Source: an optimization exercise on an open RTL-to-GDS flow (aim: small area). Production flows keep margins and buffers that such runs may drop. RTL that was checked went through simulation tests only; none was proved equivalent to the original. Some runs may be left out. An edit can pass the tests and still lose a function that they never use. Only the layout flow was run in runs 4, 6, 7 and 10 to 14; the RTL was not checked for function there.

File: flow/design.v
package AggrCDMAPkg;
    parameter int CDMA_CODE_WIDTH = 16;                      
    parameter int NUM_PORTS       = CDMA_CODE_WIDTH;         
    parameter int DATA_WIDTH      = 8;                       
    parameter int LOG_CODE_WIDTH  = $clog2(CDMA_CODE_WIDTH-1); 
    parameter int COUNTER_WIDTH   = $clog2(CDMA_CODE_WIDTH-1);   
    parameter logic [CDMA_CODE_WIDTH*CDMA_CODE_WIDTH-1:0] CDMA_CODES    
                   = { 16'd0,
                       16'd21845,
                       16'd13107,
                       16'd26214,
                       16'd3855,
                       16'd23130,
                       16'd15420,
                       16'd26985,
                       16'd255,
                       16'd21930,
                       16'd13260,
                       16'd26265,
                       16'd4080,
                       16'd23205,
                       16'd15555,
                       16'd27030};
    typedef   logic [DATA_WIDTH-1:0] dataWord;  
endpackage
module fa3 (
  input  logic a,
  input  logic b,
  input  logic c,
  output logic s,
  output logic co
);
  assign s  = a ^ b ^ c;
  assign co = (a & b) | (a & c) | (b & c);
endmodule
module ha2 (
  input  logic a,
  input  logic b,
  output logic s,
  output logic co
);
  assign s  = a ^ b;
  assign co = a & b;
endmodule
module acdma_top (
  input  logic         clk,
  input  logic         rst,
  input  logic [127:0] data_in,
  output logic [127:0] decoded_out
);
  logic [15:1] chip;
  wire  [15:0] chipx = {chip, 1'b0};
  wire  [3:0]  ph = ~{chip[8], chip[4], chip[2], chip[1]};
  wire  [3:0]  nn = ~(ph + 4'h1);
  always_ff @(posedge clk) begin
    if (rst) {chip[12], chip[8], chip[4], chip[3], chip[2], chip[1]} <= 6'd0;
    else begin
      chip[1] <= nn[0];
      chip[2] <= nn[1];
      chip[3] <= nn[0] ^ nn[1];
      chip[4] <= nn[2];
      chip[8] <= nn[3];
      chip[12] <= nn[2] ^ nn[3];
    end
  end
  assign chip[5] = chip[1] ^ chip[4];
  assign chip[6] = chip[2] ^ chip[4];
  assign chip[7] = chip[3] ^ chip[4];
  assign chip[9] = chip[1] ^ chip[8];
  assign chip[10] = chip[2] ^ chip[8];
  assign chip[11] = chip[3] ^ chip[8];
  assign chip[13] = chip[1] ^ chip[12];
  assign chip[14] = chip[2] ^ chip[12];
  assign chip[15] = chip[3] ^ chip[12];
  logic [127:0] w;
  assign w[7:0] = {~(data_in[7] ^ chipx[0]), data_in[6:0] ^ {7{chipx[0]}}};
  assign w[15:8] = {~(data_in[15] ^ chipx[1]), data_in[14:8] ^ {7{chipx[1]}}};
  assign w[23:16] = {~(data_in[23] ^ chipx[2]), data_in[22:16] ^ {7{chipx[2]}}};
  assign w[31:24] = {~(data_in[31] ^ chipx[3]), data_in[30:24] ^ {7{chipx[3]}}};
  assign w[39:32] = {~(data_in[39] ^ chipx[4]), data_in[38:32] ^ {7{chipx[4]}}};
  assign w[47:40] = {~(data_in[47] ^ chipx[5]), data_in[46:40] ^ {7{chipx[5]}}};
  assign w[55:48] = {~(data_in[55] ^ chipx[6]), data_in[54:48] ^ {7{chipx[6]}}};
  assign w[63:56] = {~(data_in[63] ^ chipx[7]), data_in[62:56] ^ {7{chipx[7]}}};
  assign w[71:64] = {~(data_in[71] ^ chipx[8]), data_in[70:64] ^ {7{chipx[8]}}};
  assign w[79:72] = {~(data_in[79] ^ chipx[9]), data_in[78:72] ^ {7{chipx[9]}}};
  assign w[87:80] = {~(data_in[87] ^ chipx[10]), data_in[86:80] ^ {7{chipx[10]}}};
  assign w[95:88] = {~(data_in[95] ^ chipx[11]), data_in[94:88] ^ {7{chipx[11]}}};
  assign w[103:96] = {~(data_in[103] ^ chipx[12]), data_in[102:96] ^ {7{chipx[12]}}};
  assign w[111:104] = {~(data_in[111] ^ chipx[13]), data_in[110:104] ^ {7{chipx[13]}}};
  assign w[119:112] = {~(data_in[119] ^ chipx[14]), data_in[118:112] ^ {7{chipx[14]}}};
  assign w[127:120] = {~(data_in[127] ^ chipx[15]), data_in[126:120] ^ {7{chipx[15]}}};
  wire ts0, tc0;
  fa3 uts0 (.a(w[0]), .b(w[8]), .c(w[16]), .s(ts0), .co(tc0));
  wire ts1, tc1;
  fa3 uts1 (.a(w[24]), .b(w[32]), .c(w[64]), .s(ts1), .co(tc1));
  wire ts2, tc2;
  fa3 uts2 (.a(w[96]), .b(w[40]), .c(w[48]), .s(ts2), .co(tc2));
  wire ts3, tc3;
  fa3 uts3 (.a(w[56]), .b(w[72]), .c(w[80]), .s(ts3), .co(tc3));
  wire ts4, tc4;
  fa3 uts4 (.a(w[88]), .b(w[104]), .c(w[112]), .s(ts4), .co(tc4));
  wire ts5, tc5;
  fa3 uts5 (.a(w[120]), .b(ts0), .c(ts1), .s(ts5), .co(tc5));
  wire ts6, tc6;
  fa3 uts6 (.a(ts2), .b(ts3), .c(ts4), .s(ts6), .co(tc6));
  wire ts7, tc7;
  fa3 uts7 (.a(w[1]), .b(w[9]), .c(w[17]), .s(ts7), .co(tc7));
  wire ts8, tc8;
  fa3 uts8 (.a(w[25]), .b(w[33]), .c(w[65]), .s(ts8), .co(tc8));
  wire ts9, tc9;
  fa3 uts9 (.a(w[97]), .b(w[41]), .c(w[49]), .s(ts9), .co(tc9));
  wire ts10, tc10;
  fa3 uts10 (.a(w[57]), .b(w[73]), .c(w[81]), .s(ts10), .co(tc10));
  wire ts11, tc11;
  fa3 uts11 (.a(w[89]), .b(w[105]), .c(w[113]), .s(ts11), .co(tc11));
  wire ts12, tc12;
  fa3 uts12 (.a(w[121]), .b(tc0), .c(tc1), .s(ts12), .co(tc12));
  wire ts13, tc13;
  fa3 uts13 (.a(ts7), .b(ts8), .c(tc2), .s(ts13), .co(tc13));
  wire ts14, tc14;
  fa3 uts14 (.a(tc3), .b(tc4), .c(ts9), .s(ts14), .co(tc14));
  wire ts15, tc15;
  fa3 uts15 (.a(ts10), .b(ts11), .c(tc5), .s(ts15), .co(tc15));
  wire ts16, tc16;
  fa3 uts16 (.a(ts12), .b(tc6), .c(ts13), .s(ts16), .co(tc16));
  wire ts17, tc17;
  fa3 uts17 (.a(w[2]), .b(w[10]), .c(w[18]), .s(ts17), .co(tc17));
  wire ts18, tc18;
  fa3 uts18 (.a(w[26]), .b(w[34]), .c(w[66]), .s(ts18), .co(tc18));
  wire ts19, tc19;
  fa3 uts19 (.a(w[98]), .b(w[42]), .c(w[50]), .s(ts19), .co(tc19));
  wire ts20, tc20;
  fa3 uts20 (.a(w[58]), .b(w[74]), .c(w[82]), .s(ts20), .co(tc20));
  wire ts21, tc21;
  fa3 uts21 (.a(w[90]), .b(w[106]), .c(w[114]), .s(ts21), .co(tc21));
  wire ts22, tc22;
  fa3 uts22 (.a(w[122]), .b(tc7), .c(tc8), .s(ts22), .co(tc22));
  wire ts23, tc23;
  fa3 uts23 (.a(ts17), .b(ts18), .c(tc9), .s(ts23), .co(tc23));
  wire ts24, tc24;
  fa3 uts24 (.a(tc10), .b(tc11), .c(ts19), .s(ts24), .co(tc24));
  wire ts25, tc25;
  fa3 uts25 (.a(ts20), .b(ts21), .c(tc12), .s(ts25), .co(tc25));
  wire ts26, tc26;
  fa3 uts26 (.a(ts22), .b(tc13), .c(tc14), .s(ts26), .co(tc26));
  wire ts27, tc27;
  fa3 uts27 (.a(ts23), .b(ts24), .c(tc15), .s(ts27), .co(tc27));
  wire ts28, tc28;
  fa3 uts28 (.a(ts25), .b(tc16), .c(ts26), .s(ts28), .co(tc28));
  wire ts29, tc29;
  fa3 uts29 (.a(w[3]), .b(w[11]), .c(w[19]), .s(ts29), .co(tc29));
  wire ts30, tc30;
  fa3 uts30 (.a(w[27]), .b(w[35]), .c(w[67]), .s(ts30), .co(tc30));
  wire ts31, tc31;
  fa3 uts31 (.a(w[99]), .b(w[43]), .c(w[51]), .s(ts31), .co(tc31));
  wire ts32, tc32;
  fa3 uts32 (.a(w[59]), .b(w[75]), .c(w[83]), .s(ts32), .co(tc32));
  wire ts33, tc33;
  fa3 uts33 (.a(w[91]), .b(w[107]), .c(w[115]), .s(ts33), .co(tc33));
  wire ts34, tc34;
  fa3 uts34 (.a(w[123]), .b(tc17), .c(tc18), .s(ts34), .co(tc34));
  wire ts35, tc35;
  fa3 uts35 (.a(ts29), .b(ts30), .c(tc19), .s(ts35), .co(tc35));
  wire ts36, tc36;
  fa3 uts36 (.a(tc20), .b(tc21), .c(ts31), .s(ts36), .co(tc36));
  wire ts37, tc37;
  fa3 uts37 (.a(ts32), .b(ts33), .c(tc22), .s(ts37), .co(tc37));
  wire ts38, tc38;
  fa3 uts38 (.a(ts34), .b(tc23), .c(tc24), .s(ts38), .co(tc38));
  wire ts39, tc39;
  fa3 uts39 (.a(ts35), .b(tc25), .c(ts36), .s(ts39), .co(tc39));
  wire ts40, tc40;
  fa3 uts40 (.a(ts37), .b(tc26), .c(ts38), .s(ts40), .co(tc40));
  wire ts41, tc41;
  fa3 uts41 (.a(tc27), .b(ts39), .c(tc28), .s(ts41), .co(tc41));
  wire ts42, tc42;
  fa3 uts42 (.a(w[4]), .b(w[12]), .c(w[20]), .s(ts42), .co(tc42));
  wire ts43, tc43;
  fa3 uts43 (.a(w[28]), .b(w[36]), .c(w[68]), .s(ts43), .co(tc43));
  wire ts44, tc44;
  fa3 uts44 (.a(w[100]), .b(w[44]), .c(w[52]), .s(ts44), .co(tc44));
  wire ts45, tc45;
  fa3 uts45 (.a(w[60]), .b(w[76]), .c(w[84]), .s(ts45), .co(tc45));
  wire ts46, tc46;
  fa3 uts46 (.a(w[92]), .b(w[108]), .c(w[116]), .s(ts46), .co(tc46));
  wire ts47, tc47;
  fa3 uts47 (.a(w[124]), .b(tc29), .c(tc30), .s(ts47), .co(tc47));
  wire ts48, tc48;
  fa3 uts48 (.a(ts42), .b(ts43), .c(tc31), .s(ts48), .co(tc48));
  wire ts49, tc49;
  fa3 uts49 (.a(tc32), .b(tc33), .c(ts44), .s(ts49), .co(tc49));
  wire ts50, tc50;
  fa3 uts50 (.a(ts45), .b(ts46), .c(tc34), .s(ts50), .co(tc50));
  wire ts51, tc51;
  fa3 uts51 (.a(ts47), .b(tc35), .c(tc36), .s(ts51), .co(tc51));
  wire ts52, tc52;
  fa3 uts52 (.a(ts48), .b(tc37), .c(ts49), .s(ts52), .co(tc52));
  wire ts53, tc53;
  fa3 uts53 (.a(ts50), .b(tc38), .c(tc39), .s(ts53), .co(tc53));
  wire ts54, tc54;
  fa3 uts54 (.a(ts51), .b(ts52), .c(tc40), .s(ts54), .co(tc54));
  wire ts55, tc55;
  fa3 uts55 (.a(w[5]), .b(w[13]), .c(w[21]), .s(ts55), .co(tc55));
  wire ts56, tc56;
  fa3 uts56 (.a(w[29]), .b(w[37]), .c(w[69]), .s(ts56), .co(tc56));
  wire ts57, tc57;
  fa3 uts57 (.a(w[101]), .b(w[45]), .c(w[53]), .s(ts57), .co(tc57));
  wire ts58, tc58;
  fa3 uts58 (.a(w[61]), .b(w[77]), .c(w[85]), .s(ts58), .co(tc58));
  wire ts59, tc59;
  fa3 uts59 (.a(w[93]), .b(w[109]), .c(w[117]), .s(ts59), .co(tc59));
  wire ts60, tc60;
  fa3 uts60 (.a(w[125]), .b(tc42), .c(tc43), .s(ts60), .co(tc60));
  wire ts61, tc61;
  fa3 uts61 (.a(ts55), .b(ts56), .c(tc44), .s(ts61), .co(tc61));
  wire ts62, tc62;
  fa3 uts62 (.a(tc45), .b(tc46), .c(ts57), .s(ts62), .co(tc62));
  wire ts63, tc63;
  fa3 uts63 (.a(ts58), .b(ts59), .c(tc47), .s(ts63), .co(tc63));
  wire ts64, tc64;
  fa3 uts64 (.a(ts60), .b(tc48), .c(tc49), .s(ts64), .co(tc64));
  wire ts65, tc65;
  fa3 uts65 (.a(ts61), .b(tc50), .c(ts62), .s(ts65), .co(tc65));
  wire ts66, tc66;
  fa3 uts66 (.a(ts63), .b(tc51), .c(tc52), .s(ts66), .co(tc66));
  wire ts67, tc67;
  fa3 uts67 (.a(ts64), .b(ts65), .c(tc53), .s(ts67), .co(tc67));
  wire ts68, tc68;
  fa3 uts68 (.a(w[6]), .b(w[14]), .c(w[22]), .s(ts68), .co(tc68));
  wire ts69, tc69;
  fa3 uts69 (.a(w[30]), .b(w[38]), .c(w[70]), .s(ts69), .co(tc69));
  wire ts70, tc70;
  fa3 uts70 (.a(w[102]), .b(w[46]), .c(w[54]), .s(ts70), .co(tc70));
  wire ts71, tc71;
  fa3 uts71 (.a(w[62]), .b(w[78]), .c(w[86]), .s(ts71), .co(tc71));
  wire ts72, tc72;
  fa3 uts72 (.a(w[94]), .b(w[110]), .c(w[118]), .s(ts72), .co(tc72));
  wire ts73, tc73;
  fa3 uts73 (.a(w[126]), .b(tc55), .c(tc56), .s(ts73), .co(tc73));
  wire ts74, tc74;
  fa3 uts74 (.a(ts68), .b(ts69), .c(tc57), .s(ts74), .co(tc74));
  wire ts75, tc75;
  fa3 uts75 (.a(tc58), .b(tc59), .c(ts70), .s(ts75), .co(tc75));
  wire ts76, tc76;
  fa3 uts76 (.a(ts71), .b(ts72), .c(tc60), .s(ts76), .co(tc76));
  wire ts77, tc77;
  fa3 uts77 (.a(ts73), .b(tc61), .c(tc62), .s(ts77), .co(tc77));
  wire ts78, tc78;
  fa3 uts78 (.a(ts74), .b(tc63), .c(ts75), .s(ts78), .co(tc78));
  wire ts79, tc79;
  fa3 uts79 (.a(ts76), .b(tc64), .c(tc65), .s(ts79), .co(tc79));
  wire ts80, tc80;
  fa3 uts80 (.a(ts77), .b(ts78), .c(tc66), .s(ts80), .co(tc80));
  wire ts81, tc81;
  fa3 uts81 (.a(w[7]), .b(w[15]), .c(w[23]), .s(ts81), .co(tc81));
  wire ts82, tc82;
  fa3 uts82 (.a(w[31]), .b(w[39]), .c(w[71]), .s(ts82), .co(tc82));
  wire ts83, tc83;
  fa3 uts83 (.a(w[103]), .b(w[47]), .c(w[55]), .s(ts83), .co(tc83));
  wire ts84, tc84;
  fa3 uts84 (.a(w[63]), .b(w[79]), .c(w[87]), .s(ts84), .co(tc84));
  wire ts85, tc85;
  fa3 uts85 (.a(w[95]), .b(w[111]), .c(w[119]), .s(ts85), .co(tc85));
  wire ts86, tc86;
  fa3 uts86 (.a(w[127]), .b(tc68), .c(tc69), .s(ts86), .co(tc86));
  wire ts87, tc87;
  fa3 uts87 (.a(ts81), .b(ts82), .c(tc70), .s(ts87), .co(tc87));
  wire ts88, tc88;
  fa3 uts88 (.a(tc71), .b(tc72), .c(ts83), .s(ts88), .co(tc88));
  wire ts89, tc89;
  fa3 uts89 (.a(ts84), .b(ts85), .c(tc73), .s(ts89), .co(tc89));
  wire ts90, tc90;
  fa3 uts90 (.a(ts86), .b(tc74), .c(tc75), .s(ts90), .co(tc90));
  wire ts91, tc91;
  fa3 uts91 (.a(ts87), .b(tc76), .c(ts88), .s(ts91), .co(tc91));
  wire ts92, tc92;
  fa3 uts92 (.a(ts89), .b(tc77), .c(tc78), .s(ts92), .co(tc92));
  wire ts93, tc93;
  fa3 uts93 (.a(ts90), .b(ts91), .c(tc79), .s(ts93), .co(tc93));
  wire ts94, tc94;
  fa3 uts94 (.a(tc81), .b(tc82), .c(tc83), .s(ts94), .co(tc94));
  wire ts95, tc95;
  fa3 uts95 (.a(tc84), .b(tc85), .c(tc86), .s(ts95), .co(tc95));
  wire ts96, tc96;
  fa3 uts96 (.a(tc87), .b(tc88), .c(ts94), .s(ts96), .co(tc96));
  wire ts97, tc97;
  fa3 uts97 (.a(tc89), .b(ts95), .c(tc90), .s(ts97), .co(tc97));
  wire ts98, tc98;
  fa3 uts98 (.a(tc91), .b(ts96), .c(tc92), .s(ts98), .co(tc98));
  wire ts99, tc99;
  fa3 uts99 (.a(tc94), .b(tc95), .c(tc96), .s(ts99), .co(tc99));
  wire [11:0] t0 = {1'b0, tc99, tc97, ts97, ts92, ts79, ts66, ts53, ts40, ts27, ts14, ts5};
  wire [11:0] t1 = {1'b0, 1'b0, ts99, tc93, tc80, tc67, tc54, tc41, ts41, ts28, ts15, ts6};
  wire [11:0] t2 = {1'b0, 1'b0, tc98, ts98, ts93, ts80, ts67, ts54, 1'b0, 1'b0, ts16, 1'b0};
  logic [11:0] a0, a1, a2;
  logic [11:0] r1, r2;
  logic [11:4] r3;
  logic [4:0] xl;
  logic [6:0] xd;
  logic cx;
  wire sel = ~ph[0];
  wire [4:0] xa = sel ? {r2[3:0], 1'b0} : r2[4:0];
  wire [4:0] xb = sel ? ~xl : r1[4:0];
  wire [5:0] xc;
  wire [4:0] xs;
  ha2 uxl0 (.a(xa[0]), .b(xb[0]), .s(xs[0]), .co(xc[1]));
  fa3 uxl1 (.a(xa[1]), .b(xb[1]), .c(xc[1]), .s(xs[1]), .co(xc[2]));
  fa3 uxl2 (.a(xa[2]), .b(xb[2]), .c(xc[2]), .s(xs[2]), .co(xc[3]));
  fa3 uxl3 (.a(xa[3]), .b(xb[3]), .c(xc[3]), .s(xs[3]), .co(xc[4]));
  fa3 uxl4 (.a(xa[4]), .b(xb[4]), .c(xc[4]), .s(xs[4]), .co(xc[5]));
  wire [6:0] ya = sel ? r3[11:5] : r3[10:4];
  wire [6:0] yb = sel ? r2[11:5] : ~xd;
  wire [7:0] yc;
  wire [6:0] ys;
  assign yc[0] = cx;
  fa3 uxh0 (.a(ya[0]), .b(yb[0]), .c(yc[0]), .s(ys[0]), .co(yc[1]));
  fa3 uxh1 (.a(ya[1]), .b(yb[1]), .c(yc[1]), .s(ys[1]), .co(yc[2]));
  fa3 uxh2 (.a(ya[2]), .b(yb[2]), .c(yc[2]), .s(ys[2]), .co(yc[3]));
  fa3 uxh3 (.a(ya[3]), .b(yb[3]), .c(yc[3]), .s(ys[3]), .co(yc[4]));
  fa3 uxh4 (.a(ya[4]), .b(yb[4]), .c(yc[4]), .s(ys[4]), .co(yc[5]));
  fa3 uxh5 (.a(ya[5]), .b(yb[5]), .c(yc[5]), .s(ys[5]), .co(yc[6]));
  assign ys[6] = ya[6] ^ yb[6] ^ yc[6];
  always_ff @(posedge clk) begin
    a0 <= t0;
    a1 <= t1;
    a2 <= t2;
    r1 <= a0 + a1 + a2;
    r2 <= r1;
    r3 <= r2[11:4];
    xl <= xs;
    cx <= xc[5];
    xd <= ys;
  end
  wire [4:0] xlo = xl;
  logic [7:0] sl, sh;
  logic clr_lo, clr_hi;
  assign clr_lo = (ph == 4'd4) | (ph == 4'd5);
  always_comb begin
    case (ph)
      4'd0: sl = 8'haa;
      4'd1: sl = 8'h55;
      4'd2: sl = 8'h00;
      4'd3: sl = 8'h00;
      4'd4: sl = 8'h5a;
      4'd5: sl = 8'hb4;
      4'd6: sl = 8'he1;
      4'd7: sl = 8'hc3;
      4'd8: sl = 8'ha5;
      4'd9: sl = 8'h4b;
      4'd10: sl = 8'h1e;
      4'd11: sl = 8'h3c;
      4'd12: sl = 8'h99;
      4'd13: sl = 8'h33;
      4'd14: sl = 8'h66;
      4'd15: sl = 8'hcc;
      default: sl = 8'h00;
    endcase
  end
  always_ff @(posedge clk) begin
    sh <= sl;
    clr_hi <= clr_lo;
  end
  logic [4:0] klo [0:7];
  logic [6:0] khi [0:7];
  assign klo[0] = ph[0] ? 5'h1c : 5'h1c;
  assign khi[0] = ph[0] ? 7'h7f : 7'h7f;
  assign klo[1] = ph[0] ? 5'h1c : 5'h1c;
  assign khi[1] = ph[0] ? 7'h7f : 7'h7f;
  assign klo[2] = ph[0] ? 5'h1c : 5'h18;
  assign khi[2] = ph[0] ? 7'h3 : 7'h7f;
  assign klo[3] = ph[0] ? 5'h0 : 5'h1c;
  assign khi[3] = ph[0] ? 7'h7f : 7'h0;
  assign klo[4] = ph[0] ? 5'h1c : 5'h1c;
  assign khi[4] = ph[0] ? 7'h7f : 7'h7f;
  assign klo[5] = ph[0] ? 5'h1c : 5'h1c;
  assign khi[5] = ph[0] ? 7'h7f : 7'h7f;
  assign klo[6] = ph[0] ? 5'h1c : 5'h1c;
  assign khi[6] = ph[0] ? 7'h7f : 7'h7f;
  assign klo[7] = ph[0] ? 5'h1c : 5'h1c;
  assign khi[7] = ph[0] ? 7'h7f : 7'h7f;
  logic [11:0] ring [0:15];
  logic [7:0]  cy;
  wire [4:0] la0 = clr_lo ? klo[0] : ring[0][4:0];
  wire [4:0] lb0 = xlo ^ {5{sl[0]}};
  wire [5:0] lc0;
  wire [4:0] ls0;
  assign lc0[0] = 1'b0;
  ha2 ul0_0 (.a(la0[0]), .b(lb0[0]), .s(ls0[0]), .co(lc0[1]));
  fa3 ul0_1 (.a(la0[1]), .b(lb0[1]), .c(lc0[1]), .s(ls0[1]), .co(lc0[2]));
  fa3 ul0_2 (.a(la0[2]), .b(lb0[2]), .c(lc0[2]), .s(ls0[2]), .co(lc0[3]));
  fa3 ul0_3 (.a(la0[3]), .b(lb0[3]), .c(lc0[3]), .s(ls0[3]), .co(lc0[4]));
  fa3 ul0_4 (.a(la0[4]), .b(lb0[4]), .c(lc0[4]), .s(ls0[4]), .co(lc0[5]));
  wire [6:0] ha0 = clr_hi ? khi[0] : ring[1][11:5];
  wire [6:0] hb0 = xd ^ {7{sh[0]}};
  wire [6:0] hc0;
  wire [6:0] hs0;
  assign hc0[0] = cy[0];
  fa3 uh0_0 (.a(ha0[0]), .b(hb0[0]), .c(hc0[0]), .s(hs0[0]), .co(hc0[1]));
  fa3 uh0_1 (.a(ha0[1]), .b(hb0[1]), .c(hc0[1]), .s(hs0[1]), .co(hc0[2]));
  fa3 uh0_2 (.a(ha0[2]), .b(hb0[2]), .c(hc0[2]), .s(hs0[2]), .co(hc0[3]));
  fa3 uh0_3 (.a(ha0[3]), .b(hb0[3]), .c(hc0[3]), .s(hs0[3]), .co(hc0[4]));
  fa3 uh0_4 (.a(ha0[4]), .b(hb0[4]), .c(hc0[4]), .s(hs0[4]), .co(hc0[5]));
  fa3 uh0_5 (.a(ha0[5]), .b(hb0[5]), .c(hc0[5]), .s(hs0[5]), .co(hc0[6]));
  assign hs0[6] = ha0[6] ^ hb0[6] ^ hc0[6];
  wire [4:0] la1 = clr_lo ? klo[1] : ring[2][4:0];
  wire [4:0] lb1 = xlo ^ {5{sl[1]}};
  wire [5:0] lc1;
  wire [4:0] ls1;
  assign lc1[0] = 1'b0;
  ha2 ul1_0 (.a(la1[0]), .b(lb1[0]), .s(ls1[0]), .co(lc1[1]));
  fa3 ul1_1 (.a(la1[1]), .b(lb1[1]), .c(lc1[1]), .s(ls1[1]), .co(lc1[2]));
  fa3 ul1_2 (.a(la1[2]), .b(lb1[2]), .c(lc1[2]), .s(ls1[2]), .co(lc1[3]));
  fa3 ul1_3 (.a(la1[3]), .b(lb1[3]), .c(lc1[3]), .s(ls1[3]), .co(lc1[4]));
  fa3 ul1_4 (.a(la1[4]), .b(lb1[4]), .c(lc1[4]), .s(ls1[4]), .co(lc1[5]));
  wire [6:0] ha1 = clr_hi ? khi[1] : ring[3][11:5];
  wire [6:0] hb1 = xd ^ {7{sh[1]}};
  wire [6:0] hc1;
  wire [6:0] hs1;
  assign hc1[0] = cy[1];
  fa3 uh1_0 (.a(ha1[0]), .b(hb1[0]), .c(hc1[0]), .s(hs1[0]), .co(hc1[1]));
  fa3 uh1_1 (.a(ha1[1]), .b(hb1[1]), .c(hc1[1]), .s(hs1[1]), .co(hc1[2]));
  fa3 uh1_2 (.a(ha1[2]), .b(hb1[2]), .c(hc1[2]), .s(hs1[2]), .co(hc1[3]));
  fa3 uh1_3 (.a(ha1[3]), .b(hb1[3]), .c(hc1[3]), .s(hs1[3]), .co(hc1[4]));
  fa3 uh1_4 (.a(ha1[4]), .b(hb1[4]), .c(hc1[4]), .s(hs1[4]), .co(hc1[5]));
  fa3 uh1_5 (.a(ha1[5]), .b(hb1[5]), .c(hc1[5]), .s(hs1[5]), .co(hc1[6]));
  assign hs1[6] = ha1[6] ^ hb1[6] ^ hc1[6];
  wire [4:0] la2 = clr_lo ? klo[2] : ring[4][4:0];
  wire [4:0] lb2 = xlo ^ {5{sl[2]}};
  wire [5:0] lc2;
  wire [4:0] ls2;
  assign lc2[0] = 1'b0;
  ha2 ul2_0 (.a(la2[0]), .b(lb2[0]), .s(ls2[0]), .co(lc2[1]));
  fa3 ul2_1 (.a(la2[1]), .b(lb2[1]), .c(lc2[1]), .s(ls2[1]), .co(lc2[2]));
  fa3 ul2_2 (.a(la2[2]), .b(lb2[2]), .c(lc2[2]), .s(ls2[2]), .co(lc2[3]));
  fa3 ul2_3 (.a(la2[3]), .b(lb2[3]), .c(lc2[3]), .s(ls2[3]), .co(lc2[4]));
  fa3 ul2_4 (.a(la2[4]), .b(lb2[4]), .c(lc2[4]), .s(ls2[4]), .co(lc2[5]));
  wire [6:0] ha2 = clr_hi ? khi[2] : ring[5][11:5];
  wire [6:0] hb2 = xd ^ {7{sh[2]}};
  wire [6:0] hc2;
  wire [6:0] hs2;
  assign hc2[0] = cy[2];
  fa3 uh2_0 (.a(ha2[0]), .b(hb2[0]), .c(hc2[0]), .s(hs2[0]), .co(hc2[1]));
  fa3 uh2_1 (.a(ha2[1]), .b(hb2[1]), .c(hc2[1]), .s(hs2[1]), .co(hc2[2]));
  fa3 uh2_2 (.a(ha2[2]), .b(hb2[2]), .c(hc2[2]), .s(hs2[2]), .co(hc2[3]));
  fa3 uh2_3 (.a(ha2[3]), .b(hb2[3]), .c(hc2[3]), .s(hs2[3]), .co(hc2[4]));
  fa3 uh2_4 (.a(ha2[4]), .b(hb2[4]), .c(hc2[4]), .s(hs2[4]), .co(hc2[5]));
  fa3 uh2_5 (.a(ha2[5]), .b(hb2[5]), .c(hc2[5]), .s(hs2[5]), .co(hc2[6]));
  assign hs2[6] = ha2[6] ^ hb2[6] ^ hc2[6];
  wire [4:0] la3 = clr_lo ? klo[3] : ring[6][4:0];
  wire [4:0] lb3 = xlo ^ {5{sl[3]}};
  wire [5:0] lc3;
  wire [4:0] ls3;
  assign lc3[0] = 1'b0;
  ha2 ul3_0 (.a(la3[0]), .b(lb3[0]), .s(ls3[0]), .co(lc3[1]));
  fa3 ul3_1 (.a(la3[1]), .b(lb3[1]), .c(lc3[1]), .s(ls3[1]), .co(lc3[2]));
  fa3 ul3_2 (.a(la3[2]), .b(lb3[2]), .c(lc3[2]), .s(ls3[2]), .co(lc3[3]));
  fa3 ul3_3 (.a(la3[3]), .b(lb3[3]), .c(lc3[3]), .s(ls3[3]), .co(lc3[4]));
  fa3 ul3_4 (.a(la3[4]), .b(lb3[4]), .c(lc3[4]), .s(ls3[4]), .co(lc3[5]));
  wire [6:0] ha3 = clr_hi ? khi[3] : ring[7][11:5];
  wire [6:0] hb3 = xd ^ {7{sh[3]}};
  wire [6:0] hc3;
  wire [6:0] hs3;
  assign hc3[0] = cy[3];
  fa3 uh3_0 (.a(ha3[0]), .b(hb3[0]), .c(hc3[0]), .s(hs3[0]), .co(hc3[1]));
  fa3 uh3_1 (.a(ha3[1]), .b(hb3[1]), .c(hc3[1]), .s(hs3[1]), .co(hc3[2]));
  fa3 uh3_2 (.a(ha3[2]), .b(hb3[2]), .c(hc3[2]), .s(hs3[2]), .co(hc3[3]));
  fa3 uh3_3 (.a(ha3[3]), .b(hb3[3]), .c(hc3[3]), .s(hs3[3]), .co(hc3[4]));
  fa3 uh3_4 (.a(ha3[4]), .b(hb3[4]), .c(hc3[4]), .s(hs3[4]), .co(hc3[5]));
  fa3 uh3_5 (.a(ha3[5]), .b(hb3[5]), .c(hc3[5]), .s(hs3[5]), .co(hc3[6]));
  assign hs3[6] = ha3[6] ^ hb3[6] ^ hc3[6];
  wire [4:0] la4 = clr_lo ? klo[4] : ring[8][4:0];
  wire [4:0] lb4 = xlo ^ {5{sl[4]}};
  wire [5:0] lc4;
  wire [4:0] ls4;
  assign lc4[0] = 1'b0;
  ha2 ul4_0 (.a(la4[0]), .b(lb4[0]), .s(ls4[0]), .co(lc4[1]));
  fa3 ul4_1 (.a(la4[1]), .b(lb4[1]), .c(lc4[1]), .s(ls4[1]), .co(lc4[2]));
  fa3 ul4_2 (.a(la4[2]), .b(lb4[2]), .c(lc4[2]), .s(ls4[2]), .co(lc4[3]));
  fa3 ul4_3 (.a(la4[3]), .b(lb4[3]), .c(lc4[3]), .s(ls4[3]), .co(lc4[4]));
  fa3 ul4_4 (.a(la4[4]), .b(lb4[4]), .c(lc4[4]), .s(ls4[4]), .co(lc4[5]));
  wire [6:0] ha4 = clr_hi ? khi[4] : ring[9][11:5];
  wire [6:0] hb4 = xd ^ {7{sh[4]}};
  wire [6:0] hc4;
  wire [6:0] hs4;
  assign hc4[0] = cy[4];
  fa3 uh4_0 (.a(ha4[0]), .b(hb4[0]), .c(hc4[0]), .s(hs4[0]), .co(hc4[1]));
  fa3 uh4_1 (.a(ha4[1]), .b(hb4[1]), .c(hc4[1]), .s(hs4[1]), .co(hc4[2]));
  fa3 uh4_2 (.a(ha4[2]), .b(hb4[2]), .c(hc4[2]), .s(hs4[2]), .co(hc4[3]));
  fa3 uh4_3 (.a(ha4[3]), .b(hb4[3]), .c(hc4[3]), .s(hs4[3]), .co(hc4[4]));
  fa3 uh4_4 (.a(ha4[4]), .b(hb4[4]), .c(hc4[4]), .s(hs4[4]), .co(hc4[5]));
  fa3 uh4_5 (.a(ha4[5]), .b(hb4[5]), .c(hc4[5]), .s(hs4[5]), .co(hc4[6]));
  assign hs4[6] = ha4[6] ^ hb4[6] ^ hc4[6];
  wire [4:0] la5 = clr_lo ? klo[5] : ring[10][4:0];
  wire [4:0] lb5 = xlo ^ {5{sl[5]}};
  wire [5:0] lc5;
  wire [4:0] ls5;
  assign lc5[0] = 1'b0;
  ha2 ul5_0 (.a(la5[0]), .b(lb5[0]), .s(ls5[0]), .co(lc5[1]));
  fa3 ul5_1 (.a(la5[1]), .b(lb5[1]), .c(lc5[1]), .s(ls5[1]), .co(lc5[2]));
  fa3 ul5_2 (.a(la5[2]), .b(lb5[2]), .c(lc5[2]), .s(ls5[2]), .co(lc5[3]));
  fa3 ul5_3 (.a(la5[3]), .b(lb5[3]), .c(lc5[3]), .s(ls5[3]), .co(lc5[4]));
  fa3 ul5_4 (.a(la5[4]), .b(lb5[4]), .c(lc5[4]), .s(ls5[4]), .co(lc5[5]));
  wire [6:0] ha5 = clr_hi ? khi[5] : ring[11][11:5];
  wire [6:0] hb5 = xd ^ {7{sh[5]}};
  wire [6:0] hc5;
  wire [6:0] hs5;
  assign hc5[0] = cy[5];
  fa3 uh5_0 (.a(ha5[0]), .b(hb5[0]), .c(hc5[0]), .s(hs5[0]), .co(hc5[1]));
  fa3 uh5_1 (.a(ha5[1]), .b(hb5[1]), .c(hc5[1]), .s(hs5[1]), .co(hc5[2]));
  fa3 uh5_2 (.a(ha5[2]), .b(hb5[2]), .c(hc5[2]), .s(hs5[2]), .co(hc5[3]));
  fa3 uh5_3 (.a(ha5[3]), .b(hb5[3]), .c(hc5[3]), .s(hs5[3]), .co(hc5[4]));
  fa3 uh5_4 (.a(ha5[4]), .b(hb5[4]), .c(hc5[4]), .s(hs5[4]), .co(hc5[5]));
  fa3 uh5_5 (.a(ha5[5]), .b(hb5[5]), .c(hc5[5]), .s(hs5[5]), .co(hc5[6]));
  assign hs5[6] = ha5[6] ^ hb5[6] ^ hc5[6];
  wire [4:0] la6 = clr_lo ? klo[6] : ring[12][4:0];
  wire [4:0] lb6 = xlo ^ {5{sl[6]}};
  wire [5:0] lc6;
  wire [4:0] ls6;
  assign lc6[0] = 1'b0;
  ha2 ul6_0 (.a(la6[0]), .b(lb6[0]), .s(ls6[0]), .co(lc6[1]));
  fa3 ul6_1 (.a(la6[1]), .b(lb6[1]), .c(lc6[1]), .s(ls6[1]), .co(lc6[2]));
  fa3 ul6_2 (.a(la6[2]), .b(lb6[2]), .c(lc6[2]), .s(ls6[2]), .co(lc6[3]));
  fa3 ul6_3 (.a(la6[3]), .b(lb6[3]), .c(lc6[3]), .s(ls6[3]), .co(lc6[4]));
  fa3 ul6_4 (.a(la6[4]), .b(lb6[4]), .c(lc6[4]), .s(ls6[4]), .co(lc6[5]));
  wire [6:0] ha6 = clr_hi ? khi[6] : ring[13][11:5];
  wire [6:0] hb6 = xd ^ {7{sh[6]}};
  wire [6:0] hc6;
  wire [6:0] hs6;
  assign hc6[0] = cy[6];
  fa3 uh6_0 (.a(ha6[0]), .b(hb6[0]), .c(hc6[0]), .s(hs6[0]), .co(hc6[1]));
  fa3 uh6_1 (.a(ha6[1]), .b(hb6[1]), .c(hc6[1]), .s(hs6[1]), .co(hc6[2]));
  fa3 uh6_2 (.a(ha6[2]), .b(hb6[2]), .c(hc6[2]), .s(hs6[2]), .co(hc6[3]));
  fa3 uh6_3 (.a(ha6[3]), .b(hb6[3]), .c(hc6[3]), .s(hs6[3]), .co(hc6[4]));
  fa3 uh6_4 (.a(ha6[4]), .b(hb6[4]), .c(hc6[4]), .s(hs6[4]), .co(hc6[5]));
  fa3 uh6_5 (.a(ha6[5]), .b(hb6[5]), .c(hc6[5]), .s(hs6[5]), .co(hc6[6]));
  assign hs6[6] = ha6[6] ^ hb6[6] ^ hc6[6];
  wire [4:0] la7 = clr_lo ? klo[7] : ring[14][4:0];
  wire [4:0] lb7 = xlo ^ {5{sl[7]}};
  wire [5:0] lc7;
  wire [4:0] ls7;
  assign lc7[0] = 1'b0;
  ha2 ul7_0 (.a(la7[0]), .b(lb7[0]), .s(ls7[0]), .co(lc7[1]));
  fa3 ul7_1 (.a(la7[1]), .b(lb7[1]), .c(lc7[1]), .s(ls7[1]), .co(lc7[2]));
  fa3 ul7_2 (.a(la7[2]), .b(lb7[2]), .c(lc7[2]), .s(ls7[2]), .co(lc7[3]));
  fa3 ul7_3 (.a(la7[3]), .b(lb7[3]), .c(lc7[3]), .s(ls7[3]), .co(lc7[4]));
  fa3 ul7_4 (.a(la7[4]), .b(lb7[4]), .c(lc7[4]), .s(ls7[4]), .co(lc7[5]));
  wire [6:0] ha7 = clr_hi ? khi[7] : ring[15][11:5];
  wire [6:0] hb7 = xd ^ {7{sh[7]}};
  wire [6:0] hc7;
  wire [6:0] hs7;
  assign hc7[0] = cy[7];
  fa3 uh7_0 (.a(ha7[0]), .b(hb7[0]), .c(hc7[0]), .s(hs7[0]), .co(hc7[1]));
  fa3 uh7_1 (.a(ha7[1]), .b(hb7[1]), .c(hc7[1]), .s(hs7[1]), .co(hc7[2]));
  fa3 uh7_2 (.a(ha7[2]), .b(hb7[2]), .c(hc7[2]), .s(hs7[2]), .co(hc7[3]));
  fa3 uh7_3 (.a(ha7[3]), .b(hb7[3]), .c(hc7[3]), .s(hs7[3]), .co(hc7[4]));
  fa3 uh7_4 (.a(ha7[4]), .b(hb7[4]), .c(hc7[4]), .s(hs7[4]), .co(hc7[5]));
  fa3 uh7_5 (.a(ha7[5]), .b(hb7[5]), .c(hc7[5]), .s(hs7[5]), .co(hc7[6]));
  assign hs7[6] = ha7[6] ^ hb7[6] ^ hc7[6];
  always_ff @(posedge clk) begin
    ring[1] <= {ring[0][11:5], ls0};
    cy[0] <= lc0[5];
    ring[2] <= {hs0, ring[1][4:0]};
    ring[3] <= {ring[2][11:5], ls1};
    cy[1] <= lc1[5];
    ring[4] <= {hs1, ring[3][4:0]};
    ring[5] <= {ring[4][11:5], ls2};
    cy[2] <= lc2[5];
    ring[6] <= {hs2, ring[5][4:0]};
    ring[7] <= {ring[6][11:5], ls3};
    cy[3] <= lc3[5];
    ring[8] <= {hs3, ring[7][4:0]};
    ring[9] <= {ring[8][11:5], ls4};
    cy[4] <= lc4[5];
    ring[10] <= {hs4, ring[9][4:0]};
    ring[11] <= {ring[10][11:5], ls5};
    cy[5] <= lc5[5];
    ring[12] <= {hs5, ring[11][4:0]};
    ring[13] <= {ring[12][11:5], ls6};
    cy[6] <= lc6[5];
    ring[14] <= {hs6, ring[13][4:0]};
    ring[15] <= {ring[14][11:5], ls7};
    cy[7] <= lc7[5];
    ring[0] <= {hs7, ring[15][4:0]};
  end
  logic [0:0] cap [0:7];
  always_ff @(posedge clk) begin
    cap[0] <= ring[4][4:4];
    cap[1] <= ring[6][4:4];
    cap[2] <= ring[8][4:4];
    cap[3] <= ring[10][4:4];
    cap[4] <= ring[12][4:4];
    cap[5] <= ring[14][4:4];
    cap[6] <= ring[0][4:4];
    cap[7] <= ring[2][4:4];
  end
  assign decoded_out[7:0] = {ring[5][11:5], cap[0]};
  assign decoded_out[15:8] = ring[6][11:4];
  assign decoded_out[23:16] = {ring[7][11:5], cap[1]};
  assign decoded_out[31:24] = ring[8][11:4];
  assign decoded_out[39:32] = {ring[9][11:5], cap[2]};
  assign decoded_out[47:40] = ring[10][11:4];
  assign decoded_out[55:48] = {ring[11][11:5], cap[3]};
  assign decoded_out[63:56] = ring[12][11:4];
  assign decoded_out[71:64] = {ring[13][11:5], cap[4]};
  assign decoded_out[79:72] = ring[14][11:4];
  assign decoded_out[87:80] = {ring[15][11:5], cap[5]};
  assign decoded_out[95:88] = ring[0][11:4];
  assign decoded_out[103:96] = {ring[1][11:5], cap[6]};
  assign decoded_out[111:104] = ring[2][11:4];
  assign decoded_out[119:112] = {ring[3][11:5], cap[7]};
  assign decoded_out[127:120] = ring[4][11:4];
endmodule
File: flow/flow/run.sh
#!/bin/bash
# The standard layout, with the smallest buffer on every input and output port
# instead of the flow's default choice, and clock tree synthesis without dummy
# loads and with smaller clock buffers, then downsizing of gates off the
# critical paths after global routing (power recovery).  make's output goes to flow_make.log.
set -euo pipefail
export BUFFER_PORTS_ARGS="-buffer_cell sky130_fd_sc_hd__buf_1"
export CTS_ARGS="-sink_clustering_enable -repair_clock_nets -dont_use_dummy_load -buf_list {sky130_fd_sc_hd__clkbuf_8} -sink_clustering_size 20 -sink_clustering_max_diameter 60"
export RECOVER_POWER=100
bash standard.sh > flow_make.log 2>&1
File: flow/standard.sh
#!/bin/bash
# synth_recipe.tcl (not shown) runs the flow's synth.tcl, then flattens the netlist and writes it again
# the make line also repeats each setting of config.mk as NAME=value (left out here)
make -C /OpenROAD-flow-scripts/flow DESIGN_CONFIG=/design/flow/config.mk WORK_HOME=/design/flow/orfs CLKGATE_MAP_FILE= SYNTH_SCRIPT=/design/flow/synth_recipe.tcl "${@:-finish}"
File: flow/config.mk
export PLATFORM = sky130hd
export DESIGN_NAME = acdma_top
export DESIGN_NICKNAME = acdma_top
export VERILOG_FILES = /design/flow/design.v
export SDC_FILE = /design/flow/constraint.sdc
export NUM_CORES = 4
export LEC_CHECK = 0
export CAP_MARGIN = 20
export CORE_MARGIN = 2
export CORE_UTILIZATION = 70
export PLACE_DENSITY = 0.8
export SLEW_MARGIN = 20
export SYNTH_HIERARCHICAL = 1
export SYNTH_MINIMUM_KEEP_SIZE = 0
File: flow/constraint.sdc
create_clock -name core_clock -period 4.0 [get_ports {clk}]
set_input_delay 0.8000 -clock core_clock [delete_from_list [all_inputs] [get_ports {clk}]]
set_output_delay 0.8000 -clock core_clock [all_outputs]
set_load 0.01 [all_outputs]
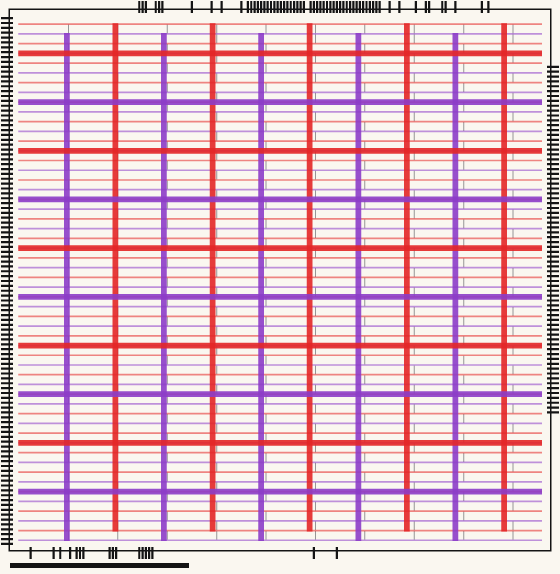
Figure 1: run 1, supply network.
Scale bar: 50 um. Pins as bars on the die edge. Tap cells in grey.
[purple] VSS
[red] VDD
signal pins: 258
met4 straps: 10
rows: 53
DIE HEIGHT: 150.8 um
total core area: 0.02109 mm^2
chip width: 150.8 um

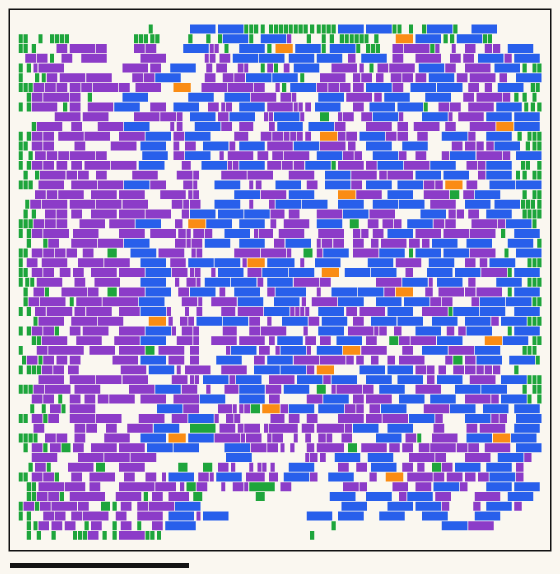
Figure 2: run 1, cell classes on the final placement.
Scale bar: 50 um.
[purple] remaining logic cells | cells: 712
[blue] registers | cells: 296
[orange] clock-net drivers | cells: 19
[green] remaining buffers and delay cells | cells: 281
row count: 53
final core utilization: 0.7428
design area: 0.01566 mm^2

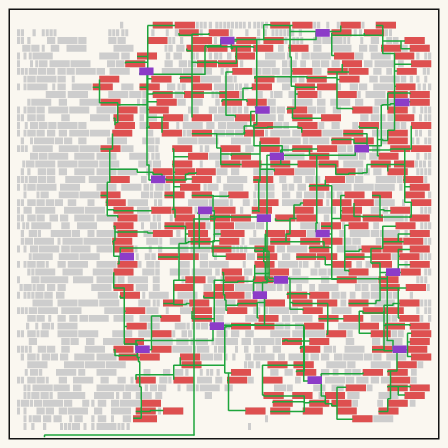
Figure 3: run 1, clock distribution.
[green] clock wires | length: 2,860 um
[purple] clock-net drivers | count: 19
[red] flip-flops | count: 296
flops lie: all over the die
routed clock nets: 20
Clock Skews: 0.05396 ns
later-pin clock latency in the skew report: 0.53 ns

==> impl_metrics.yaml, run 1 <==
clock_network:
  cts.sinks: 296
  cts_tree: "built"
  numCtsBuffers: 19
  clk_pin_slew_ns: 0.11
  htree_num_levels: 1
  cts_root_buffer: "clkbuf_8"
  clock_path_buffers: 3
global_route:
  track_usage: 0.2587
  grt_max_degree: 36
  grt_first_pass_wirelength_um: 44590
  grt_pass1_vias: 8749
  gr-total-overflow: 0
drt:
  drt_iter0_drc: 313
  drt_wl_total_um: 28170
  antenna_left: 0
  drc_errors: 0
  viasPerCell: 5.110
  first_pass_iters: 4
setup_path:
  arrival_ns: 4.20
  cpMostUsedCell: "fa_1"
  path_buf_inv: 3
  slowest_stage: "ha_1"
  cp_max_fo: 8
  crit_path_max_incr_delay_ns: 0.53
  critPathRequiredTime_ns: 4.41
  cp-start-kind: "flop"
  cp_top_family: "adder cells"
  setup.worst_path.end_class: "flop"
logic_synthesis:
  ys_types: 41
  synth.area.top_cells: "dfxtp_1, fa_1, xor2_1"
  synth-edff-count: 0
  synth-seq-cells: 296
  yosysWarnings: 20
  syn_avg_cell_area_um2: 12.75
  synth_fp_nets: 1538
  synthMostInstantiatedCell: "dfxtp_1"
  syn_inst: 1184
  yosysSeqAreaShare: 0.3926
  async_flop_share: 0
sta:
  period_share: 0.9477
  fin_crit_ns: 3.791
  fmax_mhz: 263.8
  final.setup.worst_slack_ns: 0.2092
  fin_setup_tns_ns: 0
  slew_viol_final: 0
  hold_viol: 0
  holdWs_ns: 0.2861
  setup_viol: 0
  worst_slew_pin_slew_ns: 0.8216
placement:
  dp.cells: 1564
  dpl_cell_area_mm2: 0.01542
  port-buffer-count: 257
  dp_hpwl_um: 23050
  post-place-ws_ns: 0.1088
job:
  max-cap-violations: 0
floorplanning:
  start_util: 0.7158
  io_pins: 258
worst_hold_path:
  min_path_type: "flop to flop"
final_layout:
  nets: 1664
  area_growth_pct: 3.772
  diodes: 0
  n_fill_cell: 1449
  multi_input_area_mm2: 0.007834
run_status:
  status: "timing/DRC/antenna clean"
[run 1: cell families (layout without fill, tap and decap cells)]
group,Yosys count,in the layout,share of synthesized area
buf+inv,209,333,0.08720
simple gates,136,136,0.04833
mux,12,12,0.009615
fa+ha+maj,224,224,0.2842
flops,296,296,0.3926
xor+xnor,253,253,0.1538
compound gates,54,54,0.02437
[run 1: cells in the final DEF (no fill, tap or decap), drive strengths merged, types with 10 or more instances in the layout]
| cell | Yosys | routed |
|---|---|---|
| ha | 26 | 26 |
| buf | 151 | 280 |
| fa | 198 | 198 |
| nor2 | 19 | 19 |
| or2 | 40 | 40 |
| inv | 33 | 33 |
| and2 | 16 | 16 |
| nand2 | 32 | 32 |
| mux2 | 10 | 10 |
| xnor2 | 130 | 130 |
| clkbuf | 25 | 20 |
| nand2b | 23 | 23 |
| xor2 | 123 | 123 |
| dfxtp | 296 | 296 |
| o21ai | 32 | 32 |
[run 1: Yosys stat by module, one instance, submodules excluded]
module	cells	area, um^2	flip-flops and latches
ha2	1	12.51	0
fa3	1	20.02	0
acdma_top	985	11180	296
[run 1: registers in the layout, summed over array words and instances, names as in the netlist]
register and cells:
ring 192, r1 12, r2 12, a0 11
a1 10, cap 8, cy 8, r3 8
sh 8, a2 7, xd 7, chip 6
xl 5, clr_hi 1, cx 1
[run 1: what timing repair did]
item / in CTS / in global routing
endpoints found under the setup margin: 0 / 5
hold buffers: 0 / 0
resized for setup: 0 / 4
[run 1: layout make-up]
class | instances | area share
timing repair buffer | 281 | 0.07445
multi-input combinational | 679 | 0.5001
tap | 275 | 0.02197
clock buffer | 19 | 0.01669
sequential | 296 | 0.3789
inverter | 33 | 0.007908
[run 1: worst paths after layout]
| path | startpoint | end | slack (ns) | cells past startpoint |
|---|---|---|---|---|
| hold reg to reg | r1[4] | r2[4] | 0.29 | 0 |
| setup reg to reg | chip[1] | ring[11][4] | 0.21 | 11 |
| hold / removal | r1[4] | r2[4] | 0.29 | 0 |
| setup / recovery | chip[1] | ring[11][4] | 0.21 | 11 |
[run 1: routing by layer]
metal	track usage	part of all wire
met1	0.3282	0.41
met3	0.03163	0.051
met5	0	0
met4	0.07103	0.024
met2	0.4707	0.52
==> run 2, diff against run 1 <==
==> flow/flow/run.sh (replaced) <==
#!/bin/bash
# The standard layout, with the smallest buffer on every input and output port
# instead of the flow's default choice, and clock tree synthesis without dummy
# loads and with smaller clock buffers.  make's output goes to flow_make.log.
set -euo pipefail
export BUFFER_PORTS_ARGS="-buffer_cell sky130_fd_sc_hd__buf_1"
export CTS_ARGS="-sink_clustering_enable -repair_clock_nets -dont_use_dummy_load -buf_list {sky130_fd_sc_hd__clkbuf_8} -sink_clustering_size 16 -sink_clustering_max_diameter 50"
bash standard.sh > flow_make.log 2>&1
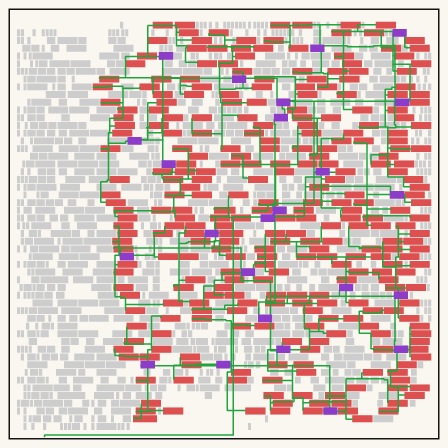
Figure 4: run 2, clock distribution.
[green] clock wires | length: 2,900 um
[purple] clock-net drivers | count: 24
[red] flip-flops | count: 296
flops lie: all over the die
routed clock nets: 25
later-pin clock latency in the skew report: 0.55 ns
Clock Skews: 0.04529 ns

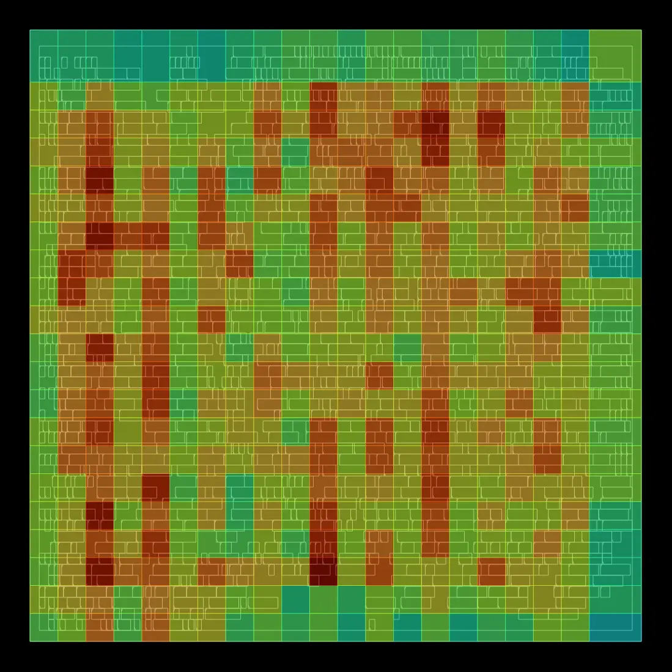
Figure 5: run 2, routing congestion map.
drt wl/cell: 17.63 um
GRT Total Usage: 0.2581

==> run 2 against run 1 <==
- still clean on timing, DRC and antenna
- via count is 0.12% higher
- critical path depth is 1 lower
- non-clock buffer count stayed put
- die area stayed put
- first-iteration DRC count is 5.1% higher
- global-route usage is 0.066 points lower
- design area is 0.58% higher
- critical path type unchanged
- critical endpoint is now ring[2][11]
==> impl_metrics.yaml, run 2 <==
logic_synthesis:
  synth.area.top_cells: "dfxtp_1, fa_1, xor2_1"
  synthMostInstantiatedCell: "dfxtp_1"
  yosysWarnings: 20
  yosys_most_used_dff: "dfxtp_1"
  async_flop_share: 0
  synth_common_cells: "dfxtp_1, fa_1, buf_4"
  syn_avg_cell_area_um2: 12.75
  ys_types: 41
  post-synth-top-area-fraction: 0.3926
  yosysTopAreaCell: "dfxtp_1"
  synth-edff-count: 0
  synth_fp_nets: 1538
  netlist_area_mm2: 0.01509
  syn_inst: 1184
  synth-seq-cells: 296
  yosysSeqAreaShare: 0.3926
placement:
  dp.cells: 1564
  dp_hpwl_um: 23050
  gp_congestion: 0.8758
  post-place-ws_ns: 0.1088
  port-buffer-count: 257
setup_path:
  arrival_ns: 4.21
  worst_r2r_endpoint: "ring[2][11]"
  cp_max_fo: 20
  r2r-start: "clr_hi"
  reg2regPathDepth: 10
  critPathRequiredTime_ns: 4.39
  cp-start-kind: "flop"
  path_class: "flop to flop"
  setup.worst_path.end_class: "flop"
  ff2ff_setup_slack_ns: 0.19
run_status:
  status: "timing/DRC/antenna clean"
final_layout:
  area_growth_pct: 4.377
  nets: 1669
  largest_reg_flops: 192
  diodes: 0
  multi_input_area_mm2: 0.007853
  n_fill_cell: 1423
  post-route-util: 0.7471
  drive_gt1_frac: 0.08987
  mostFrequentLayoutCell: "dfxtp_1"
  layout_common_cells: "dfxtp_1, buf_1, fa_1"
  layout.cells.non_filler: 1588
  register_area_mm2: 0.005934
  top_regs: "ring: 192 flops, r1: 12 flops, r2: 12 flops"
drt:
  antenna_left: 0
  viasPerCell: 5.100
  vias: 8099
  drc_errors: 0
  drt_wl_total_um: 28000
  drt_iter0_drc: 329
  first_pass_iters: 4
sta:
  hold_viol: 0
  max_slew_margin: 0.4442
  fmax_mhz: 262.2
  period_share: 0.9537
  slew_viol_final: 0
  fin_crit_ns: 3.815
  setup_viol: 0
  fin_setup_tns_ns: 0
  worst_slew_pin_slew_ns: 0.8297
  grt_setup_unrepaired: "false"
  final.setup.worst_slack_ns: 0.1854
floorplanning:
  core_area_mm2: 0.02109
  io_pins: 258
  die_w_um: 150.8
  die-area_mm2: 0.02275
  die_y_um: 150.8
  rows: 53
  start_util: 0.7158
clock_network:
  htree_num_levels: 1
  cts_tree: "built"
  cts.sinks: 296
  cts_root_buffer: "clkbuf_8"
  ctsHoldBuffers: 0
  postCtsSetupBuffers: 0
  clock_path_buffers: 3
  post_cts_resized: 0
  numCtsBuffers: 24
  clk_pin_slew_ns: 0.10
worst_hold_path:
  hold_start: "ring[4][8]"
  min_path_cells: 0
  min_path_type: "flop to flop"
  worstHoldEndpoint: "ring[5][8]"
global_route:
  grt_max_degree: 36
  grt_pass1_vias: 8770
  gr-total-overflow: 0
  grt_first_pass_wirelength_um: 44310
  antenna_found_initial: 0
job:
  max-cap-violations: 0
[run 2: cell counts after synthesis]
Identical to the previous run, type by type.
[run 2: layout make-up]
cell class / instances / share of cell area
multi-input cells: 679 / 0.4984
flip-flops and latches: 296 / 0.3767
repair buffers: 281 / 0.07425
well taps: 275 / 0.02184
clock buffers: 24 / 0.02097
inverters: 33 / 0.007862
[run 2: metal layers]
metal / track usage / vias up / wire (um)
met1: 0.3248 / 4008 / 11340
met5: 0 / - / 0
met3: 0.03464 / 57 / 1530
met2: 0.4634 / 291 / 14350
met4: 0.08411 / 0 / 776
li1: - / 3743 / -
[run 2: cells by family after synthesis]
group | Yosys count | synth area share
flops | 296 | 0.3926
xor+xnor | 253 | 0.1538
fa+ha+maj | 224 | 0.2842
buf+inv | 209 | 0.08720
simple gates | 136 | 0.04833
compound gates | 54 | 0.02437
mux | 12 | 0.009615
[run 2: stage by stage]
step	hold slack, ns	area, um^2
after floorplan	0.3096	15090
after global placement	0.3098	15420
after detailed placement	0.3121	15420
after CTS	0.3271	15750
after global routing	0.3321	15760
final	0.3261	15760
[run 2: per-module statistics from Yosys, one instance, submodules excluded]
module | flip-flops and latches | area (um^2) | copies in the design | cells
acdma_top | 296 | 11180 | 1 | 985
fa3 | 0 | 20.02 | 190 | 1
ha2 | 0 | 12.51 | 9 | 1
[run 2: worst max-delay path by stage]
stage | endpoint | cells past startpoint | from
after detailed placement | ring[9][4] | 13 | chip[1]
final | ring[2][11] | 10 | clr_hi
after global routing | ring[2][11] | 10 | sh[0]
after floorplan | a1[3] | 10 | chip[2]
after CTS | ring[9][4] | 13 | chip[1]
after global placement | ring[8][11] | 12 | chip[1]
[run 2: worst max-delay path, stage by stage (launching register included)]
cell	delay (ns)
dfxtp_4	0.42
or2_2	0.34
fa_1	0.46
fa_1	0.42
fa_1	0.42
fa_1	0.40
fa_1	0.39
fa_1	0.38
xnor2_1	0.15
xnor2_1	0.16
xnor2_1	0.14
==> run 3, diff against run 2 <==
--- a/flow/design.v
+++ b/flow/design.v
@@ -337,22 +337,22 @@
   assign clr_lo = (ph == 4'd4) | (ph == 4'd5);
   always_comb begin
     case (ph)
-      4'd0: sl = 8'haa;
-      4'd1: sl = 8'h55;
+      4'd0: sl = 8'h1e;
+      4'd1: sl = 8'h1e;
       4'd2: sl = 8'h00;
       4'd3: sl = 8'h00;
-      4'd4: sl = 8'h5a;
-      4'd5: sl = 8'hb4;
-      4'd6: sl = 8'he1;
-      4'd7: sl = 8'hc3;
-      4'd8: sl = 8'ha5;
+      4'd4: sl = 8'h9c;
+      4'd5: sl = 8'h9c;
+      4'd6: sl = 8'hc9;
+      4'd7: sl = 8'hc9;
+      4'd8: sl = 8'h4b;
       4'd9: sl = 8'h4b;
-      4'd10: sl = 8'h1e;
-      4'd11: sl = 8'h3c;
-      4'd12: sl = 8'h99;
-      4'd13: sl = 8'h33;
-      4'd14: sl = 8'h66;
-      4'd15: sl = 8'hcc;
+      4'd10: sl = 8'h55;
+      4'd11: sl = 8'h55;
+      4'd12: sl = 8'h63;
+      4'd13: sl = 8'h63;
+      4'd14: sl = 8'hc9;
+      4'd15: sl = 8'hc9;
       default: sl = 8'h00;
     endcase
   end
@@ -362,14 +362,14 @@
   end
   logic [4:0] klo [0:7];
   logic [6:0] khi [0:7];
-  assign klo[0] = ph[0] ? 5'h1c : 5'h1c;
-  assign khi[0] = ph[0] ? 7'h7f : 7'h7f;
+  assign klo[0] = ph[0] ? 5'h0 : 5'h18;
+  assign khi[0] = ph[0] ? 7'h3 : 7'h0;
   assign klo[1] = ph[0] ? 5'h1c : 5'h1c;
   assign khi[1] = ph[0] ? 7'h7f : 7'h7f;
-  assign klo[2] = ph[0] ? 5'h1c : 5'h18;
-  assign khi[2] = ph[0] ? 7'h3 : 7'h7f;
-  assign klo[3] = ph[0] ? 5'h0 : 5'h1c;
-  assign khi[3] = ph[0] ? 7'h7f : 7'h0;
+  assign klo[2] = ph[0] ? 5'h1c : 5'h1c;
+  assign khi[2] = ph[0] ? 7'h7f : 7'h7f;
+  assign klo[3] = ph[0] ? 5'h1c : 5'h1c;
+  assign khi[3] = ph[0] ? 7'h7f : 7'h7f;
   assign klo[4] = ph[0] ? 5'h1c : 5'h1c;
   assign khi[4] = ph[0] ? 7'h7f : 7'h7f;
   assign klo[5] = ph[0] ? 5'h1c : 5'h1c;
@@ -584,29 +584,29 @@
   end
   logic [0:0] cap [0:7];
   always_ff @(posedge clk) begin
-    cap[0] <= ring[4][4:4];
-    cap[1] <= ring[6][4:4];
-    cap[2] <= ring[8][4:4];
-    cap[3] <= ring[10][4:4];
-    cap[4] <= ring[12][4:4];
-    cap[5] <= ring[14][4:4];
-    cap[6] <= ring[0][4:4];
-    cap[7] <= ring[2][4:4];
+    cap[0] <= ring[0][4:4];
+    cap[1] <= ring[8][4:4];
+    cap[2] <= ring[4][4:4];
+    cap[3] <= ring[12][4:4];
+    cap[4] <= ring[14][4:4];
+    cap[5] <= ring[10][4:4];
+    cap[6] <= ring[2][4:4];
+    cap[7] <= ring[6][4:4];
   end
-  assign decoded_out[7:0] = {ring[5][11:5], cap[0]};
-  assign decoded_out[15:8] = ring[6][11:4];
-  assign decoded_out[23:16] = {ring[7][11:5], cap[1]};
+  assign decoded_out[7:0] = {ring[1][11:5], cap[0]};
+  assign decoded_out[15:8] = ring[0][11:4];
+  assign decoded_out[23:16] = {ring[9][11:5], cap[1]};
   assign decoded_out[31:24] = ring[8][11:4];
-  assign decoded_out[39:32] = {ring[9][11:5], cap[2]};
-  assign decoded_out[47:40] = ring[10][11:4];
-  assign decoded_out[55:48] = {ring[11][11:5], cap[3]};
+  assign decoded_out[39:32] = {ring[5][11:5], cap[2]};
+  assign decoded_out[47:40] = ring[4][11:4];
+  assign decoded_out[55:48] = {ring[13][11:5], cap[3]};
   assign decoded_out[63:56] = ring[12][11:4];
-  assign decoded_out[71:64] = {ring[13][11:5], cap[4]};
+  assign decoded_out[71:64] = {ring[15][11:5], cap[4]};
   assign decoded_out[79:72] = ring[14][11:4];
-  assign decoded_out[87:80] = {ring[15][11:5], cap[5]};
-  assign decoded_out[95:88] = ring[0][11:4];
-  assign decoded_out[103:96] = {ring[1][11:5], cap[6]};
+  assign decoded_out[87:80] = {ring[11][11:5], cap[5]};
+  assign decoded_out[95:88] = ring[10][11:4];
+  assign decoded_out[103:96] = {ring[3][11:5], cap[6]};
   assign decoded_out[111:104] = ring[2][11:4];
-  assign decoded_out[119:112] = {ring[3][11:5], cap[7]};
-  assign decoded_out[127:120] = ring[4][11:4];
+  assign decoded_out[119:112] = {ring[7][11:5], cap[7]};
+  assign decoded_out[127:120] = ring[6][11:4];
 endmodule
==> flow/flow/run.sh (replaced) <==
#!/bin/bash
# The standard layout, with the smallest buffer on every input and output port
# instead of the flow's default choice, and clock tree synthesis without dummy
# loads and with smaller clock buffers, then downsizing of gates off the
# critical paths after global routing (power recovery).  make's output goes to flow_make.log.
set -euo pipefail
export BUFFER_PORTS_ARGS="-buffer_cell sky130_fd_sc_hd__buf_1"
export CTS_ARGS="-sink_clustering_enable -repair_clock_nets -dont_use_dummy_load -buf_list {sky130_fd_sc_hd__clkbuf_8} -sink_clustering_size 20 -sink_clustering_max_diameter 60"
export RECOVER_POWER=100
bash standard.sh > flow_make.log 2>&1
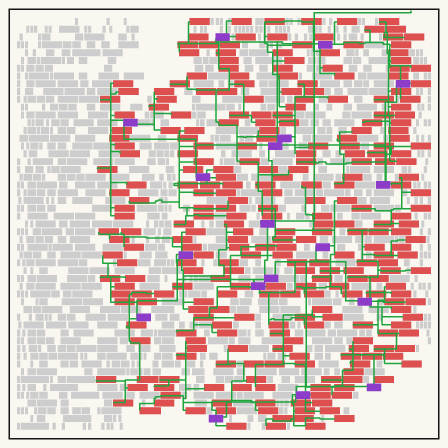
Figure 6: run 3, clock distribution.
[purple] clock-net drivers | count: 18
[red] flip-flops | count: 294
[green] clock wires | length: 2,730 um
flops lie: all over the die
later-pin clock latency in the skew report: 0.52 ns
Clock Skews: 0.02316 ns

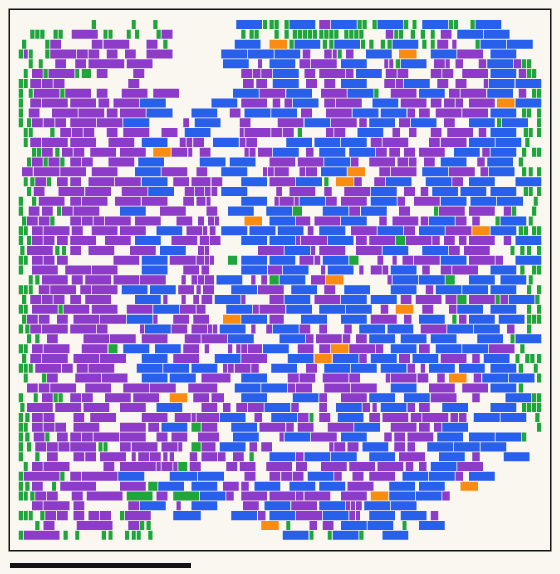
Figure 7: run 3, cell classes on the final placement.
Scale bar: 50 um.
[orange] clock-net drivers | cells: 18
[blue] registers | cells: 294
[green] remaining buffers and delay cells | cells: 274
[purple] remaining logic cells | cells: 659
total core area: 0.02089 mm^2
fraction of area in registers: 0.3847
final core utilization: 0.7328
design area: 0.01531 mm^2

==> run 3 against run 2 <==
- die area is 1.7% lower
- critical endpoint is now ring[3][4]
- synthesized cell count is 4.9% lower
- via count shrank 6.6%
- still clean
- critical path depth is 2 lower
==> impl_metrics.yaml, run 3 <==
job:
  max-cap-violations: 0
global_route:
  track_usage: 0.2543
  globalRoute.busiestLayer: "met2"
  grt_use_met2: 0.4610
  met1_usage: 0.3170
  grt_first_pass_wirelength_um: 43130
  antenna_found_initial: 0
  grt_pass1_vias: 8479
  grt_max_degree: 43
  grtUsageMet3: 0.03232
setup_path:
  ff2ff_setup_slack_ns: 0.17
  worst_r2r_endpoint: "ring[3][4]"
  slowest_stage: "mux2i_1"
  cp_max_fo: 9
  critical_path.cell_chain: "buf_4, mux2i_1, xnor2_1, ha_1, fa_1, fa_1, fa_1, fa_1"
  path_class: "flop to flop"
  critPathRequiredTime_ns: 4.41
  cpMostUsedCell: "fa_1"
  reg2regPathDepth: 8
  cp-start-kind: "flop"
  worst-path-stages: 8
  crit_path_max_incr_delay_ns: 0.74
  path_buf_inv: 1
  setup.worst_path.end_class: "flop"
  arrival_ns: 4.24
final_layout:
  top_regs: "ring: 192 flops, r1: 12 flops, r2: 12 flops"
  multi_input_area_mm2: 0.007624
  drive_gt1_frac: 0.09880
  area_growth_pct: 3.241
  layout_common_cells: "dfxtp_1, buf_1, fa_1"
  largest_reg_flops: 192
  mostFrequentLayoutCell: "dfxtp_1"
  nets: 1604
  n_fill_cell: 1454
  diodes: 0
floorplanning:
  die-area_mm2: 0.02236
  start_util: 0.7098
  die_w_um: 149.5
  rows: 53
  io_pins: 258
drt:
  antenna_left: 0
  first_pass_iters: 4
  drt_wl_total_um: 27030
  drt_iter0_drc: 287
  viasPerCell: 4.977
logic_synthesis:
  synth.area.top_cells: "dfxtp_1, fa_1, xnor2_1"
  yosysSeqAreaShare: 0.3970
  yosys_most_used_dff: "dfxtp_1"
  synthMostInstantiatedCell: "dfxtp_1"
  post-synth-top-area-fraction: 0.3970
  yosysTopAreaCell: "dfxtp_1"
  synth_common_cells: "dfxtp_1, fa_1, buf_4"
  synth-edff-count: 0
  synth_fp_nets: 1483
  syn_avg_cell_area_um2: 13.17
  netlist_area_mm2: 0.01483
worst_hold_path:
  min_path_type: "flop to flop"
clock_network:
  cts.sinks: 294
  ctsHoldBuffers: 0
  clock_path_buffers: 3
  numCtsBuffers: 18
  clk_pin_slew_ns: 0.11
  htree_num_levels: 1
  postCtsSetupBuffers: 0
  cts_tree: "built"
  post_cts_resized: 0
sta:
  holdWs_ns: 0.3267
  fin_setup_tns_ns: 0
  fmax_mhz: 260.9
  final.setup.worst_slack_ns: 0.1673
  setup_viol: 0
  period_share: 0.9582
  grt_setup_unrepaired: "false"
  hold_viol: 0
  slew_viol_final: 0
  max_slew_margin: 0.4205
  worst_slew_pin_slew_ns: 0.8451
placement:
  gp_congestion: 0.8772
  dpl_cell_area_mm2: 0.01508
  port-buffer-count: 257
  dp_hpwl_um: 22370
run_status:
  status: "timing/DRC/antenna clean"
run 3: logic make-up after synthesis:
| group | count (synthesis) | share of synthesized area |
|---|---|---|
| XOR/XNOR | 229 | 0.1454 |
| flip-flops | 294 | 0.3970 |
| multiplexers | 13 | 0.01215 |
| buffers and inverters | 198 | 0.08776 |
| AND/OR/NAND/NOR | 130 | 0.04979 |
| AO/OA/AOI/OAI | 35 | 0.01612 |
| adder cells (fa/ha/maj) | 227 | 0.2918 |
run 3: modules after synthesis (local to each module, per instance):
module,cells inside,cell area [um^2],times used,flops+latches
ha2,1,12.51,9,0
acdma_top,927,10910,1,294
fa3,1,20.02,190,0
run 3: metrics by stage:
step,utilization,instances
after floorplan,-,1126
after CTS,0.7340,1520
after detailed placement,0.7221,1502
after global routing,0.7328,1520
after global placement,0.7221,1502
final,0.7328,1520
run 3: final cells by class:
type | instances | share of cell area
Clock buffer | 18 | 0.01618
Inverter | 25 | 0.006130
Multi-Input combinational cell | 634 | 0.4980
Sequential cell | 294 | 0.3847
Tap cell | 275 | 0.02248
Timing Repair Buffer | 274 | 0.07250
run 3: worst min-delay path by stage:
stage               startpoint  slack, ns    endpoint  depth (start not counted)
floorplan               r1[10]       0.31      r2[10]                          0
global placement         r1[8]       0.31       r2[8]                          0
detailed placement  ring[1][4]       0.31  ring[2][4]                          0
CTS                      r1[9]       0.33       r2[9]                          0
global route             r1[9]       0.33       r2[9]                          0
finish                   r1[9]       0.33       r2[9]                          0
run 3: metal layers:
| metal | part of all wire | vias to the layer above |
|---|---|---|
| met2 | 0.51 | 267 |
| met5 | 0 | - |
| met4 | 0.032 | 0 |
| met3 | 0.050 | 53 |
| li1 | - | 3538 |
| met1 | 0.40 | 3707 |
==> run 4, diff against run 3 <==
--- a/flow/design.v
+++ b/flow/design.v
@@ -337,22 +337,22 @@
   assign clr_lo = (ph == 4'd4) | (ph == 4'd5);
   always_comb begin
     case (ph)
-      4'd0: sl = 8'h1e;
-      4'd1: sl = 8'h1e;
+      4'd0: sl = 8'h2b;
+      4'd1: sl = 8'h2b;
       4'd2: sl = 8'h00;
       4'd3: sl = 8'h00;
-      4'd4: sl = 8'h9c;
-      4'd5: sl = 8'h9c;
-      4'd6: sl = 8'hc9;
-      4'd7: sl = 8'hc9;
-      4'd8: sl = 8'h4b;
-      4'd9: sl = 8'h4b;
-      4'd10: sl = 8'h55;
-      4'd11: sl = 8'h55;
-      4'd12: sl = 8'h63;
-      4'd13: sl = 8'h63;
-      4'd14: sl = 8'hc9;
-      4'd15: sl = 8'hc9;
+      4'd4: sl = 8'h99;
+      4'd5: sl = 8'h99;
+      4'd6: sl = 8'h6a;
+      4'd7: sl = 8'h6a;
+      4'd8: sl = 8'h5a;
+      4'd9: sl = 8'h5a;
+      4'd10: sl = 8'hd1;
+      4'd11: sl = 8'hd1;
+      4'd12: sl = 8'h3a;
+      4'd13: sl = 8'h3a;
+      4'd14: sl = 8'he1;
+      4'd15: sl = 8'he1;
       default: sl = 8'h00;
     endcase
   end
@@ -362,8 +362,8 @@
   end
   logic [4:0] klo [0:7];
   logic [6:0] khi [0:7];
-  assign klo[0] = ph[0] ? 5'h0 : 5'h18;
-  assign khi[0] = ph[0] ? 7'h3 : 7'h0;
+  assign klo[0] = ph[0] ? 5'h1c : 5'h1c;
+  assign khi[0] = ph[0] ? 7'h7f : 7'h7f;
   assign klo[1] = ph[0] ? 5'h1c : 5'h1c;
   assign khi[1] = ph[0] ? 7'h7f : 7'h7f;
   assign klo[2] = ph[0] ? 5'h1c : 5'h1c;
@@ -374,8 +374,8 @@
   assign khi[4] = ph[0] ? 7'h7f : 7'h7f;
   assign klo[5] = ph[0] ? 5'h1c : 5'h1c;
   assign khi[5] = ph[0] ? 7'h7f : 7'h7f;
-  assign klo[6] = ph[0] ? 5'h1c : 5'h1c;
-  assign khi[6] = ph[0] ? 7'h7f : 7'h7f;
+  assign klo[6] = ph[0] ? 5'h0 : 5'h18;
+  assign khi[6] = ph[0] ? 7'h3 : 7'h0;
   assign klo[7] = ph[0] ? 5'h1c : 5'h1c;
   assign khi[7] = ph[0] ? 7'h7f : 7'h7f;
   logic [11:0] ring [0:15];
@@ -584,25 +584,25 @@
   end
   logic [0:0] cap [0:7];
   always_ff @(posedge clk) begin
-    cap[0] <= ring[0][4:4];
-    cap[1] <= ring[8][4:4];
-    cap[2] <= ring[4][4:4];
-    cap[3] <= ring[12][4:4];
-    cap[4] <= ring[14][4:4];
+    cap[0] <= ring[12][4:4];
+    cap[1] <= ring[14][4:4];
+    cap[2] <= ring[0][4:4];
+    cap[3] <= ring[4][4:4];
+    cap[4] <= ring[8][4:4];
     cap[5] <= ring[10][4:4];
     cap[6] <= ring[2][4:4];
     cap[7] <= ring[6][4:4];
   end
-  assign decoded_out[7:0] = {ring[1][11:5], cap[0]};
-  assign decoded_out[15:8] = ring[0][11:4];
-  assign decoded_out[23:16] = {ring[9][11:5], cap[1]};
-  assign decoded_out[31:24] = ring[8][11:4];
-  assign decoded_out[39:32] = {ring[5][11:5], cap[2]};
-  assign decoded_out[47:40] = ring[4][11:4];
-  assign decoded_out[55:48] = {ring[13][11:5], cap[3]};
-  assign decoded_out[63:56] = ring[12][11:4];
-  assign decoded_out[71:64] = {ring[15][11:5], cap[4]};
-  assign decoded_out[79:72] = ring[14][11:4];
+  assign decoded_out[7:0] = {ring[13][11:5], cap[0]};
+  assign decoded_out[15:8] = ring[12][11:4];
+  assign decoded_out[23:16] = {ring[15][11:5], cap[1]};
+  assign decoded_out[31:24] = ring[14][11:4];
+  assign decoded_out[39:32] = {ring[1][11:5], cap[2]};
+  assign decoded_out[47:40] = ring[0][11:4];
+  assign decoded_out[55:48] = {ring[5][11:5], cap[3]};
+  assign decoded_out[63:56] = ring[4][11:4];
+  assign decoded_out[71:64] = {ring[9][11:5], cap[4]};
+  assign decoded_out[79:72] = ring[8][11:4];
   assign decoded_out[87:80] = {ring[11][11:5], cap[5]};
   assign decoded_out[95:88] = ring[10][11:4];
   assign decoded_out[103:96] = {ring[3][11:5], cap[6]};
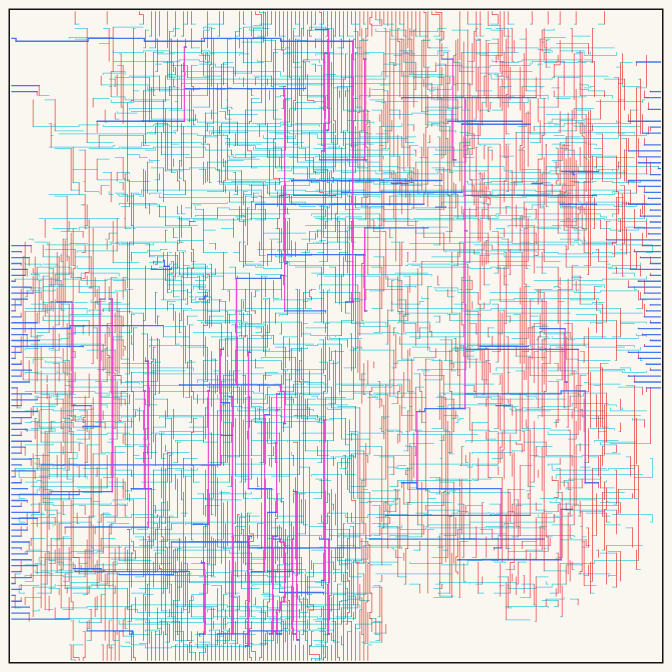
Figure 8: run 4, metal layers overlaid.
[blue] M3 | wire length: 1,450 um
[cyan] M1 | wire length: 11,100 um
[magenta] M4 | wire length: 986 um
[red] M2 | wire length: 14,600 um
GRT Total Usage: 0.2661
WL final: 28,080 um
detailed-route via count: 7,844
drt wl/cell: 18.17 um

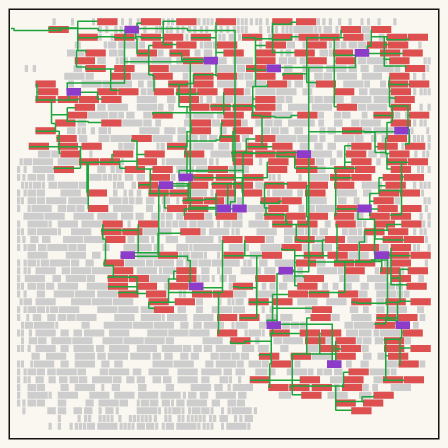
Figure 9: run 4, clock distribution.
[red] flip-flops | count: 295
[purple] clock-net drivers | count: 19
[green] clock wires | length: 2,800 um
routed clock nets: 20
Clock Skews: 0.07698 ns
later-pin clock latency in the skew report: 0.55 ns

==> run 4 against run 3 <==
- critical path depth grew 2
- setup slack gained 0.027 ns
- global-route usage grew 1.2 points
- highest routed layer unchanged
- sequential share of layout area shrank 0.13 points
- still clean on timing, DRC and antenna
==> impl_metrics.yaml, run 4 <==
sta:
  fmax_mhz: 262.7
  holdWs_ns: 0.2909
  fin_crit_ns: 3.806
  worst_slew_pin_slew_ns: 0.8878
  hold_viol: 0
  setup_viol: 0
  grt_setup_unrepaired: "false"
  period_share: 0.9515
  slew_viol_final: 0
final_layout:
  mostFrequentLayoutCell: "dfxtp_1"
  multi_input_area_mm2: 0.007651
  area_growth_pct: 3.834
  diodes: 0
  largest_reg_flops: 192
  n_fill_cell: 1428
  layout_common_cells: "dfxtp_1, buf_1, fa_1"
  drive_gt1_frac: 0.08583
  top_regs: "ring: 192 flops, r1: 12 flops, r2: 12 flops"
  nets: 1628
  register_area_mm2: 0.005909
setup_path:
  path_class: "flop to flop"
  critPathRequiredTime_ns: 4.43
  critical_path.cell_chain: "or2_2, fa_1, fa_1, fa_1, fa_1, fa_1, fa_1, xnor2_1, xnor2_1, xnor2_1"
  setup.worst_path.end_class: "flop"
  cp_max_fo: 13
  slowest_stage: "fa_1"
  cp_top_family: "adder cells"
  crit_path_max_incr_delay_ns: 0.43
  path_buf_inv: 0
  cp-start-kind: "flop"
global_route:
  gr-total-overflow: 0
  grt_first_pass_wirelength_um: 44970
  antenna_found_initial: 0
  grt_max_degree: 28
floorplanning:
  die_y_um: 149.6
  io_pins: 258
  die-area_mm2: 0.02239
  die_w_um: 149.6
  rows: 53
  core_area_mm2: 0.02089
logic_synthesis:
  ys_types: 37
  synth-seq-cells: 295
  synth.area.mux_share: 0.009270
  synth_adder_area_share: 0.2906
  synth-xor-area-share: 0.1519
  yosys_most_used_dff: "dfxtp_1"
  yosysSeqAreaShare: 0.3978
  synth-edff-count: 0
  syn_avg_cell_area_um2: 13.01
  async_flop_share: 0
  netlist_area_mm2: 0.01485
  syn_inst: 1141
  synth.area.top_cells: "dfxtp_1, fa_1, xnor2_1"
  synth-simple-area-share: 0.04837
  synth_top_family_by_area: "adder cells"
  post-synth-top-area-fraction: 0.3978
  yosysTopAreaCell: "dfxtp_1"
  synth_fp_nets: 1497
  synth_common_cells: "dfxtp_1, fa_1, buf_4"
  synth_compound_area_frac: 0.01610
clock_network:
  cts.sinks: 295
  numCtsBuffers: 19
  htree_num_levels: 1
  cts_tree: "built"
drt:
  viasPerCell: 5.077
  drc_errors: 0
  drt_iter0_drc: 302
run_status:
  status: "timing/DRC/antenna clean"
placement:
  port-buffer-count: 257
  gp_congestion: 0.8785
  dp_hpwl_um: 22630
job:
  max-cap-violations: 0
worst_hold_path:
  min_path_type: "flop to flop"
[run 4: final timing paths]
path	slack (ns)	start	cells after the start	end
worst max register to register	0.19	clr_hi	10	ring[8][11]
worst min register to register	0.29	r1[2]	0	r2[2]
worst min-delay path	0.29	r1[2]	0	r2[2]
worst max-delay path	0.19	clr_hi	10	ring[8][11]
[run 4: cell families (layout without fill, tap and decap cells)]
group,count (synthesis),in the layout
flip-flops,295,295
XOR/XNOR,243,243
adder cells (fa/ha/maj),226,226
buffers and inverters,198,327
AND/OR/NAND/NOR,129,129
AO/OA/AOI/OAI,38,38
multiplexers,12,12
[run 4: final cells by class]
type                            count  share of cell area
Multi-Input combinational cell    648              0.4963
Sequential cell                   295              0.3833
Tap cell                          275             0.02232
Inverter                           25            0.006087
Timing Repair Buffer              283             0.07499
Clock buffer                       19             0.01696
[run 4: modules after synthesis, one instance, submodules excluded]
module     times used  flops+latches  area [um^2]
acdma_top           1            295        10930
fa3               190              0        20.02
ha2                 9              0        12.51
[run 4: repair_timing]
item	4_1_cts	5_1_grt
setup buffers	0	0
setup endpoints to repair	0	6
resized for setup	0	2
[run 4: per-stage QoR]
step / std cells / setup slack [ns] / instance area, um^2 / utilization
after floorplan: 1141 / 0.09224 / 14850 / -
after global placement: 1526 / 0.2486 / 15180 / 0.7266
after detailed placement: 1526 / 0.1020 / 15180 / 0.7266
after CTS: 1545 / 0.1043 / 15440 / 0.7391
after global routing: 1545 / 0.01692 / 15420 / 0.7380
final: 1545 / 0.1940 / 15420 / 0.7380
[run 4: metal layers]
| metal | wire (um) | GRT usage | vias to the layer above |
|---|---|---|---|
| met4 | 985 | 0.09714 | 0 |
| met5 | 0 | 0 | - |
| li1 | - | - | 3593 |
| met1 | 11080 | 0.3297 | 3920 |
| met2 | 14560 | 0.4718 | 253 |
| met3 | 1447 | 0.04329 | 78 |
==> run 5, diff against run 4 <==
--- a/flow/design.v
+++ b/flow/design.v
@@ -337,22 +337,22 @@
   assign clr_lo = (ph == 4'd4) | (ph == 4'd5);
   always_comb begin
     case (ph)
-      4'd0: sl = 8'h2b;
-      4'd1: sl = 8'h2b;
+      4'd0: sl = 8'h4e;
+      4'd1: sl = 8'h1b;
       4'd2: sl = 8'h00;
       4'd3: sl = 8'h00;
-      4'd4: sl = 8'h99;
-      4'd5: sl = 8'h99;
-      4'd6: sl = 8'h6a;
-      4'd7: sl = 8'h6a;
-      4'd8: sl = 8'h5a;
-      4'd9: sl = 8'h5a;
-      4'd10: sl = 8'hd1;
+      4'd4: sl = 8'h1e;
+      4'd5: sl = 8'h35;
+      4'd6: sl = 8'h4e;
+      4'd7: sl = 8'hb2;
+      4'd8: sl = 8'h35;
+      4'd9: sl = 8'h59;
+      4'd10: sl = 8'ha3;
       4'd11: sl = 8'hd1;
-      4'd12: sl = 8'h3a;
-      4'd13: sl = 8'h3a;
-      4'd14: sl = 8'he1;
-      4'd15: sl = 8'he1;
+      4'd12: sl = 8'ha6;
+      4'd13: sl = 8'hf0;
+      4'd14: sl = 8'h6a;
+      4'd15: sl = 8'h6c;
       default: sl = 8'h00;
     endcase
   end
@@ -374,10 +374,10 @@
   assign khi[4] = ph[0] ? 7'h7f : 7'h7f;
   assign klo[5] = ph[0] ? 5'h1c : 5'h1c;
   assign khi[5] = ph[0] ? 7'h7f : 7'h7f;
-  assign klo[6] = ph[0] ? 5'h0 : 5'h18;
-  assign khi[6] = ph[0] ? 7'h3 : 7'h0;
-  assign klo[7] = ph[0] ? 5'h1c : 5'h1c;
-  assign khi[7] = ph[0] ? 7'h7f : 7'h7f;
+  assign klo[6] = ph[0] ? 5'h1c : 5'h1c;
+  assign khi[6] = ph[0] ? 7'h7f : 7'h7f;
+  assign klo[7] = ph[0] ? 5'h0 : 5'h18;
+  assign khi[7] = ph[0] ? 7'h3 : 7'h0;
   logic [11:0] ring [0:15];
   logic [7:0]  cy;
   wire [4:0] la0 = clr_lo ? klo[0] : ring[0][4:0];
@@ -584,29 +584,29 @@
   end
   logic [0:0] cap [0:7];
   always_ff @(posedge clk) begin
-    cap[0] <= ring[12][4:4];
-    cap[1] <= ring[14][4:4];
-    cap[2] <= ring[0][4:4];
-    cap[3] <= ring[4][4:4];
-    cap[4] <= ring[8][4:4];
+    cap[0] <= ring[14][4:4];
+    cap[1] <= ring[6][4:4];
+    cap[2] <= ring[2][4:4];
+    cap[3] <= ring[0][4:4];
+    cap[4] <= ring[4][4:4];
     cap[5] <= ring[10][4:4];
-    cap[6] <= ring[2][4:4];
-    cap[7] <= ring[6][4:4];
+    cap[6] <= ring[12][4:4];
+    cap[7] <= ring[8][4:4];
   end
-  assign decoded_out[7:0] = {ring[13][11:5], cap[0]};
-  assign decoded_out[15:8] = ring[12][11:4];
-  assign decoded_out[23:16] = {ring[15][11:5], cap[1]};
-  assign decoded_out[31:24] = ring[14][11:4];
-  assign decoded_out[39:32] = {ring[1][11:5], cap[2]};
+  assign decoded_out[7:0] = {ring[15][11:5], cap[0]};
+  assign decoded_out[15:8] = ring[14][11:4];
+  assign decoded_out[23:16] = {ring[7][11:5], cap[1]};
+  assign decoded_out[31:24] = ring[4][11:4];
+  assign decoded_out[39:32] = {ring[3][11:5], cap[2]};
   assign decoded_out[47:40] = ring[0][11:4];
-  assign decoded_out[55:48] = {ring[5][11:5], cap[3]};
-  assign decoded_out[63:56] = ring[4][11:4];
-  assign decoded_out[71:64] = {ring[9][11:5], cap[4]};
+  assign decoded_out[55:48] = {ring[1][11:5], cap[3]};
+  assign decoded_out[63:56] = ring[12][11:4];
+  assign decoded_out[71:64] = {ring[5][11:5], cap[4]};
   assign decoded_out[79:72] = ring[8][11:4];
   assign decoded_out[87:80] = {ring[11][11:5], cap[5]};
-  assign decoded_out[95:88] = ring[10][11:4];
-  assign decoded_out[103:96] = {ring[3][11:5], cap[6]};
+  assign decoded_out[95:88] = ring[6][11:4];
+  assign decoded_out[103:96] = {ring[13][11:5], cap[6]};
   assign decoded_out[111:104] = ring[2][11:4];
-  assign decoded_out[119:112] = {ring[7][11:5], cap[7]};
-  assign decoded_out[127:120] = ring[6][11:4];
+  assign decoded_out[119:112] = {ring[9][11:5], cap[7]};
+  assign decoded_out[127:120] = ring[10][11:4];
 endmodule
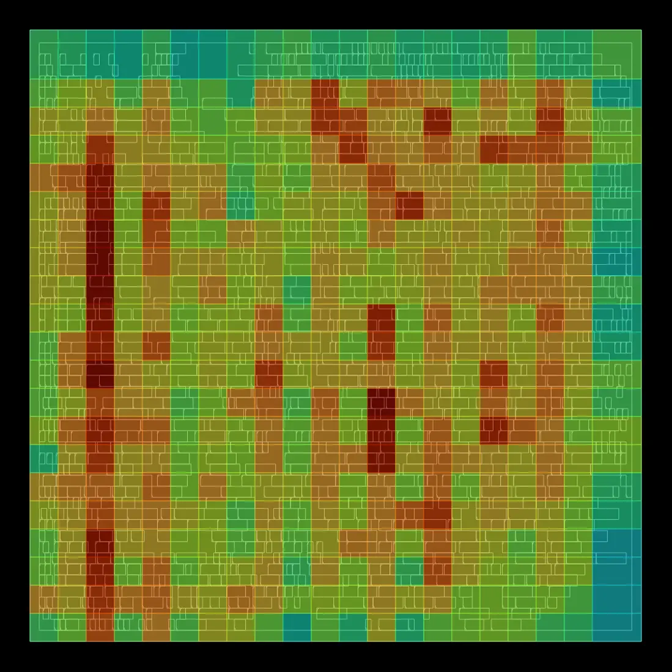
Figure 10: run 5, routing congestion map.
met2 usage: 0.4616
drt wl/cell: 17.68 um
routing usage on met1: 0.3160
GRT Total Usage: 0.2552

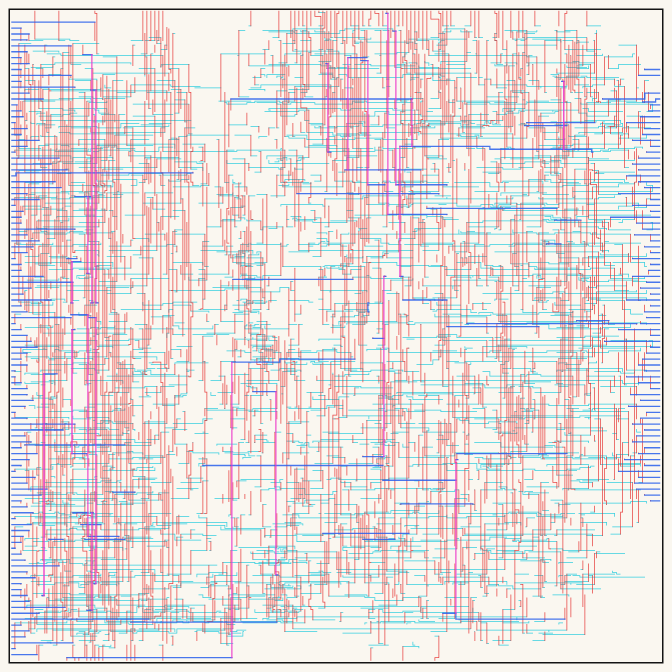
Figure 11: run 5, metal layers overlaid.
[magenta] M4 | wire length: 747 um
[cyan] M1 | wire length: 11,200 um
[blue] M3 | wire length: 1,630 um
[red] M2 | wire length: 14,200 um
detailed-route via count: 7,937
WL final: 27,820 um

==> run 5 against run 4 <==
- count of clock-buffer cells in the layout rose by 2
- synthesized area grew 0.54%
- maximum frequency down 1.1%
- synthesized cell count increased by 2.5%
- wire length shrank 0.90%
- critical path type unchanged
- critical endpoint is now ring[12][11]
- non-clock buffer count is 2 higher
==> impl_metrics.yaml, run 5 <==
logic_synthesis:
  syn_avg_cell_area_um2: 12.77
  syn_inst: 1169
  synthMostInstantiatedCell: "dfxtp_1"
  yosys_most_used_dff: "dfxtp_1"
  post-synth-top-area-fraction: 0.3970
  async_flop_share: 0
  yosysTopAreaCell: "dfxtp_1"
  ys_types: 35
  synth_fp_nets: 1527
  synth-seq-cells: 296
  yosysSeqAreaShare: 0.3970
  synth_common_cells: "dfxtp_1, fa_1, xnor2_1"
  synth.area.top_cells: "dfxtp_1, fa_1, xnor2_1"
  yosysWarnings: 20
  netlist_area_mm2: 0.01493
  synth-edff-count: 0
job:
  max-cap-violations: 0
placement:
  dp_hpwl_um: 22840
  dpl_cell_area_mm2: 0.01530
  gp_congestion: 0.9159
  port-buffer-count: 257
clock_network:
  clock_path_buffers: 3
  cts_tree: "built"
  htree_num_levels: 1
  clk_pin_slew_ns: 0.11
  ctsHoldBuffers: 0
  cts.sinks: 296
  clock_latency_ns: 0.54
  cts_root_buffer: "clkbuf_8"
  numCtsBuffers: 21
final_layout:
  drive_gt1_frac: 0.09392
  diodes: 0
  nets: 1659
  layout_common_cells: "dfxtp_1, buf_1, fa_1"
  top_regs: "ring: 192 flops, r1: 12 flops, r2: 12 flops"
  mostFrequentLayoutCell: "dfxtp_1"
  stdcell_area_mm2: 0.01556
  post-route-util: 0.7428
  area_growth_pct: 4.275
  largest_reg_flops: 192
setup_path:
  critPathRequiredTime_ns: 4.41
  r2r-start: "clr_hi"
  setup.worst_path.end_class: "flop"
  worst_r2r_endpoint: "ring[12][11]"
  critical_path.cell_chain: "or2_2, fa_1, fa_1, fa_1, fa_1, fa_1, fa_1, xnor2_1, xnor2_1, xnor2_1"
  arrival_ns: 4.26
  ff2ff_setup_slack_ns: 0.15
  slowest_stage: "fa_1"
  cp-start-kind: "flop"
  cp_max_fo: 19
  cp_top_family: "adder cells"
  cpMostUsedCell: "fa_1"
  critPathLaunch: "clr_hi"
  crit_path_max_incr_delay_ns: 0.46
  path_class: "flop to flop"
  reg2regPathDepth: 10
  path_buf_inv: 0
drt:
  first_pass_iters: 4
  antenna_left: 0
  drt_iter0_drc: 291
  viasPerCell: 5.043
  drc_errors: 0
global_route:
  grt_first_pass_wirelength_um: 43410
  grt_pass1_vias: 8545
  antenna_found_initial: 0
  grt_max_degree: 46
  gr-total-overflow: 0
sta:
  fin_setup_tns_ns: 0
  fin_crit_ns: 3.848
  finClkSkew_ns: 0.04925
  hold_viol: 0
  slew_viol_final: 0
  grt_setup_unrepaired: "false"
  fmax_mhz: 259.9
  max_slew_margin: 0.5468
  period_share: 0.9619
  setup_viol: 0
  worst_slew_pin_slew_ns: 0.6750
floorplanning:
  rows: 53
  core_area_mm2: 0.02096
  die-area_mm2: 0.02251
  io_pins: 258
  die_w_um: 150.0
  start_util: 0.7123
  die_y_um: 150.0
worst_hold_path:
  hold_start: "ring[11][4]"
  min_path_cells: 0
  worstHoldEndpoint: "ring[12][4]"
  min_path_type: "flop to flop"
run_status:
  status: "timing/DRC/antenna clean"
-- run 5: changes by cell type after synthesis, moves of 4 or more --
cell / delta
xnor2_4: -6
and2_1: -17
xnor2_1: +17
buf_4: -4
nor2b_1: +19
nand2b_1: -18
clkbuf_1: +10
or2_2: +21
-- run 5: layer usage --
| layer | GRT usage | up-vias | routed length [um] |
|---|---|---|---|
| met4 | 0.07170 | 0 | 747 |
| met2 | 0.4616 | 276 | 14200 |
| met5 | 0 | - | 0 |
| met1 | 0.3160 | 3918 | 11250 |
| li1 | - | 3697 | - |
| met3 | 0.04299 | 46 | 1631 |
-- run 5: repair_timing --
item | in CTS | in global routing
endpoints found under the setup margin | 0 | 4
setup buffers | 0 | 0
gates resized for setup | 0 | 3
-- run 5: worst max-delay path by stage --
| stage | endpoint | slack, ns | depth (start not counted) |
|---|---|---|---|
| floorplan | a1[3] | 0.05 | 11 |
| global placement | ring[12][11] | 0.18 | 10 |
| detailed placement | ring[8][11] | 0.14 | 10 |
| CTS | ring[12][11] | 0.08 | 10 |
| global route | ring[8][11] | 0.02 | 10 |
| finish | ring[12][11] | 0.15 | 10 |
-- run 5: final cells by class --
class / instances / area [um^2]
clock buffers: 21 / 289.0
inverters: 24 / 90.09
fillers: 1462 / 5390
multi-input cells: 673 / 7709
well taps: 275 / 344.1
repair buffers: 285 / 1201
flip-flops and latches: 296 / 5932
-- run 5: cells by family after synthesis --
| kind of cell | synth area share |
|---|---|
| buffers and inverters | 0.08533 |
| XOR/XNOR | 0.1479 |
| AO/OA/AOI/OAI | 0.02020 |
| adder cells (fa/ha/maj) | 0.2907 |
| multiplexers | 0.008885 |
| flip-flops | 0.3970 |
| AND/OR/NAND/NOR | 0.05004 |
-- run 5: stage by stage --
stage                     setup slack (ns)  hold slack [ns]  cells
after floorplan                    0.04613           0.3096   1169
after global placement              0.1776           0.3101   1553
final                               0.1525           0.3143   1574
after global routing               0.01701           0.3199   1574
after detailed placement            0.1360           0.3121   1553
after CTS                          0.07557           0.3116   1574
==> run 6, diff against run 5 <==
--- a/flow/design.v
+++ b/flow/design.v
@@ -337,22 +337,22 @@
   assign clr_lo = (ph == 4'd4) | (ph == 4'd5);
   always_comb begin
     case (ph)
-      4'd0: sl = 8'h4e;
-      4'd1: sl = 8'h1b;
+      4'd0: sl = 8'h33;
+      4'd1: sl = 8'h33;
       4'd2: sl = 8'h00;
       4'd3: sl = 8'h00;
-      4'd4: sl = 8'h1e;
-      4'd5: sl = 8'h35;
-      4'd6: sl = 8'h4e;
-      4'd7: sl = 8'hb2;
-      4'd8: sl = 8'h35;
-      4'd9: sl = 8'h59;
-      4'd10: sl = 8'ha3;
-      4'd11: sl = 8'hd1;
-      4'd12: sl = 8'ha6;
-      4'd13: sl = 8'hf0;
-      4'd14: sl = 8'h6a;
-      4'd15: sl = 8'h6c;
+      4'd4: sl = 8'h65;
+      4'd5: sl = 8'h65;
+      4'd6: sl = 8'h53;
+      4'd7: sl = 8'h53;
+      4'd8: sl = 8'h3c;
+      4'd9: sl = 8'h3c;
+      4'd10: sl = 8'h1e;
+      4'd11: sl = 8'h1e;
+      4'd12: sl = 8'h6a;
+      4'd13: sl = 8'h6a;
+      4'd14: sl = 8'h4d;
+      4'd15: sl = 8'h4d;
       default: sl = 8'h00;
     endcase
   end
@@ -370,14 +370,14 @@
   assign khi[2] = ph[0] ? 7'h7f : 7'h7f;
   assign klo[3] = ph[0] ? 5'h1c : 5'h1c;
   assign khi[3] = ph[0] ? 7'h7f : 7'h7f;
-  assign klo[4] = ph[0] ? 5'h1c : 5'h1c;
-  assign khi[4] = ph[0] ? 7'h7f : 7'h7f;
+  assign klo[4] = ph[0] ? 5'h0 : 5'h18;
+  assign khi[4] = ph[0] ? 7'h3 : 7'h0;
   assign klo[5] = ph[0] ? 5'h1c : 5'h1c;
   assign khi[5] = ph[0] ? 7'h7f : 7'h7f;
   assign klo[6] = ph[0] ? 5'h1c : 5'h1c;
   assign khi[6] = ph[0] ? 7'h7f : 7'h7f;
-  assign klo[7] = ph[0] ? 5'h0 : 5'h18;
-  assign khi[7] = ph[0] ? 7'h3 : 7'h0;
+  assign klo[7] = ph[0] ? 5'h1c : 5'h1c;
+  assign khi[7] = ph[0] ? 7'h7f : 7'h7f;
   logic [11:0] ring [0:15];
   logic [7:0]  cy;
   wire [4:0] la0 = clr_lo ? klo[0] : ring[0][4:0];
@@ -584,29 +584,29 @@
   end
   logic [0:0] cap [0:7];
   always_ff @(posedge clk) begin
-    cap[0] <= ring[14][4:4];
-    cap[1] <= ring[6][4:4];
-    cap[2] <= ring[2][4:4];
-    cap[3] <= ring[0][4:4];
-    cap[4] <= ring[4][4:4];
-    cap[5] <= ring[10][4:4];
-    cap[6] <= ring[12][4:4];
-    cap[7] <= ring[8][4:4];
+    cap[0] <= ring[8][4:4];
+    cap[1] <= ring[4][4:4];
+    cap[2] <= ring[10][4:4];
+    cap[3] <= ring[6][4:4];
+    cap[4] <= ring[0][4:4];
+    cap[5] <= ring[14][4:4];
+    cap[6] <= ring[2][4:4];
+    cap[7] <= ring[12][4:4];
   end
-  assign decoded_out[7:0] = {ring[15][11:5], cap[0]};
-  assign decoded_out[15:8] = ring[14][11:4];
-  assign decoded_out[23:16] = {ring[7][11:5], cap[1]};
+  assign decoded_out[7:0] = {ring[9][11:5], cap[0]};
+  assign decoded_out[15:8] = ring[8][11:4];
+  assign decoded_out[23:16] = {ring[5][11:5], cap[1]};
   assign decoded_out[31:24] = ring[4][11:4];
-  assign decoded_out[39:32] = {ring[3][11:5], cap[2]};
-  assign decoded_out[47:40] = ring[0][11:4];
-  assign decoded_out[55:48] = {ring[1][11:5], cap[3]};
-  assign decoded_out[63:56] = ring[12][11:4];
-  assign decoded_out[71:64] = {ring[5][11:5], cap[4]};
-  assign decoded_out[79:72] = ring[8][11:4];
-  assign decoded_out[87:80] = {ring[11][11:5], cap[5]};
-  assign decoded_out[95:88] = ring[6][11:4];
-  assign decoded_out[103:96] = {ring[13][11:5], cap[6]};
+  assign decoded_out[39:32] = {ring[11][11:5], cap[2]};
+  assign decoded_out[47:40] = ring[10][11:4];
+  assign decoded_out[55:48] = {ring[7][11:5], cap[3]};
+  assign decoded_out[63:56] = ring[6][11:4];
+  assign decoded_out[71:64] = {ring[1][11:5], cap[4]};
+  assign decoded_out[79:72] = ring[0][11:4];
+  assign decoded_out[87:80] = {ring[15][11:5], cap[5]};
+  assign decoded_out[95:88] = ring[14][11:4];
+  assign decoded_out[103:96] = {ring[3][11:5], cap[6]};
   assign decoded_out[111:104] = ring[2][11:4];
-  assign decoded_out[119:112] = {ring[9][11:5], cap[7]};
-  assign decoded_out[127:120] = ring[10][11:4];
+  assign decoded_out[119:112] = {ring[13][11:5], cap[7]};
+  assign decoded_out[127:120] = ring[12][11:4];
 endmodule
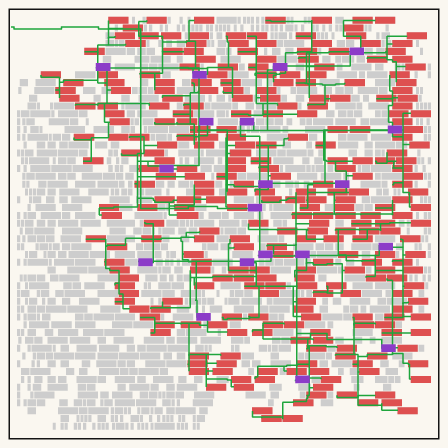
Figure 12: run 6, clock distribution.
[purple] clock-net drivers | count: 19
[red] flip-flops | count: 295
[green] clock wires | length: 2,750 um
flops lie: all over the die
later-pin clock latency in the skew report: 0.53 ns
Clock Skews: 0.05519 ns

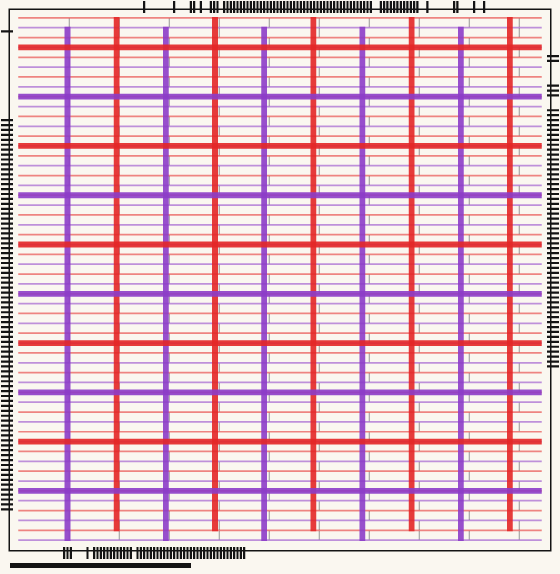
Figure 13: run 6, supply network.
Scale bar: 50 um. Pins as bars on the die edge. Tap cells in grey.
[purple] VSS
[red] VDD
tap cells: 275
rows: 53
met1 rails: 54
met4 straps: 10
total core area: 0.02082 mm^2
DIE HEIGHT: 149.1 um

==> run 6 against run 5 <==
- cell count fell by 2.5%
- highest routed layer unchanged
- clock skew rose by 0.0059 ns
- wire length fell by 3.3%
- still clean on timing, DRC and antenna
- core utilization fell by 0.64 points
- largest cell class unchanged
- synthesized cell count fell by 2.7%
- first-iteration DRC count fell by 10%
==> impl_metrics.yaml, run 6 <==
clock_network:
  clock_path_buffers: 3
  ctsHoldBuffers: 0
  htree_num_levels: 1
  numCtsBuffers: 19
  clk_pin_slew_ns: 0.11
  cts_tree: "built"
  post_cts_resized: 0
  cts.sinks: 295
  postCtsSetupBuffers: 0
  cts_root_buffer: "clkbuf_8"
logic_synthesis:
  synth-edff-count: 0
  synthMostInstantiatedCell: "dfxtp_1"
  async_flop_share: 0
  syn_avg_cell_area_um2: 12.94
  netlist_area_mm2: 0.01473
  synth_fp_nets: 1493
  yosysTopAreaCell: "dfxtp_1"
  yosysSeqAreaShare: 0.4010
  synth.area.top_cells: "dfxtp_1, fa_1, xnor2_1"
  yosysWarnings: 20
  post-synth-top-area-fraction: 0.4010
  ys_types: 33
  synth-seq-cells: 295
  syn_inst: 1138
  synth_common_cells: "dfxtp_1, fa_1, buf_4"
  yosys_most_used_dff: "dfxtp_1"
final_layout:
  nets: 1616
  layout_common_cells: "dfxtp_1, buf_1, fa_1"
  stdcell_area_mm2: 0.01533
  area_growth_pct: 4.103
  largest_reg_flops: 192
  top_regs: "ring: 192 flops, r1: 12 flops, r2: 12 flops"
  mostFrequentLayoutCell: "dfxtp_1"
  diodes: 0
  drive_gt1_frac: 0.08102
  post-route-util: 0.7363
sta:
  hold_viol: 0
  slew_viol_final: 0
  max_slew_margin: 0.3603
  fin_setup_tns_ns: 0
  worst_slew_pin_slew_ns: 0.9549
  fmax_mhz: 253.7
  fin_crit_ns: 3.942
  period_share: 0.9856
  setup_viol: 0
  grt_setup_unrepaired: "true"
setup_path:
  path_class: "flop to flop"
  cp-start-kind: "flop"
  arrival_ns: 4.31
  setup.worst_path.end_class: "flop"
  critPathRequiredTime_ns: 4.37
  cp_max_fo: 8
floorplanning:
  start_util: 0.7073
  die_w_um: 149.1
  rows: 53
  die-area_mm2: 0.02222
  io_pins: 258
placement:
  dp_hpwl_um: 21520
  dpl_cell_area_mm2: 0.01506
  port-buffer-count: 257
  gp_congestion: 0.8376
drt:
  drt_wl_total_um: 26910
  first_pass_iters: 5
  drc_errors: 0
  drt_iter0_drc: 261
  antenna_left: 0
  vias: 7707
  viasPerCell: 5.024
  routedWlPerCell_um: 17.54
global_route:
  grt_first_pass_wirelength_um: 42420
  track_usage: 0.2517
  grt_pass1_vias: 8495
  antenna_found_initial: 0
  grt_max_degree: 44
  gr-total-overflow: 0
worst_hold_path:
  min_path_type: "flop to flop"
run_status:
  status: "timing/DRC/antenna clean"
job:
  max-cap-violations: 0
[run 6: stage by stage]
stage | setup slack [ns] | std cells | hold slack [ns]
floorplan | 0.03824 | 1138 | 0.3096
global placement | 0.1692 | 1515 | 0.3098
detailed placement | 0.1015 | 1515 | 0.3121
CTS | 0.06814 | 1534 | 0.3135
global route | -0.02549 | 1534 | 0.3248
finish | 0.05761 | 1534 | 0.3154
[run 6: layout make-up]
type	instances	area [um^2]
clock buffers	19	261.5
fillers	1403	5490
inverters	25	93.84
multi-input cells	644	7580
flip-flops and latches	295	5912
well taps	275	344.1
repair buffers	276	1141
[run 6: Yosys stat by module, one instance, submodules excluded]
module,area [um^2],copies in the design,flip-flops and latches
ha2,12.51,9,0
fa3,20.02,190,0
acdma_top,10810,1,295
[run 6: final timing paths]
path	from	to	slack [ns]	cells after the start
setup / recovery	chip[8]	a2[5]	0.06	7
hold reg to reg	ring[11][0]	ring[12][0]	0.32	0
setup reg to reg	chip[8]	a2[5]	0.06	7
hold / removal	ring[11][0]	ring[12][0]	0.32	0
[run 6: worst max-delay path: stages (launching register included)]
cell and delay, ns:
dfxtp_2 0.48, xnor2_2 0.82, xnor2_1 0.23, fa_1 0.50, fa_1 0.48, fa_1 0.43
fa_1 0.39, fa_1 0.44
[run 6: cells by family (layout without fill, tap and decap cells)]
logic type / Yosys count / count (layout) / share of synthesized area
and+or+nand+nor: 128 / 128 / 0.04817
DFF: 295 / 295 / 0.4010
muxes: 11 / 11 / 0.008411
buffers and inverters: 199 / 320 / 0.08512
xor gates and xnor gates: 245 / 245 / 0.1513
adders and majority gates: 225 / 225 / 0.2921
AOI/OAI and AO/OA: 35 / 35 / 0.01393
[run 6: layer usage]
metal	wire length, um	global-route usage	vias to the layer above
li1	-	-	3564
met1	10560	0.3054	3823
met2	13930	0.4541	257
met3	1438	0.03547	63
met4	988	0.1005	0
met5	0	0	-
==> run 7, diff against run 6 <==
--- a/flow/design.v
+++ b/flow/design.v
@@ -337,22 +337,22 @@
   assign clr_lo = (ph == 4'd4) | (ph == 4'd5);
   always_comb begin
     case (ph)
-      4'd0: sl = 8'h33;
-      4'd1: sl = 8'h33;
+      4'd0: sl = 8'haa;
+      4'd1: sl = 8'haa;
       4'd2: sl = 8'h00;
       4'd3: sl = 8'h00;
-      4'd4: sl = 8'h65;
-      4'd5: sl = 8'h65;
-      4'd6: sl = 8'h53;
-      4'd7: sl = 8'h53;
-      4'd8: sl = 8'h3c;
-      4'd9: sl = 8'h3c;
-      4'd10: sl = 8'h1e;
-      4'd11: sl = 8'h1e;
-      4'd12: sl = 8'h6a;
-      4'd13: sl = 8'h6a;
-      4'd14: sl = 8'h4d;
-      4'd15: sl = 8'h4d;
+      4'd4: sl = 8'h96;
+      4'd5: sl = 8'h96;
+      4'd6: sl = 8'h3c;
+      4'd7: sl = 8'h3c;
+      4'd8: sl = 8'h5a;
+      4'd9: sl = 8'h5a;
+      4'd10: sl = 8'hf0;
+      4'd11: sl = 8'hf0;
+      4'd12: sl = 8'h66;
+      4'd13: sl = 8'h66;
+      4'd14: sl = 8'hcc;
+      4'd15: sl = 8'hcc;
       default: sl = 8'h00;
     endcase
   end
@@ -362,16 +362,16 @@
   end
   logic [4:0] klo [0:7];
   logic [6:0] khi [0:7];
-  assign klo[0] = ph[0] ? 5'h1c : 5'h1c;
-  assign khi[0] = ph[0] ? 7'h7f : 7'h7f;
+  assign klo[0] = ph[0] ? 5'h0 : 5'h18;
+  assign khi[0] = ph[0] ? 7'h3 : 7'h0;
   assign klo[1] = ph[0] ? 5'h1c : 5'h1c;
   assign khi[1] = ph[0] ? 7'h7f : 7'h7f;
   assign klo[2] = ph[0] ? 5'h1c : 5'h1c;
   assign khi[2] = ph[0] ? 7'h7f : 7'h7f;
   assign klo[3] = ph[0] ? 5'h1c : 5'h1c;
   assign khi[3] = ph[0] ? 7'h7f : 7'h7f;
-  assign klo[4] = ph[0] ? 5'h0 : 5'h18;
-  assign khi[4] = ph[0] ? 7'h3 : 7'h0;
+  assign klo[4] = ph[0] ? 5'h1c : 5'h1c;
+  assign khi[4] = ph[0] ? 7'h7f : 7'h7f;
   assign klo[5] = ph[0] ? 5'h1c : 5'h1c;
   assign khi[5] = ph[0] ? 7'h7f : 7'h7f;
   assign klo[6] = ph[0] ? 5'h1c : 5'h1c;
@@ -559,54 +559,54 @@
   always_ff @(posedge clk) begin
     ring[1] <= {ring[0][11:5], ls0};
     cy[0] <= lc0[5];
-    ring[2] <= {hs0, ring[1][4:0]};
+    ring[0] <= {hs0, ring[1][4:0]};
     ring[3] <= {ring[2][11:5], ls1};
     cy[1] <= lc1[5];
-    ring[4] <= {hs1, ring[3][4:0]};
+    ring[2] <= {hs1, ring[3][4:0]};
     ring[5] <= {ring[4][11:5], ls2};
     cy[2] <= lc2[5];
-    ring[6] <= {hs2, ring[5][4:0]};
+    ring[4] <= {hs2, ring[5][4:0]};
     ring[7] <= {ring[6][11:5], ls3};
     cy[3] <= lc3[5];
-    ring[8] <= {hs3, ring[7][4:0]};
+    ring[6] <= {hs3, ring[7][4:0]};
     ring[9] <= {ring[8][11:5], ls4};
     cy[4] <= lc4[5];
-    ring[10] <= {hs4, ring[9][4:0]};
+    ring[8] <= {hs4, ring[9][4:0]};
     ring[11] <= {ring[10][11:5], ls5};
     cy[5] <= lc5[5];
-    ring[12] <= {hs5, ring[11][4:0]};
+    ring[10] <= {hs5, ring[11][4:0]};
     ring[13] <= {ring[12][11:5], ls6};
     cy[6] <= lc6[5];
-    ring[14] <= {hs6, ring[13][4:0]};
+    ring[12] <= {hs6, ring[13][4:0]};
     ring[15] <= {ring[14][11:5], ls7};
     cy[7] <= lc7[5];
-    ring[0] <= {hs7, ring[15][4:0]};
+    ring[14] <= {hs7, ring[15][4:0]};
   end
   logic [0:0] cap [0:7];
   always_ff @(posedge clk) begin
-    cap[0] <= ring[8][4:4];
-    cap[1] <= ring[4][4:4];
-    cap[2] <= ring[10][4:4];
+    cap[0] <= ring[0][4:4];
+    cap[1] <= ring[2][4:4];
+    cap[2] <= ring[4][4:4];
     cap[3] <= ring[6][4:4];
-    cap[4] <= ring[0][4:4];
-    cap[5] <= ring[14][4:4];
-    cap[6] <= ring[2][4:4];
-    cap[7] <= ring[12][4:4];
+    cap[4] <= ring[8][4:4];
+    cap[5] <= ring[10][4:4];
+    cap[6] <= ring[12][4:4];
+    cap[7] <= ring[14][4:4];
   end
-  assign decoded_out[7:0] = {ring[9][11:5], cap[0]};
-  assign decoded_out[15:8] = ring[8][11:4];
-  assign decoded_out[23:16] = {ring[5][11:5], cap[1]};
-  assign decoded_out[31:24] = ring[4][11:4];
-  assign decoded_out[39:32] = {ring[11][11:5], cap[2]};
-  assign decoded_out[47:40] = ring[10][11:4];
+  assign decoded_out[7:0] = {ring[1][11:5], cap[0]};
+  assign decoded_out[15:8] = ring[0][11:4];
+  assign decoded_out[23:16] = {ring[3][11:5], cap[1]};
+  assign decoded_out[31:24] = ring[2][11:4];
+  assign decoded_out[39:32] = {ring[5][11:5], cap[2]};
+  assign decoded_out[47:40] = ring[4][11:4];
   assign decoded_out[55:48] = {ring[7][11:5], cap[3]};
   assign decoded_out[63:56] = ring[6][11:4];
-  assign decoded_out[71:64] = {ring[1][11:5], cap[4]};
-  assign decoded_out[79:72] = ring[0][11:4];
-  assign decoded_out[87:80] = {ring[15][11:5], cap[5]};
-  assign decoded_out[95:88] = ring[14][11:4];
-  assign decoded_out[103:96] = {ring[3][11:5], cap[6]};
-  assign decoded_out[111:104] = ring[2][11:4];
-  assign decoded_out[119:112] = {ring[13][11:5], cap[7]};
-  assign decoded_out[127:120] = ring[12][11:4];
+  assign decoded_out[71:64] = {ring[9][11:5], cap[4]};
+  assign decoded_out[79:72] = ring[8][11:4];
+  assign decoded_out[87:80] = {ring[11][11:5], cap[5]};
+  assign decoded_out[95:88] = ring[10][11:4];
+  assign decoded_out[103:96] = {ring[13][11:5], cap[6]};
+  assign decoded_out[111:104] = ring[12][11:4];
+  assign decoded_out[119:112] = {ring[15][11:5], cap[7]};
+  assign decoded_out[127:120] = ring[14][11:4];
 endmodule
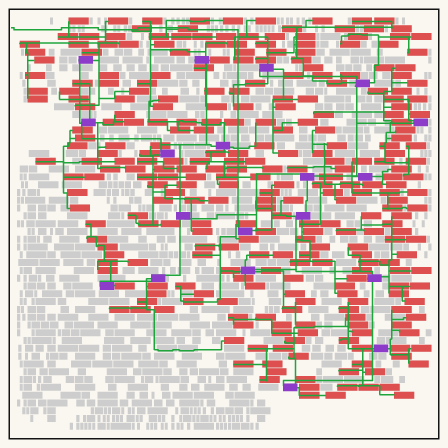
Figure 14: run 7, clock distribution.
[purple] clock-net drivers | count: 19
[green] clock wires | length: 2,800 um
[red] flip-flops | count: 295
flops lie: all over the die
Clock Skews: 0.07806 ns
later-pin clock latency in the skew report: 0.54 ns

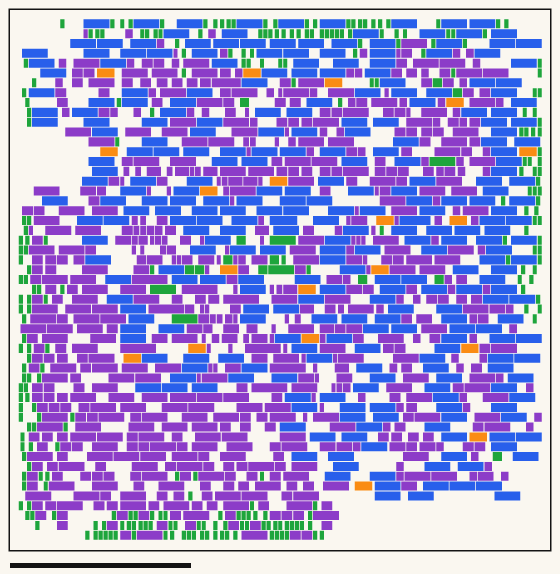
Figure 15: run 7, cell classes on the final placement.
Scale bar: 50 um.
[purple] remaining logic cells | cells: 667
[green] remaining buffers and delay cells | cells: 277
[orange] clock-net drivers | cells: 19
[blue] registers | cells: 295
total core area: 0.02089 mm^2
final core utilization: 0.7371
design area: 0.01540 mm^2
fraction of area in registers: 0.3839

==> run 7 against run 6 <==
- clock skew is 0.023 ns higher
- largest cell class unchanged
- synthesized cell count is 0.26% lower
- still clean on timing, DRC and antenna
- maximum frequency rose by 3.4%
- register-to-register slack improved by 0.13 ns
- design area increased by 0.42%
- critical endpoint is now ring[14][11]
- sequential cell count unchanged
==> impl_metrics.yaml, run 7 <==
run_status:
  status: "timing/DRC/antenna clean"
logic_synthesis:
  synth_fp_nets: 1491
  synth_common_cells: "dfxtp_1, fa_1, buf_4"
  synth.area.top_cells: "dfxtp_1, fa_1, xnor2_1"
  synth-seq-cells: 295
  synth_adder_area_share: 0.2917
  post-synth-top-area-fraction: 0.3993
  synthMostInstantiatedCell: "dfxtp_1"
  yosysWarnings: 20
  synth.area.mux_share: 0.007614
  synth_top_family_by_area: "adder cells"
  yosysTopAreaCell: "dfxtp_1"
  synth-xor-area-share: 0.1547
  async_flop_share: 0
  synth-simple-area-share: 0.04873
sta:
  max_slew_margin: 0.3544
  slew_viol_final: 0
  grt_setup_unrepaired: "false"
  period_share: 0.9534
  worst_slew_pin_slew_ns: 0.9683
  fin_setup_tns_ns: 0
  fmax_mhz: 262.2
floorplanning:
  start_util: 0.7080
  io_pins: 258
  die_y_um: 149.4
  rows: 53
setup_path:
  critical_path.cell_chain: "buf_12, or2_2, fa_1, fa_2, fa_1, fa_1, fa_1, fa_1, xnor2_1, xnor2_1, xnor2_1"
  critPathRequiredTime_ns: 4.44
  cpMostUsedCell: "fa_1"
  crit_path_max_incr_delay_ns: 0.44
  arrival_ns: 4.26
drt:
  drc_errors: 0
  antenna_left: 0
  first_pass_iters: 4
  met1_length_um: 10330
  routedWlPerCell_um: 16.82
  viasPerCell: 4.960
  met2_length_um: 13570
clock_network:
  htree_num_levels: 1
  clk_pin_slew_ns: 0.12
  numCtsBuffers: 19
  cts.sinks: 295
  cts_root_buffer: "clkbuf_8"
final_layout:
  layout_common_cells: "dfxtp_1, buf_1, fa_1"
  mostFrequentLayoutCell: "dfxtp_1"
  multi_input_area_mm2: 0.007625
  register_area_mm2: 0.005911
  drive_gt1_frac: 0.06995
  top_regs: "ring: 192 flops, r1: 12 flops, r2: 12 flops"
worst_hold_path:
  min_path_type: "flop to flop"
global_route:
  gr-total-overflow: 0
  grt_pass1_vias: 8533
  track_usage: 0.2463
  grt_max_degree: 23
placement:
  dp_hpwl_um: 20600
  gp_congestion: 0.8417
job:
  max-cap-violations: 0
## run 7: cell types whose count changed after synthesis, moves of 2 or more
cell and delta:
o21ai_0 -15, o21ai_1 +14, mux2_2 -10, mux2_1 +9
xnor2_2 -6, xnor2_4 +6, or2_1 +5, or2_2 -5
buf_4 +4, inv_1 -4, inv_2 +3, nand2_1 +3
clkbuf_1 -2
## run 7: area by class of cell
cell class / instances / area share
flip-flops and latches: 295 / 0.3839
well taps: 275 / 0.02235
clock buffers: 19 / 0.01698
inverters: 24 / 0.005851
repair buffers: 277 / 0.07574
multi-input cells: 643 / 0.4952
## run 7: kinds of logic (layout without fill, tap and decap cells)
logic type               Yosys count  count (layout)
AND/OR/NAND/NOR                  131             131
AO/OA/AOI/OAI                     32              32
XOR/XNOR                         244             244
adder cells (fa/ha/maj)          226             226
multiplexers                      10              10
buffers and inverters            197             320
flip-flops                       295             295
## run 7: per-module statistics from Yosys (local to each module, per instance)
module | cells | times used | flip-flops and latches
fa3 | 1 | 190 | 0
ha2 | 1 | 9 | 0
acdma_top | 936 | 1 | 295
## run 7: worst paths after layout
kind / slack, ns / depth (start not counted) / end / start
setup / recovery: 0.19 / 11 / ring[14][11] / clr_hi
hold / removal: 0.32 / 0 / ring[2][3] / ring[3][3]
setup reg to reg: 0.19 / 11 / ring[14][11] / clr_hi
hold reg to reg: 0.32 / 0 / ring[2][3] / ring[3][3]
## run 7: per-layer routing
metal | up-vias | GRT usage
met2 | 208 | 0.4431
met1 | 3790 | 0.3105
met3 | 52 | 0.03425
li1 | 3553 | -
met4 | 0 | 0.07381
met5 | - | 0
## run 7: per-stage QoR
step	hold slack, ns	worst slack [ns]	area (um^2)	cells
after floorplan	0.3096	0.1417	14790	1135
after global placement	0.3098	0.2073	15150	1514
after detailed placement	0.3121	0.09763	15150	1514
after CTS	0.3023	0.09606	15410	1533
after global routing	0.3225	0.01444	15400	1533
final	0.3160	0.1865	15400	1533
==> run 8, diff against run 7 <==
--- a/flow/design.v
+++ b/flow/design.v
@@ -337,22 +337,22 @@
   assign clr_lo = (ph == 4'd4) | (ph == 4'd5);
   always_comb begin
     case (ph)
-      4'd0: sl = 8'haa;
-      4'd1: sl = 8'haa;
+      4'd0: sl = 8'he1;
+      4'd1: sl = 8'he1;
       4'd2: sl = 8'h00;
       4'd3: sl = 8'h00;
-      4'd4: sl = 8'h96;
-      4'd5: sl = 8'h96;
-      4'd6: sl = 8'h3c;
-      4'd7: sl = 8'h3c;
-      4'd8: sl = 8'h5a;
-      4'd9: sl = 8'h5a;
-      4'd10: sl = 8'hf0;
-      4'd11: sl = 8'hf0;
-      4'd12: sl = 8'h66;
-      4'd13: sl = 8'h66;
-      4'd14: sl = 8'hcc;
-      4'd15: sl = 8'hcc;
+      4'd4: sl = 8'h63;
+      4'd5: sl = 8'h63;
+      4'd6: sl = 8'hc9;
+      4'd7: sl = 8'hc9;
+      4'd8: sl = 8'hb4;
+      4'd9: sl = 8'hb4;
+      4'd10: sl = 8'h55;
+      4'd11: sl = 8'h55;
+      4'd12: sl = 8'h9c;
+      4'd13: sl = 8'h9c;
+      4'd14: sl = 8'hc9;
+      4'd15: sl = 8'hc9;
       default: sl = 8'h00;
     endcase
   end
@@ -362,25 +362,25 @@
   end
   logic [4:0] klo [0:7];
   logic [6:0] khi [0:7];
-  assign klo[0] = ph[0] ? 5'h0 : 5'h18;
-  assign khi[0] = ph[0] ? 7'h3 : 7'h0;
-  assign klo[1] = ph[0] ? 5'h1c : 5'h1c;
+  assign klo[0] = ph[0] ? 5'h1c : 5'h14;
+  assign khi[0] = ph[0] ? 7'h3 : 7'h7f;
+  assign klo[1] = ph[0] ? 5'h18 : 5'h18;
   assign khi[1] = ph[0] ? 7'h7f : 7'h7f;
-  assign klo[2] = ph[0] ? 5'h1c : 5'h1c;
+  assign klo[2] = ph[0] ? 5'h18 : 5'h18;
   assign khi[2] = ph[0] ? 7'h7f : 7'h7f;
-  assign klo[3] = ph[0] ? 5'h1c : 5'h1c;
+  assign klo[3] = ph[0] ? 5'h18 : 5'h18;
   assign khi[3] = ph[0] ? 7'h7f : 7'h7f;
-  assign klo[4] = ph[0] ? 5'h1c : 5'h1c;
+  assign klo[4] = ph[0] ? 5'h18 : 5'h18;
   assign khi[4] = ph[0] ? 7'h7f : 7'h7f;
-  assign klo[5] = ph[0] ? 5'h1c : 5'h1c;
+  assign klo[5] = ph[0] ? 5'h18 : 5'h18;
   assign khi[5] = ph[0] ? 7'h7f : 7'h7f;
-  assign klo[6] = ph[0] ? 5'h1c : 5'h1c;
+  assign klo[6] = ph[0] ? 5'h18 : 5'h18;
   assign khi[6] = ph[0] ? 7'h7f : 7'h7f;
-  assign klo[7] = ph[0] ? 5'h1c : 5'h1c;
+  assign klo[7] = ph[0] ? 5'h18 : 5'h18;
   assign khi[7] = ph[0] ? 7'h7f : 7'h7f;
   logic [11:0] ring [0:15];
   logic [7:0]  cy;
-  wire [4:0] la0 = clr_lo ? klo[0] : ring[0][4:0];
+  wire [4:0] la0 = ~(clr_lo ? klo[0] : ring[0][4:0]);
   wire [4:0] lb0 = xlo ^ {5{sl[0]}};
   wire [5:0] lc0;
   wire [4:0] ls0;
@@ -390,7 +390,7 @@
   fa3 ul0_2 (.a(la0[2]), .b(lb0[2]), .c(lc0[2]), .s(ls0[2]), .co(lc0[3]));
   fa3 ul0_3 (.a(la0[3]), .b(lb0[3]), .c(lc0[3]), .s(ls0[3]), .co(lc0[4]));
   fa3 ul0_4 (.a(la0[4]), .b(lb0[4]), .c(lc0[4]), .s(ls0[4]), .co(lc0[5]));
-  wire [6:0] ha0 = clr_hi ? khi[0] : ring[1][11:5];
+  wire [6:0] ha0 = ~(clr_hi ? khi[0] : ring[1][11:5]);
   wire [6:0] hb0 = xd ^ {7{sh[0]}};
   wire [6:0] hc0;
   wire [6:0] hs0;
@@ -402,7 +402,7 @@
   fa3 uh0_4 (.a(ha0[4]), .b(hb0[4]), .c(hc0[4]), .s(hs0[4]), .co(hc0[5]));
   fa3 uh0_5 (.a(ha0[5]), .b(hb0[5]), .c(hc0[5]), .s(hs0[5]), .co(hc0[6]));
   assign hs0[6] = ha0[6] ^ hb0[6] ^ hc0[6];
-  wire [4:0] la1 = clr_lo ? klo[1] : ring[2][4:0];
+  wire [4:0] la1 = ~(clr_lo ? klo[1] : ring[2][4:0]);
   wire [4:0] lb1 = xlo ^ {5{sl[1]}};
   wire [5:0] lc1;
   wire [4:0] ls1;
@@ -412,7 +412,7 @@
   fa3 ul1_2 (.a(la1[2]), .b(lb1[2]), .c(lc1[2]), .s(ls1[2]), .co(lc1[3]));
   fa3 ul1_3 (.a(la1[3]), .b(lb1[3]), .c(lc1[3]), .s(ls1[3]), .co(lc1[4]));
   fa3 ul1_4 (.a(la1[4]), .b(lb1[4]), .c(lc1[4]), .s(ls1[4]), .co(lc1[5]));
-  wire [6:0] ha1 = clr_hi ? khi[1] : ring[3][11:5];
+  wire [6:0] ha1 = ~(clr_hi ? khi[1] : ring[3][11:5]);
   wire [6:0] hb1 = xd ^ {7{sh[1]}};
   wire [6:0] hc1;
   wire [6:0] hs1;
@@ -424,7 +424,7 @@
   fa3 uh1_4 (.a(ha1[4]), .b(hb1[4]), .c(hc1[4]), .s(hs1[4]), .co(hc1[5]));
   fa3 uh1_5 (.a(ha1[5]), .b(hb1[5]), .c(hc1[5]), .s(hs1[5]), .co(hc1[6]));
   assign hs1[6] = ha1[6] ^ hb1[6] ^ hc1[6];
-  wire [4:0] la2 = clr_lo ? klo[2] : ring[4][4:0];
+  wire [4:0] la2 = ~(clr_lo ? klo[2] : ring[4][4:0]);
   wire [4:0] lb2 = xlo ^ {5{sl[2]}};
   wire [5:0] lc2;
   wire [4:0] ls2;
@@ -434,7 +434,7 @@
   fa3 ul2_2 (.a(la2[2]), .b(lb2[2]), .c(lc2[2]), .s(ls2[2]), .co(lc2[3]));
   fa3 ul2_3 (.a(la2[3]), .b(lb2[3]), .c(lc2[3]), .s(ls2[3]), .co(lc2[4]));
   fa3 ul2_4 (.a(la2[4]), .b(lb2[4]), .c(lc2[4]), .s(ls2[4]), .co(lc2[5]));
-  wire [6:0] ha2 = clr_hi ? khi[2] : ring[5][11:5];
+  wire [6:0] ha2 = ~(clr_hi ? khi[2] : ring[5][11:5]);
   wire [6:0] hb2 = xd ^ {7{sh[2]}};
   wire [6:0] hc2;
   wire [6:0] hs2;
@@ -446,7 +446,7 @@
   fa3 uh2_4 (.a(ha2[4]), .b(hb2[4]), .c(hc2[4]), .s(hs2[4]), .co(hc2[5]));
   fa3 uh2_5 (.a(ha2[5]), .b(hb2[5]), .c(hc2[5]), .s(hs2[5]), .co(hc2[6]));
   assign hs2[6] = ha2[6] ^ hb2[6] ^ hc2[6];
-  wire [4:0] la3 = clr_lo ? klo[3] : ring[6][4:0];
+  wire [4:0] la3 = ~(clr_lo ? klo[3] : ring[6][4:0]);
   wire [4:0] lb3 = xlo ^ {5{sl[3]}};
   wire [5:0] lc3;
   wire [4:0] ls3;
@@ -456,7 +456,7 @@
   fa3 ul3_2 (.a(la3[2]), .b(lb3[2]), .c(lc3[2]), .s(ls3[2]), .co(lc3[3]));
   fa3 ul3_3 (.a(la3[3]), .b(lb3[3]), .c(lc3[3]), .s(ls3[3]), .co(lc3[4]));
   fa3 ul3_4 (.a(la3[4]), .b(lb3[4]), .c(lc3[4]), .s(ls3[4]), .co(lc3[5]));
-  wire [6:0] ha3 = clr_hi ? khi[3] : ring[7][11:5];
+  wire [6:0] ha3 = ~(clr_hi ? khi[3] : ring[7][11:5]);
   wire [6:0] hb3 = xd ^ {7{sh[3]}};
   wire [6:0] hc3;
   wire [6:0] hs3;
@@ -468,7 +468,7 @@
   fa3 uh3_4 (.a(ha3[4]), .b(hb3[4]), .c(hc3[4]), .s(hs3[4]), .co(hc3[5]));
   fa3 uh3_5 (.a(ha3[5]), .b(hb3[5]), .c(hc3[5]), .s(hs3[5]), .co(hc3[6]));
   assign hs3[6] = ha3[6] ^ hb3[6] ^ hc3[6];
-  wire [4:0] la4 = clr_lo ? klo[4] : ring[8][4:0];
+  wire [4:0] la4 = ~(clr_lo ? klo[4] : ring[8][4:0]);
   wire [4:0] lb4 = xlo ^ {5{sl[4]}};
   wire [5:0] lc4;
   wire [4:0] ls4;
@@ -478,7 +478,7 @@
   fa3 ul4_2 (.a(la4[2]), .b(lb4[2]), .c(lc4[2]), .s(ls4[2]), .co(lc4[3]));
   fa3 ul4_3 (.a(la4[3]), .b(lb4[3]), .c(lc4[3]), .s(ls4[3]), .co(lc4[4]));
   fa3 ul4_4 (.a(la4[4]), .b(lb4[4]), .c(lc4[4]), .s(ls4[4]), .co(lc4[5]));
-  wire [6:0] ha4 = clr_hi ? khi[4] : ring[9][11:5];
+  wire [6:0] ha4 = ~(clr_hi ? khi[4] : ring[9][11:5]);
   wire [6:0] hb4 = xd ^ {7{sh[4]}};
   wire [6:0] hc4;
   wire [6:0] hs4;
@@ -490,7 +490,7 @@
   fa3 uh4_4 (.a(ha4[4]), .b(hb4[4]), .c(hc4[4]), .s(hs4[4]), .co(hc4[5]));
   fa3 uh4_5 (.a(ha4[5]), .b(hb4[5]), .c(hc4[5]), .s(hs4[5]), .co(hc4[6]));
   assign hs4[6] = ha4[6] ^ hb4[6] ^ hc4[6];
-  wire [4:0] la5 = clr_lo ? klo[5] : ring[10][4:0];
+  wire [4:0] la5 = ~(clr_lo ? klo[5] : ring[10][4:0]);
   wire [4:0] lb5 = xlo ^ {5{sl[5]}};
   wire [5:0] lc5;
   wire [4:0] ls5;
@@ -500,7 +500,7 @@
   fa3 ul5_2 (.a(la5[2]), .b(lb5[2]), .c(lc5[2]), .s(ls5[2]), .co(lc5[3]));
   fa3 ul5_3 (.a(la5[3]), .b(lb5[3]), .c(lc5[3]), .s(ls5[3]), .co(lc5[4]));
   fa3 ul5_4 (.a(la5[4]), .b(lb5[4]), .c(lc5[4]), .s(ls5[4]), .co(lc5[5]));
-  wire [6:0] ha5 = clr_hi ? khi[5] : ring[11][11:5];
+  wire [6:0] ha5 = ~(clr_hi ? khi[5] : ring[11][11:5]);
   wire [6:0] hb5 = xd ^ {7{sh[5]}};
   wire [6:0] hc5;
   wire [6:0] hs5;
@@ -512,7 +512,7 @@
   fa3 uh5_4 (.a(ha5[4]), .b(hb5[4]), .c(hc5[4]), .s(hs5[4]), .co(hc5[5]));
   fa3 uh5_5 (.a(ha5[5]), .b(hb5[5]), .c(hc5[5]), .s(hs5[5]), .co(hc5[6]));
   assign hs5[6] = ha5[6] ^ hb5[6] ^ hc5[6];
-  wire [4:0] la6 = clr_lo ? klo[6] : ring[12][4:0];
+  wire [4:0] la6 = ~(clr_lo ? klo[6] : ring[12][4:0]);
   wire [4:0] lb6 = xlo ^ {5{sl[6]}};
   wire [5:0] lc6;
   wire [4:0] ls6;
@@ -522,7 +522,7 @@
   fa3 ul6_2 (.a(la6[2]), .b(lb6[2]), .c(lc6[2]), .s(ls6[2]), .co(lc6[3]));
   fa3 ul6_3 (.a(la6[3]), .b(lb6[3]), .c(lc6[3]), .s(ls6[3]), .co(lc6[4]));
   fa3 ul6_4 (.a(la6[4]), .b(lb6[4]), .c(lc6[4]), .s(ls6[4]), .co(lc6[5]));
-  wire [6:0] ha6 = clr_hi ? khi[6] : ring[13][11:5];
+  wire [6:0] ha6 = ~(clr_hi ? khi[6] : ring[13][11:5]);
   wire [6:0] hb6 = xd ^ {7{sh[6]}};
   wire [6:0] hc6;
   wire [6:0] hs6;
@@ -534,7 +534,7 @@
   fa3 uh6_4 (.a(ha6[4]), .b(hb6[4]), .c(hc6[4]), .s(hs6[4]), .co(hc6[5]));
   fa3 uh6_5 (.a(ha6[5]), .b(hb6[5]), .c(hc6[5]), .s(hs6[5]), .co(hc6[6]));
   assign hs6[6] = ha6[6] ^ hb6[6] ^ hc6[6];
-  wire [4:0] la7 = clr_lo ? klo[7] : ring[14][4:0];
+  wire [4:0] la7 = ~(clr_lo ? klo[7] : ring[14][4:0]);
   wire [4:0] lb7 = xlo ^ {5{sl[7]}};
   wire [5:0] lc7;
   wire [4:0] ls7;
@@ -544,7 +544,7 @@
   fa3 ul7_2 (.a(la7[2]), .b(lb7[2]), .c(lc7[2]), .s(ls7[2]), .co(lc7[3]));
   fa3 ul7_3 (.a(la7[3]), .b(lb7[3]), .c(lc7[3]), .s(ls7[3]), .co(lc7[4]));
   fa3 ul7_4 (.a(la7[4]), .b(lb7[4]), .c(lc7[4]), .s(ls7[4]), .co(lc7[5]));
-  wire [6:0] ha7 = clr_hi ? khi[7] : ring[15][11:5];
+  wire [6:0] ha7 = ~(clr_hi ? khi[7] : ring[15][11:5]);
   wire [6:0] hb7 = xd ^ {7{sh[7]}};
   wire [6:0] hc7;
   wire [6:0] hs7;
@@ -559,54 +559,54 @@
   always_ff @(posedge clk) begin
     ring[1] <= {ring[0][11:5], ls0};
     cy[0] <= lc0[5];
-    ring[0] <= {hs0, ring[1][4:0]};
+    ring[2] <= {hs0, ring[1][4:0]};
     ring[3] <= {ring[2][11:5], ls1};
     cy[1] <= lc1[5];
-    ring[2] <= {hs1, ring[3][4:0]};
+    ring[4] <= {hs1, ring[3][4:0]};
     ring[5] <= {ring[4][11:5], ls2};
     cy[2] <= lc2[5];
-    ring[4] <= {hs2, ring[5][4:0]};
+    ring[6] <= {hs2, ring[5][4:0]};
     ring[7] <= {ring[6][11:5], ls3};
     cy[3] <= lc3[5];
-    ring[6] <= {hs3, ring[7][4:0]};
+    ring[8] <= {hs3, ring[7][4:0]};
     ring[9] <= {ring[8][11:5], ls4};
     cy[4] <= lc4[5];
-    ring[8] <= {hs4, ring[9][4:0]};
+    ring[10] <= {hs4, ring[9][4:0]};
     ring[11] <= {ring[10][11:5], ls5};
     cy[5] <= lc5[5];
-    ring[10] <= {hs5, ring[11][4:0]};
+    ring[12] <= {hs5, ring[11][4:0]};
     ring[13] <= {ring[12][11:5], ls6};
     cy[6] <= lc6[5];
-    ring[12] <= {hs6, ring[13][4:0]};
+    ring[14] <= {hs6, ring[13][4:0]};
     ring[15] <= {ring[14][11:5], ls7};
     cy[7] <= lc7[5];
-    ring[14] <= {hs7, ring[15][4:0]};
+    ring[0] <= {hs7, ring[15][4:0]};
   end
   logic [0:0] cap [0:7];
   always_ff @(posedge clk) begin
     cap[0] <= ring[0][4:4];
-    cap[1] <= ring[2][4:4];
+    cap[1] <= ring[8][4:4];
     cap[2] <= ring[4][4:4];
-    cap[3] <= ring[6][4:4];
-    cap[4] <= ring[8][4:4];
+    cap[3] <= ring[12][4:4];
+    cap[4] <= ring[14][4:4];
     cap[5] <= ring[10][4:4];
-    cap[6] <= ring[12][4:4];
-    cap[7] <= ring[14][4:4];
+    cap[6] <= ring[2][4:4];
+    cap[7] <= ring[6][4:4];
   end
   assign decoded_out[7:0] = {ring[1][11:5], cap[0]};
   assign decoded_out[15:8] = ring[0][11:4];
-  assign decoded_out[23:16] = {ring[3][11:5], cap[1]};
-  assign decoded_out[31:24] = ring[2][11:4];
+  assign decoded_out[23:16] = {ring[9][11:5], cap[1]};
+  assign decoded_out[31:24] = ring[8][11:4];
   assign decoded_out[39:32] = {ring[5][11:5], cap[2]};
   assign decoded_out[47:40] = ring[4][11:4];
-  assign decoded_out[55:48] = {ring[7][11:5], cap[3]};
-  assign decoded_out[63:56] = ring[6][11:4];
-  assign decoded_out[71:64] = {ring[9][11:5], cap[4]};
-  assign decoded_out[79:72] = ring[8][11:4];
+  assign decoded_out[55:48] = {ring[13][11:5], cap[3]};
+  assign decoded_out[63:56] = ring[12][11:4];
+  assign decoded_out[71:64] = {ring[15][11:5], cap[4]};
+  assign decoded_out[79:72] = ring[14][11:4];
   assign decoded_out[87:80] = {ring[11][11:5], cap[5]};
   assign decoded_out[95:88] = ring[10][11:4];
-  assign decoded_out[103:96] = {ring[13][11:5], cap[6]};
-  assign decoded_out[111:104] = ring[12][11:4];
-  assign decoded_out[119:112] = {ring[15][11:5], cap[7]};
-  assign decoded_out[127:120] = ring[14][11:4];
+  assign decoded_out[103:96] = {ring[3][11:5], cap[6]};
+  assign decoded_out[111:104] = ring[2][11:4];
+  assign decoded_out[119:112] = {ring[7][11:5], cap[7]};
+  assign decoded_out[127:120] = ring[6][11:4];
 endmodule
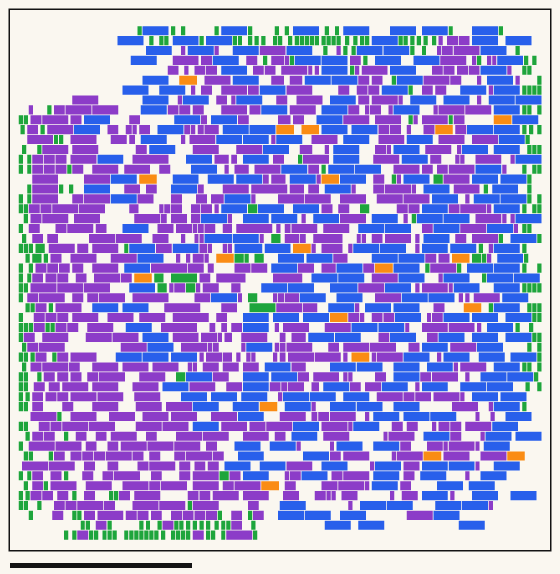
Figure 16: run 8, cell classes on the final placement.
Scale bar: 50 um.
[purple] remaining logic cells | cells: 654
[orange] clock-net drivers | cells: 19
[green] remaining buffers and delay cells | cells: 275
[blue] registers | cells: 294
row count: 52
design area: 0.01514 mm^2
total core area: 0.02036 mm^2
fraction of area in registers: 0.3889
final core utilization: 0.7435

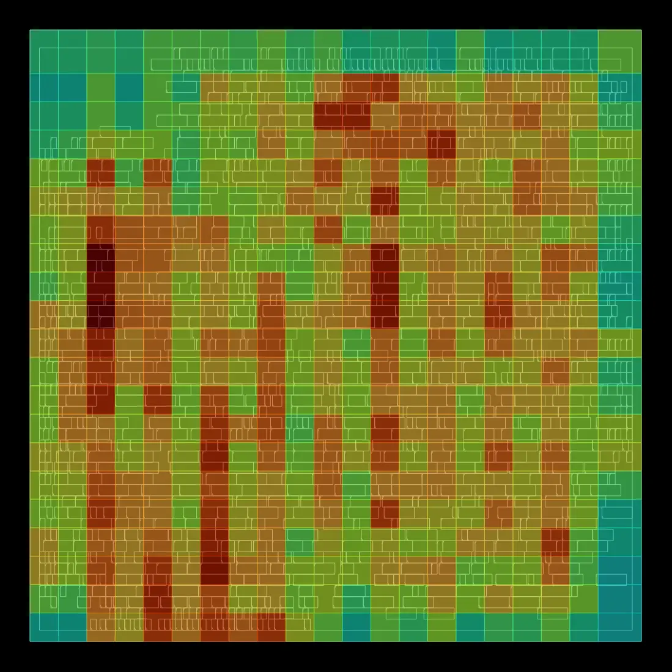
Figure 17: run 8, routing congestion map.
GR Util met3: 0.03497
met2 usage: 0.4829

==> run 8 against run 7 <==
- critical path depth down 3
- die area down 1.1%
- worst hold slack worse by 0.034 ns
- setup slack better by 0.064 ns
- non-clock buffer count down 2
==> impl_metrics.yaml, run 8 <==
final_layout:
  drive_gt1_frac: 0.05314
  diodes: 0
  register_area_mm2: 0.005889
  design.seq.count: 294
  multi_input_comb_cells: 634
  buffers_excl_clock: 275
  top_regs: "ring: 192 flops, r1: 12 flops, r2: 12 flops"
  mostFrequentLayoutCell: "dfxtp_1"
  n_fill_cell: 1372
  clock_area_frac: 0.01727
  largestClassByArea: "multi-input combinational cells"
  multi_input_area_mm2: 0.007457
  largest_reg_flops: 192
  layout.cells.non_filler: 1512
  area_growth_pct: 3.586
  nets: 1601
  final-nonclk-buf-share: 0.07404
  inverters: 20
  n_clock_buffer: 19
  layout_common_cells: "dfxtp_1, buf_1, fa_1"
  multi_input_area_share: 0.4925
sta:
  setup_viol: 0
  max_slew_margin: 0.5714
  hold_viol: 0
  grt_setup_unrepaired: "false"
  period_share: 0.9375
  fmax_mhz: 266.7
  fin_setup_tns_ns: 0
  fin_crit_ns: 3.750
  slew_viol_final: 0
  finClkSkew_ns: 0.04375
  worst_slew_pin_slew_ns: 0.6429
clock_network:
  cts.sinks: 294
  clock_latency_ns: 0.53
  cts_tree: "built"
  ctsHoldBuffers: 0
  post_cts_resized: 0
  cts_root_buffer: "clkbuf_8"
  htree_num_levels: 1
  clock_path_buffers: 3
  postCtsSetupBuffers: 0
  clk_pin_slew_ns: 0.12
  numCtsBuffers: 19
placement:
  port-buffer-count: 257
  gp_congestion: 0.8559
  dp_hpwl_um: 22160
  dp.cells: 1493
logic_synthesis:
  synth-seq-cells: 294
  syn_inst: 1118
  yosys_most_used_dff: "dfxtp_1"
  synth_fp_nets: 1475
  netlist_area_mm2: 0.01462
  synth-edff-count: 0
  synth.area.top_cells: "dfxtp_1, fa_1, xor2_1"
  synthMostInstantiatedCell: "dfxtp_1"
  ys_types: 41
  post-synth-top-area-fraction: 0.4026
  yosysSeqAreaShare: 0.4026
  synth_common_cells: "dfxtp_1, fa_1, buf_4"
  yosysWarnings: 20
  yosysTopAreaCell: "dfxtp_1"
  async_flop_share: 0
  syn_avg_cell_area_um2: 13.07
drt:
  drt_wl_total_um: 27260
  routedWlPerCell_um: 18.03
  first_pass_iters: 4
  drc_errors: 0
  drt_iter0_drc: 283
  viasPerCell: 5.015
  vias: 7582
  antenna_left: 0
setup_path:
  path_class: "flop to flop"
  ff2ff_setup_slack_ns: 0.25
  worst_r2r_endpoint: "a2[8]"
  path_buf_inv: 1
  crit_end: "a2[8]"
  cpMostUsedCell: "fa_1"
  arrival_ns: 4.15
  slowest_stage: "dfxtp_2"
  cp_max_fo: 9
  r2r-start: "chip[1]"
  cp_top_family: "adder cells"
  crit_path_max_incr_delay_ns: 0.52
  setup.worst_path.end_class: "flop"
  reg2regPathDepth: 8
  critical_path.cell_chain: "buf_4, xor2_1, fa_1, fa_1, fa_1, fa_1, fa_1, fa_1"
  worst-path-stages: 8
  critPathRequiredTime_ns: 4.40
  cp-start-kind: "flop"
  critPathLaunch: "chip[1]"
floorplanning:
  die_y_um: 148.5
  taps: 270
  die_w_um: 148.5
  die-area_mm2: 0.02205
  io_pins: 258
  start_util: 0.7178
global_route:
  grt_max_degree: 28
  grt_pass1_vias: 8432
  grt_first_pass_wirelength_um: 43550
  antenna_found_initial: 0
  track_usage: 0.2595
  gr-total-overflow: 0
worst_hold_path:
  worstHoldEndpoint: "ring[2][0]"
  min_path_type: "flop to flop"
  min_path_cells: 0
  hold_start: "ring[1][0]"
run_status:
  status: "timing/DRC/antenna clean"
job:
  max-cap-violations: 0
## run 8: cell count changes in the layout (fill, tap and decap cells not counted), moves of 5 or more
cell | before | now
and2_0 | 12 | 0
and2_1 | 5 | 0
mux2_1 | 9 | 1
mux2_2 | 1 | 9
mux2i_1 | 0 | 6
nand2_1 | 20 | 37
nand2b_1 | 21 | 0
nor2_1 | 18 | 79
nor2b_1 | 9 | 3
o21ai_0 | 5 | 15
o21ai_1 | 11 | 1
or2_1 | 5 | 0
or2_2 | 37 | 0
xnor2_1 | 124 | 106
## run 8: worst register-to-register path: cells and delay by family, from the launching register on
kind                     cells  cell delay, ns
adder cells (fa/ha/maj)      6            2.61
buffers and inverters        1            0.34
flip-flops                   1            0.52
XOR/XNOR                     1            0.16
## run 8: logic make-up (layout without fill, tap and decap cells)
logic type	Yosys count	count (layout)	share of synthesized area
multiplexers	19	19	0.01643
flip-flops	294	294	0.4026
XOR/XNOR	229	229	0.1475
AND/OR/NAND/NOR	128	128	0.03629
AO/OA/AOI/OAI	31	31	0.01609
buffers and inverters	190	314	0.08508
adder cells (fa/ha/maj)	227	227	0.2960
## run 8: per-layer routing
metal,track usage,share of wire
met1,0.3226,0.40
met3,0.03497,0.052
met5,0,0
met4,0.06048,0.023
met2,0.4829,0.53
## run 8: per-stage QoR
| step | hold slack [ns] | setup slack (ns) | cell area (um^2) |
|---|---|---|---|
| final | 0.2821 | 0.2501 | 15140 |
| after global routing | 0.2876 | 0.05258 | 15140 |
| after CTS | 0.2833 | 0.2197 | 15180 |
| after detailed placement | 0.3121 | 0.2276 | 14920 |
| after global placement | 0.3098 | 0.2568 | 14920 |
| after floorplan | 0.3096 | 0.03690 | 14620 |
## run 8: modules after synthesis, one instance, submodules excluded
| module | times used | cells inside | flops+latches | area [um^2] |
|---|---|---|---|---|
| acdma_top | 1 | 919 | 294 | 10700 |
| fa3 | 190 | 1 | 0 | 20.02 |
| ha2 | 9 | 1 | 0 | 12.51 |
--- run 9 (changed files replaced; the others as in run 8) ---
==> flow/design.v <==
package AggrCDMAPkg;
    parameter int CDMA_CODE_WIDTH = 16;                      
    parameter int NUM_PORTS       = CDMA_CODE_WIDTH;         
    parameter int DATA_WIDTH      = 8;                       
    parameter int LOG_CODE_WIDTH  = $clog2(CDMA_CODE_WIDTH-1); 
    parameter int COUNTER_WIDTH   = $clog2(CDMA_CODE_WIDTH-1);   
    parameter logic [CDMA_CODE_WIDTH*CDMA_CODE_WIDTH-1:0] CDMA_CODES    
                   = { 16'd0,
                       16'd21845,
                       16'd13107,
                       16'd26214,
                       16'd3855,
                       16'd23130,
                       16'd15420,
                       16'd26985,
                       16'd255,
                       16'd21930,
                       16'd13260,
                       16'd26265,
                       16'd4080,
                       16'd23205,
                       16'd15555,
                       16'd27030};
    typedef   logic [DATA_WIDTH-1:0] dataWord;  
endpackage
module fa3 (
  input  logic a,
  input  logic b,
  input  logic c,
  output logic s,
  output logic co
);
  assign s  = a ^ b ^ c;
  assign co = (a & b) | (a & c) | (b & c);
endmodule
module ha2 (
  input  logic a,
  input  logic b,
  output logic s,
  output logic co
);
  assign s  = a ^ b;
  assign co = a & b;
endmodule
module acdma_top (
  input  logic         clk,
  input  logic         rst,
  input  logic [127:0] data_in,
  output logic [127:0] decoded_out
);
  logic [15:1] chip;
  wire  [15:0] chipx = {chip, 1'b0};
  wire  [3:0]  ph = ~{chip[8], chip[4], chip[2], chip[1]};
  wire  [3:0]  nn = ~(ph + 4'h1);
  always_ff @(posedge clk) begin
    if (rst) {chip[12], chip[8], chip[4], chip[3], chip[2], chip[1]} <= 6'd0;
    else begin
      chip[1] <= nn[0];
      chip[2] <= nn[1];
      chip[3] <= nn[0] ^ nn[1];
      chip[4] <= nn[2];
      chip[8] <= nn[3];
      chip[12] <= nn[2] ^ nn[3];
    end
  end
  assign chip[5] = chip[1] ^ chip[4];
  assign chip[6] = chip[2] ^ chip[4];
  assign chip[7] = chip[3] ^ chip[4];
  assign chip[9] = chip[1] ^ chip[8];
  assign chip[10] = chip[2] ^ chip[8];
  assign chip[11] = chip[3] ^ chip[8];
  assign chip[13] = chip[1] ^ chip[12];
  assign chip[14] = chip[2] ^ chip[12];
  assign chip[15] = chip[3] ^ chip[12];
  logic [127:0] w;
  assign w[7:0] = {~(data_in[7] ^ chipx[0]), data_in[6:0] ^ {7{chipx[0]}}};
  assign w[15:8] = {~(data_in[15] ^ chipx[1]), data_in[14:8] ^ {7{chipx[1]}}};
  assign w[23:16] = {~(data_in[23] ^ chipx[2]), data_in[22:16] ^ {7{chipx[2]}}};
  assign w[31:24] = {~(data_in[31] ^ chipx[3]), data_in[30:24] ^ {7{chipx[3]}}};
  assign w[39:32] = {~(data_in[39] ^ chipx[4]), data_in[38:32] ^ {7{chipx[4]}}};
  assign w[47:40] = {~(data_in[47] ^ chipx[5]), data_in[46:40] ^ {7{chipx[5]}}};
  assign w[55:48] = {~(data_in[55] ^ chipx[6]), data_in[54:48] ^ {7{chipx[6]}}};
  assign w[63:56] = {~(data_in[63] ^ chipx[7]), data_in[62:56] ^ {7{chipx[7]}}};
  assign w[71:64] = {~(data_in[71] ^ chipx[8]), data_in[70:64] ^ {7{chipx[8]}}};
  assign w[79:72] = {~(data_in[79] ^ chipx[9]), data_in[78:72] ^ {7{chipx[9]}}};
  assign w[87:80] = {~(data_in[87] ^ chipx[10]), data_in[86:80] ^ {7{chipx[10]}}};
  assign w[95:88] = {~(data_in[95] ^ chipx[11]), data_in[94:88] ^ {7{chipx[11]}}};
  assign w[103:96] = {~(data_in[103] ^ chipx[12]), data_in[102:96] ^ {7{chipx[12]}}};
  assign w[111:104] = {~(data_in[111] ^ chipx[13]), data_in[110:104] ^ {7{chipx[13]}}};
  assign w[119:112] = {~(data_in[119] ^ chipx[14]), data_in[118:112] ^ {7{chipx[14]}}};
  assign w[127:120] = {~(data_in[127] ^ chipx[15]), data_in[126:120] ^ {7{chipx[15]}}};
  wire ts0, tc0;
  fa3 uts0 (.a(w[0]), .b(w[8]), .c(w[16]), .s(ts0), .co(tc0));
  wire ts1, tc1;
  fa3 uts1 (.a(w[24]), .b(w[32]), .c(w[64]), .s(ts1), .co(tc1));
  wire ts2, tc2;
  fa3 uts2 (.a(w[96]), .b(w[40]), .c(w[48]), .s(ts2), .co(tc2));
  wire ts3, tc3;
  fa3 uts3 (.a(w[56]), .b(w[72]), .c(w[80]), .s(ts3), .co(tc3));
  wire ts4, tc4;
  fa3 uts4 (.a(w[88]), .b(w[104]), .c(w[112]), .s(ts4), .co(tc4));
  wire ts5, tc5;
  fa3 uts5 (.a(w[120]), .b(ts0), .c(ts1), .s(ts5), .co(tc5));
  wire ts6, tc6;
  fa3 uts6 (.a(ts2), .b(ts3), .c(ts4), .s(ts6), .co(tc6));
  wire ts7, tc7;
  fa3 uts7 (.a(w[1]), .b(w[9]), .c(w[17]), .s(ts7), .co(tc7));
  wire ts8, tc8;
  fa3 uts8 (.a(w[25]), .b(w[33]), .c(w[65]), .s(ts8), .co(tc8));
  wire ts9, tc9;
  fa3 uts9 (.a(w[97]), .b(w[41]), .c(w[49]), .s(ts9), .co(tc9));
  wire ts10, tc10;
  fa3 uts10 (.a(w[57]), .b(w[73]), .c(w[81]), .s(ts10), .co(tc10));
  wire ts11, tc11;
  fa3 uts11 (.a(w[89]), .b(w[105]), .c(w[113]), .s(ts11), .co(tc11));
  wire ts12, tc12;
  fa3 uts12 (.a(w[121]), .b(tc0), .c(tc1), .s(ts12), .co(tc12));
  wire ts13, tc13;
  fa3 uts13 (.a(ts7), .b(ts8), .c(tc2), .s(ts13), .co(tc13));
  wire ts14, tc14;
  fa3 uts14 (.a(tc3), .b(tc4), .c(ts9), .s(ts14), .co(tc14));
  wire ts15, tc15;
  fa3 uts15 (.a(ts10), .b(ts11), .c(tc5), .s(ts15), .co(tc15));
  wire ts16, tc16;
  fa3 uts16 (.a(ts12), .b(tc6), .c(ts13), .s(ts16), .co(tc16));
  wire ts17, tc17;
  fa3 uts17 (.a(w[2]), .b(w[10]), .c(w[18]), .s(ts17), .co(tc17));
  wire ts18, tc18;
  fa3 uts18 (.a(w[26]), .b(w[34]), .c(w[66]), .s(ts18), .co(tc18));
  wire ts19, tc19;
  fa3 uts19 (.a(w[98]), .b(w[42]), .c(w[50]), .s(ts19), .co(tc19));
  wire ts20, tc20;
  fa3 uts20 (.a(w[58]), .b(w[74]), .c(w[82]), .s(ts20), .co(tc20));
  wire ts21, tc21;
  fa3 uts21 (.a(w[90]), .b(w[106]), .c(w[114]), .s(ts21), .co(tc21));
  wire ts22, tc22;
  fa3 uts22 (.a(w[122]), .b(tc7), .c(tc8), .s(ts22), .co(tc22));
  wire ts23, tc23;
  fa3 uts23 (.a(ts17), .b(ts18), .c(tc9), .s(ts23), .co(tc23));
  wire ts24, tc24;
  fa3 uts24 (.a(tc10), .b(tc11), .c(ts19), .s(ts24), .co(tc24));
  wire ts25, tc25;
  fa3 uts25 (.a(ts20), .b(ts21), .c(tc12), .s(ts25), .co(tc25));
  wire ts26, tc26;
  fa3 uts26 (.a(ts22), .b(tc13), .c(tc14), .s(ts26), .co(tc26));
  wire ts27, tc27;
  fa3 uts27 (.a(ts23), .b(ts24), .c(tc15), .s(ts27), .co(tc27));
  wire ts28, tc28;
  fa3 uts28 (.a(ts25), .b(tc16), .c(ts26), .s(ts28), .co(tc28));
  wire ts29, tc29;
  fa3 uts29 (.a(w[3]), .b(w[11]), .c(w[19]), .s(ts29), .co(tc29));
  wire ts30, tc30;
  fa3 uts30 (.a(w[27]), .b(w[35]), .c(w[67]), .s(ts30), .co(tc30));
  wire ts31, tc31;
  fa3 uts31 (.a(w[99]), .b(w[43]), .c(w[51]), .s(ts31), .co(tc31));
  wire ts32, tc32;
  fa3 uts32 (.a(w[59]), .b(w[75]), .c(w[83]), .s(ts32), .co(tc32));
  wire ts33, tc33;
  fa3 uts33 (.a(w[91]), .b(w[107]), .c(w[115]), .s(ts33), .co(tc33));
  wire ts34, tc34;
  fa3 uts34 (.a(w[123]), .b(tc17), .c(tc18), .s(ts34), .co(tc34));
  wire ts35, tc35;
  fa3 uts35 (.a(ts29), .b(ts30), .c(tc19), .s(ts35), .co(tc35));
  wire ts36, tc36;
  fa3 uts36 (.a(tc20), .b(tc21), .c(ts31), .s(ts36), .co(tc36));
  wire ts37, tc37;
  fa3 uts37 (.a(ts32), .b(ts33), .c(tc22), .s(ts37), .co(tc37));
  wire ts38, tc38;
  fa3 uts38 (.a(ts34), .b(tc23), .c(tc24), .s(ts38), .co(tc38));
  wire ts39, tc39;
  fa3 uts39 (.a(ts35), .b(tc25), .c(ts36), .s(ts39), .co(tc39));
  wire ts40, tc40;
  fa3 uts40 (.a(ts37), .b(tc26), .c(ts38), .s(ts40), .co(tc40));
  wire ts41, tc41;
  fa3 uts41 (.a(tc27), .b(ts39), .c(tc28), .s(ts41), .co(tc41));
  wire ts42, tc42;
  fa3 uts42 (.a(w[4]), .b(w[12]), .c(w[20]), .s(ts42), .co(tc42));
  wire ts43, tc43;
  fa3 uts43 (.a(w[28]), .b(w[36]), .c(w[68]), .s(ts43), .co(tc43));
  wire ts44, tc44;
  fa3 uts44 (.a(w[100]), .b(w[44]), .c(w[52]), .s(ts44), .co(tc44));
  wire ts45, tc45;
  fa3 uts45 (.a(w[60]), .b(w[76]), .c(w[84]), .s(ts45), .co(tc45));
  wire ts46, tc46;
  fa3 uts46 (.a(w[92]), .b(w[108]), .c(w[116]), .s(ts46), .co(tc46));
  wire ts47, tc47;
  fa3 uts47 (.a(w[124]), .b(tc29), .c(tc30), .s(ts47), .co(tc47));
  wire ts48, tc48;
  fa3 uts48 (.a(ts42), .b(ts43), .c(tc31), .s(ts48), .co(tc48));
  wire ts49, tc49;
  fa3 uts49 (.a(tc32), .b(tc33), .c(ts44), .s(ts49), .co(tc49));
  wire ts50, tc50;
  fa3 uts50 (.a(ts45), .b(ts46), .c(tc34), .s(ts50), .co(tc50));
  wire ts51, tc51;
  fa3 uts51 (.a(ts47), .b(tc35), .c(tc36), .s(ts51), .co(tc51));
  wire ts52, tc52;
  fa3 uts52 (.a(ts48), .b(tc37), .c(ts49), .s(ts52), .co(tc52));
  wire ts53, tc53;
  fa3 uts53 (.a(ts50), .b(tc38), .c(tc39), .s(ts53), .co(tc53));
  wire ts54, tc54;
  fa3 uts54 (.a(ts51), .b(ts52), .c(tc40), .s(ts54), .co(tc54));
  wire ts55, tc55;
  fa3 uts55 (.a(w[5]), .b(w[13]), .c(w[21]), .s(ts55), .co(tc55));
  wire ts56, tc56;
  fa3 uts56 (.a(w[29]), .b(w[37]), .c(w[69]), .s(ts56), .co(tc56));
  wire ts57, tc57;
  fa3 uts57 (.a(w[101]), .b(w[45]), .c(w[53]), .s(ts57), .co(tc57));
  wire ts58, tc58;
  fa3 uts58 (.a(w[61]), .b(w[77]), .c(w[85]), .s(ts58), .co(tc58));
  wire ts59, tc59;
  fa3 uts59 (.a(w[93]), .b(w[109]), .c(w[117]), .s(ts59), .co(tc59));
  wire ts60, tc60;
  fa3 uts60 (.a(w[125]), .b(tc42), .c(tc43), .s(ts60), .co(tc60));
  wire ts61, tc61;
  fa3 uts61 (.a(ts55), .b(ts56), .c(tc44), .s(ts61), .co(tc61));
  wire ts62, tc62;
  fa3 uts62 (.a(tc45), .b(tc46), .c(ts57), .s(ts62), .co(tc62));
  wire ts63, tc63;
  fa3 uts63 (.a(ts58), .b(ts59), .c(tc47), .s(ts63), .co(tc63));
  wire ts64, tc64;
  fa3 uts64 (.a(ts60), .b(tc48), .c(tc49), .s(ts64), .co(tc64));
  wire ts65, tc65;
  fa3 uts65 (.a(ts61), .b(tc50), .c(ts62), .s(ts65), .co(tc65));
  wire ts66, tc66;
  fa3 uts66 (.a(ts63), .b(tc51), .c(tc52), .s(ts66), .co(tc66));
  wire ts67, tc67;
  fa3 uts67 (.a(ts64), .b(ts65), .c(tc53), .s(ts67), .co(tc67));
  wire ts68, tc68;
  fa3 uts68 (.a(w[6]), .b(w[14]), .c(w[22]), .s(ts68), .co(tc68));
  wire ts69, tc69;
  fa3 uts69 (.a(w[30]), .b(w[38]), .c(w[70]), .s(ts69), .co(tc69));
  wire ts70, tc70;
  fa3 uts70 (.a(w[102]), .b(w[46]), .c(w[54]), .s(ts70), .co(tc70));
  wire ts71, tc71;
  fa3 uts71 (.a(w[62]), .b(w[78]), .c(w[86]), .s(ts71), .co(tc71));
  wire ts72, tc72;
  fa3 uts72 (.a(w[94]), .b(w[110]), .c(w[118]), .s(ts72), .co(tc72));
  wire ts73, tc73;
  fa3 uts73 (.a(w[126]), .b(tc55), .c(tc56), .s(ts73), .co(tc73));
  wire ts74, tc74;
  fa3 uts74 (.a(ts68), .b(ts69), .c(tc57), .s(ts74), .co(tc74));
  wire ts75, tc75;
  fa3 uts75 (.a(tc58), .b(tc59), .c(ts70), .s(ts75), .co(tc75));
  wire ts76, tc76;
  fa3 uts76 (.a(ts71), .b(ts72), .c(tc60), .s(ts76), .co(tc76));
  wire ts77, tc77;
  fa3 uts77 (.a(ts73), .b(tc61), .c(tc62), .s(ts77), .co(tc77));
  wire ts78, tc78;
  fa3 uts78 (.a(ts74), .b(tc63), .c(ts75), .s(ts78), .co(tc78));
  wire ts79, tc79;
  fa3 uts79 (.a(ts76), .b(tc64), .c(tc65), .s(ts79), .co(tc79));
  wire ts80, tc80;
  fa3 uts80 (.a(ts77), .b(ts78), .c(tc66), .s(ts80), .co(tc80));
  wire ts81, tc81;
  fa3 uts81 (.a(w[7]), .b(w[15]), .c(w[23]), .s(ts81), .co(tc81));
  wire ts82, tc82;
  fa3 uts82 (.a(w[31]), .b(w[39]), .c(w[71]), .s(ts82), .co(tc82));
  wire ts83, tc83;
  fa3 uts83 (.a(w[103]), .b(w[47]), .c(w[55]), .s(ts83), .co(tc83));
  wire ts84, tc84;
  fa3 uts84 (.a(w[63]), .b(w[79]), .c(w[87]), .s(ts84), .co(tc84));
  wire ts85, tc85;
  fa3 uts85 (.a(w[95]), .b(w[111]), .c(w[119]), .s(ts85), .co(tc85));
  wire ts86, tc86;
  fa3 uts86 (.a(w[127]), .b(tc68), .c(tc69), .s(ts86), .co(tc86));
  wire ts87, tc87;
  fa3 uts87 (.a(ts81), .b(ts82), .c(tc70), .s(ts87), .co(tc87));
  wire ts88, tc88;
  fa3 uts88 (.a(tc71), .b(tc72), .c(ts83), .s(ts88), .co(tc88));
  wire ts89, tc89;
  fa3 uts89 (.a(ts84), .b(ts85), .c(tc73), .s(ts89), .co(tc89));
  wire ts90, tc90;
  fa3 uts90 (.a(ts86), .b(tc74), .c(tc75), .s(ts90), .co(tc90));
  wire ts91, tc91;
  fa3 uts91 (.a(ts87), .b(tc76), .c(ts88), .s(ts91), .co(tc91));
  wire ts92, tc92;
  fa3 uts92 (.a(ts89), .b(tc77), .c(tc78), .s(ts92), .co(tc92));
  wire ts93, tc93;
  fa3 uts93 (.a(ts90), .b(ts91), .c(tc79), .s(ts93), .co(tc93));
  wire ts94, tc94;
  fa3 uts94 (.a(tc81), .b(tc82), .c(tc83), .s(ts94), .co(tc94));
  wire ts95, tc95;
  fa3 uts95 (.a(tc84), .b(tc85), .c(tc86), .s(ts95), .co(tc95));
  wire ts96, tc96;
  fa3 uts96 (.a(tc87), .b(tc88), .c(ts94), .s(ts96), .co(tc96));
  wire ts97, tc97;
  fa3 uts97 (.a(tc89), .b(ts95), .c(tc90), .s(ts97), .co(tc97));
  wire ts98, tc98;
  fa3 uts98 (.a(tc91), .b(ts96), .c(tc92), .s(ts98), .co(tc98));
  wire ts99, tc99;
  fa3 uts99 (.a(tc94), .b(tc95), .c(tc96), .s(ts99), .co(tc99));
  wire [11:0] t0 = {1'b0, tc99, tc97, ts97, ts92, ts79, ts66, ts53, ts40, ts27, ts14, ts5};
  wire [11:0] t1 = {1'b0, 1'b0, ts99, tc93, tc80, tc67, tc54, tc41, ts41, ts28, ts15, ts6};
  wire [11:0] t2 = {1'b0, 1'b0, tc98, ts98, ts93, ts80, ts67, ts54, 1'b0, 1'b0, ts16, 1'b0};
  logic [11:0] a0, a1, a2;
  logic [11:0] r1, r2;
  logic [11:3] r3;
  logic [3:0] xl;
  logic [7:0] xd;
  logic cx;
  wire sel = ~ph[0];
  wire [3:0] xa = sel ? {r2[2:0], 1'b0} : r2[3:0];
  wire [3:0] xb = sel ? ~xl : r1[3:0];
  wire [4:0] xc;
  wire [3:0] xs;
  ha2 uxl0 (.a(xa[0]), .b(xb[0]), .s(xs[0]), .co(xc[1]));
  fa3 uxl1 (.a(xa[1]), .b(xb[1]), .c(xc[1]), .s(xs[1]), .co(xc[2]));
  fa3 uxl2 (.a(xa[2]), .b(xb[2]), .c(xc[2]), .s(xs[2]), .co(xc[3]));
  fa3 uxl3 (.a(xa[3]), .b(xb[3]), .c(xc[3]), .s(xs[3]), .co(xc[4]));
  wire [7:0] ya = sel ? r3[11:4] : r3[10:3];
  wire [7:0] yb = sel ? r2[11:4] : ~xd;
  wire [8:0] yc;
  wire [7:0] ys;
  assign yc[0] = cx;
  fa3 uxh0 (.a(ya[0]), .b(yb[0]), .c(yc[0]), .s(ys[0]), .co(yc[1]));
  fa3 uxh1 (.a(ya[1]), .b(yb[1]), .c(yc[1]), .s(ys[1]), .co(yc[2]));
  fa3 uxh2 (.a(ya[2]), .b(yb[2]), .c(yc[2]), .s(ys[2]), .co(yc[3]));
  fa3 uxh3 (.a(ya[3]), .b(yb[3]), .c(yc[3]), .s(ys[3]), .co(yc[4]));
  fa3 uxh4 (.a(ya[4]), .b(yb[4]), .c(yc[4]), .s(ys[4]), .co(yc[5]));
  fa3 uxh5 (.a(ya[5]), .b(yb[5]), .c(yc[5]), .s(ys[5]), .co(yc[6]));
  fa3 uxh6 (.a(ya[6]), .b(yb[6]), .c(yc[6]), .s(ys[6]), .co(yc[7]));
  assign ys[7] = ya[7] ^ yb[7] ^ yc[7];
  always_ff @(posedge clk) begin
    a0 <= t0;
    a1 <= t1;
    a2 <= t2;
    r1 <= a0 + a1 + a2;
    r2 <= r1;
    r3 <= r2[11:3];
    xl <= xs;
    cx <= xc[4];
    xd <= ys;
  end
  wire [3:0] xlo = xl;
  logic [7:0] sl, sh;
  logic clr_lo, clr_hi;
  assign clr_lo = (ph == 4'd4) | (ph == 4'd5);
  always_comb begin
    case (ph)
      4'd0: sl = 8'he1;
      4'd1: sl = 8'he1;
      4'd2: sl = 8'h00;
      4'd3: sl = 8'h00;
      4'd4: sl = 8'h63;
      4'd5: sl = 8'h63;
      4'd6: sl = 8'hc9;
      4'd7: sl = 8'hc9;
      4'd8: sl = 8'hb4;
      4'd9: sl = 8'hb4;
      4'd10: sl = 8'h55;
      4'd11: sl = 8'h55;
      4'd12: sl = 8'h9c;
      4'd13: sl = 8'h9c;
      4'd14: sl = 8'hc9;
      4'd15: sl = 8'hc9;
      default: sl = 8'h00;
    endcase
  end
  always_ff @(posedge clk) begin
    sh <= sl;
    clr_hi <= clr_lo;
  end
  logic [3:0] klo [0:7];
  logic [7:0] khi [0:7];
  assign klo[0] = ph[0] ? 4'hc : 4'h4;
  assign khi[0] = ph[0] ? 8'h7 : 8'hff;
  assign klo[1] = ph[0] ? 4'h8 : 4'h8;
  assign khi[1] = ph[0] ? 8'hff : 8'hff;
  assign klo[2] = ph[0] ? 4'h8 : 4'h8;
  assign khi[2] = ph[0] ? 8'hff : 8'hff;
  assign klo[3] = ph[0] ? 4'h8 : 4'h8;
  assign khi[3] = ph[0] ? 8'hff : 8'hff;
  assign klo[4] = ph[0] ? 4'h8 : 4'h8;
  assign khi[4] = ph[0] ? 8'hff : 8'hff;
  assign klo[5] = ph[0] ? 4'h8 : 4'h8;
  assign khi[5] = ph[0] ? 8'hff : 8'hff;
  assign klo[6] = ph[0] ? 4'h8 : 4'h8;
  assign khi[6] = ph[0] ? 8'hff : 8'hff;
  assign klo[7] = ph[0] ? 4'h8 : 4'h8;
  assign khi[7] = ph[0] ? 8'hff : 8'hff;
  logic [11:0] ring [0:15];
  logic [7:0]  cy;
  wire [3:0] la0 = ~(clr_lo ? klo[0] : ring[0][3:0]);
  wire [3:0] lb0 = xlo ^ {4{sl[0]}};
  wire [4:0] lc0;
  wire [3:0] ls0;
  assign lc0[0] = 1'b0;
  ha2 ul0_0 (.a(la0[0]), .b(lb0[0]), .s(ls0[0]), .co(lc0[1]));
  fa3 ul0_1 (.a(la0[1]), .b(lb0[1]), .c(lc0[1]), .s(ls0[1]), .co(lc0[2]));
  fa3 ul0_2 (.a(la0[2]), .b(lb0[2]), .c(lc0[2]), .s(ls0[2]), .co(lc0[3]));
  fa3 ul0_3 (.a(la0[3]), .b(lb0[3]), .c(lc0[3]), .s(ls0[3]), .co(lc0[4]));
  wire [7:0] ha0 = ~(clr_hi ? khi[0] : ring[1][11:4]);
  wire [7:0] hb0 = xd ^ {8{sh[0]}};
  wire [7:0] hc0;
  wire [7:0] hs0;
  assign hc0[0] = cy[0];
  fa3 uh0_0 (.a(ha0[0]), .b(hb0[0]), .c(hc0[0]), .s(hs0[0]), .co(hc0[1]));
  fa3 uh0_1 (.a(ha0[1]), .b(hb0[1]), .c(hc0[1]), .s(hs0[1]), .co(hc0[2]));
  fa3 uh0_2 (.a(ha0[2]), .b(hb0[2]), .c(hc0[2]), .s(hs0[2]), .co(hc0[3]));
  fa3 uh0_3 (.a(ha0[3]), .b(hb0[3]), .c(hc0[3]), .s(hs0[3]), .co(hc0[4]));
  fa3 uh0_4 (.a(ha0[4]), .b(hb0[4]), .c(hc0[4]), .s(hs0[4]), .co(hc0[5]));
  fa3 uh0_5 (.a(ha0[5]), .b(hb0[5]), .c(hc0[5]), .s(hs0[5]), .co(hc0[6]));
  fa3 uh0_6 (.a(ha0[6]), .b(hb0[6]), .c(hc0[6]), .s(hs0[6]), .co(hc0[7]));
  assign hs0[7] = ha0[7] ^ hb0[7] ^ hc0[7];
  wire [3:0] la1 = ~(clr_lo ? klo[1] : ring[2][3:0]);
  wire [3:0] lb1 = xlo ^ {4{sl[1]}};
  wire [4:0] lc1;
  wire [3:0] ls1;
  assign lc1[0] = 1'b0;
  ha2 ul1_0 (.a(la1[0]), .b(lb1[0]), .s(ls1[0]), .co(lc1[1]));
  fa3 ul1_1 (.a(la1[1]), .b(lb1[1]), .c(lc1[1]), .s(ls1[1]), .co(lc1[2]));
  fa3 ul1_2 (.a(la1[2]), .b(lb1[2]), .c(lc1[2]), .s(ls1[2]), .co(lc1[3]));
  fa3 ul1_3 (.a(la1[3]), .b(lb1[3]), .c(lc1[3]), .s(ls1[3]), .co(lc1[4]));
  wire [7:0] ha1 = ~(clr_hi ? khi[1] : ring[3][11:4]);
  wire [7:0] hb1 = xd ^ {8{sh[1]}};
  wire [7:0] hc1;
  wire [7:0] hs1;
  assign hc1[0] = cy[1];
  fa3 uh1_0 (.a(ha1[0]), .b(hb1[0]), .c(hc1[0]), .s(hs1[0]), .co(hc1[1]));
  fa3 uh1_1 (.a(ha1[1]), .b(hb1[1]), .c(hc1[1]), .s(hs1[1]), .co(hc1[2]));
  fa3 uh1_2 (.a(ha1[2]), .b(hb1[2]), .c(hc1[2]), .s(hs1[2]), .co(hc1[3]));
  fa3 uh1_3 (.a(ha1[3]), .b(hb1[3]), .c(hc1[3]), .s(hs1[3]), .co(hc1[4]));
  fa3 uh1_4 (.a(ha1[4]), .b(hb1[4]), .c(hc1[4]), .s(hs1[4]), .co(hc1[5]));
  fa3 uh1_5 (.a(ha1[5]), .b(hb1[5]), .c(hc1[5]), .s(hs1[5]), .co(hc1[6]));
  fa3 uh1_6 (.a(ha1[6]), .b(hb1[6]), .c(hc1[6]), .s(hs1[6]), .co(hc1[7]));
  assign hs1[7] = ha1[7] ^ hb1[7] ^ hc1[7];
  wire [3:0] la2 = ~(clr_lo ? klo[2] : ring[4][3:0]);
  wire [3:0] lb2 = xlo ^ {4{sl[2]}};
  wire [4:0] lc2;
  wire [3:0] ls2;
  assign lc2[0] = 1'b0;
  ha2 ul2_0 (.a(la2[0]), .b(lb2[0]), .s(ls2[0]), .co(lc2[1]));
  fa3 ul2_1 (.a(la2[1]), .b(lb2[1]), .c(lc2[1]), .s(ls2[1]), .co(lc2[2]));
  fa3 ul2_2 (.a(la2[2]), .b(lb2[2]), .c(lc2[2]), .s(ls2[2]), .co(lc2[3]));
  fa3 ul2_3 (.a(la2[3]), .b(lb2[3]), .c(lc2[3]), .s(ls2[3]), .co(lc2[4]));
  wire [7:0] ha2 = ~(clr_hi ? khi[2] : ring[5][11:4]);
  wire [7:0] hb2 = xd ^ {8{sh[2]}};
  wire [7:0] hc2;
  wire [7:0] hs2;
  assign hc2[0] = cy[2];
  fa3 uh2_0 (.a(ha2[0]), .b(hb2[0]), .c(hc2[0]), .s(hs2[0]), .co(hc2[1]));
  fa3 uh2_1 (.a(ha2[1]), .b(hb2[1]), .c(hc2[1]), .s(hs2[1]), .co(hc2[2]));
  fa3 uh2_2 (.a(ha2[2]), .b(hb2[2]), .c(hc2[2]), .s(hs2[2]), .co(hc2[3]));
  fa3 uh2_3 (.a(ha2[3]), .b(hb2[3]), .c(hc2[3]), .s(hs2[3]), .co(hc2[4]));
  fa3 uh2_4 (.a(ha2[4]), .b(hb2[4]), .c(hc2[4]), .s(hs2[4]), .co(hc2[5]));
  fa3 uh2_5 (.a(ha2[5]), .b(hb2[5]), .c(hc2[5]), .s(hs2[5]), .co(hc2[6]));
  fa3 uh2_6 (.a(ha2[6]), .b(hb2[6]), .c(hc2[6]), .s(hs2[6]), .co(hc2[7]));
  assign hs2[7] = ha2[7] ^ hb2[7] ^ hc2[7];
  wire [3:0] la3 = ~(clr_lo ? klo[3] : ring[6][3:0]);
  wire [3:0] lb3 = xlo ^ {4{sl[3]}};
  wire [4:0] lc3;
  wire [3:0] ls3;
  assign lc3[0] = 1'b0;
  ha2 ul3_0 (.a(la3[0]), .b(lb3[0]), .s(ls3[0]), .co(lc3[1]));
  fa3 ul3_1 (.a(la3[1]), .b(lb3[1]), .c(lc3[1]), .s(ls3[1]), .co(lc3[2]));
  fa3 ul3_2 (.a(la3[2]), .b(lb3[2]), .c(lc3[2]), .s(ls3[2]), .co(lc3[3]));
  fa3 ul3_3 (.a(la3[3]), .b(lb3[3]), .c(lc3[3]), .s(ls3[3]), .co(lc3[4]));
  wire [7:0] ha3 = ~(clr_hi ? khi[3] : ring[7][11:4]);
  wire [7:0] hb3 = xd ^ {8{sh[3]}};
  wire [7:0] hc3;
  wire [7:0] hs3;
  assign hc3[0] = cy[3];
  fa3 uh3_0 (.a(ha3[0]), .b(hb3[0]), .c(hc3[0]), .s(hs3[0]), .co(hc3[1]));
  fa3 uh3_1 (.a(ha3[1]), .b(hb3[1]), .c(hc3[1]), .s(hs3[1]), .co(hc3[2]));
  fa3 uh3_2 (.a(ha3[2]), .b(hb3[2]), .c(hc3[2]), .s(hs3[2]), .co(hc3[3]));
  fa3 uh3_3 (.a(ha3[3]), .b(hb3[3]), .c(hc3[3]), .s(hs3[3]), .co(hc3[4]));
  fa3 uh3_4 (.a(ha3[4]), .b(hb3[4]), .c(hc3[4]), .s(hs3[4]), .co(hc3[5]));
  fa3 uh3_5 (.a(ha3[5]), .b(hb3[5]), .c(hc3[5]), .s(hs3[5]), .co(hc3[6]));
  fa3 uh3_6 (.a(ha3[6]), .b(hb3[6]), .c(hc3[6]), .s(hs3[6]), .co(hc3[7]));
  assign hs3[7] = ha3[7] ^ hb3[7] ^ hc3[7];
  wire [3:0] la4 = ~(clr_lo ? klo[4] : ring[8][3:0]);
  wire [3:0] lb4 = xlo ^ {4{sl[4]}};
  wire [4:0] lc4;
  wire [3:0] ls4;
  assign lc4[0] = 1'b0;
  ha2 ul4_0 (.a(la4[0]), .b(lb4[0]), .s(ls4[0]), .co(lc4[1]));
  fa3 ul4_1 (.a(la4[1]), .b(lb4[1]), .c(lc4[1]), .s(ls4[1]), .co(lc4[2]));
  fa3 ul4_2 (.a(la4[2]), .b(lb4[2]), .c(lc4[2]), .s(ls4[2]), .co(lc4[3]));
  fa3 ul4_3 (.a(la4[3]), .b(lb4[3]), .c(lc4[3]), .s(ls4[3]), .co(lc4[4]));
  wire [7:0] ha4 = ~(clr_hi ? khi[4] : ring[9][11:4]);
  wire [7:0] hb4 = xd ^ {8{sh[4]}};
  wire [7:0] hc4;
  wire [7:0] hs4;
  assign hc4[0] = cy[4];
  fa3 uh4_0 (.a(ha4[0]), .b(hb4[0]), .c(hc4[0]), .s(hs4[0]), .co(hc4[1]));
  fa3 uh4_1 (.a(ha4[1]), .b(hb4[1]), .c(hc4[1]), .s(hs4[1]), .co(hc4[2]));
  fa3 uh4_2 (.a(ha4[2]), .b(hb4[2]), .c(hc4[2]), .s(hs4[2]), .co(hc4[3]));
  fa3 uh4_3 (.a(ha4[3]), .b(hb4[3]), .c(hc4[3]), .s(hs4[3]), .co(hc4[4]));
  fa3 uh4_4 (.a(ha4[4]), .b(hb4[4]), .c(hc4[4]), .s(hs4[4]), .co(hc4[5]));
  fa3 uh4_5 (.a(ha4[5]), .b(hb4[5]), .c(hc4[5]), .s(hs4[5]), .co(hc4[6]));
  fa3 uh4_6 (.a(ha4[6]), .b(hb4[6]), .c(hc4[6]), .s(hs4[6]), .co(hc4[7]));
  assign hs4[7] = ha4[7] ^ hb4[7] ^ hc4[7];
  wire [3:0] la5 = ~(clr_lo ? klo[5] : ring[10][3:0]);
  wire [3:0] lb5 = xlo ^ {4{sl[5]}};
  wire [4:0] lc5;
  wire [3:0] ls5;
  assign lc5[0] = 1'b0;
  ha2 ul5_0 (.a(la5[0]), .b(lb5[0]), .s(ls5[0]), .co(lc5[1]));
  fa3 ul5_1 (.a(la5[1]), .b(lb5[1]), .c(lc5[1]), .s(ls5[1]), .co(lc5[2]));
  fa3 ul5_2 (.a(la5[2]), .b(lb5[2]), .c(lc5[2]), .s(ls5[2]), .co(lc5[3]));
  fa3 ul5_3 (.a(la5[3]), .b(lb5[3]), .c(lc5[3]), .s(ls5[3]), .co(lc5[4]));
  wire [7:0] ha5 = ~(clr_hi ? khi[5] : ring[11][11:4]);
  wire [7:0] hb5 = xd ^ {8{sh[5]}};
  wire [7:0] hc5;
  wire [7:0] hs5;
  assign hc5[0] = cy[5];
  fa3 uh5_0 (.a(ha5[0]), .b(hb5[0]), .c(hc5[0]), .s(hs5[0]), .co(hc5[1]));
  fa3 uh5_1 (.a(ha5[1]), .b(hb5[1]), .c(hc5[1]), .s(hs5[1]), .co(hc5[2]));
  fa3 uh5_2 (.a(ha5[2]), .b(hb5[2]), .c(hc5[2]), .s(hs5[2]), .co(hc5[3]));
  fa3 uh5_3 (.a(ha5[3]), .b(hb5[3]), .c(hc5[3]), .s(hs5[3]), .co(hc5[4]));
  fa3 uh5_4 (.a(ha5[4]), .b(hb5[4]), .c(hc5[4]), .s(hs5[4]), .co(hc5[5]));
  fa3 uh5_5 (.a(ha5[5]), .b(hb5[5]), .c(hc5[5]), .s(hs5[5]), .co(hc5[6]));
  fa3 uh5_6 (.a(ha5[6]), .b(hb5[6]), .c(hc5[6]), .s(hs5[6]), .co(hc5[7]));
  assign hs5[7] = ha5[7] ^ hb5[7] ^ hc5[7];
  wire [3:0] la6 = ~(clr_lo ? klo[6] : ring[12][3:0]);
  wire [3:0] lb6 = xlo ^ {4{sl[6]}};
  wire [4:0] lc6;
  wire [3:0] ls6;
  assign lc6[0] = 1'b0;
  ha2 ul6_0 (.a(la6[0]), .b(lb6[0]), .s(ls6[0]), .co(lc6[1]));
  fa3 ul6_1 (.a(la6[1]), .b(lb6[1]), .c(lc6[1]), .s(ls6[1]), .co(lc6[2]));
  fa3 ul6_2 (.a(la6[2]), .b(lb6[2]), .c(lc6[2]), .s(ls6[2]), .co(lc6[3]));
  fa3 ul6_3 (.a(la6[3]), .b(lb6[3]), .c(lc6[3]), .s(ls6[3]), .co(lc6[4]));
  wire [7:0] ha6 = ~(clr_hi ? khi[6] : ring[13][11:4]);
  wire [7:0] hb6 = xd ^ {8{sh[6]}};
  wire [7:0] hc6;
  wire [7:0] hs6;
  assign hc6[0] = cy[6];
  fa3 uh6_0 (.a(ha6[0]), .b(hb6[0]), .c(hc6[0]), .s(hs6[0]), .co(hc6[1]));
  fa3 uh6_1 (.a(ha6[1]), .b(hb6[1]), .c(hc6[1]), .s(hs6[1]), .co(hc6[2]));
  fa3 uh6_2 (.a(ha6[2]), .b(hb6[2]), .c(hc6[2]), .s(hs6[2]), .co(hc6[3]));
  fa3 uh6_3 (.a(ha6[3]), .b(hb6[3]), .c(hc6[3]), .s(hs6[3]), .co(hc6[4]));
  fa3 uh6_4 (.a(ha6[4]), .b(hb6[4]), .c(hc6[4]), .s(hs6[4]), .co(hc6[5]));
  fa3 uh6_5 (.a(ha6[5]), .b(hb6[5]), .c(hc6[5]), .s(hs6[5]), .co(hc6[6]));
  fa3 uh6_6 (.a(ha6[6]), .b(hb6[6]), .c(hc6[6]), .s(hs6[6]), .co(hc6[7]));
  assign hs6[7] = ha6[7] ^ hb6[7] ^ hc6[7];
  wire [3:0] la7 = ~(clr_lo ? klo[7] : ring[14][3:0]);
  wire [3:0] lb7 = xlo ^ {4{sl[7]}};
  wire [4:0] lc7;
  wire [3:0] ls7;
  assign lc7[0] = 1'b0;
  ha2 ul7_0 (.a(la7[0]), .b(lb7[0]), .s(ls7[0]), .co(lc7[1]));
  fa3 ul7_1 (.a(la7[1]), .b(lb7[1]), .c(lc7[1]), .s(ls7[1]), .co(lc7[2]));
  fa3 ul7_2 (.a(la7[2]), .b(lb7[2]), .c(lc7[2]), .s(ls7[2]), .co(lc7[3]));
  fa3 ul7_3 (.a(la7[3]), .b(lb7[3]), .c(lc7[3]), .s(ls7[3]), .co(lc7[4]));
  wire [7:0] ha7 = ~(clr_hi ? khi[7] : ring[15][11:4]);
  wire [7:0] hb7 = xd ^ {8{sh[7]}};
  wire [7:0] hc7;
  wire [7:0] hs7;
  assign hc7[0] = cy[7];
  fa3 uh7_0 (.a(ha7[0]), .b(hb7[0]), .c(hc7[0]), .s(hs7[0]), .co(hc7[1]));
  fa3 uh7_1 (.a(ha7[1]), .b(hb7[1]), .c(hc7[1]), .s(hs7[1]), .co(hc7[2]));
  fa3 uh7_2 (.a(ha7[2]), .b(hb7[2]), .c(hc7[2]), .s(hs7[2]), .co(hc7[3]));
  fa3 uh7_3 (.a(ha7[3]), .b(hb7[3]), .c(hc7[3]), .s(hs7[3]), .co(hc7[4]));
  fa3 uh7_4 (.a(ha7[4]), .b(hb7[4]), .c(hc7[4]), .s(hs7[4]), .co(hc7[5]));
  fa3 uh7_5 (.a(ha7[5]), .b(hb7[5]), .c(hc7[5]), .s(hs7[5]), .co(hc7[6]));
  fa3 uh7_6 (.a(ha7[6]), .b(hb7[6]), .c(hc7[6]), .s(hs7[6]), .co(hc7[7]));
  assign hs7[7] = ha7[7] ^ hb7[7] ^ hc7[7];
  always_ff @(posedge clk) begin
    ring[1] <= {ring[0][11:4], ls0};
    cy[0] <= lc0[4];
    ring[2] <= {hs0, ring[1][3:0]};
    ring[3] <= {ring[2][11:4], ls1};
    cy[1] <= lc1[4];
    ring[4] <= {hs1, ring[3][3:0]};
    ring[5] <= {ring[4][11:4], ls2};
    cy[2] <= lc2[4];
    ring[6] <= {hs2, ring[5][3:0]};
    ring[7] <= {ring[6][11:4], ls3};
    cy[3] <= lc3[4];
    ring[8] <= {hs3, ring[7][3:0]};
    ring[9] <= {ring[8][11:4], ls4};
    cy[4] <= lc4[4];
    ring[10] <= {hs4, ring[9][3:0]};
    ring[11] <= {ring[10][11:4], ls5};
    cy[5] <= lc5[4];
    ring[12] <= {hs5, ring[11][3:0]};
    ring[13] <= {ring[12][11:4], ls6};
    cy[6] <= lc6[4];
    ring[14] <= {hs6, ring[13][3:0]};
    ring[15] <= {ring[14][11:4], ls7};
    cy[7] <= lc7[4];
    ring[0] <= {hs7, ring[15][3:0]};
  end
  assign decoded_out[7:0] = ring[1][11:4];
  assign decoded_out[15:8] = ring[0][11:4];
  assign decoded_out[23:16] = ring[9][11:4];
  assign decoded_out[31:24] = ring[8][11:4];
  assign decoded_out[39:32] = ring[5][11:4];
  assign decoded_out[47:40] = ring[4][11:4];
  assign decoded_out[55:48] = ring[13][11:4];
  assign decoded_out[63:56] = ring[12][11:4];
  assign decoded_out[71:64] = ring[15][11:4];
  assign decoded_out[79:72] = ring[14][11:4];
  assign decoded_out[87:80] = ring[11][11:4];
  assign decoded_out[95:88] = ring[10][11:4];
  assign decoded_out[103:96] = ring[3][11:4];
  assign decoded_out[111:104] = ring[2][11:4];
  assign decoded_out[119:112] = ring[7][11:4];
  assign decoded_out[127:120] = ring[6][11:4];
endmodule
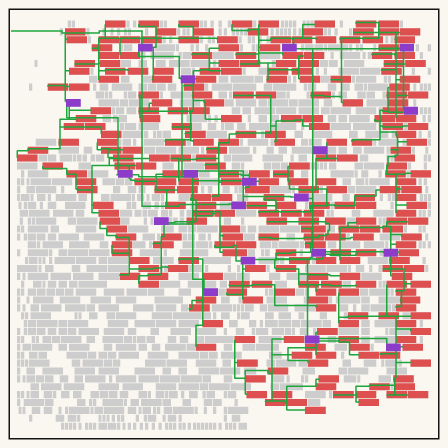
Figure 18: run 9, clock distribution.
[red] flip-flops | count: 287
[purple] clock-net drivers | count: 19
[green] clock wires | length: 2,630 um
flops lie: all over the die
Clock Skews: 0.08386 ns

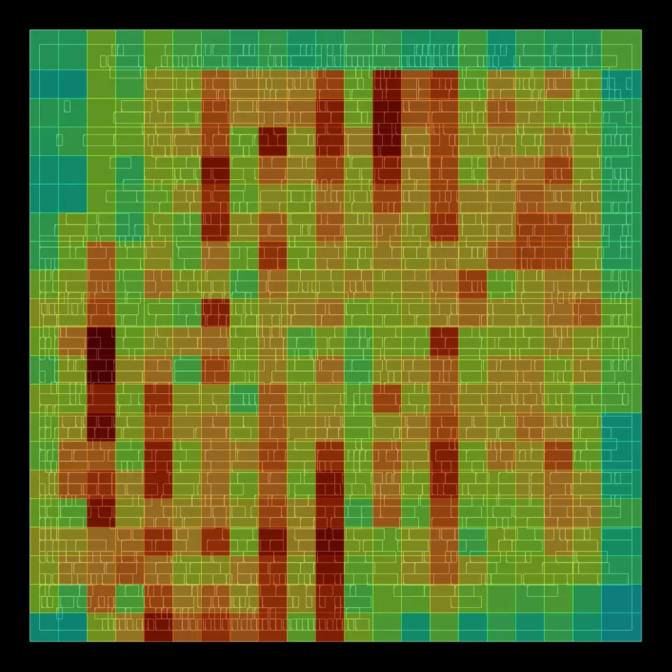
Figure 19: run 9, routing congestion map.
final core utilization: 0.7412
met2 usage: 0.4626
gr busiest metal: met2
GRT Total Usage: 0.2577
drt wl/cell: 17.84 um

==> run 9 against run 8 <==
- maximum frequency down 3.3%
- critical path type unchanged
==> impl_metrics.yaml, run 9 <==
global_route:
  grt_max_degree: 33
  grt_pass1_vias: 8498
  gr-total-overflow: 0
  antenna_found_initial: 0
  grt_first_pass_wirelength_um: 43120
final_layout:
  top_regs: "ring: 192 flops, r1: 12 flops, r2: 12 flops"
  layout.cells.non_filler: 1510
  mostFrequentLayoutCell: "dfxtp_1"
  drive_gt1_frac: 0.06129
  nets: 1599
  layout_common_cells: "dfxtp_1, buf_1, fa_1"
  largest_reg_flops: 192
  multi_input_area_mm2: 0.007437
  area_growth_pct: 3.855
  diodes: 0
  n_fill_cell: 1341
  stdcell_area_mm2: 0.01500
  register_area_mm2: 0.005757
floorplanning:
  die-area_mm2: 0.02180
  io_pins: 258
  start_util: 0.7137
  die_w_um: 147.6
  rows: 52
  core_area_mm2: 0.02023
  die_y_um: 147.6
sta:
  slew_viol_final: 0
  worst_slew_pin_slew_ns: 0.8155
  max_slew_margin: 0.4563
  hold_viol: 0
  fmax_mhz: 257.9
  fin_setup_tns_ns: 0
  holdWs_ns: 0.3084
  period_share: 0.9695
  fin_crit_ns: 3.878
  final.setup.worst_slack_ns: 0.1220
  grt_setup_unrepaired: "false"
  setup_viol: 0
clock_network:
  cts_tree: "built"
  clock_path_buffers: 3
  numCtsBuffers: 19
  cts_root_buffer: "clkbuf_8"
  clock_latency_ns: 0.54
  cts.sinks: 287
  htree_num_levels: 1
  ctsHoldBuffers: 0
  postCtsSetupBuffers: 0
  clk_pin_slew_ns: 0.12
setup_path:
  setup.worst_path.end_class: "flop"
  critPathRequiredTime_ns: 4.44
  cp-start-kind: "flop"
  arrival_ns: 4.32
  path_class: "flop to flop"
  ff2ff_setup_slack_ns: 0.12
  worst_r2r_endpoint: "ring[0][11]"
  r2r-start: "xd[0]"
  cp_max_fo: 7
  reg2regPathDepth: 11
drt:
  drt_wl_total_um: 26930
  viasPerCell: 5.028
  drc_errors: 0
  first_pass_iters: 4
  drt_iter0_drc: 385
  antenna_left: 0
  vias: 7593
worst_hold_path:
  min_path_type: "flop to flop"
  worstHoldEndpoint: "ring[14][2]"
  min_path_cells: 0
  hold_start: "ring[13][2]"
logic_synthesis:
  yosysSeqAreaShare: 0.3979
  yosysWarnings: 19
  synth.area.top_cells: "dfxtp_1, fa_1, xor2_1"
  async_flop_share: 0
  netlist_area_mm2: 0.01444
  post-synth-top-area-fraction: 0.3979
  synth-seq-cells: 287
  syn_inst: 1109
  synth_common_cells: "dfxtp_1, fa_1, buf_4"
  syn_avg_cell_area_um2: 13.02
  yosys_most_used_dff: "dfxtp_1"
  synth_fp_nets: 1466
  synth-edff-count: 0
  yosysTopAreaCell: "dfxtp_1"
  synthMostInstantiatedCell: "dfxtp_1"
  ys_types: 40
placement:
  post-place-ws_ns: -0.1321
  dp.cells: 1491
  gp_congestion: 0.8835
  dp_hpwl_um: 21890
  dpl_cell_area_mm2: 0.01474
  port-buffer-count: 257
job:
  max-cap-violations: 0
run_status:
  status: "timing/DRC/antenna clean"
run 9: layout make-up:
class,instances,area share
clock buffer,19,0.01744
multi-input combinational,634,0.4959
sequential,287,0.3838
timing repair buffer,280,0.07533
tap,270,0.02252
inverter,20,0.005005
run 9: cell families after synthesis:
| family | synth area share |
|---|---|
| fa+ha+maj | 0.2996 |
| flops | 0.3979 |
| xor+xnor | 0.1498 |
| compound gates | 0.01360 |
| buf+inv | 0.08681 |
| mux | 0.01663 |
| simple gates | 0.03570 |
run 9: modules after synthesis, one instance, submodules excluded:
module	cells inside	cell area, um^2
acdma_top	910	10530
ha2	1	12.51
fa3	1	20.02
run 9: metal layers:
layer  GRT usage  share of wire  up-vias
met4     0.08221          0.032        0
met1      0.3277           0.40     3792
met5           0              0        -
met2      0.4626           0.53      219
met3     0.03210          0.042       59
li1            -              -     3523
run 9: how the worst max path moves through the flow:
stage / from / to
detailed placement: xd[0] / ring[12][11]
finish: xd[0] / ring[0][11]
global placement: xd[0] / ring[0][11]
floorplan: clr_hi / ring[0][11]
global route: xd[0] / ring[4][11]
CTS: xd[0] / ring[12][11]
run 9: timing repair:
item / 4_1_cts / 5_1_grt
endpoints found under the setup margin: 5 / 5
pin swaps: 0 / 3
gates resized for setup: 1 / 11
run 9: worst max-delay path, stage by stage (launching register included):
cell and delay, ns:
dfxtp_4 0.40, xor2_1 0.16, fa_1 0.41, fa_1 0.39
fa_1 0.40, fa_1 0.40, fa_1 0.39, fa_1 0.39
fa_1 0.38, xor2_1 0.16, xnor2_1 0.19, xnor2_1 0.13
==> run 10, diff against run 9 <==
--- a/flow/design.v
+++ b/flow/design.v
@@ -337,22 +337,22 @@
   assign clr_lo = (ph == 4'd4) | (ph == 4'd5);
   always_comb begin
     case (ph)
-      4'd0: sl = 8'he1;
-      4'd1: sl = 8'he1;
+      4'd0: sl = 8'h55;
+      4'd1: sl = 8'h55;
       4'd2: sl = 8'h00;
       4'd3: sl = 8'h00;
-      4'd4: sl = 8'h63;
-      4'd5: sl = 8'h63;
-      4'd6: sl = 8'hc9;
-      4'd7: sl = 8'hc9;
-      4'd8: sl = 8'hb4;
-      4'd9: sl = 8'hb4;
-      4'd10: sl = 8'h55;
-      4'd11: sl = 8'h55;
-      4'd12: sl = 8'h9c;
-      4'd13: sl = 8'h9c;
-      4'd14: sl = 8'hc9;
-      4'd15: sl = 8'hc9;
+      4'd4: sl = 8'h69;
+      4'd5: sl = 8'h69;
+      4'd6: sl = 8'h3c;
+      4'd7: sl = 8'h3c;
+      4'd8: sl = 8'ha5;
+      4'd9: sl = 8'ha5;
+      4'd10: sl = 8'hf0;
+      4'd11: sl = 8'hf0;
+      4'd12: sl = 8'h99;
+      4'd13: sl = 8'h99;
+      4'd14: sl = 8'hcc;
+      4'd15: sl = 8'hcc;
       default: sl = 8'h00;
     endcase
   end
@@ -559,43 +559,43 @@
   always_ff @(posedge clk) begin
     ring[1] <= {ring[0][11:4], ls0};
     cy[0] <= lc0[4];
-    ring[2] <= {hs0, ring[1][3:0]};
+    ring[0] <= {hs0, ring[1][3:0]};
     ring[3] <= {ring[2][11:4], ls1};
     cy[1] <= lc1[4];
-    ring[4] <= {hs1, ring[3][3:0]};
+    ring[2] <= {hs1, ring[3][3:0]};
     ring[5] <= {ring[4][11:4], ls2};
     cy[2] <= lc2[4];
-    ring[6] <= {hs2, ring[5][3:0]};
+    ring[4] <= {hs2, ring[5][3:0]};
     ring[7] <= {ring[6][11:4], ls3};
     cy[3] <= lc3[4];
-    ring[8] <= {hs3, ring[7][3:0]};
+    ring[6] <= {hs3, ring[7][3:0]};
     ring[9] <= {ring[8][11:4], ls4};
     cy[4] <= lc4[4];
-    ring[10] <= {hs4, ring[9][3:0]};
+    ring[8] <= {hs4, ring[9][3:0]};
     ring[11] <= {ring[10][11:4], ls5};
     cy[5] <= lc5[4];
-    ring[12] <= {hs5, ring[11][3:0]};
+    ring[10] <= {hs5, ring[11][3:0]};
     ring[13] <= {ring[12][11:4], ls6};
     cy[6] <= lc6[4];
-    ring[14] <= {hs6, ring[13][3:0]};
+    ring[12] <= {hs6, ring[13][3:0]};
     ring[15] <= {ring[14][11:4], ls7};
     cy[7] <= lc7[4];
-    ring[0] <= {hs7, ring[15][3:0]};
+    ring[14] <= {hs7, ring[15][3:0]};
   end
   assign decoded_out[7:0] = ring[1][11:4];
   assign decoded_out[15:8] = ring[0][11:4];
-  assign decoded_out[23:16] = ring[9][11:4];
-  assign decoded_out[31:24] = ring[8][11:4];
+  assign decoded_out[23:16] = ring[3][11:4];
+  assign decoded_out[31:24] = ring[2][11:4];
   assign decoded_out[39:32] = ring[5][11:4];
   assign decoded_out[47:40] = ring[4][11:4];
-  assign decoded_out[55:48] = ring[13][11:4];
-  assign decoded_out[63:56] = ring[12][11:4];
-  assign decoded_out[71:64] = ring[15][11:4];
-  assign decoded_out[79:72] = ring[14][11:4];
+  assign decoded_out[55:48] = ring[7][11:4];
+  assign decoded_out[63:56] = ring[6][11:4];
+  assign decoded_out[71:64] = ring[9][11:4];
+  assign decoded_out[79:72] = ring[8][11:4];
   assign decoded_out[87:80] = ring[11][11:4];
   assign decoded_out[95:88] = ring[10][11:4];
-  assign decoded_out[103:96] = ring[3][11:4];
-  assign decoded_out[111:104] = ring[2][11:4];
-  assign decoded_out[119:112] = ring[7][11:4];
-  assign decoded_out[127:120] = ring[6][11:4];
+  assign decoded_out[103:96] = ring[13][11:4];
+  assign decoded_out[111:104] = ring[12][11:4];
+  assign decoded_out[119:112] = ring[15][11:4];
+  assign decoded_out[127:120] = ring[14][11:4];
 endmodule
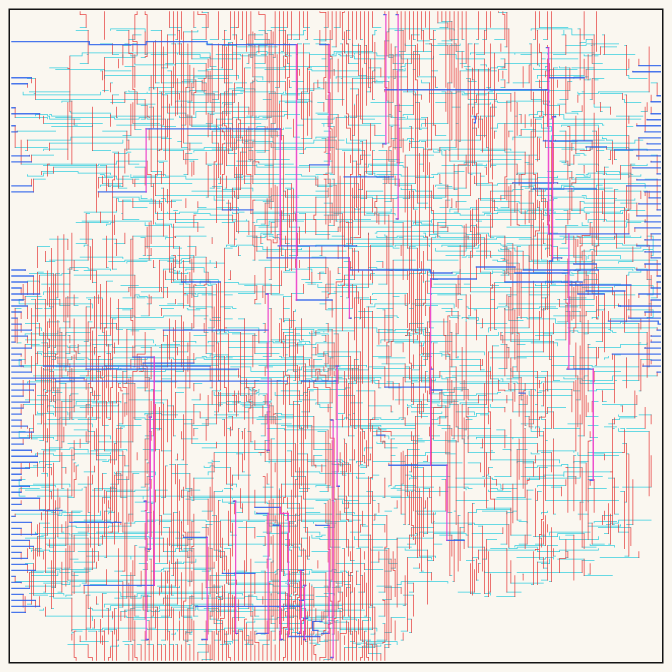
Figure 20: run 10, metal layers overlaid.
[magenta] M4 | wire length: 821 um
[red] M2 | wire length: 14,000 um
[blue] M3 | wire length: 1,180 um
[cyan] M1 | wire length: 10,800 um
drt wl/cell: 17.55 um
detailed-route via count: 7,764
WL final: 26,810 um

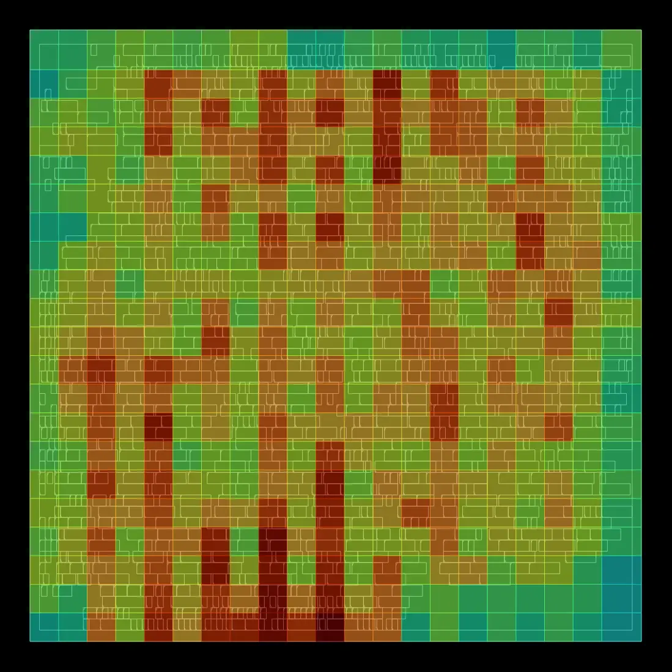
Figure 21: run 10, routing congestion map.
final core utilization: 0.7499
routing usage on met1: 0.3266
GR Util met3: 0.03056
GRT Total Usage: 0.2580
met2 usage: 0.4665

==> run 10 against run 9 <==
- still clean
- first-iteration DRC count decreased by 28%
- cell count increased by 1.2%
- global-route usage about the same
- die area is essentially flat
- wire length is 0.46% lower
- synthesized area is essentially flat
- maximum frequency shrank 0.42%
==> impl_metrics.yaml, run 10 <==
run_status:
  status: "timing/DRC/antenna clean"
floorplanning:
  start_util: 0.7133
  io_pins: 258
  rows: 52
  die_y_um: 147.6
  core_area_mm2: 0.02023
  die_w_um: 147.6
  die-area_mm2: 0.02178
setup_path:
  cpMostUsedCell: "fa_1"
  cp-start-kind: "flop"
  slowest_stage: "xnor2_2"
  critPathRequiredTime_ns: 4.34
  path_class: "flop to flop"
  crit_path_max_incr_delay_ns: 0.66
  path_buf_inv: 1
  arrival_ns: 4.23
  cp_max_fo: 25
  cp_top_family: "adder cells"
  critical_path.cell_chain: "buf_12, xnor2_2, xnor2_1, fa_1, fa_1, fa_1, fa_1, fa_1"
  setup.worst_path.end_class: "flop"
logic_synthesis:
  yosysSeqAreaShare: 0.3995
  synth-seq-cells: 288
  yosys_most_used_dff: "dfxtp_1"
  post-synth-top-area-fraction: 0.3995
  syn_inst: 1123
  synth.area.top_cells: "dfxtp_1, fa_1, xor2_1"
  synth-edff-count: 0
  synth_fp_nets: 1479
  async_flop_share: 0
  synthMostInstantiatedCell: "dfxtp_1"
  synth_common_cells: "dfxtp_1, fa_1, buf_4"
  ys_types: 32
  netlist_area_mm2: 0.01443
  yosysWarnings: 19
  syn_avg_cell_area_um2: 12.85
  yosysTopAreaCell: "dfxtp_1"
sta:
  final.setup.worst_slack_ns: 0.1057
  fmax_mhz: 256.8
  max_slew_margin: 0.4399
  hold_viol: 0
  worst_slew_pin_slew_ns: 0.8360
  holdWs_ns: 0.3167
  finClkSkew_ns: 0.09372
  slew_viol_final: 0
  period_share: 0.9736
  setup_viol: 0
  fin_crit_ns: 3.894
  fin_setup_tns_ns: 0
final_layout:
  layout.cells.non_filler: 1528
  register_area_mm2: 0.005771
  drive_gt1_frac: 0.06603
  n_fill_cell: 1359
  stdcell_area_mm2: 0.01517
  nets: 1615
  layout_common_cells: "dfxtp_1, buf_1, fa_1"
  largest_reg_flops: 192
  multi_input_area_mm2: 0.007488
  mostFrequentLayoutCell: "dfxtp_1"
  top_regs: "ring: 192 flops, r1: 12 flops, r2: 12 flops"
  area_growth_pct: 5.132
drt:
  drt_iter0_drc: 277
  drc_errors: 0
  antenna_left: 0
  viasPerCell: 5.081
  first_pass_iters: 6
global_route:
  antenna_found_initial: 1
  gr-total-overflow: 0
  grt_pass1_vias: 8758
  grt_first_pass_wirelength_um: 43570
  grt_max_degree: 26
worst_hold_path:
  min_path_type: "flop to flop"
placement:
  post-place-ws_ns: -0.04903
  dp_hpwl_um: 21170
  dp.cells: 1507
  dpl_cell_area_mm2: 0.01484
  gp_congestion: 0.8586
  port-buffer-count: 257
clock_network:
  cts_root_buffer: "clkbuf_8"
  clock_path_buffers: 3
  clock_latency_ns: 0.55
  cts_tree: "built"
  ctsHoldBuffers: 0
  htree_num_levels: 1
  clk_pin_slew_ns: 0.12
  cts.sinks: 288
  numCtsBuffers: 19
job:
  max-cap-violations: 0
[run 10: cell types whose count changed after synthesis, sizes merged, moves of 3 or more]
cell,before,now
xor2,118,127
xnor2,111,117
and3,0,3
mux2i,9,5
buf,152,147
nor2,80,77
clkbuf,16,24
inv,18,22
[run 10: metal layers]
metal / track usage / up-vias / part of all wire
li1: - / 3564 / -
met1: 0.3266 / 3905 / 0.40
met2: 0.4665 / 235 / 0.52
met3: 0.03056 / 60 / 0.044
met4: 0.08125 / 0 / 0.031
met5: 0 / - / 0
[run 10: modules after synthesis, one instance, submodules excluded]
module     flip-flops and latches  copies in the design  cell area [um^2]
acdma_top                     288                     1             10520
ha2                             0                     9             12.51
fa3                             0                   190             20.02
[run 10: kinds of logic after synthesis]
| kind of cell | Yosys count | synth area share |
|---|---|---|
| muxes | 15 | 0.01127 |
| AOI/OAI and AO/OA | 32 | 0.01361 |
| buffers and inverters | 193 | 0.08574 |
| DFF | 288 | 0.3995 |
| and+or+nand+nor | 125 | 0.03433 |
| xor gates and xnor gates | 244 | 0.1567 |
| adders and majority gates | 226 | 0.2989 |
[run 10: timing repair]
item,CTS,global route
endpoints found under the setup margin,4,11
hold endpoints to repair,0,0
gates resized for setup,7,16
buffers inserted,0,0
pin swaps,4,8
gates cloned,1,0
[run 10: final cells by class]
cell class | instances | share of cell area
Inverter | 22 | 0.005442
Sequential cell | 288 | 0.3803
Multi-Input combinational cell | 642 | 0.4935
Clock buffer | 19 | 0.01723
Timing Repair Buffer | 286 | 0.08106
Antenna cell | 1 | 0.0001649
Tap cell | 270 | 0.02226
[run 10: final timing paths]
path               startpoint           to  slack (ns)  cells after the start
hold reg to reg   ring[13][2]  ring[12][2]        0.32                      0
setup reg to reg      chip[1]        a2[6]        0.11                      8
hold / removal    ring[13][2]  ring[12][2]        0.32                      0
setup / recovery      chip[1]        a2[6]        0.11                      8
==> run 11, diff against run 10 <==
--- a/flow/design.v
+++ b/flow/design.v
@@ -337,21 +337,21 @@
   assign clr_lo = (ph == 4'd4) | (ph == 4'd5);
   always_comb begin
     case (ph)
-      4'd0: sl = 8'h55;
+      4'd0: sl = 8'haa;
       4'd1: sl = 8'h55;
       4'd2: sl = 8'h00;
       4'd3: sl = 8'h00;
-      4'd4: sl = 8'h69;
-      4'd5: sl = 8'h69;
-      4'd6: sl = 8'h3c;
-      4'd7: sl = 8'h3c;
+      4'd4: sl = 8'h5a;
+      4'd5: sl = 8'hb4;
+      4'd6: sl = 8'he1;
+      4'd7: sl = 8'hc3;
       4'd8: sl = 8'ha5;
-      4'd9: sl = 8'ha5;
-      4'd10: sl = 8'hf0;
-      4'd11: sl = 8'hf0;
+      4'd9: sl = 8'h4b;
+      4'd10: sl = 8'h1e;
+      4'd11: sl = 8'h3c;
       4'd12: sl = 8'h99;
-      4'd13: sl = 8'h99;
-      4'd14: sl = 8'hcc;
+      4'd13: sl = 8'h33;
+      4'd14: sl = 8'h66;
       4'd15: sl = 8'hcc;
       default: sl = 8'h00;
     endcase
@@ -362,25 +362,25 @@
   end
   logic [3:0] klo [0:7];
   logic [7:0] khi [0:7];
-  assign klo[0] = ph[0] ? 4'hc : 4'h4;
-  assign khi[0] = ph[0] ? 8'h7 : 8'hff;
-  assign klo[1] = ph[0] ? 4'h8 : 4'h8;
+  assign klo[0] = ph[0] ? 4'hc : 4'hc;
+  assign khi[0] = ph[0] ? 8'hff : 8'hff;
+  assign klo[1] = ph[0] ? 4'hc : 4'hc;
   assign khi[1] = ph[0] ? 8'hff : 8'hff;
-  assign klo[2] = ph[0] ? 4'h8 : 4'h8;
-  assign khi[2] = ph[0] ? 8'hff : 8'hff;
-  assign klo[3] = ph[0] ? 4'h8 : 4'h8;
-  assign khi[3] = ph[0] ? 8'hff : 8'hff;
-  assign klo[4] = ph[0] ? 4'h8 : 4'h8;
+  assign klo[2] = ph[0] ? 4'hc : 4'h8;
+  assign khi[2] = ph[0] ? 8'h7 : 8'hff;
+  assign klo[3] = ph[0] ? 4'h0 : 4'hc;
+  assign khi[3] = ph[0] ? 8'hff : 8'h0;
+  assign klo[4] = ph[0] ? 4'hc : 4'hc;
   assign khi[4] = ph[0] ? 8'hff : 8'hff;
-  assign klo[5] = ph[0] ? 4'h8 : 4'h8;
+  assign klo[5] = ph[0] ? 4'hc : 4'hc;
   assign khi[5] = ph[0] ? 8'hff : 8'hff;
-  assign klo[6] = ph[0] ? 4'h8 : 4'h8;
+  assign klo[6] = ph[0] ? 4'hc : 4'hc;
   assign khi[6] = ph[0] ? 8'hff : 8'hff;
-  assign klo[7] = ph[0] ? 4'h8 : 4'h8;
+  assign klo[7] = ph[0] ? 4'hc : 4'hc;
   assign khi[7] = ph[0] ? 8'hff : 8'hff;
   logic [11:0] ring [0:15];
   logic [7:0]  cy;
-  wire [3:0] la0 = ~(clr_lo ? klo[0] : ring[0][3:0]);
+  wire [3:0] la0 = clr_lo ? klo[0] : ring[0][3:0];
   wire [3:0] lb0 = xlo ^ {4{sl[0]}};
   wire [4:0] lc0;
   wire [3:0] ls0;
@@ -389,7 +389,7 @@
   fa3 ul0_1 (.a(la0[1]), .b(lb0[1]), .c(lc0[1]), .s(ls0[1]), .co(lc0[2]));
   fa3 ul0_2 (.a(la0[2]), .b(lb0[2]), .c(lc0[2]), .s(ls0[2]), .co(lc0[3]));
   fa3 ul0_3 (.a(la0[3]), .b(lb0[3]), .c(lc0[3]), .s(ls0[3]), .co(lc0[4]));
-  wire [7:0] ha0 = ~(clr_hi ? khi[0] : ring[1][11:4]);
+  wire [7:0] ha0 = clr_hi ? khi[0] : ring[1][11:4];
   wire [7:0] hb0 = xd ^ {8{sh[0]}};
   wire [7:0] hc0;
   wire [7:0] hs0;
@@ -402,7 +402,7 @@
   fa3 uh0_5 (.a(ha0[5]), .b(hb0[5]), .c(hc0[5]), .s(hs0[5]), .co(hc0[6]));
   fa3 uh0_6 (.a(ha0[6]), .b(hb0[6]), .c(hc0[6]), .s(hs0[6]), .co(hc0[7]));
   assign hs0[7] = ha0[7] ^ hb0[7] ^ hc0[7];
-  wire [3:0] la1 = ~(clr_lo ? klo[1] : ring[2][3:0]);
+  wire [3:0] la1 = clr_lo ? klo[1] : ring[2][3:0];
   wire [3:0] lb1 = xlo ^ {4{sl[1]}};
   wire [4:0] lc1;
   wire [3:0] ls1;
@@ -411,7 +411,7 @@
   fa3 ul1_1 (.a(la1[1]), .b(lb1[1]), .c(lc1[1]), .s(ls1[1]), .co(lc1[2]));
   fa3 ul1_2 (.a(la1[2]), .b(lb1[2]), .c(lc1[2]), .s(ls1[2]), .co(lc1[3]));
   fa3 ul1_3 (.a(la1[3]), .b(lb1[3]), .c(lc1[3]), .s(ls1[3]), .co(lc1[4]));
-  wire [7:0] ha1 = ~(clr_hi ? khi[1] : ring[3][11:4]);
+  wire [7:0] ha1 = clr_hi ? khi[1] : ring[3][11:4];
   wire [7:0] hb1 = xd ^ {8{sh[1]}};
   wire [7:0] hc1;
   wire [7:0] hs1;
@@ -424,7 +424,7 @@
   fa3 uh1_5 (.a(ha1[5]), .b(hb1[5]), .c(hc1[5]), .s(hs1[5]), .co(hc1[6]));
   fa3 uh1_6 (.a(ha1[6]), .b(hb1[6]), .c(hc1[6]), .s(hs1[6]), .co(hc1[7]));
   assign hs1[7] = ha1[7] ^ hb1[7] ^ hc1[7];
-  wire [3:0] la2 = ~(clr_lo ? klo[2] : ring[4][3:0]);
+  wire [3:0] la2 = clr_lo ? klo[2] : ring[4][3:0];
   wire [3:0] lb2 = xlo ^ {4{sl[2]}};
   wire [4:0] lc2;
   wire [3:0] ls2;
@@ -433,7 +433,7 @@
   fa3 ul2_1 (.a(la2[1]), .b(lb2[1]), .c(lc2[1]), .s(ls2[1]), .co(lc2[2]));
   fa3 ul2_2 (.a(la2[2]), .b(lb2[2]), .c(lc2[2]), .s(ls2[2]), .co(lc2[3]));
   fa3 ul2_3 (.a(la2[3]), .b(lb2[3]), .c(lc2[3]), .s(ls2[3]), .co(lc2[4]));
-  wire [7:0] ha2 = ~(clr_hi ? khi[2] : ring[5][11:4]);
+  wire [7:0] ha2 = clr_hi ? khi[2] : ring[5][11:4];
   wire [7:0] hb2 = xd ^ {8{sh[2]}};
   wire [7:0] hc2;
   wire [7:0] hs2;
@@ -446,7 +446,7 @@
   fa3 uh2_5 (.a(ha2[5]), .b(hb2[5]), .c(hc2[5]), .s(hs2[5]), .co(hc2[6]));
   fa3 uh2_6 (.a(ha2[6]), .b(hb2[6]), .c(hc2[6]), .s(hs2[6]), .co(hc2[7]));
   assign hs2[7] = ha2[7] ^ hb2[7] ^ hc2[7];
-  wire [3:0] la3 = ~(clr_lo ? klo[3] : ring[6][3:0]);
+  wire [3:0] la3 = clr_lo ? klo[3] : ring[6][3:0];
   wire [3:0] lb3 = xlo ^ {4{sl[3]}};
   wire [4:0] lc3;
   wire [3:0] ls3;
@@ -455,7 +455,7 @@
   fa3 ul3_1 (.a(la3[1]), .b(lb3[1]), .c(lc3[1]), .s(ls3[1]), .co(lc3[2]));
   fa3 ul3_2 (.a(la3[2]), .b(lb3[2]), .c(lc3[2]), .s(ls3[2]), .co(lc3[3]));
   fa3 ul3_3 (.a(la3[3]), .b(lb3[3]), .c(lc3[3]), .s(ls3[3]), .co(lc3[4]));
-  wire [7:0] ha3 = ~(clr_hi ? khi[3] : ring[7][11:4]);
+  wire [7:0] ha3 = clr_hi ? khi[3] : ring[7][11:4];
   wire [7:0] hb3 = xd ^ {8{sh[3]}};
   wire [7:0] hc3;
   wire [7:0] hs3;
@@ -468,7 +468,7 @@
   fa3 uh3_5 (.a(ha3[5]), .b(hb3[5]), .c(hc3[5]), .s(hs3[5]), .co(hc3[6]));
   fa3 uh3_6 (.a(ha3[6]), .b(hb3[6]), .c(hc3[6]), .s(hs3[6]), .co(hc3[7]));
   assign hs3[7] = ha3[7] ^ hb3[7] ^ hc3[7];
-  wire [3:0] la4 = ~(clr_lo ? klo[4] : ring[8][3:0]);
+  wire [3:0] la4 = clr_lo ? klo[4] : ring[8][3:0];
   wire [3:0] lb4 = xlo ^ {4{sl[4]}};
   wire [4:0] lc4;
   wire [3:0] ls4;
@@ -477,7 +477,7 @@
   fa3 ul4_1 (.a(la4[1]), .b(lb4[1]), .c(lc4[1]), .s(ls4[1]), .co(lc4[2]));
   fa3 ul4_2 (.a(la4[2]), .b(lb4[2]), .c(lc4[2]), .s(ls4[2]), .co(lc4[3]));
   fa3 ul4_3 (.a(la4[3]), .b(lb4[3]), .c(lc4[3]), .s(ls4[3]), .co(lc4[4]));
-  wire [7:0] ha4 = ~(clr_hi ? khi[4] : ring[9][11:4]);
+  wire [7:0] ha4 = clr_hi ? khi[4] : ring[9][11:4];
   wire [7:0] hb4 = xd ^ {8{sh[4]}};
   wire [7:0] hc4;
   wire [7:0] hs4;
@@ -490,7 +490,7 @@
   fa3 uh4_5 (.a(ha4[5]), .b(hb4[5]), .c(hc4[5]), .s(hs4[5]), .co(hc4[6]));
   fa3 uh4_6 (.a(ha4[6]), .b(hb4[6]), .c(hc4[6]), .s(hs4[6]), .co(hc4[7]));
   assign hs4[7] = ha4[7] ^ hb4[7] ^ hc4[7];
-  wire [3:0] la5 = ~(clr_lo ? klo[5] : ring[10][3:0]);
+  wire [3:0] la5 = clr_lo ? klo[5] : ring[10][3:0];
   wire [3:0] lb5 = xlo ^ {4{sl[5]}};
   wire [4:0] lc5;
   wire [3:0] ls5;
@@ -499,7 +499,7 @@
   fa3 ul5_1 (.a(la5[1]), .b(lb5[1]), .c(lc5[1]), .s(ls5[1]), .co(lc5[2]));
   fa3 ul5_2 (.a(la5[2]), .b(lb5[2]), .c(lc5[2]), .s(ls5[2]), .co(lc5[3]));
   fa3 ul5_3 (.a(la5[3]), .b(lb5[3]), .c(lc5[3]), .s(ls5[3]), .co(lc5[4]));
-  wire [7:0] ha5 = ~(clr_hi ? khi[5] : ring[11][11:4]);
+  wire [7:0] ha5 = clr_hi ? khi[5] : ring[11][11:4];
   wire [7:0] hb5 = xd ^ {8{sh[5]}};
   wire [7:0] hc5;
   wire [7:0] hs5;
@@ -512,7 +512,7 @@
   fa3 uh5_5 (.a(ha5[5]), .b(hb5[5]), .c(hc5[5]), .s(hs5[5]), .co(hc5[6]));
   fa3 uh5_6 (.a(ha5[6]), .b(hb5[6]), .c(hc5[6]), .s(hs5[6]), .co(hc5[7]));
   assign hs5[7] = ha5[7] ^ hb5[7] ^ hc5[7];
-  wire [3:0] la6 = ~(clr_lo ? klo[6] : ring[12][3:0]);
+  wire [3:0] la6 = clr_lo ? klo[6] : ring[12][3:0];
   wire [3:0] lb6 = xlo ^ {4{sl[6]}};
   wire [4:0] lc6;
   wire [3:0] ls6;
@@ -521,7 +521,7 @@
   fa3 ul6_1 (.a(la6[1]), .b(lb6[1]), .c(lc6[1]), .s(ls6[1]), .co(lc6[2]));
   fa3 ul6_2 (.a(la6[2]), .b(lb6[2]), .c(lc6[2]), .s(ls6[2]), .co(lc6[3]));
   fa3 ul6_3 (.a(la6[3]), .b(lb6[3]), .c(lc6[3]), .s(ls6[3]), .co(lc6[4]));
-  wire [7:0] ha6 = ~(clr_hi ? khi[6] : ring[13][11:4]);
+  wire [7:0] ha6 = clr_hi ? khi[6] : ring[13][11:4];
   wire [7:0] hb6 = xd ^ {8{sh[6]}};
   wire [7:0] hc6;
   wire [7:0] hs6;
@@ -534,7 +534,7 @@
   fa3 uh6_5 (.a(ha6[5]), .b(hb6[5]), .c(hc6[5]), .s(hs6[5]), .co(hc6[6]));
   fa3 uh6_6 (.a(ha6[6]), .b(hb6[6]), .c(hc6[6]), .s(hs6[6]), .co(hc6[7]));
   assign hs6[7] = ha6[7] ^ hb6[7] ^ hc6[7];
-  wire [3:0] la7 = ~(clr_lo ? klo[7] : ring[14][3:0]);
+  wire [3:0] la7 = clr_lo ? klo[7] : ring[14][3:0];
   wire [3:0] lb7 = xlo ^ {4{sl[7]}};
   wire [4:0] lc7;
   wire [3:0] ls7;
@@ -543,7 +543,7 @@
   fa3 ul7_1 (.a(la7[1]), .b(lb7[1]), .c(lc7[1]), .s(ls7[1]), .co(lc7[2]));
   fa3 ul7_2 (.a(la7[2]), .b(lb7[2]), .c(lc7[2]), .s(ls7[2]), .co(lc7[3]));
   fa3 ul7_3 (.a(la7[3]), .b(lb7[3]), .c(lc7[3]), .s(ls7[3]), .co(lc7[4]));
-  wire [7:0] ha7 = ~(clr_hi ? khi[7] : ring[15][11:4]);
+  wire [7:0] ha7 = clr_hi ? khi[7] : ring[15][11:4];
   wire [7:0] hb7 = xd ^ {8{sh[7]}};
   wire [7:0] hc7;
   wire [7:0] hs7;
@@ -559,43 +559,43 @@
   always_ff @(posedge clk) begin
     ring[1] <= {ring[0][11:4], ls0};
     cy[0] <= lc0[4];
-    ring[0] <= {hs0, ring[1][3:0]};
+    ring[2] <= {hs0, ring[1][3:0]};
     ring[3] <= {ring[2][11:4], ls1};
     cy[1] <= lc1[4];
-    ring[2] <= {hs1, ring[3][3:0]};
+    ring[4] <= {hs1, ring[3][3:0]};
     ring[5] <= {ring[4][11:4], ls2};
     cy[2] <= lc2[4];
-    ring[4] <= {hs2, ring[5][3:0]};
+    ring[6] <= {hs2, ring[5][3:0]};
     ring[7] <= {ring[6][11:4], ls3};
     cy[3] <= lc3[4];
-    ring[6] <= {hs3, ring[7][3:0]};
+    ring[8] <= {hs3, ring[7][3:0]};
     ring[9] <= {ring[8][11:4], ls4};
     cy[4] <= lc4[4];
-    ring[8] <= {hs4, ring[9][3:0]};
+    ring[10] <= {hs4, ring[9][3:0]};
     ring[11] <= {ring[10][11:4], ls5};
     cy[5] <= lc5[4];
-    ring[10] <= {hs5, ring[11][3:0]};
+    ring[12] <= {hs5, ring[11][3:0]};
     ring[13] <= {ring[12][11:4], ls6};
     cy[6] <= lc6[4];
-    ring[12] <= {hs6, ring[13][3:0]};
+    ring[14] <= {hs6, ring[13][3:0]};
     ring[15] <= {ring[14][11:4], ls7};
     cy[7] <= lc7[4];
-    ring[14] <= {hs7, ring[15][3:0]};
+    ring[0] <= {hs7, ring[15][3:0]};
   end
-  assign decoded_out[7:0] = ring[1][11:4];
-  assign decoded_out[15:8] = ring[0][11:4];
-  assign decoded_out[23:16] = ring[3][11:4];
-  assign decoded_out[31:24] = ring[2][11:4];
-  assign decoded_out[39:32] = ring[5][11:4];
-  assign decoded_out[47:40] = ring[4][11:4];
-  assign decoded_out[55:48] = ring[7][11:4];
-  assign decoded_out[63:56] = ring[6][11:4];
-  assign decoded_out[71:64] = ring[9][11:4];
-  assign decoded_out[79:72] = ring[8][11:4];
-  assign decoded_out[87:80] = ring[11][11:4];
-  assign decoded_out[95:88] = ring[10][11:4];
-  assign decoded_out[103:96] = ring[13][11:4];
-  assign decoded_out[111:104] = ring[12][11:4];
-  assign decoded_out[119:112] = ring[15][11:4];
-  assign decoded_out[127:120] = ring[14][11:4];
+  assign decoded_out[7:0] = ring[5][11:4];
+  assign decoded_out[15:8] = ring[6][11:4];
+  assign decoded_out[23:16] = ring[7][11:4];
+  assign decoded_out[31:24] = ring[8][11:4];
+  assign decoded_out[39:32] = ring[9][11:4];
+  assign decoded_out[47:40] = ring[10][11:4];
+  assign decoded_out[55:48] = ring[11][11:4];
+  assign decoded_out[63:56] = ring[12][11:4];
+  assign decoded_out[71:64] = ring[13][11:4];
+  assign decoded_out[79:72] = ring[14][11:4];
+  assign decoded_out[87:80] = ring[15][11:4];
+  assign decoded_out[95:88] = ring[0][11:4];
+  assign decoded_out[103:96] = ring[1][11:4];
+  assign decoded_out[111:104] = ring[2][11:4];
+  assign decoded_out[119:112] = ring[3][11:4];
+  assign decoded_out[127:120] = ring[4][11:4];
 endmodule
==> flow/flow/run.sh (replaced) <==
#!/bin/bash
# The standard layout, with the smallest buffer on every input and output port
# instead of the flow's default choice, and clock tree synthesis without dummy
# loads and with smaller clock buffers.  make's output goes to flow_make.log.
set -euo pipefail
export BUFFER_PORTS_ARGS="-buffer_cell sky130_fd_sc_hd__buf_1"
export CTS_ARGS="-sink_clustering_enable -repair_clock_nets -dont_use_dummy_load -buf_list {sky130_fd_sc_hd__clkbuf_8} -sink_clustering_size 20 -sink_clustering_max_diameter 60"
bash standard.sh > flow_make.log 2>&1
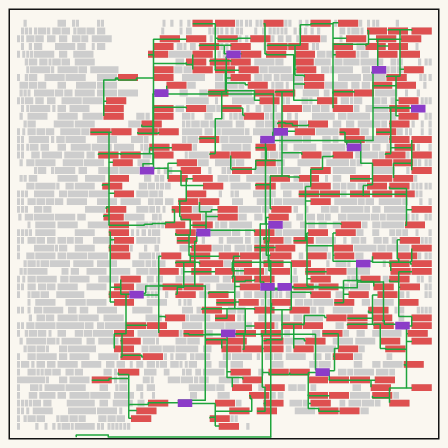
Figure 22: run 11, clock distribution.
[green] clock wires | length: 2,730 um
[red] flip-flops | count: 289
[purple] clock-net drivers | count: 18
routed clock nets: 19
flops lie: all over the die
Clock Skews: 0.03775 ns

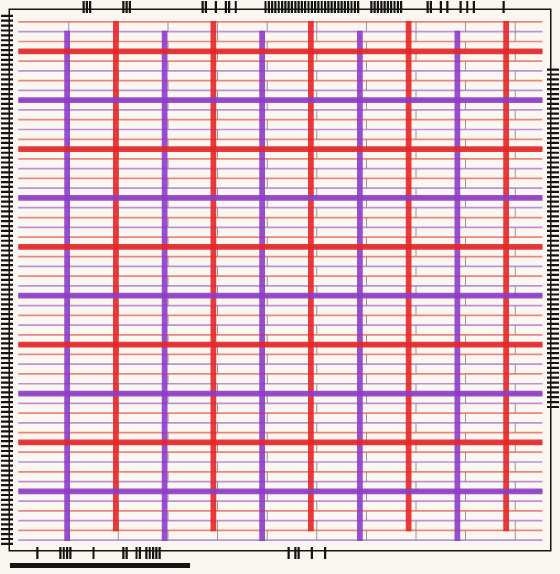
Figure 23: run 11, supply network.
Scale bar: 50 um. Pins as bars on the die edge. Tap cells in grey.
[red] VDD
[purple] VSS
met1 rails: 54
rows: 53
total core area: 0.02102 mm^2

==> run 11 against run 10 <==
- critical path depth up 1
- worst hold slack better by 0.0020 ns
- clock skew down 0.056 ns
- synthesized area up 3.7%
- critical endpoint is now xd[7]
- core utilization up 0.11 points
- maximum frequency up 0.56%
- cell count up 3.6%
- synthesized cell count up 4.7%
- sequential cell count up 1
- count of clock-buffer cells in the layout down 1
- highest routed layer is now met5
- via count up 2.9%
==> impl_metrics.yaml, run 11 <==
sta:
  holdWs_ns: 0.3187
  fmax_mhz: 258.2
  worst_slew_pin_slew_ns: 0.7611
  slew_viol_final: 0
  setup_viol: 0
  max_slew_margin: 0.4901
  final.setup.worst_slack_ns: 0.1274
  period_share: 0.9681
  fin_crit_ns: 3.873
  grt_setup_unrepaired: "true"
  hold_viol: 0
final_layout:
  layout_common_cells: "dfxtp_1, buf_1, fa_1"
  post-route-util: 0.7510
  area_growth_pct: 5.511
  mostFrequentLayoutCell: "dfxtp_1"
  nets: 1664
  n_fill_cell: 1373
  drive_gt1_frac: 0.1407
  diodes: 0
  top_regs: "ring: 192 flops, r1: 12 flops, r2: 12 flops"
  largest_reg_flops: 192
logic_synthesis:
  yosysTopAreaCell: "dfxtp_1"
  netlist_area_mm2: 0.01496
  syn_avg_cell_area_um2: 12.72
  synth.area.top_cells: "dfxtp_1, fa_1, xor2_1"
  yosysSeqAreaShare: 0.3867
  synth_fp_nets: 1530
  ys_types: 44
  post-synth-top-area-fraction: 0.3867
  synth_common_cells: "dfxtp_1, fa_1, buf_4"
  yosys_most_used_dff: "dfxtp_1"
  synth-seq-cells: 289
  async_flop_share: 0
  synthMostInstantiatedCell: "dfxtp_1"
placement:
  port-buffer-count: 257
  gp_congestion: 0.8979
  post-place-ws_ns: -0.06455
  dp_hpwl_um: 22620
drt:
  routedWlPerCell_um: 17.53
  vias: 7987
  first_pass_iters: 4
  drc_errors: 0
  antenna_left: 0
  viasPerCell: 5.045
  drt_wl_total_um: 27760
  drt_iter0_drc: 280
setup_path:
  slowest_stage: "fa_1"
  cp-start-kind: "flop"
  cp_max_fo: 4
  reg2regPathDepth: 9
  critPathRequiredTime_ns: 4.40
  path_class: "flop to flop"
  setup.worst_path.end_class: "flop"
  critical_path.cell_chain: "mux2_2, fa_1, fa_1, fa_1, fa_1, fa_1, fa_1, fa_1, xnor2_1"
  cp_top_family: "adder cells"
  crit_path_max_incr_delay_ns: 0.45
  arrival_ns: 4.27
  path_buf_inv: 0
  cpMostUsedCell: "fa_1"
worst_hold_path:
  min_path_type: "flop to flop"
  min_path_cells: 0
floorplanning:
  die_y_um: 150.2
  die-area_mm2: 0.02256
  die_w_um: 150.2
  start_util: 0.7117
  rows: 53
clock_network:
  clock_latency_ns: 0.53
  numCtsBuffers: 18
  ctsHoldBuffers: 0
  clk_pin_slew_ns: 0.11
  clock_path_buffers: 3
  cts_root_buffer: "clkbuf_8"
global_route:
  grt_pass1_vias: 8639
  antenna_found_initial: 1
  grt_max_degree: 35
  grt_first_pass_wirelength_um: 43480
job:
  max-cap-violations: 0
run_status:
  status: "timing/DRC/antenna clean"
==> run 11: changes by cell type after synthesis, moves of 13 or more <==
| cell | delta |
|---|---|
| o21ai_0 | +28 |
| and2_1 | +15 |
| o21ai_1 | -13 |
| or2_2 | +45 |
| nor2_1 | -58 |
| nand2b_1 | +14 |
| inv_1 | +15 |
==> run 11: Yosys stat by module, one instance, submodules excluded <==
module	copies in the design	area (um^2)	flip-flops and latches
ha2	9	12.51	0
acdma_top	1	11050	289
fa3	190	20.02	0
==> run 11: per-layer routing <==
layer	up-vias	global-route usage	part of all wire	wire length, um
li1	3718	-	-	-
met1	3946	0.3125	0.41	11260
met2	267	0.4710	0.52	14400
met3	54	0.02879	0.050	1376
met4	2	0.07170	0.025	702
met5	-	0	0.00065	18
==> run 11: final cells by class <==
type                       instances  area [um^2]  share of cell area
multi-input combinational        678         8038              0.5092
tap                              275        344.1             0.02180
inverter                          34        140.1            0.008877
timing repair buffer             289         1225             0.07759
sequential                       289         5792              0.3669
clock buffer                      18        247.7             0.01569
==> run 11: cell families after synthesis <==
logic type,count (synthesis),synth area share
fa+ha+maj,224,0.2867
simple gates,134,0.04842
buf+inv,209,0.08831
flops,289,0.3867
compound gates,55,0.02434
xor+xnor,253,0.1559
mux,12,0.009701
==> run 11: metrics by stage <==
stage | TNS (ns) | cells | cell area, um^2
2_1_floorplan | -0.03301 | 1176 | 15100
3_3_place_gp | 0 | 1565 | 15410
3_5_place_dp | -0.1537 | 1565 | 15410
4_1_cts | 0 | 1583 | 15700
5_1_grt | -0.002791 | 1583 | 15790
6_report | 0 | 1583 | 15790
==> run 11: path summary, 6_finish.rpt <==
| path | to | slack (ns) | startpoint |
|---|---|---|---|
| hold reg to reg | r2[5] | 0.32 | r1[5] |
| setup / recovery | xd[7] | 0.13 | chip[1] |
| setup reg to reg | xd[7] | 0.13 | chip[1] |
| hold / removal | r2[5] | 0.32 | r1[5] |
==> run 11: what timing repair did <==
action,4_1_cts,5_1_grt
gates resized for setup,16,23
setup buffers,0,0
endpoints found under the setup margin,7,10
pin swaps,11,11
## Run 12: files that changed since run 11, shown whole
removed: flow/flow/run.sh
removed: flow/standard.sh
==> flow/design.v <==
package AggrCDMAPkg;
    parameter int CDMA_CODE_WIDTH = 16;                      
    parameter int NUM_PORTS       = CDMA_CODE_WIDTH;         
    parameter int DATA_WIDTH      = 8;                       
    parameter int LOG_CODE_WIDTH  = $clog2(CDMA_CODE_WIDTH-1); 
    parameter int COUNTER_WIDTH   = $clog2(CDMA_CODE_WIDTH-1);   
    parameter logic [CDMA_CODE_WIDTH*CDMA_CODE_WIDTH-1:0] CDMA_CODES    
                   = { 16'd0,
                       16'd21845,
                       16'd13107,
                       16'd26214,
                       16'd3855,
                       16'd23130,
                       16'd15420,
                       16'd26985,
                       16'd255,
                       16'd21930,
                       16'd13260,
                       16'd26265,
                       16'd4080,
                       16'd23205,
                       16'd15555,
                       16'd27030};
    typedef   logic [DATA_WIDTH-1:0] dataWord;  
endpackage
import AggrCDMAPkg::*;
module encoder 
	#(
	parameter CODE_NUM = 0
	) (
	input clk,     
	input rst,   
	input  logic rotate_code,
	input  logic [COUNTER_WIDTH-1:0] counter,
	input  logic [DATA_WIDTH-1:0] data,
	output logic [DATA_WIDTH-1:0] encoded,
	output logic chip 
);
logic [CDMA_CODE_WIDTH-1:0] code_reg;
always_ff @(posedge clk) begin : proc_code_reg
	if(counter == {COUNTER_WIDTH{1'b1}}) begin
		code_reg <= CDMA_CODES[(CDMA_CODE_WIDTH-1-CODE_NUM)*CDMA_CODE_WIDTH +: CDMA_CODE_WIDTH];
	end else if(rotate_code) begin		 
		code_reg <= {code_reg[0], code_reg[CDMA_CODE_WIDTH-1:1]};	
	end
end
assign encoded = data ^ {(DATA_WIDTH){code_reg[0]}};
assign chip = code_reg[0];
endmodule
import AggrCDMAPkg::*;
module adder(
	input  logic clk,
	input  logic [NUM_PORTS-1:0] spreadingChips,
	input  logic [NUM_PORTS-1:0][DATA_WIDTH-1:0] encoded,
	output logic [DATA_WIDTH+LOG_CODE_WIDTH-1 :0] sum
);
logic [NUM_PORTS/2  -1:0][DATA_WIDTH+1:0] sum_stage1;
logic [NUM_PORTS/4  -1:0][DATA_WIDTH+2:0] sum_stage2;
logic [NUM_PORTS/8  -1:0][DATA_WIDTH+3:0] sum_stage3;
logic [DATA_WIDTH+4:0] sum_stage4;    
always_ff@(posedge clk) begin : proc_adder_stage1
	for (int i = 0; i < NUM_PORTS; i=i+2) begin    
		sum_stage1[i/2] <= {{2{encoded[i][DATA_WIDTH-1]}}, encoded[i]} + {{2{encoded[i+1][DATA_WIDTH-1]}}, encoded[i+1]} + spreadingChips[i] + spreadingChips[i+1];
	end
end
always_ff@(posedge clk) begin : proc_adder_stage2
	for (int i = 0; i < NUM_PORTS/2; i=i+2) begin  
		sum_stage2[i/2] <= {sum_stage1[  i][DATA_WIDTH+1], sum_stage1[  i]} 
						+ {sum_stage1[i+1][DATA_WIDTH+1], sum_stage1[i+1]};
	end
end
always_ff@(posedge clk) begin : proc_adder_stage3
	for (int i = 0; i < NUM_PORTS/4; i=i+2) begin  
		sum_stage3[i/2] <= {sum_stage2[  i][DATA_WIDTH+2], sum_stage2[  i]} 
						+ {sum_stage2[i+1][DATA_WIDTH+2], sum_stage2[i+1]};
	end
end
generate 
	if (CDMA_CODE_WIDTH==16) begin
		always_ff@(posedge clk) begin : proc_adder_stage4
			sum_stage4 <= {sum_stage3[0][DATA_WIDTH+3], sum_stage3[0]} 
						+ {sum_stage3[1][DATA_WIDTH+3], sum_stage3[1]};
		end
		assign sum = sum_stage4[DATA_WIDTH+LOG_CODE_WIDTH-1:0];
	end else begin
		assign sum = sum_stage3[0][DATA_WIDTH+LOG_CODE_WIDTH-1:0];
	end
endgenerate
endmodule  
import AggrCDMAPkg::*;
module decoder 	#(
	parameter CODE_NUM = 0
	) (
	input clk,     
	input rst,   
	input  logic rotate_code,
	input  logic [COUNTER_WIDTH-1:0] counter,
	input  logic [DATA_WIDTH+LOG_CODE_WIDTH-1:0] channel,
	output logic [DATA_WIDTH-1:0] decoded
);
logic [CDMA_CODE_WIDTH-1:0] code_reg;
logic [DATA_WIDTH + 2*LOG_CODE_WIDTH -2:0] acc, acc_input, srcA, srcB;
logic chip, srcC;
always_ff @(posedge clk) begin : proc_code_reg
	if(counter == {COUNTER_WIDTH{1'b1}}) begin
		code_reg <= CDMA_CODES[(CDMA_CODE_WIDTH-1-CODE_NUM)*CDMA_CODE_WIDTH +: CDMA_CODE_WIDTH];
	end else if(rotate_code) begin		 
		code_reg <= {code_reg[0], code_reg[CDMA_CODE_WIDTH-1:1]};	
	end
end
always@(posedge clk) begin
    acc = acc_input;
end
assign chip = code_reg[0];
always@(*) begin
    if(chip == 0) begin
        srcB = {1'b0, channel};
        srcC = 0;
    end else begin
        srcB = {1'b0, ~channel};
        srcC = 1;
    end
    if(counter == 0)
    	srcA = 0;
    else
    	srcA = acc;
end
assign acc_input = srcA + srcB + srcC;
assign decoded = acc >> LOG_CODE_WIDTH;
endmodule
import AggrCDMAPkg::*;
module acdma_top (
	input  clk,    	 
	input  rst, 	 
	input  logic [NUM_PORTS*DATA_WIDTH-1:0] data_in,
	output logic [NUM_PORTS*DATA_WIDTH-1:0] decoded_out
);
logic [NUM_PORTS-1:0][DATA_WIDTH-1:0] data, decoded;
assign data        = data_in;
assign decoded_out = decoded;
logic [NUM_PORTS-1:0][DATA_WIDTH-1:0] encoded, encoded_reg1;
logic [NUM_PORTS-1:0] spreadingChips, spreadingChips_reg1;
logic [COUNTER_WIDTH-1:0] counter, counter_reg1, counter_reg2, counter_reg3, counter_reg4;
logic [COUNTER_WIDTH-1:0] counter1_reg4;  
logic [COUNTER_WIDTH-1:0] decoder_counter, decoder_counter1;
logic [DATA_WIDTH+LOG_CODE_WIDTH-1:0] channel;
logic rotate_code;
genvar x;
always_ff @(posedge clk) begin : proc_counter
	if(rst) begin
		counter  <= -1;
	end else begin
		counter  <= counter + 1;
	end
end
generate
	for ( x = 0; x < NUM_PORTS; x++) begin
		encoder #(
			.CODE_NUM(x)
		) encoder (
			.clk(clk),
			.rst(rst),
			.rotate_code(rotate_code),
			.counter(counter),
			.data(data[x]),
			.encoded(encoded[x]),
			.chip(spreadingChips[x])
		);
	end
endgenerate
assign rotate_code = 1'b1;
always_ff@(posedge clk) begin 
	encoded_reg1 <= encoded;
	counter_reg1 <= counter;
	spreadingChips_reg1 <= spreadingChips;
end
adder adder (
	.clk(clk),
	.spreadingChips(spreadingChips_reg1),
	.encoded(encoded_reg1),
	.sum(channel)
);
always_ff@(posedge clk) begin 
	counter_reg2  <= counter_reg1;
	counter_reg3  <= counter_reg2;
	counter_reg4  <= counter_reg3;
	counter1_reg4 <= counter_reg3;
end
generate
	if (CDMA_CODE_WIDTH==16) begin
		logic [COUNTER_WIDTH-1:0] counter_reg5, counter1_reg5;
		always_ff@(posedge clk) begin 
			counter_reg5  <= counter_reg4;
			counter1_reg5 <= counter_reg4;
		end
		assign decoder_counter  = counter_reg5;
		assign decoder_counter1 = counter1_reg5;
	end else begin
		assign decoder_counter  = counter_reg4;
		assign decoder_counter1 = counter1_reg4;
	end
endgenerate
generate
	for ( x = 0; x < NUM_PORTS/2; x++) begin
		decoder #(
		.CODE_NUM(x)
		) decoder (
		.clk(clk),     
		.rst(rst),   
		.rotate_code(rotate_code),
		.counter(decoder_counter),
		.channel(channel),
		.decoded(decoded[x])
		);
	end
	for ( x = NUM_PORTS/2; x < NUM_PORTS; x++) begin
		decoder #(
		.CODE_NUM(x)
		) decoder (
		.clk(clk),     
		.rst(rst),   
		.rotate_code(rotate_code),
		.counter(decoder_counter1),
		.channel(channel),
		.decoded(decoded[x])
		);
	end
endgenerate
endmodule
==> flow/run.sh <==
#!/bin/bash
# synth_recipe.tcl (not shown) runs the flow's synth.tcl, then flattens the netlist and writes it again
# the make line also repeats each setting of config.mk as NAME=value (left out here)
make -C /OpenROAD-flow-scripts/flow DESIGN_CONFIG=/design/flow/config.mk WORK_HOME=/design/flow/orfs CLKGATE_MAP_FILE= SYNTH_SCRIPT=/design/flow/synth_recipe.tcl finish
==> flow/config.mk <==
export PLATFORM = sky130hd
export DESIGN_NAME = acdma_top
export DESIGN_NICKNAME = acdma_top
export VERILOG_FILES = /design/flow/design.v
export SDC_FILE = /design/flow/constraint.sdc
export NUM_CORES = 4
export LEC_CHECK = 0
export CAP_MARGIN = 20
export CORE_MARGIN = 2
export CORE_UTILIZATION = 40
export PLACE_DENSITY = 0.6
export SLEW_MARGIN = 20
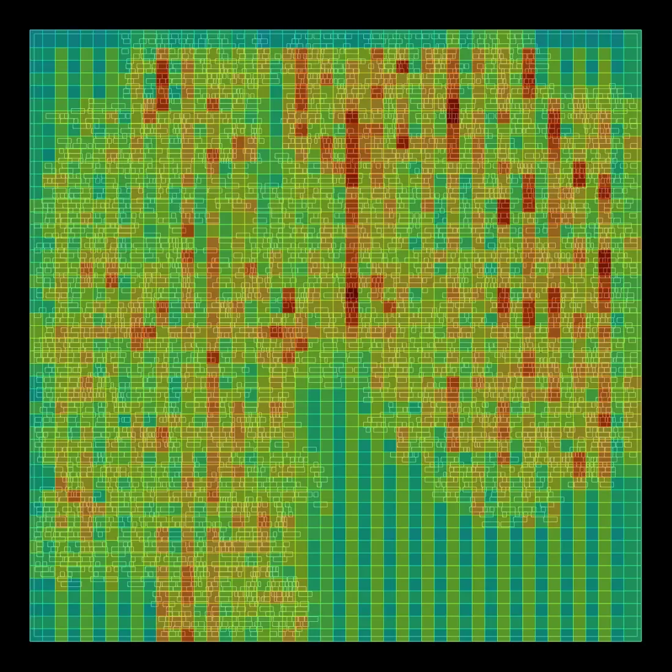
Figure 24: run 12, routing congestion map.
GRT Total Usage: 0.1486
routing usage on met1: 0.1993
final core utilization: 0.4659
drt wl/cell: 14.26 um

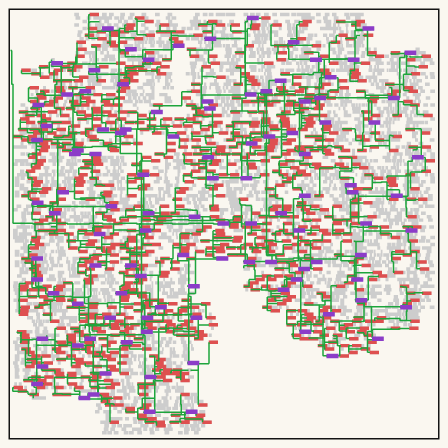
Figure 25: run 12, clock distribution.
[purple] clock-net drivers | count: 108
[red] flip-flops | count: 1,032
[green] clock wires | length: 12,400 um
flops lie: all over the die
routed clock nets: 109
later-pin clock latency in the skew report: 0.69 ns

==> run 12 against run 11 <==
- sequential share of layout area up 4.2 points
- synthesized area grew to 2.9 times the previous value
- first-iteration DRC count grew to 4.1 times the previous value
- design area rose to 3.2 times the previous value
- core utilization fell by 29 points
- cell count rose to 3.7 times the previous value
- wire length grew to 3.0 times the previous value
- count of clock-buffer cells in the layout up 123
- die area grew to 4.9 times the previous value
- critical path type unchanged
- largest cell class unchanged
- highest routed layer unchanged
==> impl_metrics.yaml, run 12 <==
clock_network:
  post_cts_resized: 0
  ctsHoldBuffers: 0
  htree_num_levels: 3
  clk_pin_slew_ns: 0.06
  cts_root_buffer: "clkbuf_16"
  postCtsSetupBuffers: 0
  cts.sinks: 1032
  clock_path_buffers: 3
  cts_tree: "built"
  numCtsBuffers: 108
logic_synthesis:
  synth-simple-area-share: 0.1562
  syn_inst: 4192
  synth_compound_area_frac: 0.09088
  synth_adder_area_share: 0.1059
  yosysTopAreaCell: "dfxtp_1"
  yosysSeqAreaShare: 0.4744
  synthMostInstantiatedCell: "dfxtp_1"
  synth-edff-count: 0
  ys_types: 79
  synth_top_family_by_area: "simple AND/OR/NAND/NOR gates"
  synth_common_cells: "dfxtp_1, and2_1, xor2_1"
  syn_avg_cell_area_um2: 10.39
  synth-seq-cells: 1032
  synth_fp_nets: 4667
  synth-xor-area-share: 0.1259
  synth.area.top_cells: "dfxtp_1, ha_1, xor2_1"
  netlist_area_mm2: 0.04355
  async_flop_share: 0
  synth.area.mux_share: 0.0007183
  yosysWarnings: 34
  yosys_most_used_dff: "dfxtp_1"
  post-synth-top-area-fraction: 0.4744
sta:
  holdWs_ns: 0.3254
  max_slew_margin: 0.2448
  slew_viol_final: 0
  finClkSkew_ns: 0.02961
  period_share: 0.8585
  setup_viol: 0
  grt_setup_unrepaired: "false"
  hold_viol: 0
  fin_crit_ns: 3.434
  worst_slew_pin_slew_ns: 1.131
  fin_setup_tns_ns: 0
  fmax_mhz: 291.2
  final.setup.worst_slack_ns: 0.5658
setup_path:
  setup.worst_path.end_class: "flop"
  path_class: "flop to flop"
  cp_max_fo: 107
  path_buf_inv: 2
  cp_top_family: "simple AND/OR/NAND/NOR gates"
  slowest_stage: "or4_4"
  crit_path_max_incr_delay_ns: 0.72
  critPathRequiredTime_ns: 4.57
  arrival_ns: 4.00
  cp-start-kind: "flop"
  critical_path.cell_chain: "or4_4, buf_12, buf_4, and2_1, ha_1, or2_2, a221o_1, a41oi_2, nand3b_1, a31oi_1, xnor2_1"
worst_hold_path:
  min_path_type: "flop to flop"
floorplanning:
  rows: 121
  core_area_mm2: 0.1084
  start_util: 0.4017
  die-area_mm2: 0.1115
  die_w_um: 333.9
  io_pins: 258
  die_y_um: 333.9
final_layout:
  layout_common_cells: "dfxtp_1, and2_1, xor2_1"
  layout.cells.non_filler: 5813
  nets: 4788
  stdcell_area_mm2: 0.05051
  area_growth_pct: 15.99
  drive_gt1_frac: 0.06411
  diodes: 0
  largest_reg_flops: 256
  n_fill_cell: 10110
  mostFrequentLayoutCell: "dfxtp_1"
run_status:
  status: "timing/DRC/antenna clean"
global_route:
  grt_first_pass_wirelength_um: 135800
  grt_pass1_vias: 26610
  grt_max_degree: 226
  gr-total-overflow: 0
  antenna_found_initial: 3
drt:
  viasPerCell: 4.656
  met2_length_um: 36510
  drt_iter0_drc: 1161
  first_pass_iters: 7
  vias: 27060
  dr_wl_met3_um: 3536
  drc_errors: 0
  antenna_left: 0
  drt_wl_total_um: 82870
  met1_length_um: 40480
  maxUsedRoutingLayer: "met5"
placement:
  dp_hpwl_um: 56600
  post-place-ws_ns: 0.5823
  gp_congestion: 0.8443
  port-buffer-count: 257
  dp.cells: 5617
  dpl_cell_area_mm2: 0.04671
job:
  max-cap-violations: 0
==> run 12: changes by cell type in the layout (fill, tap and decap cells not counted), sizes merged, moves of 85 or more <==
cell and delta:
dfxtp +743, ha +280, a21oi +189, o21ai +85, xor2 +256, fa -159, and2 +424, buf -252
clkbuf +123, inv +92, nand2b +245, xnor2 +117, nand2 +97, clkdlybuf4s50 +257
==> run 12: logic make-up after synthesis <==
logic type,after synthesis
buffers and inverters,404
muxes,3
DFF,1032
and+or+nand+nor,1177
AOI/OAI and AO/OA,605
adders and majority gates,345
xor gates and xnor gates,626
==> run 12: worst paths after layout <==
check,slack [ns],cells past startpoint,start,endpoint
setup / recovery,0.57,11,genblk2.counter1_reg5[0],genblk4[13].decoder.acc[11]
hold / removal,0.33,0,counter_reg1[0],counter_reg2[0]
setup reg to reg,0.57,11,genblk2.counter1_reg5[0],genblk4[13].decoder.acc[11]
hold reg to reg,0.33,0,counter_reg1[0],counter_reg2[0]
==> run 12: worst reg2reg max path: stages, from the launching register on <==
cell      delay, ns
dfxtp_1        0.32
or4_4          0.72
buf_12         0.31
buf_4          0.30
and2_1         0.18
ha_1           0.21
or2_2          0.30
a221o_1        0.31
a41oi_2        0.26
nand3b_1       0.19
a31oi_1        0.11
xnor2_1        0.13
==> run 12: area by class of cell <==
type | count | area [um^2] | area share
well taps | 1414 | 1769 | 0.03503
flip-flops and latches | 1032 | 20660 | 0.4090
clock inverters | 55 | 733.2 | 0.01452
multi-input cells | 2756 | 20900 | 0.4138
inverters | 121 | 454.2 | 0.008993
clock buffers | 141 | 3067 | 0.06072
repair buffers | 294 | 2925 | 0.05792
==> run 12: layer usage <==
layer / up-vias / global-route usage
met5: - / 0
met4: 2 / 0.04945
met3: 152 / 0.02801
met2: 430 / 0.2402
met1: 12420 / 0.1993
li1: 14060 / -
==> run 13: too many edits to list; what changed since run 12 <==
flow/design.v: 229 -> 403 lines; modules unchanged: 0
  acdma_top: edited, 98 -> 378 lines
  removed: encoder, adder, decoder
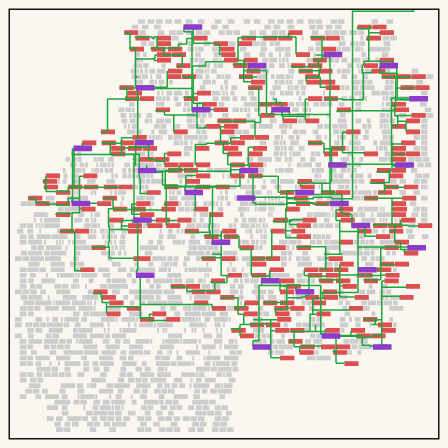
Figure 26: run 13, clock distribution.
[red] flip-flops | count: 297
[purple] clock-net drivers | count: 30
[green] clock wires | length: 3,800 um
routed clock nets: 31
Clock Skews: 0.02810 ns
later-pin clock latency in the skew report: 0.59 ns

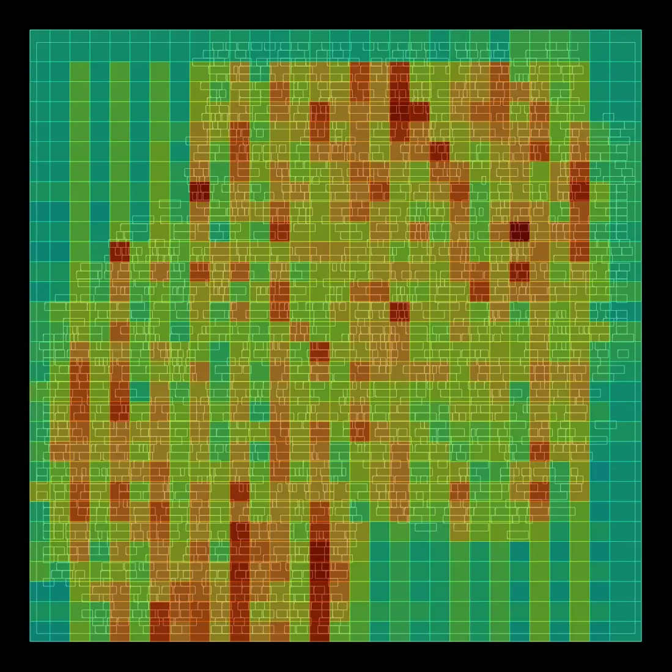
Figure 27: run 13, routing congestion map.
GR Util met3: 0.02498
final core utilization: 0.4979

==> run 13 against run 12 <==
- now fails the layout checks on negative setup slack
- non-clock buffer count is 7 higher
- cell count is 60% lower
- register-to-register slack worse by 0.96 ns
- global-route usage is 2.9 points higher
- clock skew is 0.0015 ns lower
- synthesized area is 61% lower
- sequential cell count is 735 lower
- via count is 61% lower
- critical endpoint is now as[7]
==> impl_metrics.yaml, run 13 <==
final_layout:
  layout_common_cells: "dfxtp_1, clkdlybuf4s50_1, xor2_1"
  drive_gt1_frac: 0.08898
  area_growth_pct: 22.38
  mostFrequentLayoutCell: "dfxtp_1"
  layout.cells.non_filler: 2327
  nets: 2148
  stdcell_area_mm2: 0.02098
  n_fill_cell: 3755
  largest_reg_flops: 192
clock_network:
  htree_num_levels: 1
  clock_path_buffers: 3
  cts_root_buffer: "clkbuf_16"
  clk_pin_slew_ns: 0.07
  cts_tree: "built"
  cts.sinks: 297
  ctsHoldBuffers: 0
  numCtsBuffers: 30
floorplanning:
  start_util: 0.4069
  die_y_um: 211.0
  core_area_mm2: 0.04213
  die_w_um: 211.0
  io_pins: 258
  rows: 75
  die-area_mm2: 0.04453
setup_path:
  path_class: "flop to flop"
  cp_max_fo: 8
  critPathRequiredTime_ns: 4.45
  cp-start-kind: "flop"
  setup.worst_path.end_class: "flop"
  arrival_ns: 4.84
sta:
  fin_crit_ns: 4.398
  max_slew_margin: 0.5064
  grt_setup_unrepaired: "true"
  slew_viol_final: 0
  fmax_mhz: 227.4
  setup_viol: 16
  worst_slew_pin_slew_ns: 0.7393
  hold_viol: 0
  period_share: 1.099
  holdWs_ns: 0.3243
  final.setup.worst_slack_ns: -0.3978
drt:
  maxUsedRoutingLayer: "met4"
  vias: 10650
  first_pass_iters: 4
  drt_wl_total_um: 38100
  antenna_left: 0
  met2_length_um: 19460
  drt_iter0_drc: 358
  met1_length_um: 16180
  dr_wl_met3_um: 1383
  drc_errors: 0
  routedWlPerCell_um: 16.37
  viasPerCell: 4.578
logic_synthesis:
  synthMostInstantiatedCell: "dfxtp_1"
  post-synth-top-area-fraction: 0.3468
  syn_inst: 1603
  yosys_most_used_dff: "dfxtp_1"
  synth_common_cells: "dfxtp_1, xor2_1, xnor2_1"
  yosysWarnings: 4
  synth-seq-cells: 297
  syn_avg_cell_area_um2: 10.69
  yosysTopAreaCell: "dfxtp_1"
  synth-edff-count: 0
  yosysSeqAreaShare: 0.3468
  async_flop_share: 0
  synth_fp_nets: 1988
  ys_types: 57
  synth.area.top_cells: "dfxtp_1, fa_1, ha_1"
  netlist_area_mm2: 0.01714
global_route:
  grt_max_degree: 35
  gr-total-overflow: 0
  grt_pass1_vias: 11620
  track_usage: 0.1772
  grt_first_pass_wirelength_um: 61630
  antenna_found_initial: 1
run_status:
  status: "finished with violations"
  so_faults: "negative setup slack"
placement:
  dp.cells: 2268
  gp_congestion: 0.8175
  dp_hpwl_um: 30680
  dpl_cell_area_mm2: 0.01969
  port-buffer-count: 257
worst_hold_path:
  min_path_type: "flop to flop"
job:
  max-cap-violations: 0
run 13: final timing paths:
check / startpoint / end / slack (ns) / depth (start not counted)
min: ring[9][2] / ring[10][2] / 0.32 / 0
max reg2reg: ph[0] / as[7] / -0.40 / 13
max: ph[0] / as[7] / -0.40 / 13
min reg2reg: ring[9][2] / ring[10][2] / 0.32 / 0
run 13: cell type report:
| type | count | area [um^2] | area share |
|---|---|---|---|
| Multi-Input combinational cell | 994 | 9694 | 0.4621 |
| Clock buffer | 44 | 883.3 | 0.04210 |
| Tap cell | 539 | 674.4 | 0.03214 |
| Antenna cell | 1 | 2.502 | 0.0001193 |
| Inverter | 139 | 529.3 | 0.02523 |
| Sequential cell | 297 | 5951 | 0.2836 |
| Clock inverter | 12 | 240.2 | 0.01145 |
| Timing Repair Buffer | 301 | 3005 | 0.1432 |
run 13: routing by layer:
metal | GRT usage | vias up
met3 | 0.02498 | 62
li1 | - | 5273
met5 | 0 | -
met2 | 0.3218 | 189
met4 | 0.05100 | 0
met1 | 0.2178 | 5128
run 13: cell families (layout without fill, tap and decap cells):
family | after synthesis | count (layout) | synth area share
compound gates | 191 | 191 | 0.06999
xor+xnor | 314 | 314 | 0.1670
fa+ha+maj | 255 | 255 | 0.2443
buf+inv | 312 | 496 | 0.09831
flops | 297 | 297 | 0.3468
mux | 5 | 5 | 0.004525
other cells | 0 | 1 | 0
simple gates | 229 | 229 | 0.06904
run 13: critical path, stage by stage (launching register included):
cell	delay (ns)
dfxtp_4	0.38
inv_8	0.03
ha_4	0.25
xnor2_4	0.30
xnor2_4	0.10
buf_12	0.16
xor2_4	0.16
fa_2	0.37
fa_2	0.57
fa_2	0.45
fa_1	0.50
inv_2	0.04
fa_2	0.53
fa_2	0.43
run 13: through the flow:
| step | setup slack (ns) | setup TNS [ns] |
|---|---|---|
| 2_1_floorplan | -0.7195 | -10.64 |
| 3_3_place_gp | -0.5954 | -7.909 |
| 3_5_place_dp | -0.6226 | -8.419 |
| 4_1_cts | -0.3766 | -4.869 |
| 5_1_grt | -0.5002 | -6.258 |
| 6_report | -0.3978 | -4.186 |
run 13: timing repair:
action | 4_1_cts | 5_1_grt
gates cloned | 0 | 0
pin swaps | 11 | 20
resized for setup | 14 | 22
buffers inserted | 1 | 1
hold endpoints to repair | 0 | 0
setup endpoints to repair | 16 | 16
==> run 14, diff against run 13 <==
--- a/flow/design.v
+++ b/flow/design.v
@@ -29,43 +29,47 @@
   input  logic [127:0] data_in,
   output logic [127:0] decoded_out
 );
-  logic [3:0] ph;
-  always_ff @(posedge clk) ph <= rst ? 4'hf : ph + 4'h1;
-  logic [15:0] chip;
-  wire [3:0] nph = ~ph;
-  assign chip[0] = 1'b0;
-  assign chip[1] = nph[0];
-  assign chip[2] = nph[1];
-  assign chip[3] = nph[0] ^ nph[1];
-  assign chip[4] = nph[2];
-  assign chip[5] = nph[0] ^ nph[2];
-  assign chip[6] = nph[1] ^ nph[2];
-  assign chip[7] = nph[0] ^ nph[1] ^ nph[2];
-  assign chip[8] = nph[3];
-  assign chip[9] = nph[0] ^ nph[3];
-  assign chip[10] = nph[1] ^ nph[3];
-  assign chip[11] = nph[0] ^ nph[1] ^ nph[3];
-  assign chip[12] = nph[2] ^ nph[3];
-  assign chip[13] = nph[0] ^ nph[2] ^ nph[3];
-  assign chip[14] = nph[1] ^ nph[2] ^ nph[3];
-  assign chip[15] = nph[0] ^ nph[1] ^ nph[2] ^ nph[3];
+  logic [15:1] chip;
+  wire  [15:0] chipx = {chip, 1'b0};
+  wire  [3:0]  ph = ~{chip[8], chip[4], chip[2], chip[1]};
+  wire  [3:0]  nn = ~(ph + 4'h1);
+  always_ff @(posedge clk) begin
+    if (rst) chip <= 15'd0;
+    else begin
+      chip[1] <= nn[0];
+      chip[2] <= nn[1];
+      chip[3] <= nn[0] ^ nn[1];
+      chip[4] <= nn[2];
+      chip[5] <= nn[0] ^ nn[2];
+      chip[6] <= nn[1] ^ nn[2];
+      chip[7] <= nn[0] ^ nn[1] ^ nn[2];
+      chip[8] <= nn[3];
+      chip[9] <= nn[0] ^ nn[3];
+      chip[10] <= nn[1] ^ nn[3];
+      chip[11] <= nn[0] ^ nn[1] ^ nn[3];
+      chip[12] <= nn[2] ^ nn[3];
+      chip[13] <= nn[0] ^ nn[2] ^ nn[3];
+      chip[14] <= nn[1] ^ nn[2] ^ nn[3];
+      chip[15] <= nn[0] ^ nn[1] ^ nn[2] ^ nn[3];
+    end
+  end
   logic [127:0] w;
-  assign w[7:0] = {~(data_in[7] ^ chip[0]), data_in[6:0] ^ {7{chip[0]}}};
-  assign w[15:8] = {~(data_in[15] ^ chip[1]), data_in[14:8] ^ {7{chip[1]}}};
-  assign w[23:16] = {~(data_in[23] ^ chip[2]), data_in[22:16] ^ {7{chip[2]}}};
-  assign w[31:24] = {~(data_in[31] ^ chip[3]), data_in[30:24] ^ {7{chip[3]}}};
-  assign w[39:32] = {~(data_in[39] ^ chip[4]), data_in[38:32] ^ {7{chip[4]}}};
-  assign w[47:40] = {~(data_in[47] ^ chip[5]), data_in[46:40] ^ {7{chip[5]}}};
-  assign w[55:48] = {~(data_in[55] ^ chip[6]), data_in[54:48] ^ {7{chip[6]}}};
-  assign w[63:56] = {~(data_in[63] ^ chip[7]), data_in[62:56] ^ {7{chip[7]}}};
-  assign w[71:64] = {~(data_in[71] ^ chip[8]), data_in[70:64] ^ {7{chip[8]}}};
-  assign w[79:72] = {~(data_in[79] ^ chip[9]), data_in[78:72] ^ {7{chip[9]}}};
-  assign w[87:80] = {~(data_in[87] ^ chip[10]), data_in[86:80] ^ {7{chip[10]}}};
-  assign w[95:88] = {~(data_in[95] ^ chip[11]), data_in[94:88] ^ {7{chip[11]}}};
-  assign w[103:96] = {~(data_in[103] ^ chip[12]), data_in[102:96] ^ {7{chip[12]}}};
-  assign w[111:104] = {~(data_in[111] ^ chip[13]), data_in[110:104] ^ {7{chip[13]}}};
-  assign w[119:112] = {~(data_in[119] ^ chip[14]), data_in[118:112] ^ {7{chip[14]}}};
-  assign w[127:120] = {~(data_in[127] ^ chip[15]), data_in[126:120] ^ {7{chip[15]}}};
+  assign w[7:0] = {~(data_in[7] ^ chipx[0]), data_in[6:0] ^ {7{chipx[0]}}};
+  assign w[15:8] = {~(data_in[15] ^ chipx[1]), data_in[14:8] ^ {7{chipx[1]}}};
+  assign w[23:16] = {~(data_in[23] ^ chipx[2]), data_in[22:16] ^ {7{chipx[2]}}};
+  assign w[31:24] = {~(data_in[31] ^ chipx[3]), data_in[30:24] ^ {7{chipx[3]}}};
+  assign w[39:32] = {~(data_in[39] ^ chipx[4]), data_in[38:32] ^ {7{chipx[4]}}};
+  assign w[47:40] = {~(data_in[47] ^ chipx[5]), data_in[46:40] ^ {7{chipx[5]}}};
+  assign w[55:48] = {~(data_in[55] ^ chipx[6]), data_in[54:48] ^ {7{chipx[6]}}};
+  assign w[63:56] = {~(data_in[63] ^ chipx[7]), data_in[62:56] ^ {7{chipx[7]}}};
+  assign w[71:64] = {~(data_in[71] ^ chipx[8]), data_in[70:64] ^ {7{chipx[8]}}};
+  assign w[79:72] = {~(data_in[79] ^ chipx[9]), data_in[78:72] ^ {7{chipx[9]}}};
+  assign w[87:80] = {~(data_in[87] ^ chipx[10]), data_in[86:80] ^ {7{chipx[10]}}};
+  assign w[95:88] = {~(data_in[95] ^ chipx[11]), data_in[94:88] ^ {7{chipx[11]}}};
+  assign w[103:96] = {~(data_in[103] ^ chipx[12]), data_in[102:96] ^ {7{chipx[12]}}};
+  assign w[111:104] = {~(data_in[111] ^ chipx[13]), data_in[110:104] ^ {7{chipx[13]}}};
+  assign w[119:112] = {~(data_in[119] ^ chipx[14]), data_in[118:112] ^ {7{chipx[14]}}};
+  assign w[127:120] = {~(data_in[127] ^ chipx[15]), data_in[126:120] ^ {7{chipx[15]}}};
   wire ts0, tc0;
   assign {tc0, ts0} = w[120] + w[112] + w[104];
   wire ts1, tc1;
--- a/flow/config.mk
+++ b/flow/config.mk
@@ -7,6 +7,6 @@
 export LEC_CHECK = 0
 export CAP_MARGIN = 20
 export CORE_MARGIN = 2
-export CORE_UTILIZATION = 40
-export PLACE_DENSITY = 0.6
+export CORE_UTILIZATION = 65
+export PLACE_DENSITY = 0.8
 export SLEW_MARGIN = 20
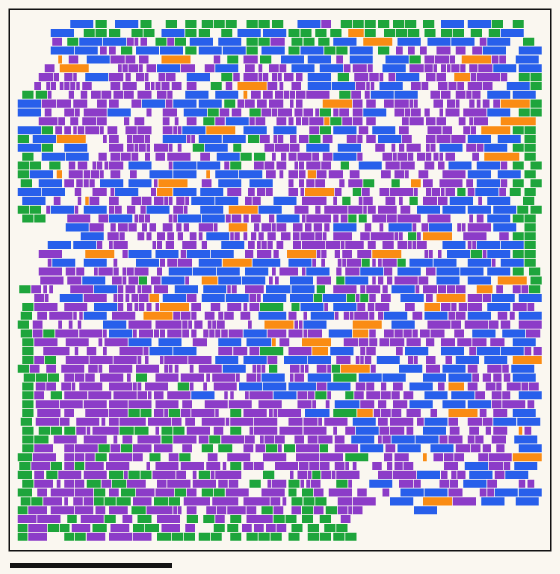
Figure 28: run 14, cell classes on the final placement.
Scale bar: 50 um.
[blue] registers | cells: 293
[orange] clock drivers and dummy loads | cells: 55
[green] remaining buffers and delay cells | cells: 287
[purple] remaining logic cells | cells: 1,131
total core area: 0.02591 mm^2
final core utilization: 0.7885
row count: 59

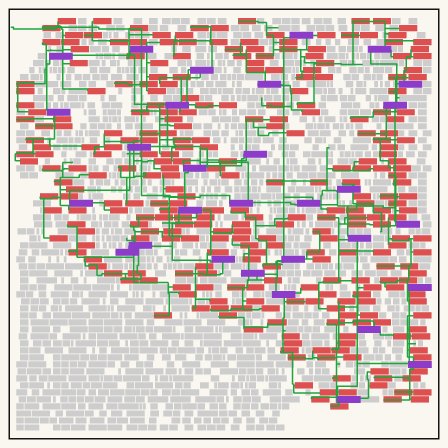
Figure 29: run 14, clock distribution.
[purple] clock-net drivers | count: 30
[green] clock wires | length: 3,350 um
[red] flip-flops | count: 293
flops lie: all over the die
routed clock nets: 31
later-pin clock latency in the skew report: 0.56 ns

==> run 14 against run 13 <==
- the layout still fails its checks (negative setup slack)
- setup slack gained 0.37 ns
- non-clock buffer count is 14 lower
- register-to-register slack better by 0.50 ns
- worst hold slack better by 0.00092 ns
- clock skew fell by 0.0064 ns
- critical path depth fell by 4
- sequential cell count shrank 4
- synthesized cell count is 0.25% higher
- die area decreased by 38%
- design area decreased by 2.6%
- largest cell class unchanged
==> impl_metrics.yaml, run 14 <==
worst_hold_path:
  hold_start: "ring[5][2]"
final_layout:
  n_fill_cell: 1659
  mostFrequentLayoutCell: "dfxtp_1"
  drive_gt1_frac: 0.08324
  layout_common_cells: "dfxtp_1, clkdlybuf4s50_1, xnor2_1"
  nets: 2122
  largest_reg_flops: 192
  area_growth_pct: 19.52
clock_network:
  cts_root_buffer: "clkbuf_16"
  ctsHoldBuffers: 0
  numCtsBuffers: 30
  clk_pin_slew_ns: 0.06
  htree_num_levels: 1
  cts.sinks: 293
  clock_path_buffers: 3
logic_synthesis:
  synthMostInstantiatedCell: "dfxtp_1"
  synth-edff-count: 0
  synth_adder_area_share: 0.2406
  yosysWarnings: 4
  ys_types: 60
  yosysSeqAreaShare: 0.3431
  synth_top_family_by_area: "adder cells"
  synth-seq-cells: 293
  yosysTopAreaCell: "dfxtp_1"
  synth-xor-area-share: 0.1617
  netlist_area_mm2: 0.01710
  synth.area.mux_share: 0.001757
  synth-simple-area-share: 0.07861
  synth.area.top_cells: "dfxtp_1, fa_1, xnor2_1"
  synth_compound_area_frac: 0.07590
  async_flop_share: 0
floorplanning:
  die_y_um: 166.2
  start_util: 0.6598
  die-area_mm2: 0.02761
  io_pins: 258
  die_w_um: 166.2
drt:
  vias: 11020
  drc_errors: 0
  first_pass_iters: 5
  antenna_left: 0
placement:
  gp_congestion: 0.9113
  dp_hpwl_um: 28910
  port-buffer-count: 257
global_route:
  grt_pass1_vias: 12280
  grt_first_pass_wirelength_um: 61510
  grt_max_degree: 35
sta:
  grt_setup_unrepaired: "true"
  setup_viol: 1
  fmax_mhz: 248.3
  fin_crit_ns: 4.027
  holdWs_ns: 0.3252
  hold_viol: 0
  final.setup.worst_slack_ns: -0.02725
  finClkSkew_ns: 0.02173
  slew_viol_final: 0
setup_path:
  reg2regPathDepth: 10
  setup.worst_path.end_class: "flop"
  cp_max_fo: 1
  worst_r2r_endpoint: "as[3]"
  r2r-start: "chip[8]"
  arrival_ns: 4.45
  critPathRequiredTime_ns: 4.42
run_status:
  status: "finished with violations"
  so_faults: "negative setup slack"
job:
  max-cap-violations: 0
-- run 14: cell families (layout without fill, tap and decap cells) --
| kind of cell | after synthesis | after routing |
|---|---|---|
| xor+xnor | 313 | 313 |
| simple gates | 258 | 258 |
| compound gates | 193 | 193 |
| mux | 3 | 3 |
| buf+inv | 298 | 457 |
| fa+ha+maj | 249 | 249 |
| flops | 293 | 293 |
| other cells | 0 | 1 |
-- run 14: worst max-delay path: stages --
cell	delay [ns]
clkdlybuf4s50_1	0.47
xor2_2	0.19
fa_1	0.59
fa_2	0.46
fa_1	0.48
fa_1	0.48
inv_1	0.05
fa_1	0.51
fa_1	0.41
-- run 14: cell type report --
cell class	instances	area, um^2	share of cell area
inverter	115	431.7	0.02113
clock buffer	47	914.6	0.04476
sequential	293	5882	0.2879
tap	335	419.2	0.02051
multi-input combinational	1016	9777	0.4785
antenna	1	2.502	0.0001225
clock inverter	8	111.4	0.005450
timing repair buffer	287	2894	0.1416
-- run 14: how the worst min path moves through the flow --
| stage | to | cells past startpoint |
|---|---|---|
| 2_1_floorplan | ring[0][0] | 0 |
| 3_3_place_gp | ring[8][0] | 0 |
| 3_5_place_dp | ring[6][0] | 0 |
| 4_1_cts | xd[0] | 0 |
| 5_1_grt | ring[8][0] | 0 |
| 6_report | ring[6][2] | 0 |
-- run 14: per-stage QoR --
step	util	instance area [um^2]
5_1_grt	0.7885	20430
6_report	0.7885	20430
3_5_place_dp	0.7384	19130
2_1_floorplan	-	17120
3_3_place_gp	0.7384	19130
4_1_cts	0.7805	20220
-- run 14: repair_timing --
action | 4_1_cts | 5_1_grt
gates cloned | 0 | 0
setup endpoints to repair | 14 | 17
buffers inserted | 0 | 1
resized for setup | 23 | 48
pin swaps | 14 | 32
hold endpoints to repair | 0 | 0
-- run 14: metal layers --
metal / vias to the layer above / GRT usage / routed length [um]
met3: 97 / 0.03646 / 1477
met2: 264 / 0.5107 / 19790
met5: - / 0 / 0
met4: 0 / 0.1006 / 1427
met1: 5427 / 0.3325 / 15530
li1: 5236 / - / -

-- re-timing with driven ports --
In the flow no input, the clock included, has a driving cell. The finished layouts below were timed again as built, in two steps.
Step 1 (the two cells are an assumption about what drives the block):
set clk [get_ports {clk}]
set_driving_cell -lib_cell sky130_fd_sc_hd__clkbuf_16 $clk
set_driving_cell -lib_cell sky130_fd_sc_hd__buf_2 [delete_from_list [all_inputs] $clk]
Step 2 moves the port delays by t, midway between the first and last clock arrival at a register: inputs arrive t later, outputs are due t later. That takes back most of the time a late clock gives input paths.
Slacks: ideal / step 1 / step 2; pairs: ideal / step 1.
run | t (ns) | slack for setup (ns) | clock arrival spread, ns | worst slew at a driven data input, ns
run 1 | 0.545 | 0.209 / 0.209 / 0.205 | 0.064 / 0.064 | 0.05
run 2 | 0.565 | 0.185 / 0.185 / 0.184 | 0.047 / 0.048 | 0.06
run 3 | 0.546 | 0.167 / 0.167 / 0.167 | 0.024 / 0.024 | 0.05
run 4 | 0.557 | 0.194 / 0.194 / 0.194 | 0.077 / 0.077 | 0.05
run 5 | 0.553 | 0.152 / 0.152 / 0.152 | 0.049 / 0.050 | 0.06
run 6 | 0.547 | 0.058 / 0.058 / 0.058 | 0.057 / 0.057 | 0.05
run 7 | 0.549 | 0.187 / 0.187 / 0.187 | 0.087 / 0.087 | 0.05
run 8 | 0.555 | 0.250 / 0.250 / 0.231 | 0.045 / 0.046 | 0.05
run 9 | 0.536 | 0.122 / 0.122 / 0.122 | 0.084 / 0.084 | 0.05
run 10 | 0.545 | 0.106 / 0.106 / 0.106 | 0.093 / 0.094 | 0.08
run 11 | 0.546 | 0.127 / 0.127 / 0.127 | 0.038 / 0.038 | 0.04
run 12 | 0.746 | 0.566 / 0.566 / 0.566 | 0.033 / 0.032 | 0.13
run 13 | 0.625 | -0.398 / -0.398 / -0.630 | 0.030 / 0.029 | 0.07
run 14 | 0.598 | -0.027 / -0.003 / -0.601 | 0.023 / 0.022 | 0.06
The setup slack of run 14, which loses most, moves by +0.024 ns with the drivers and by -0.574 ns with both steps.
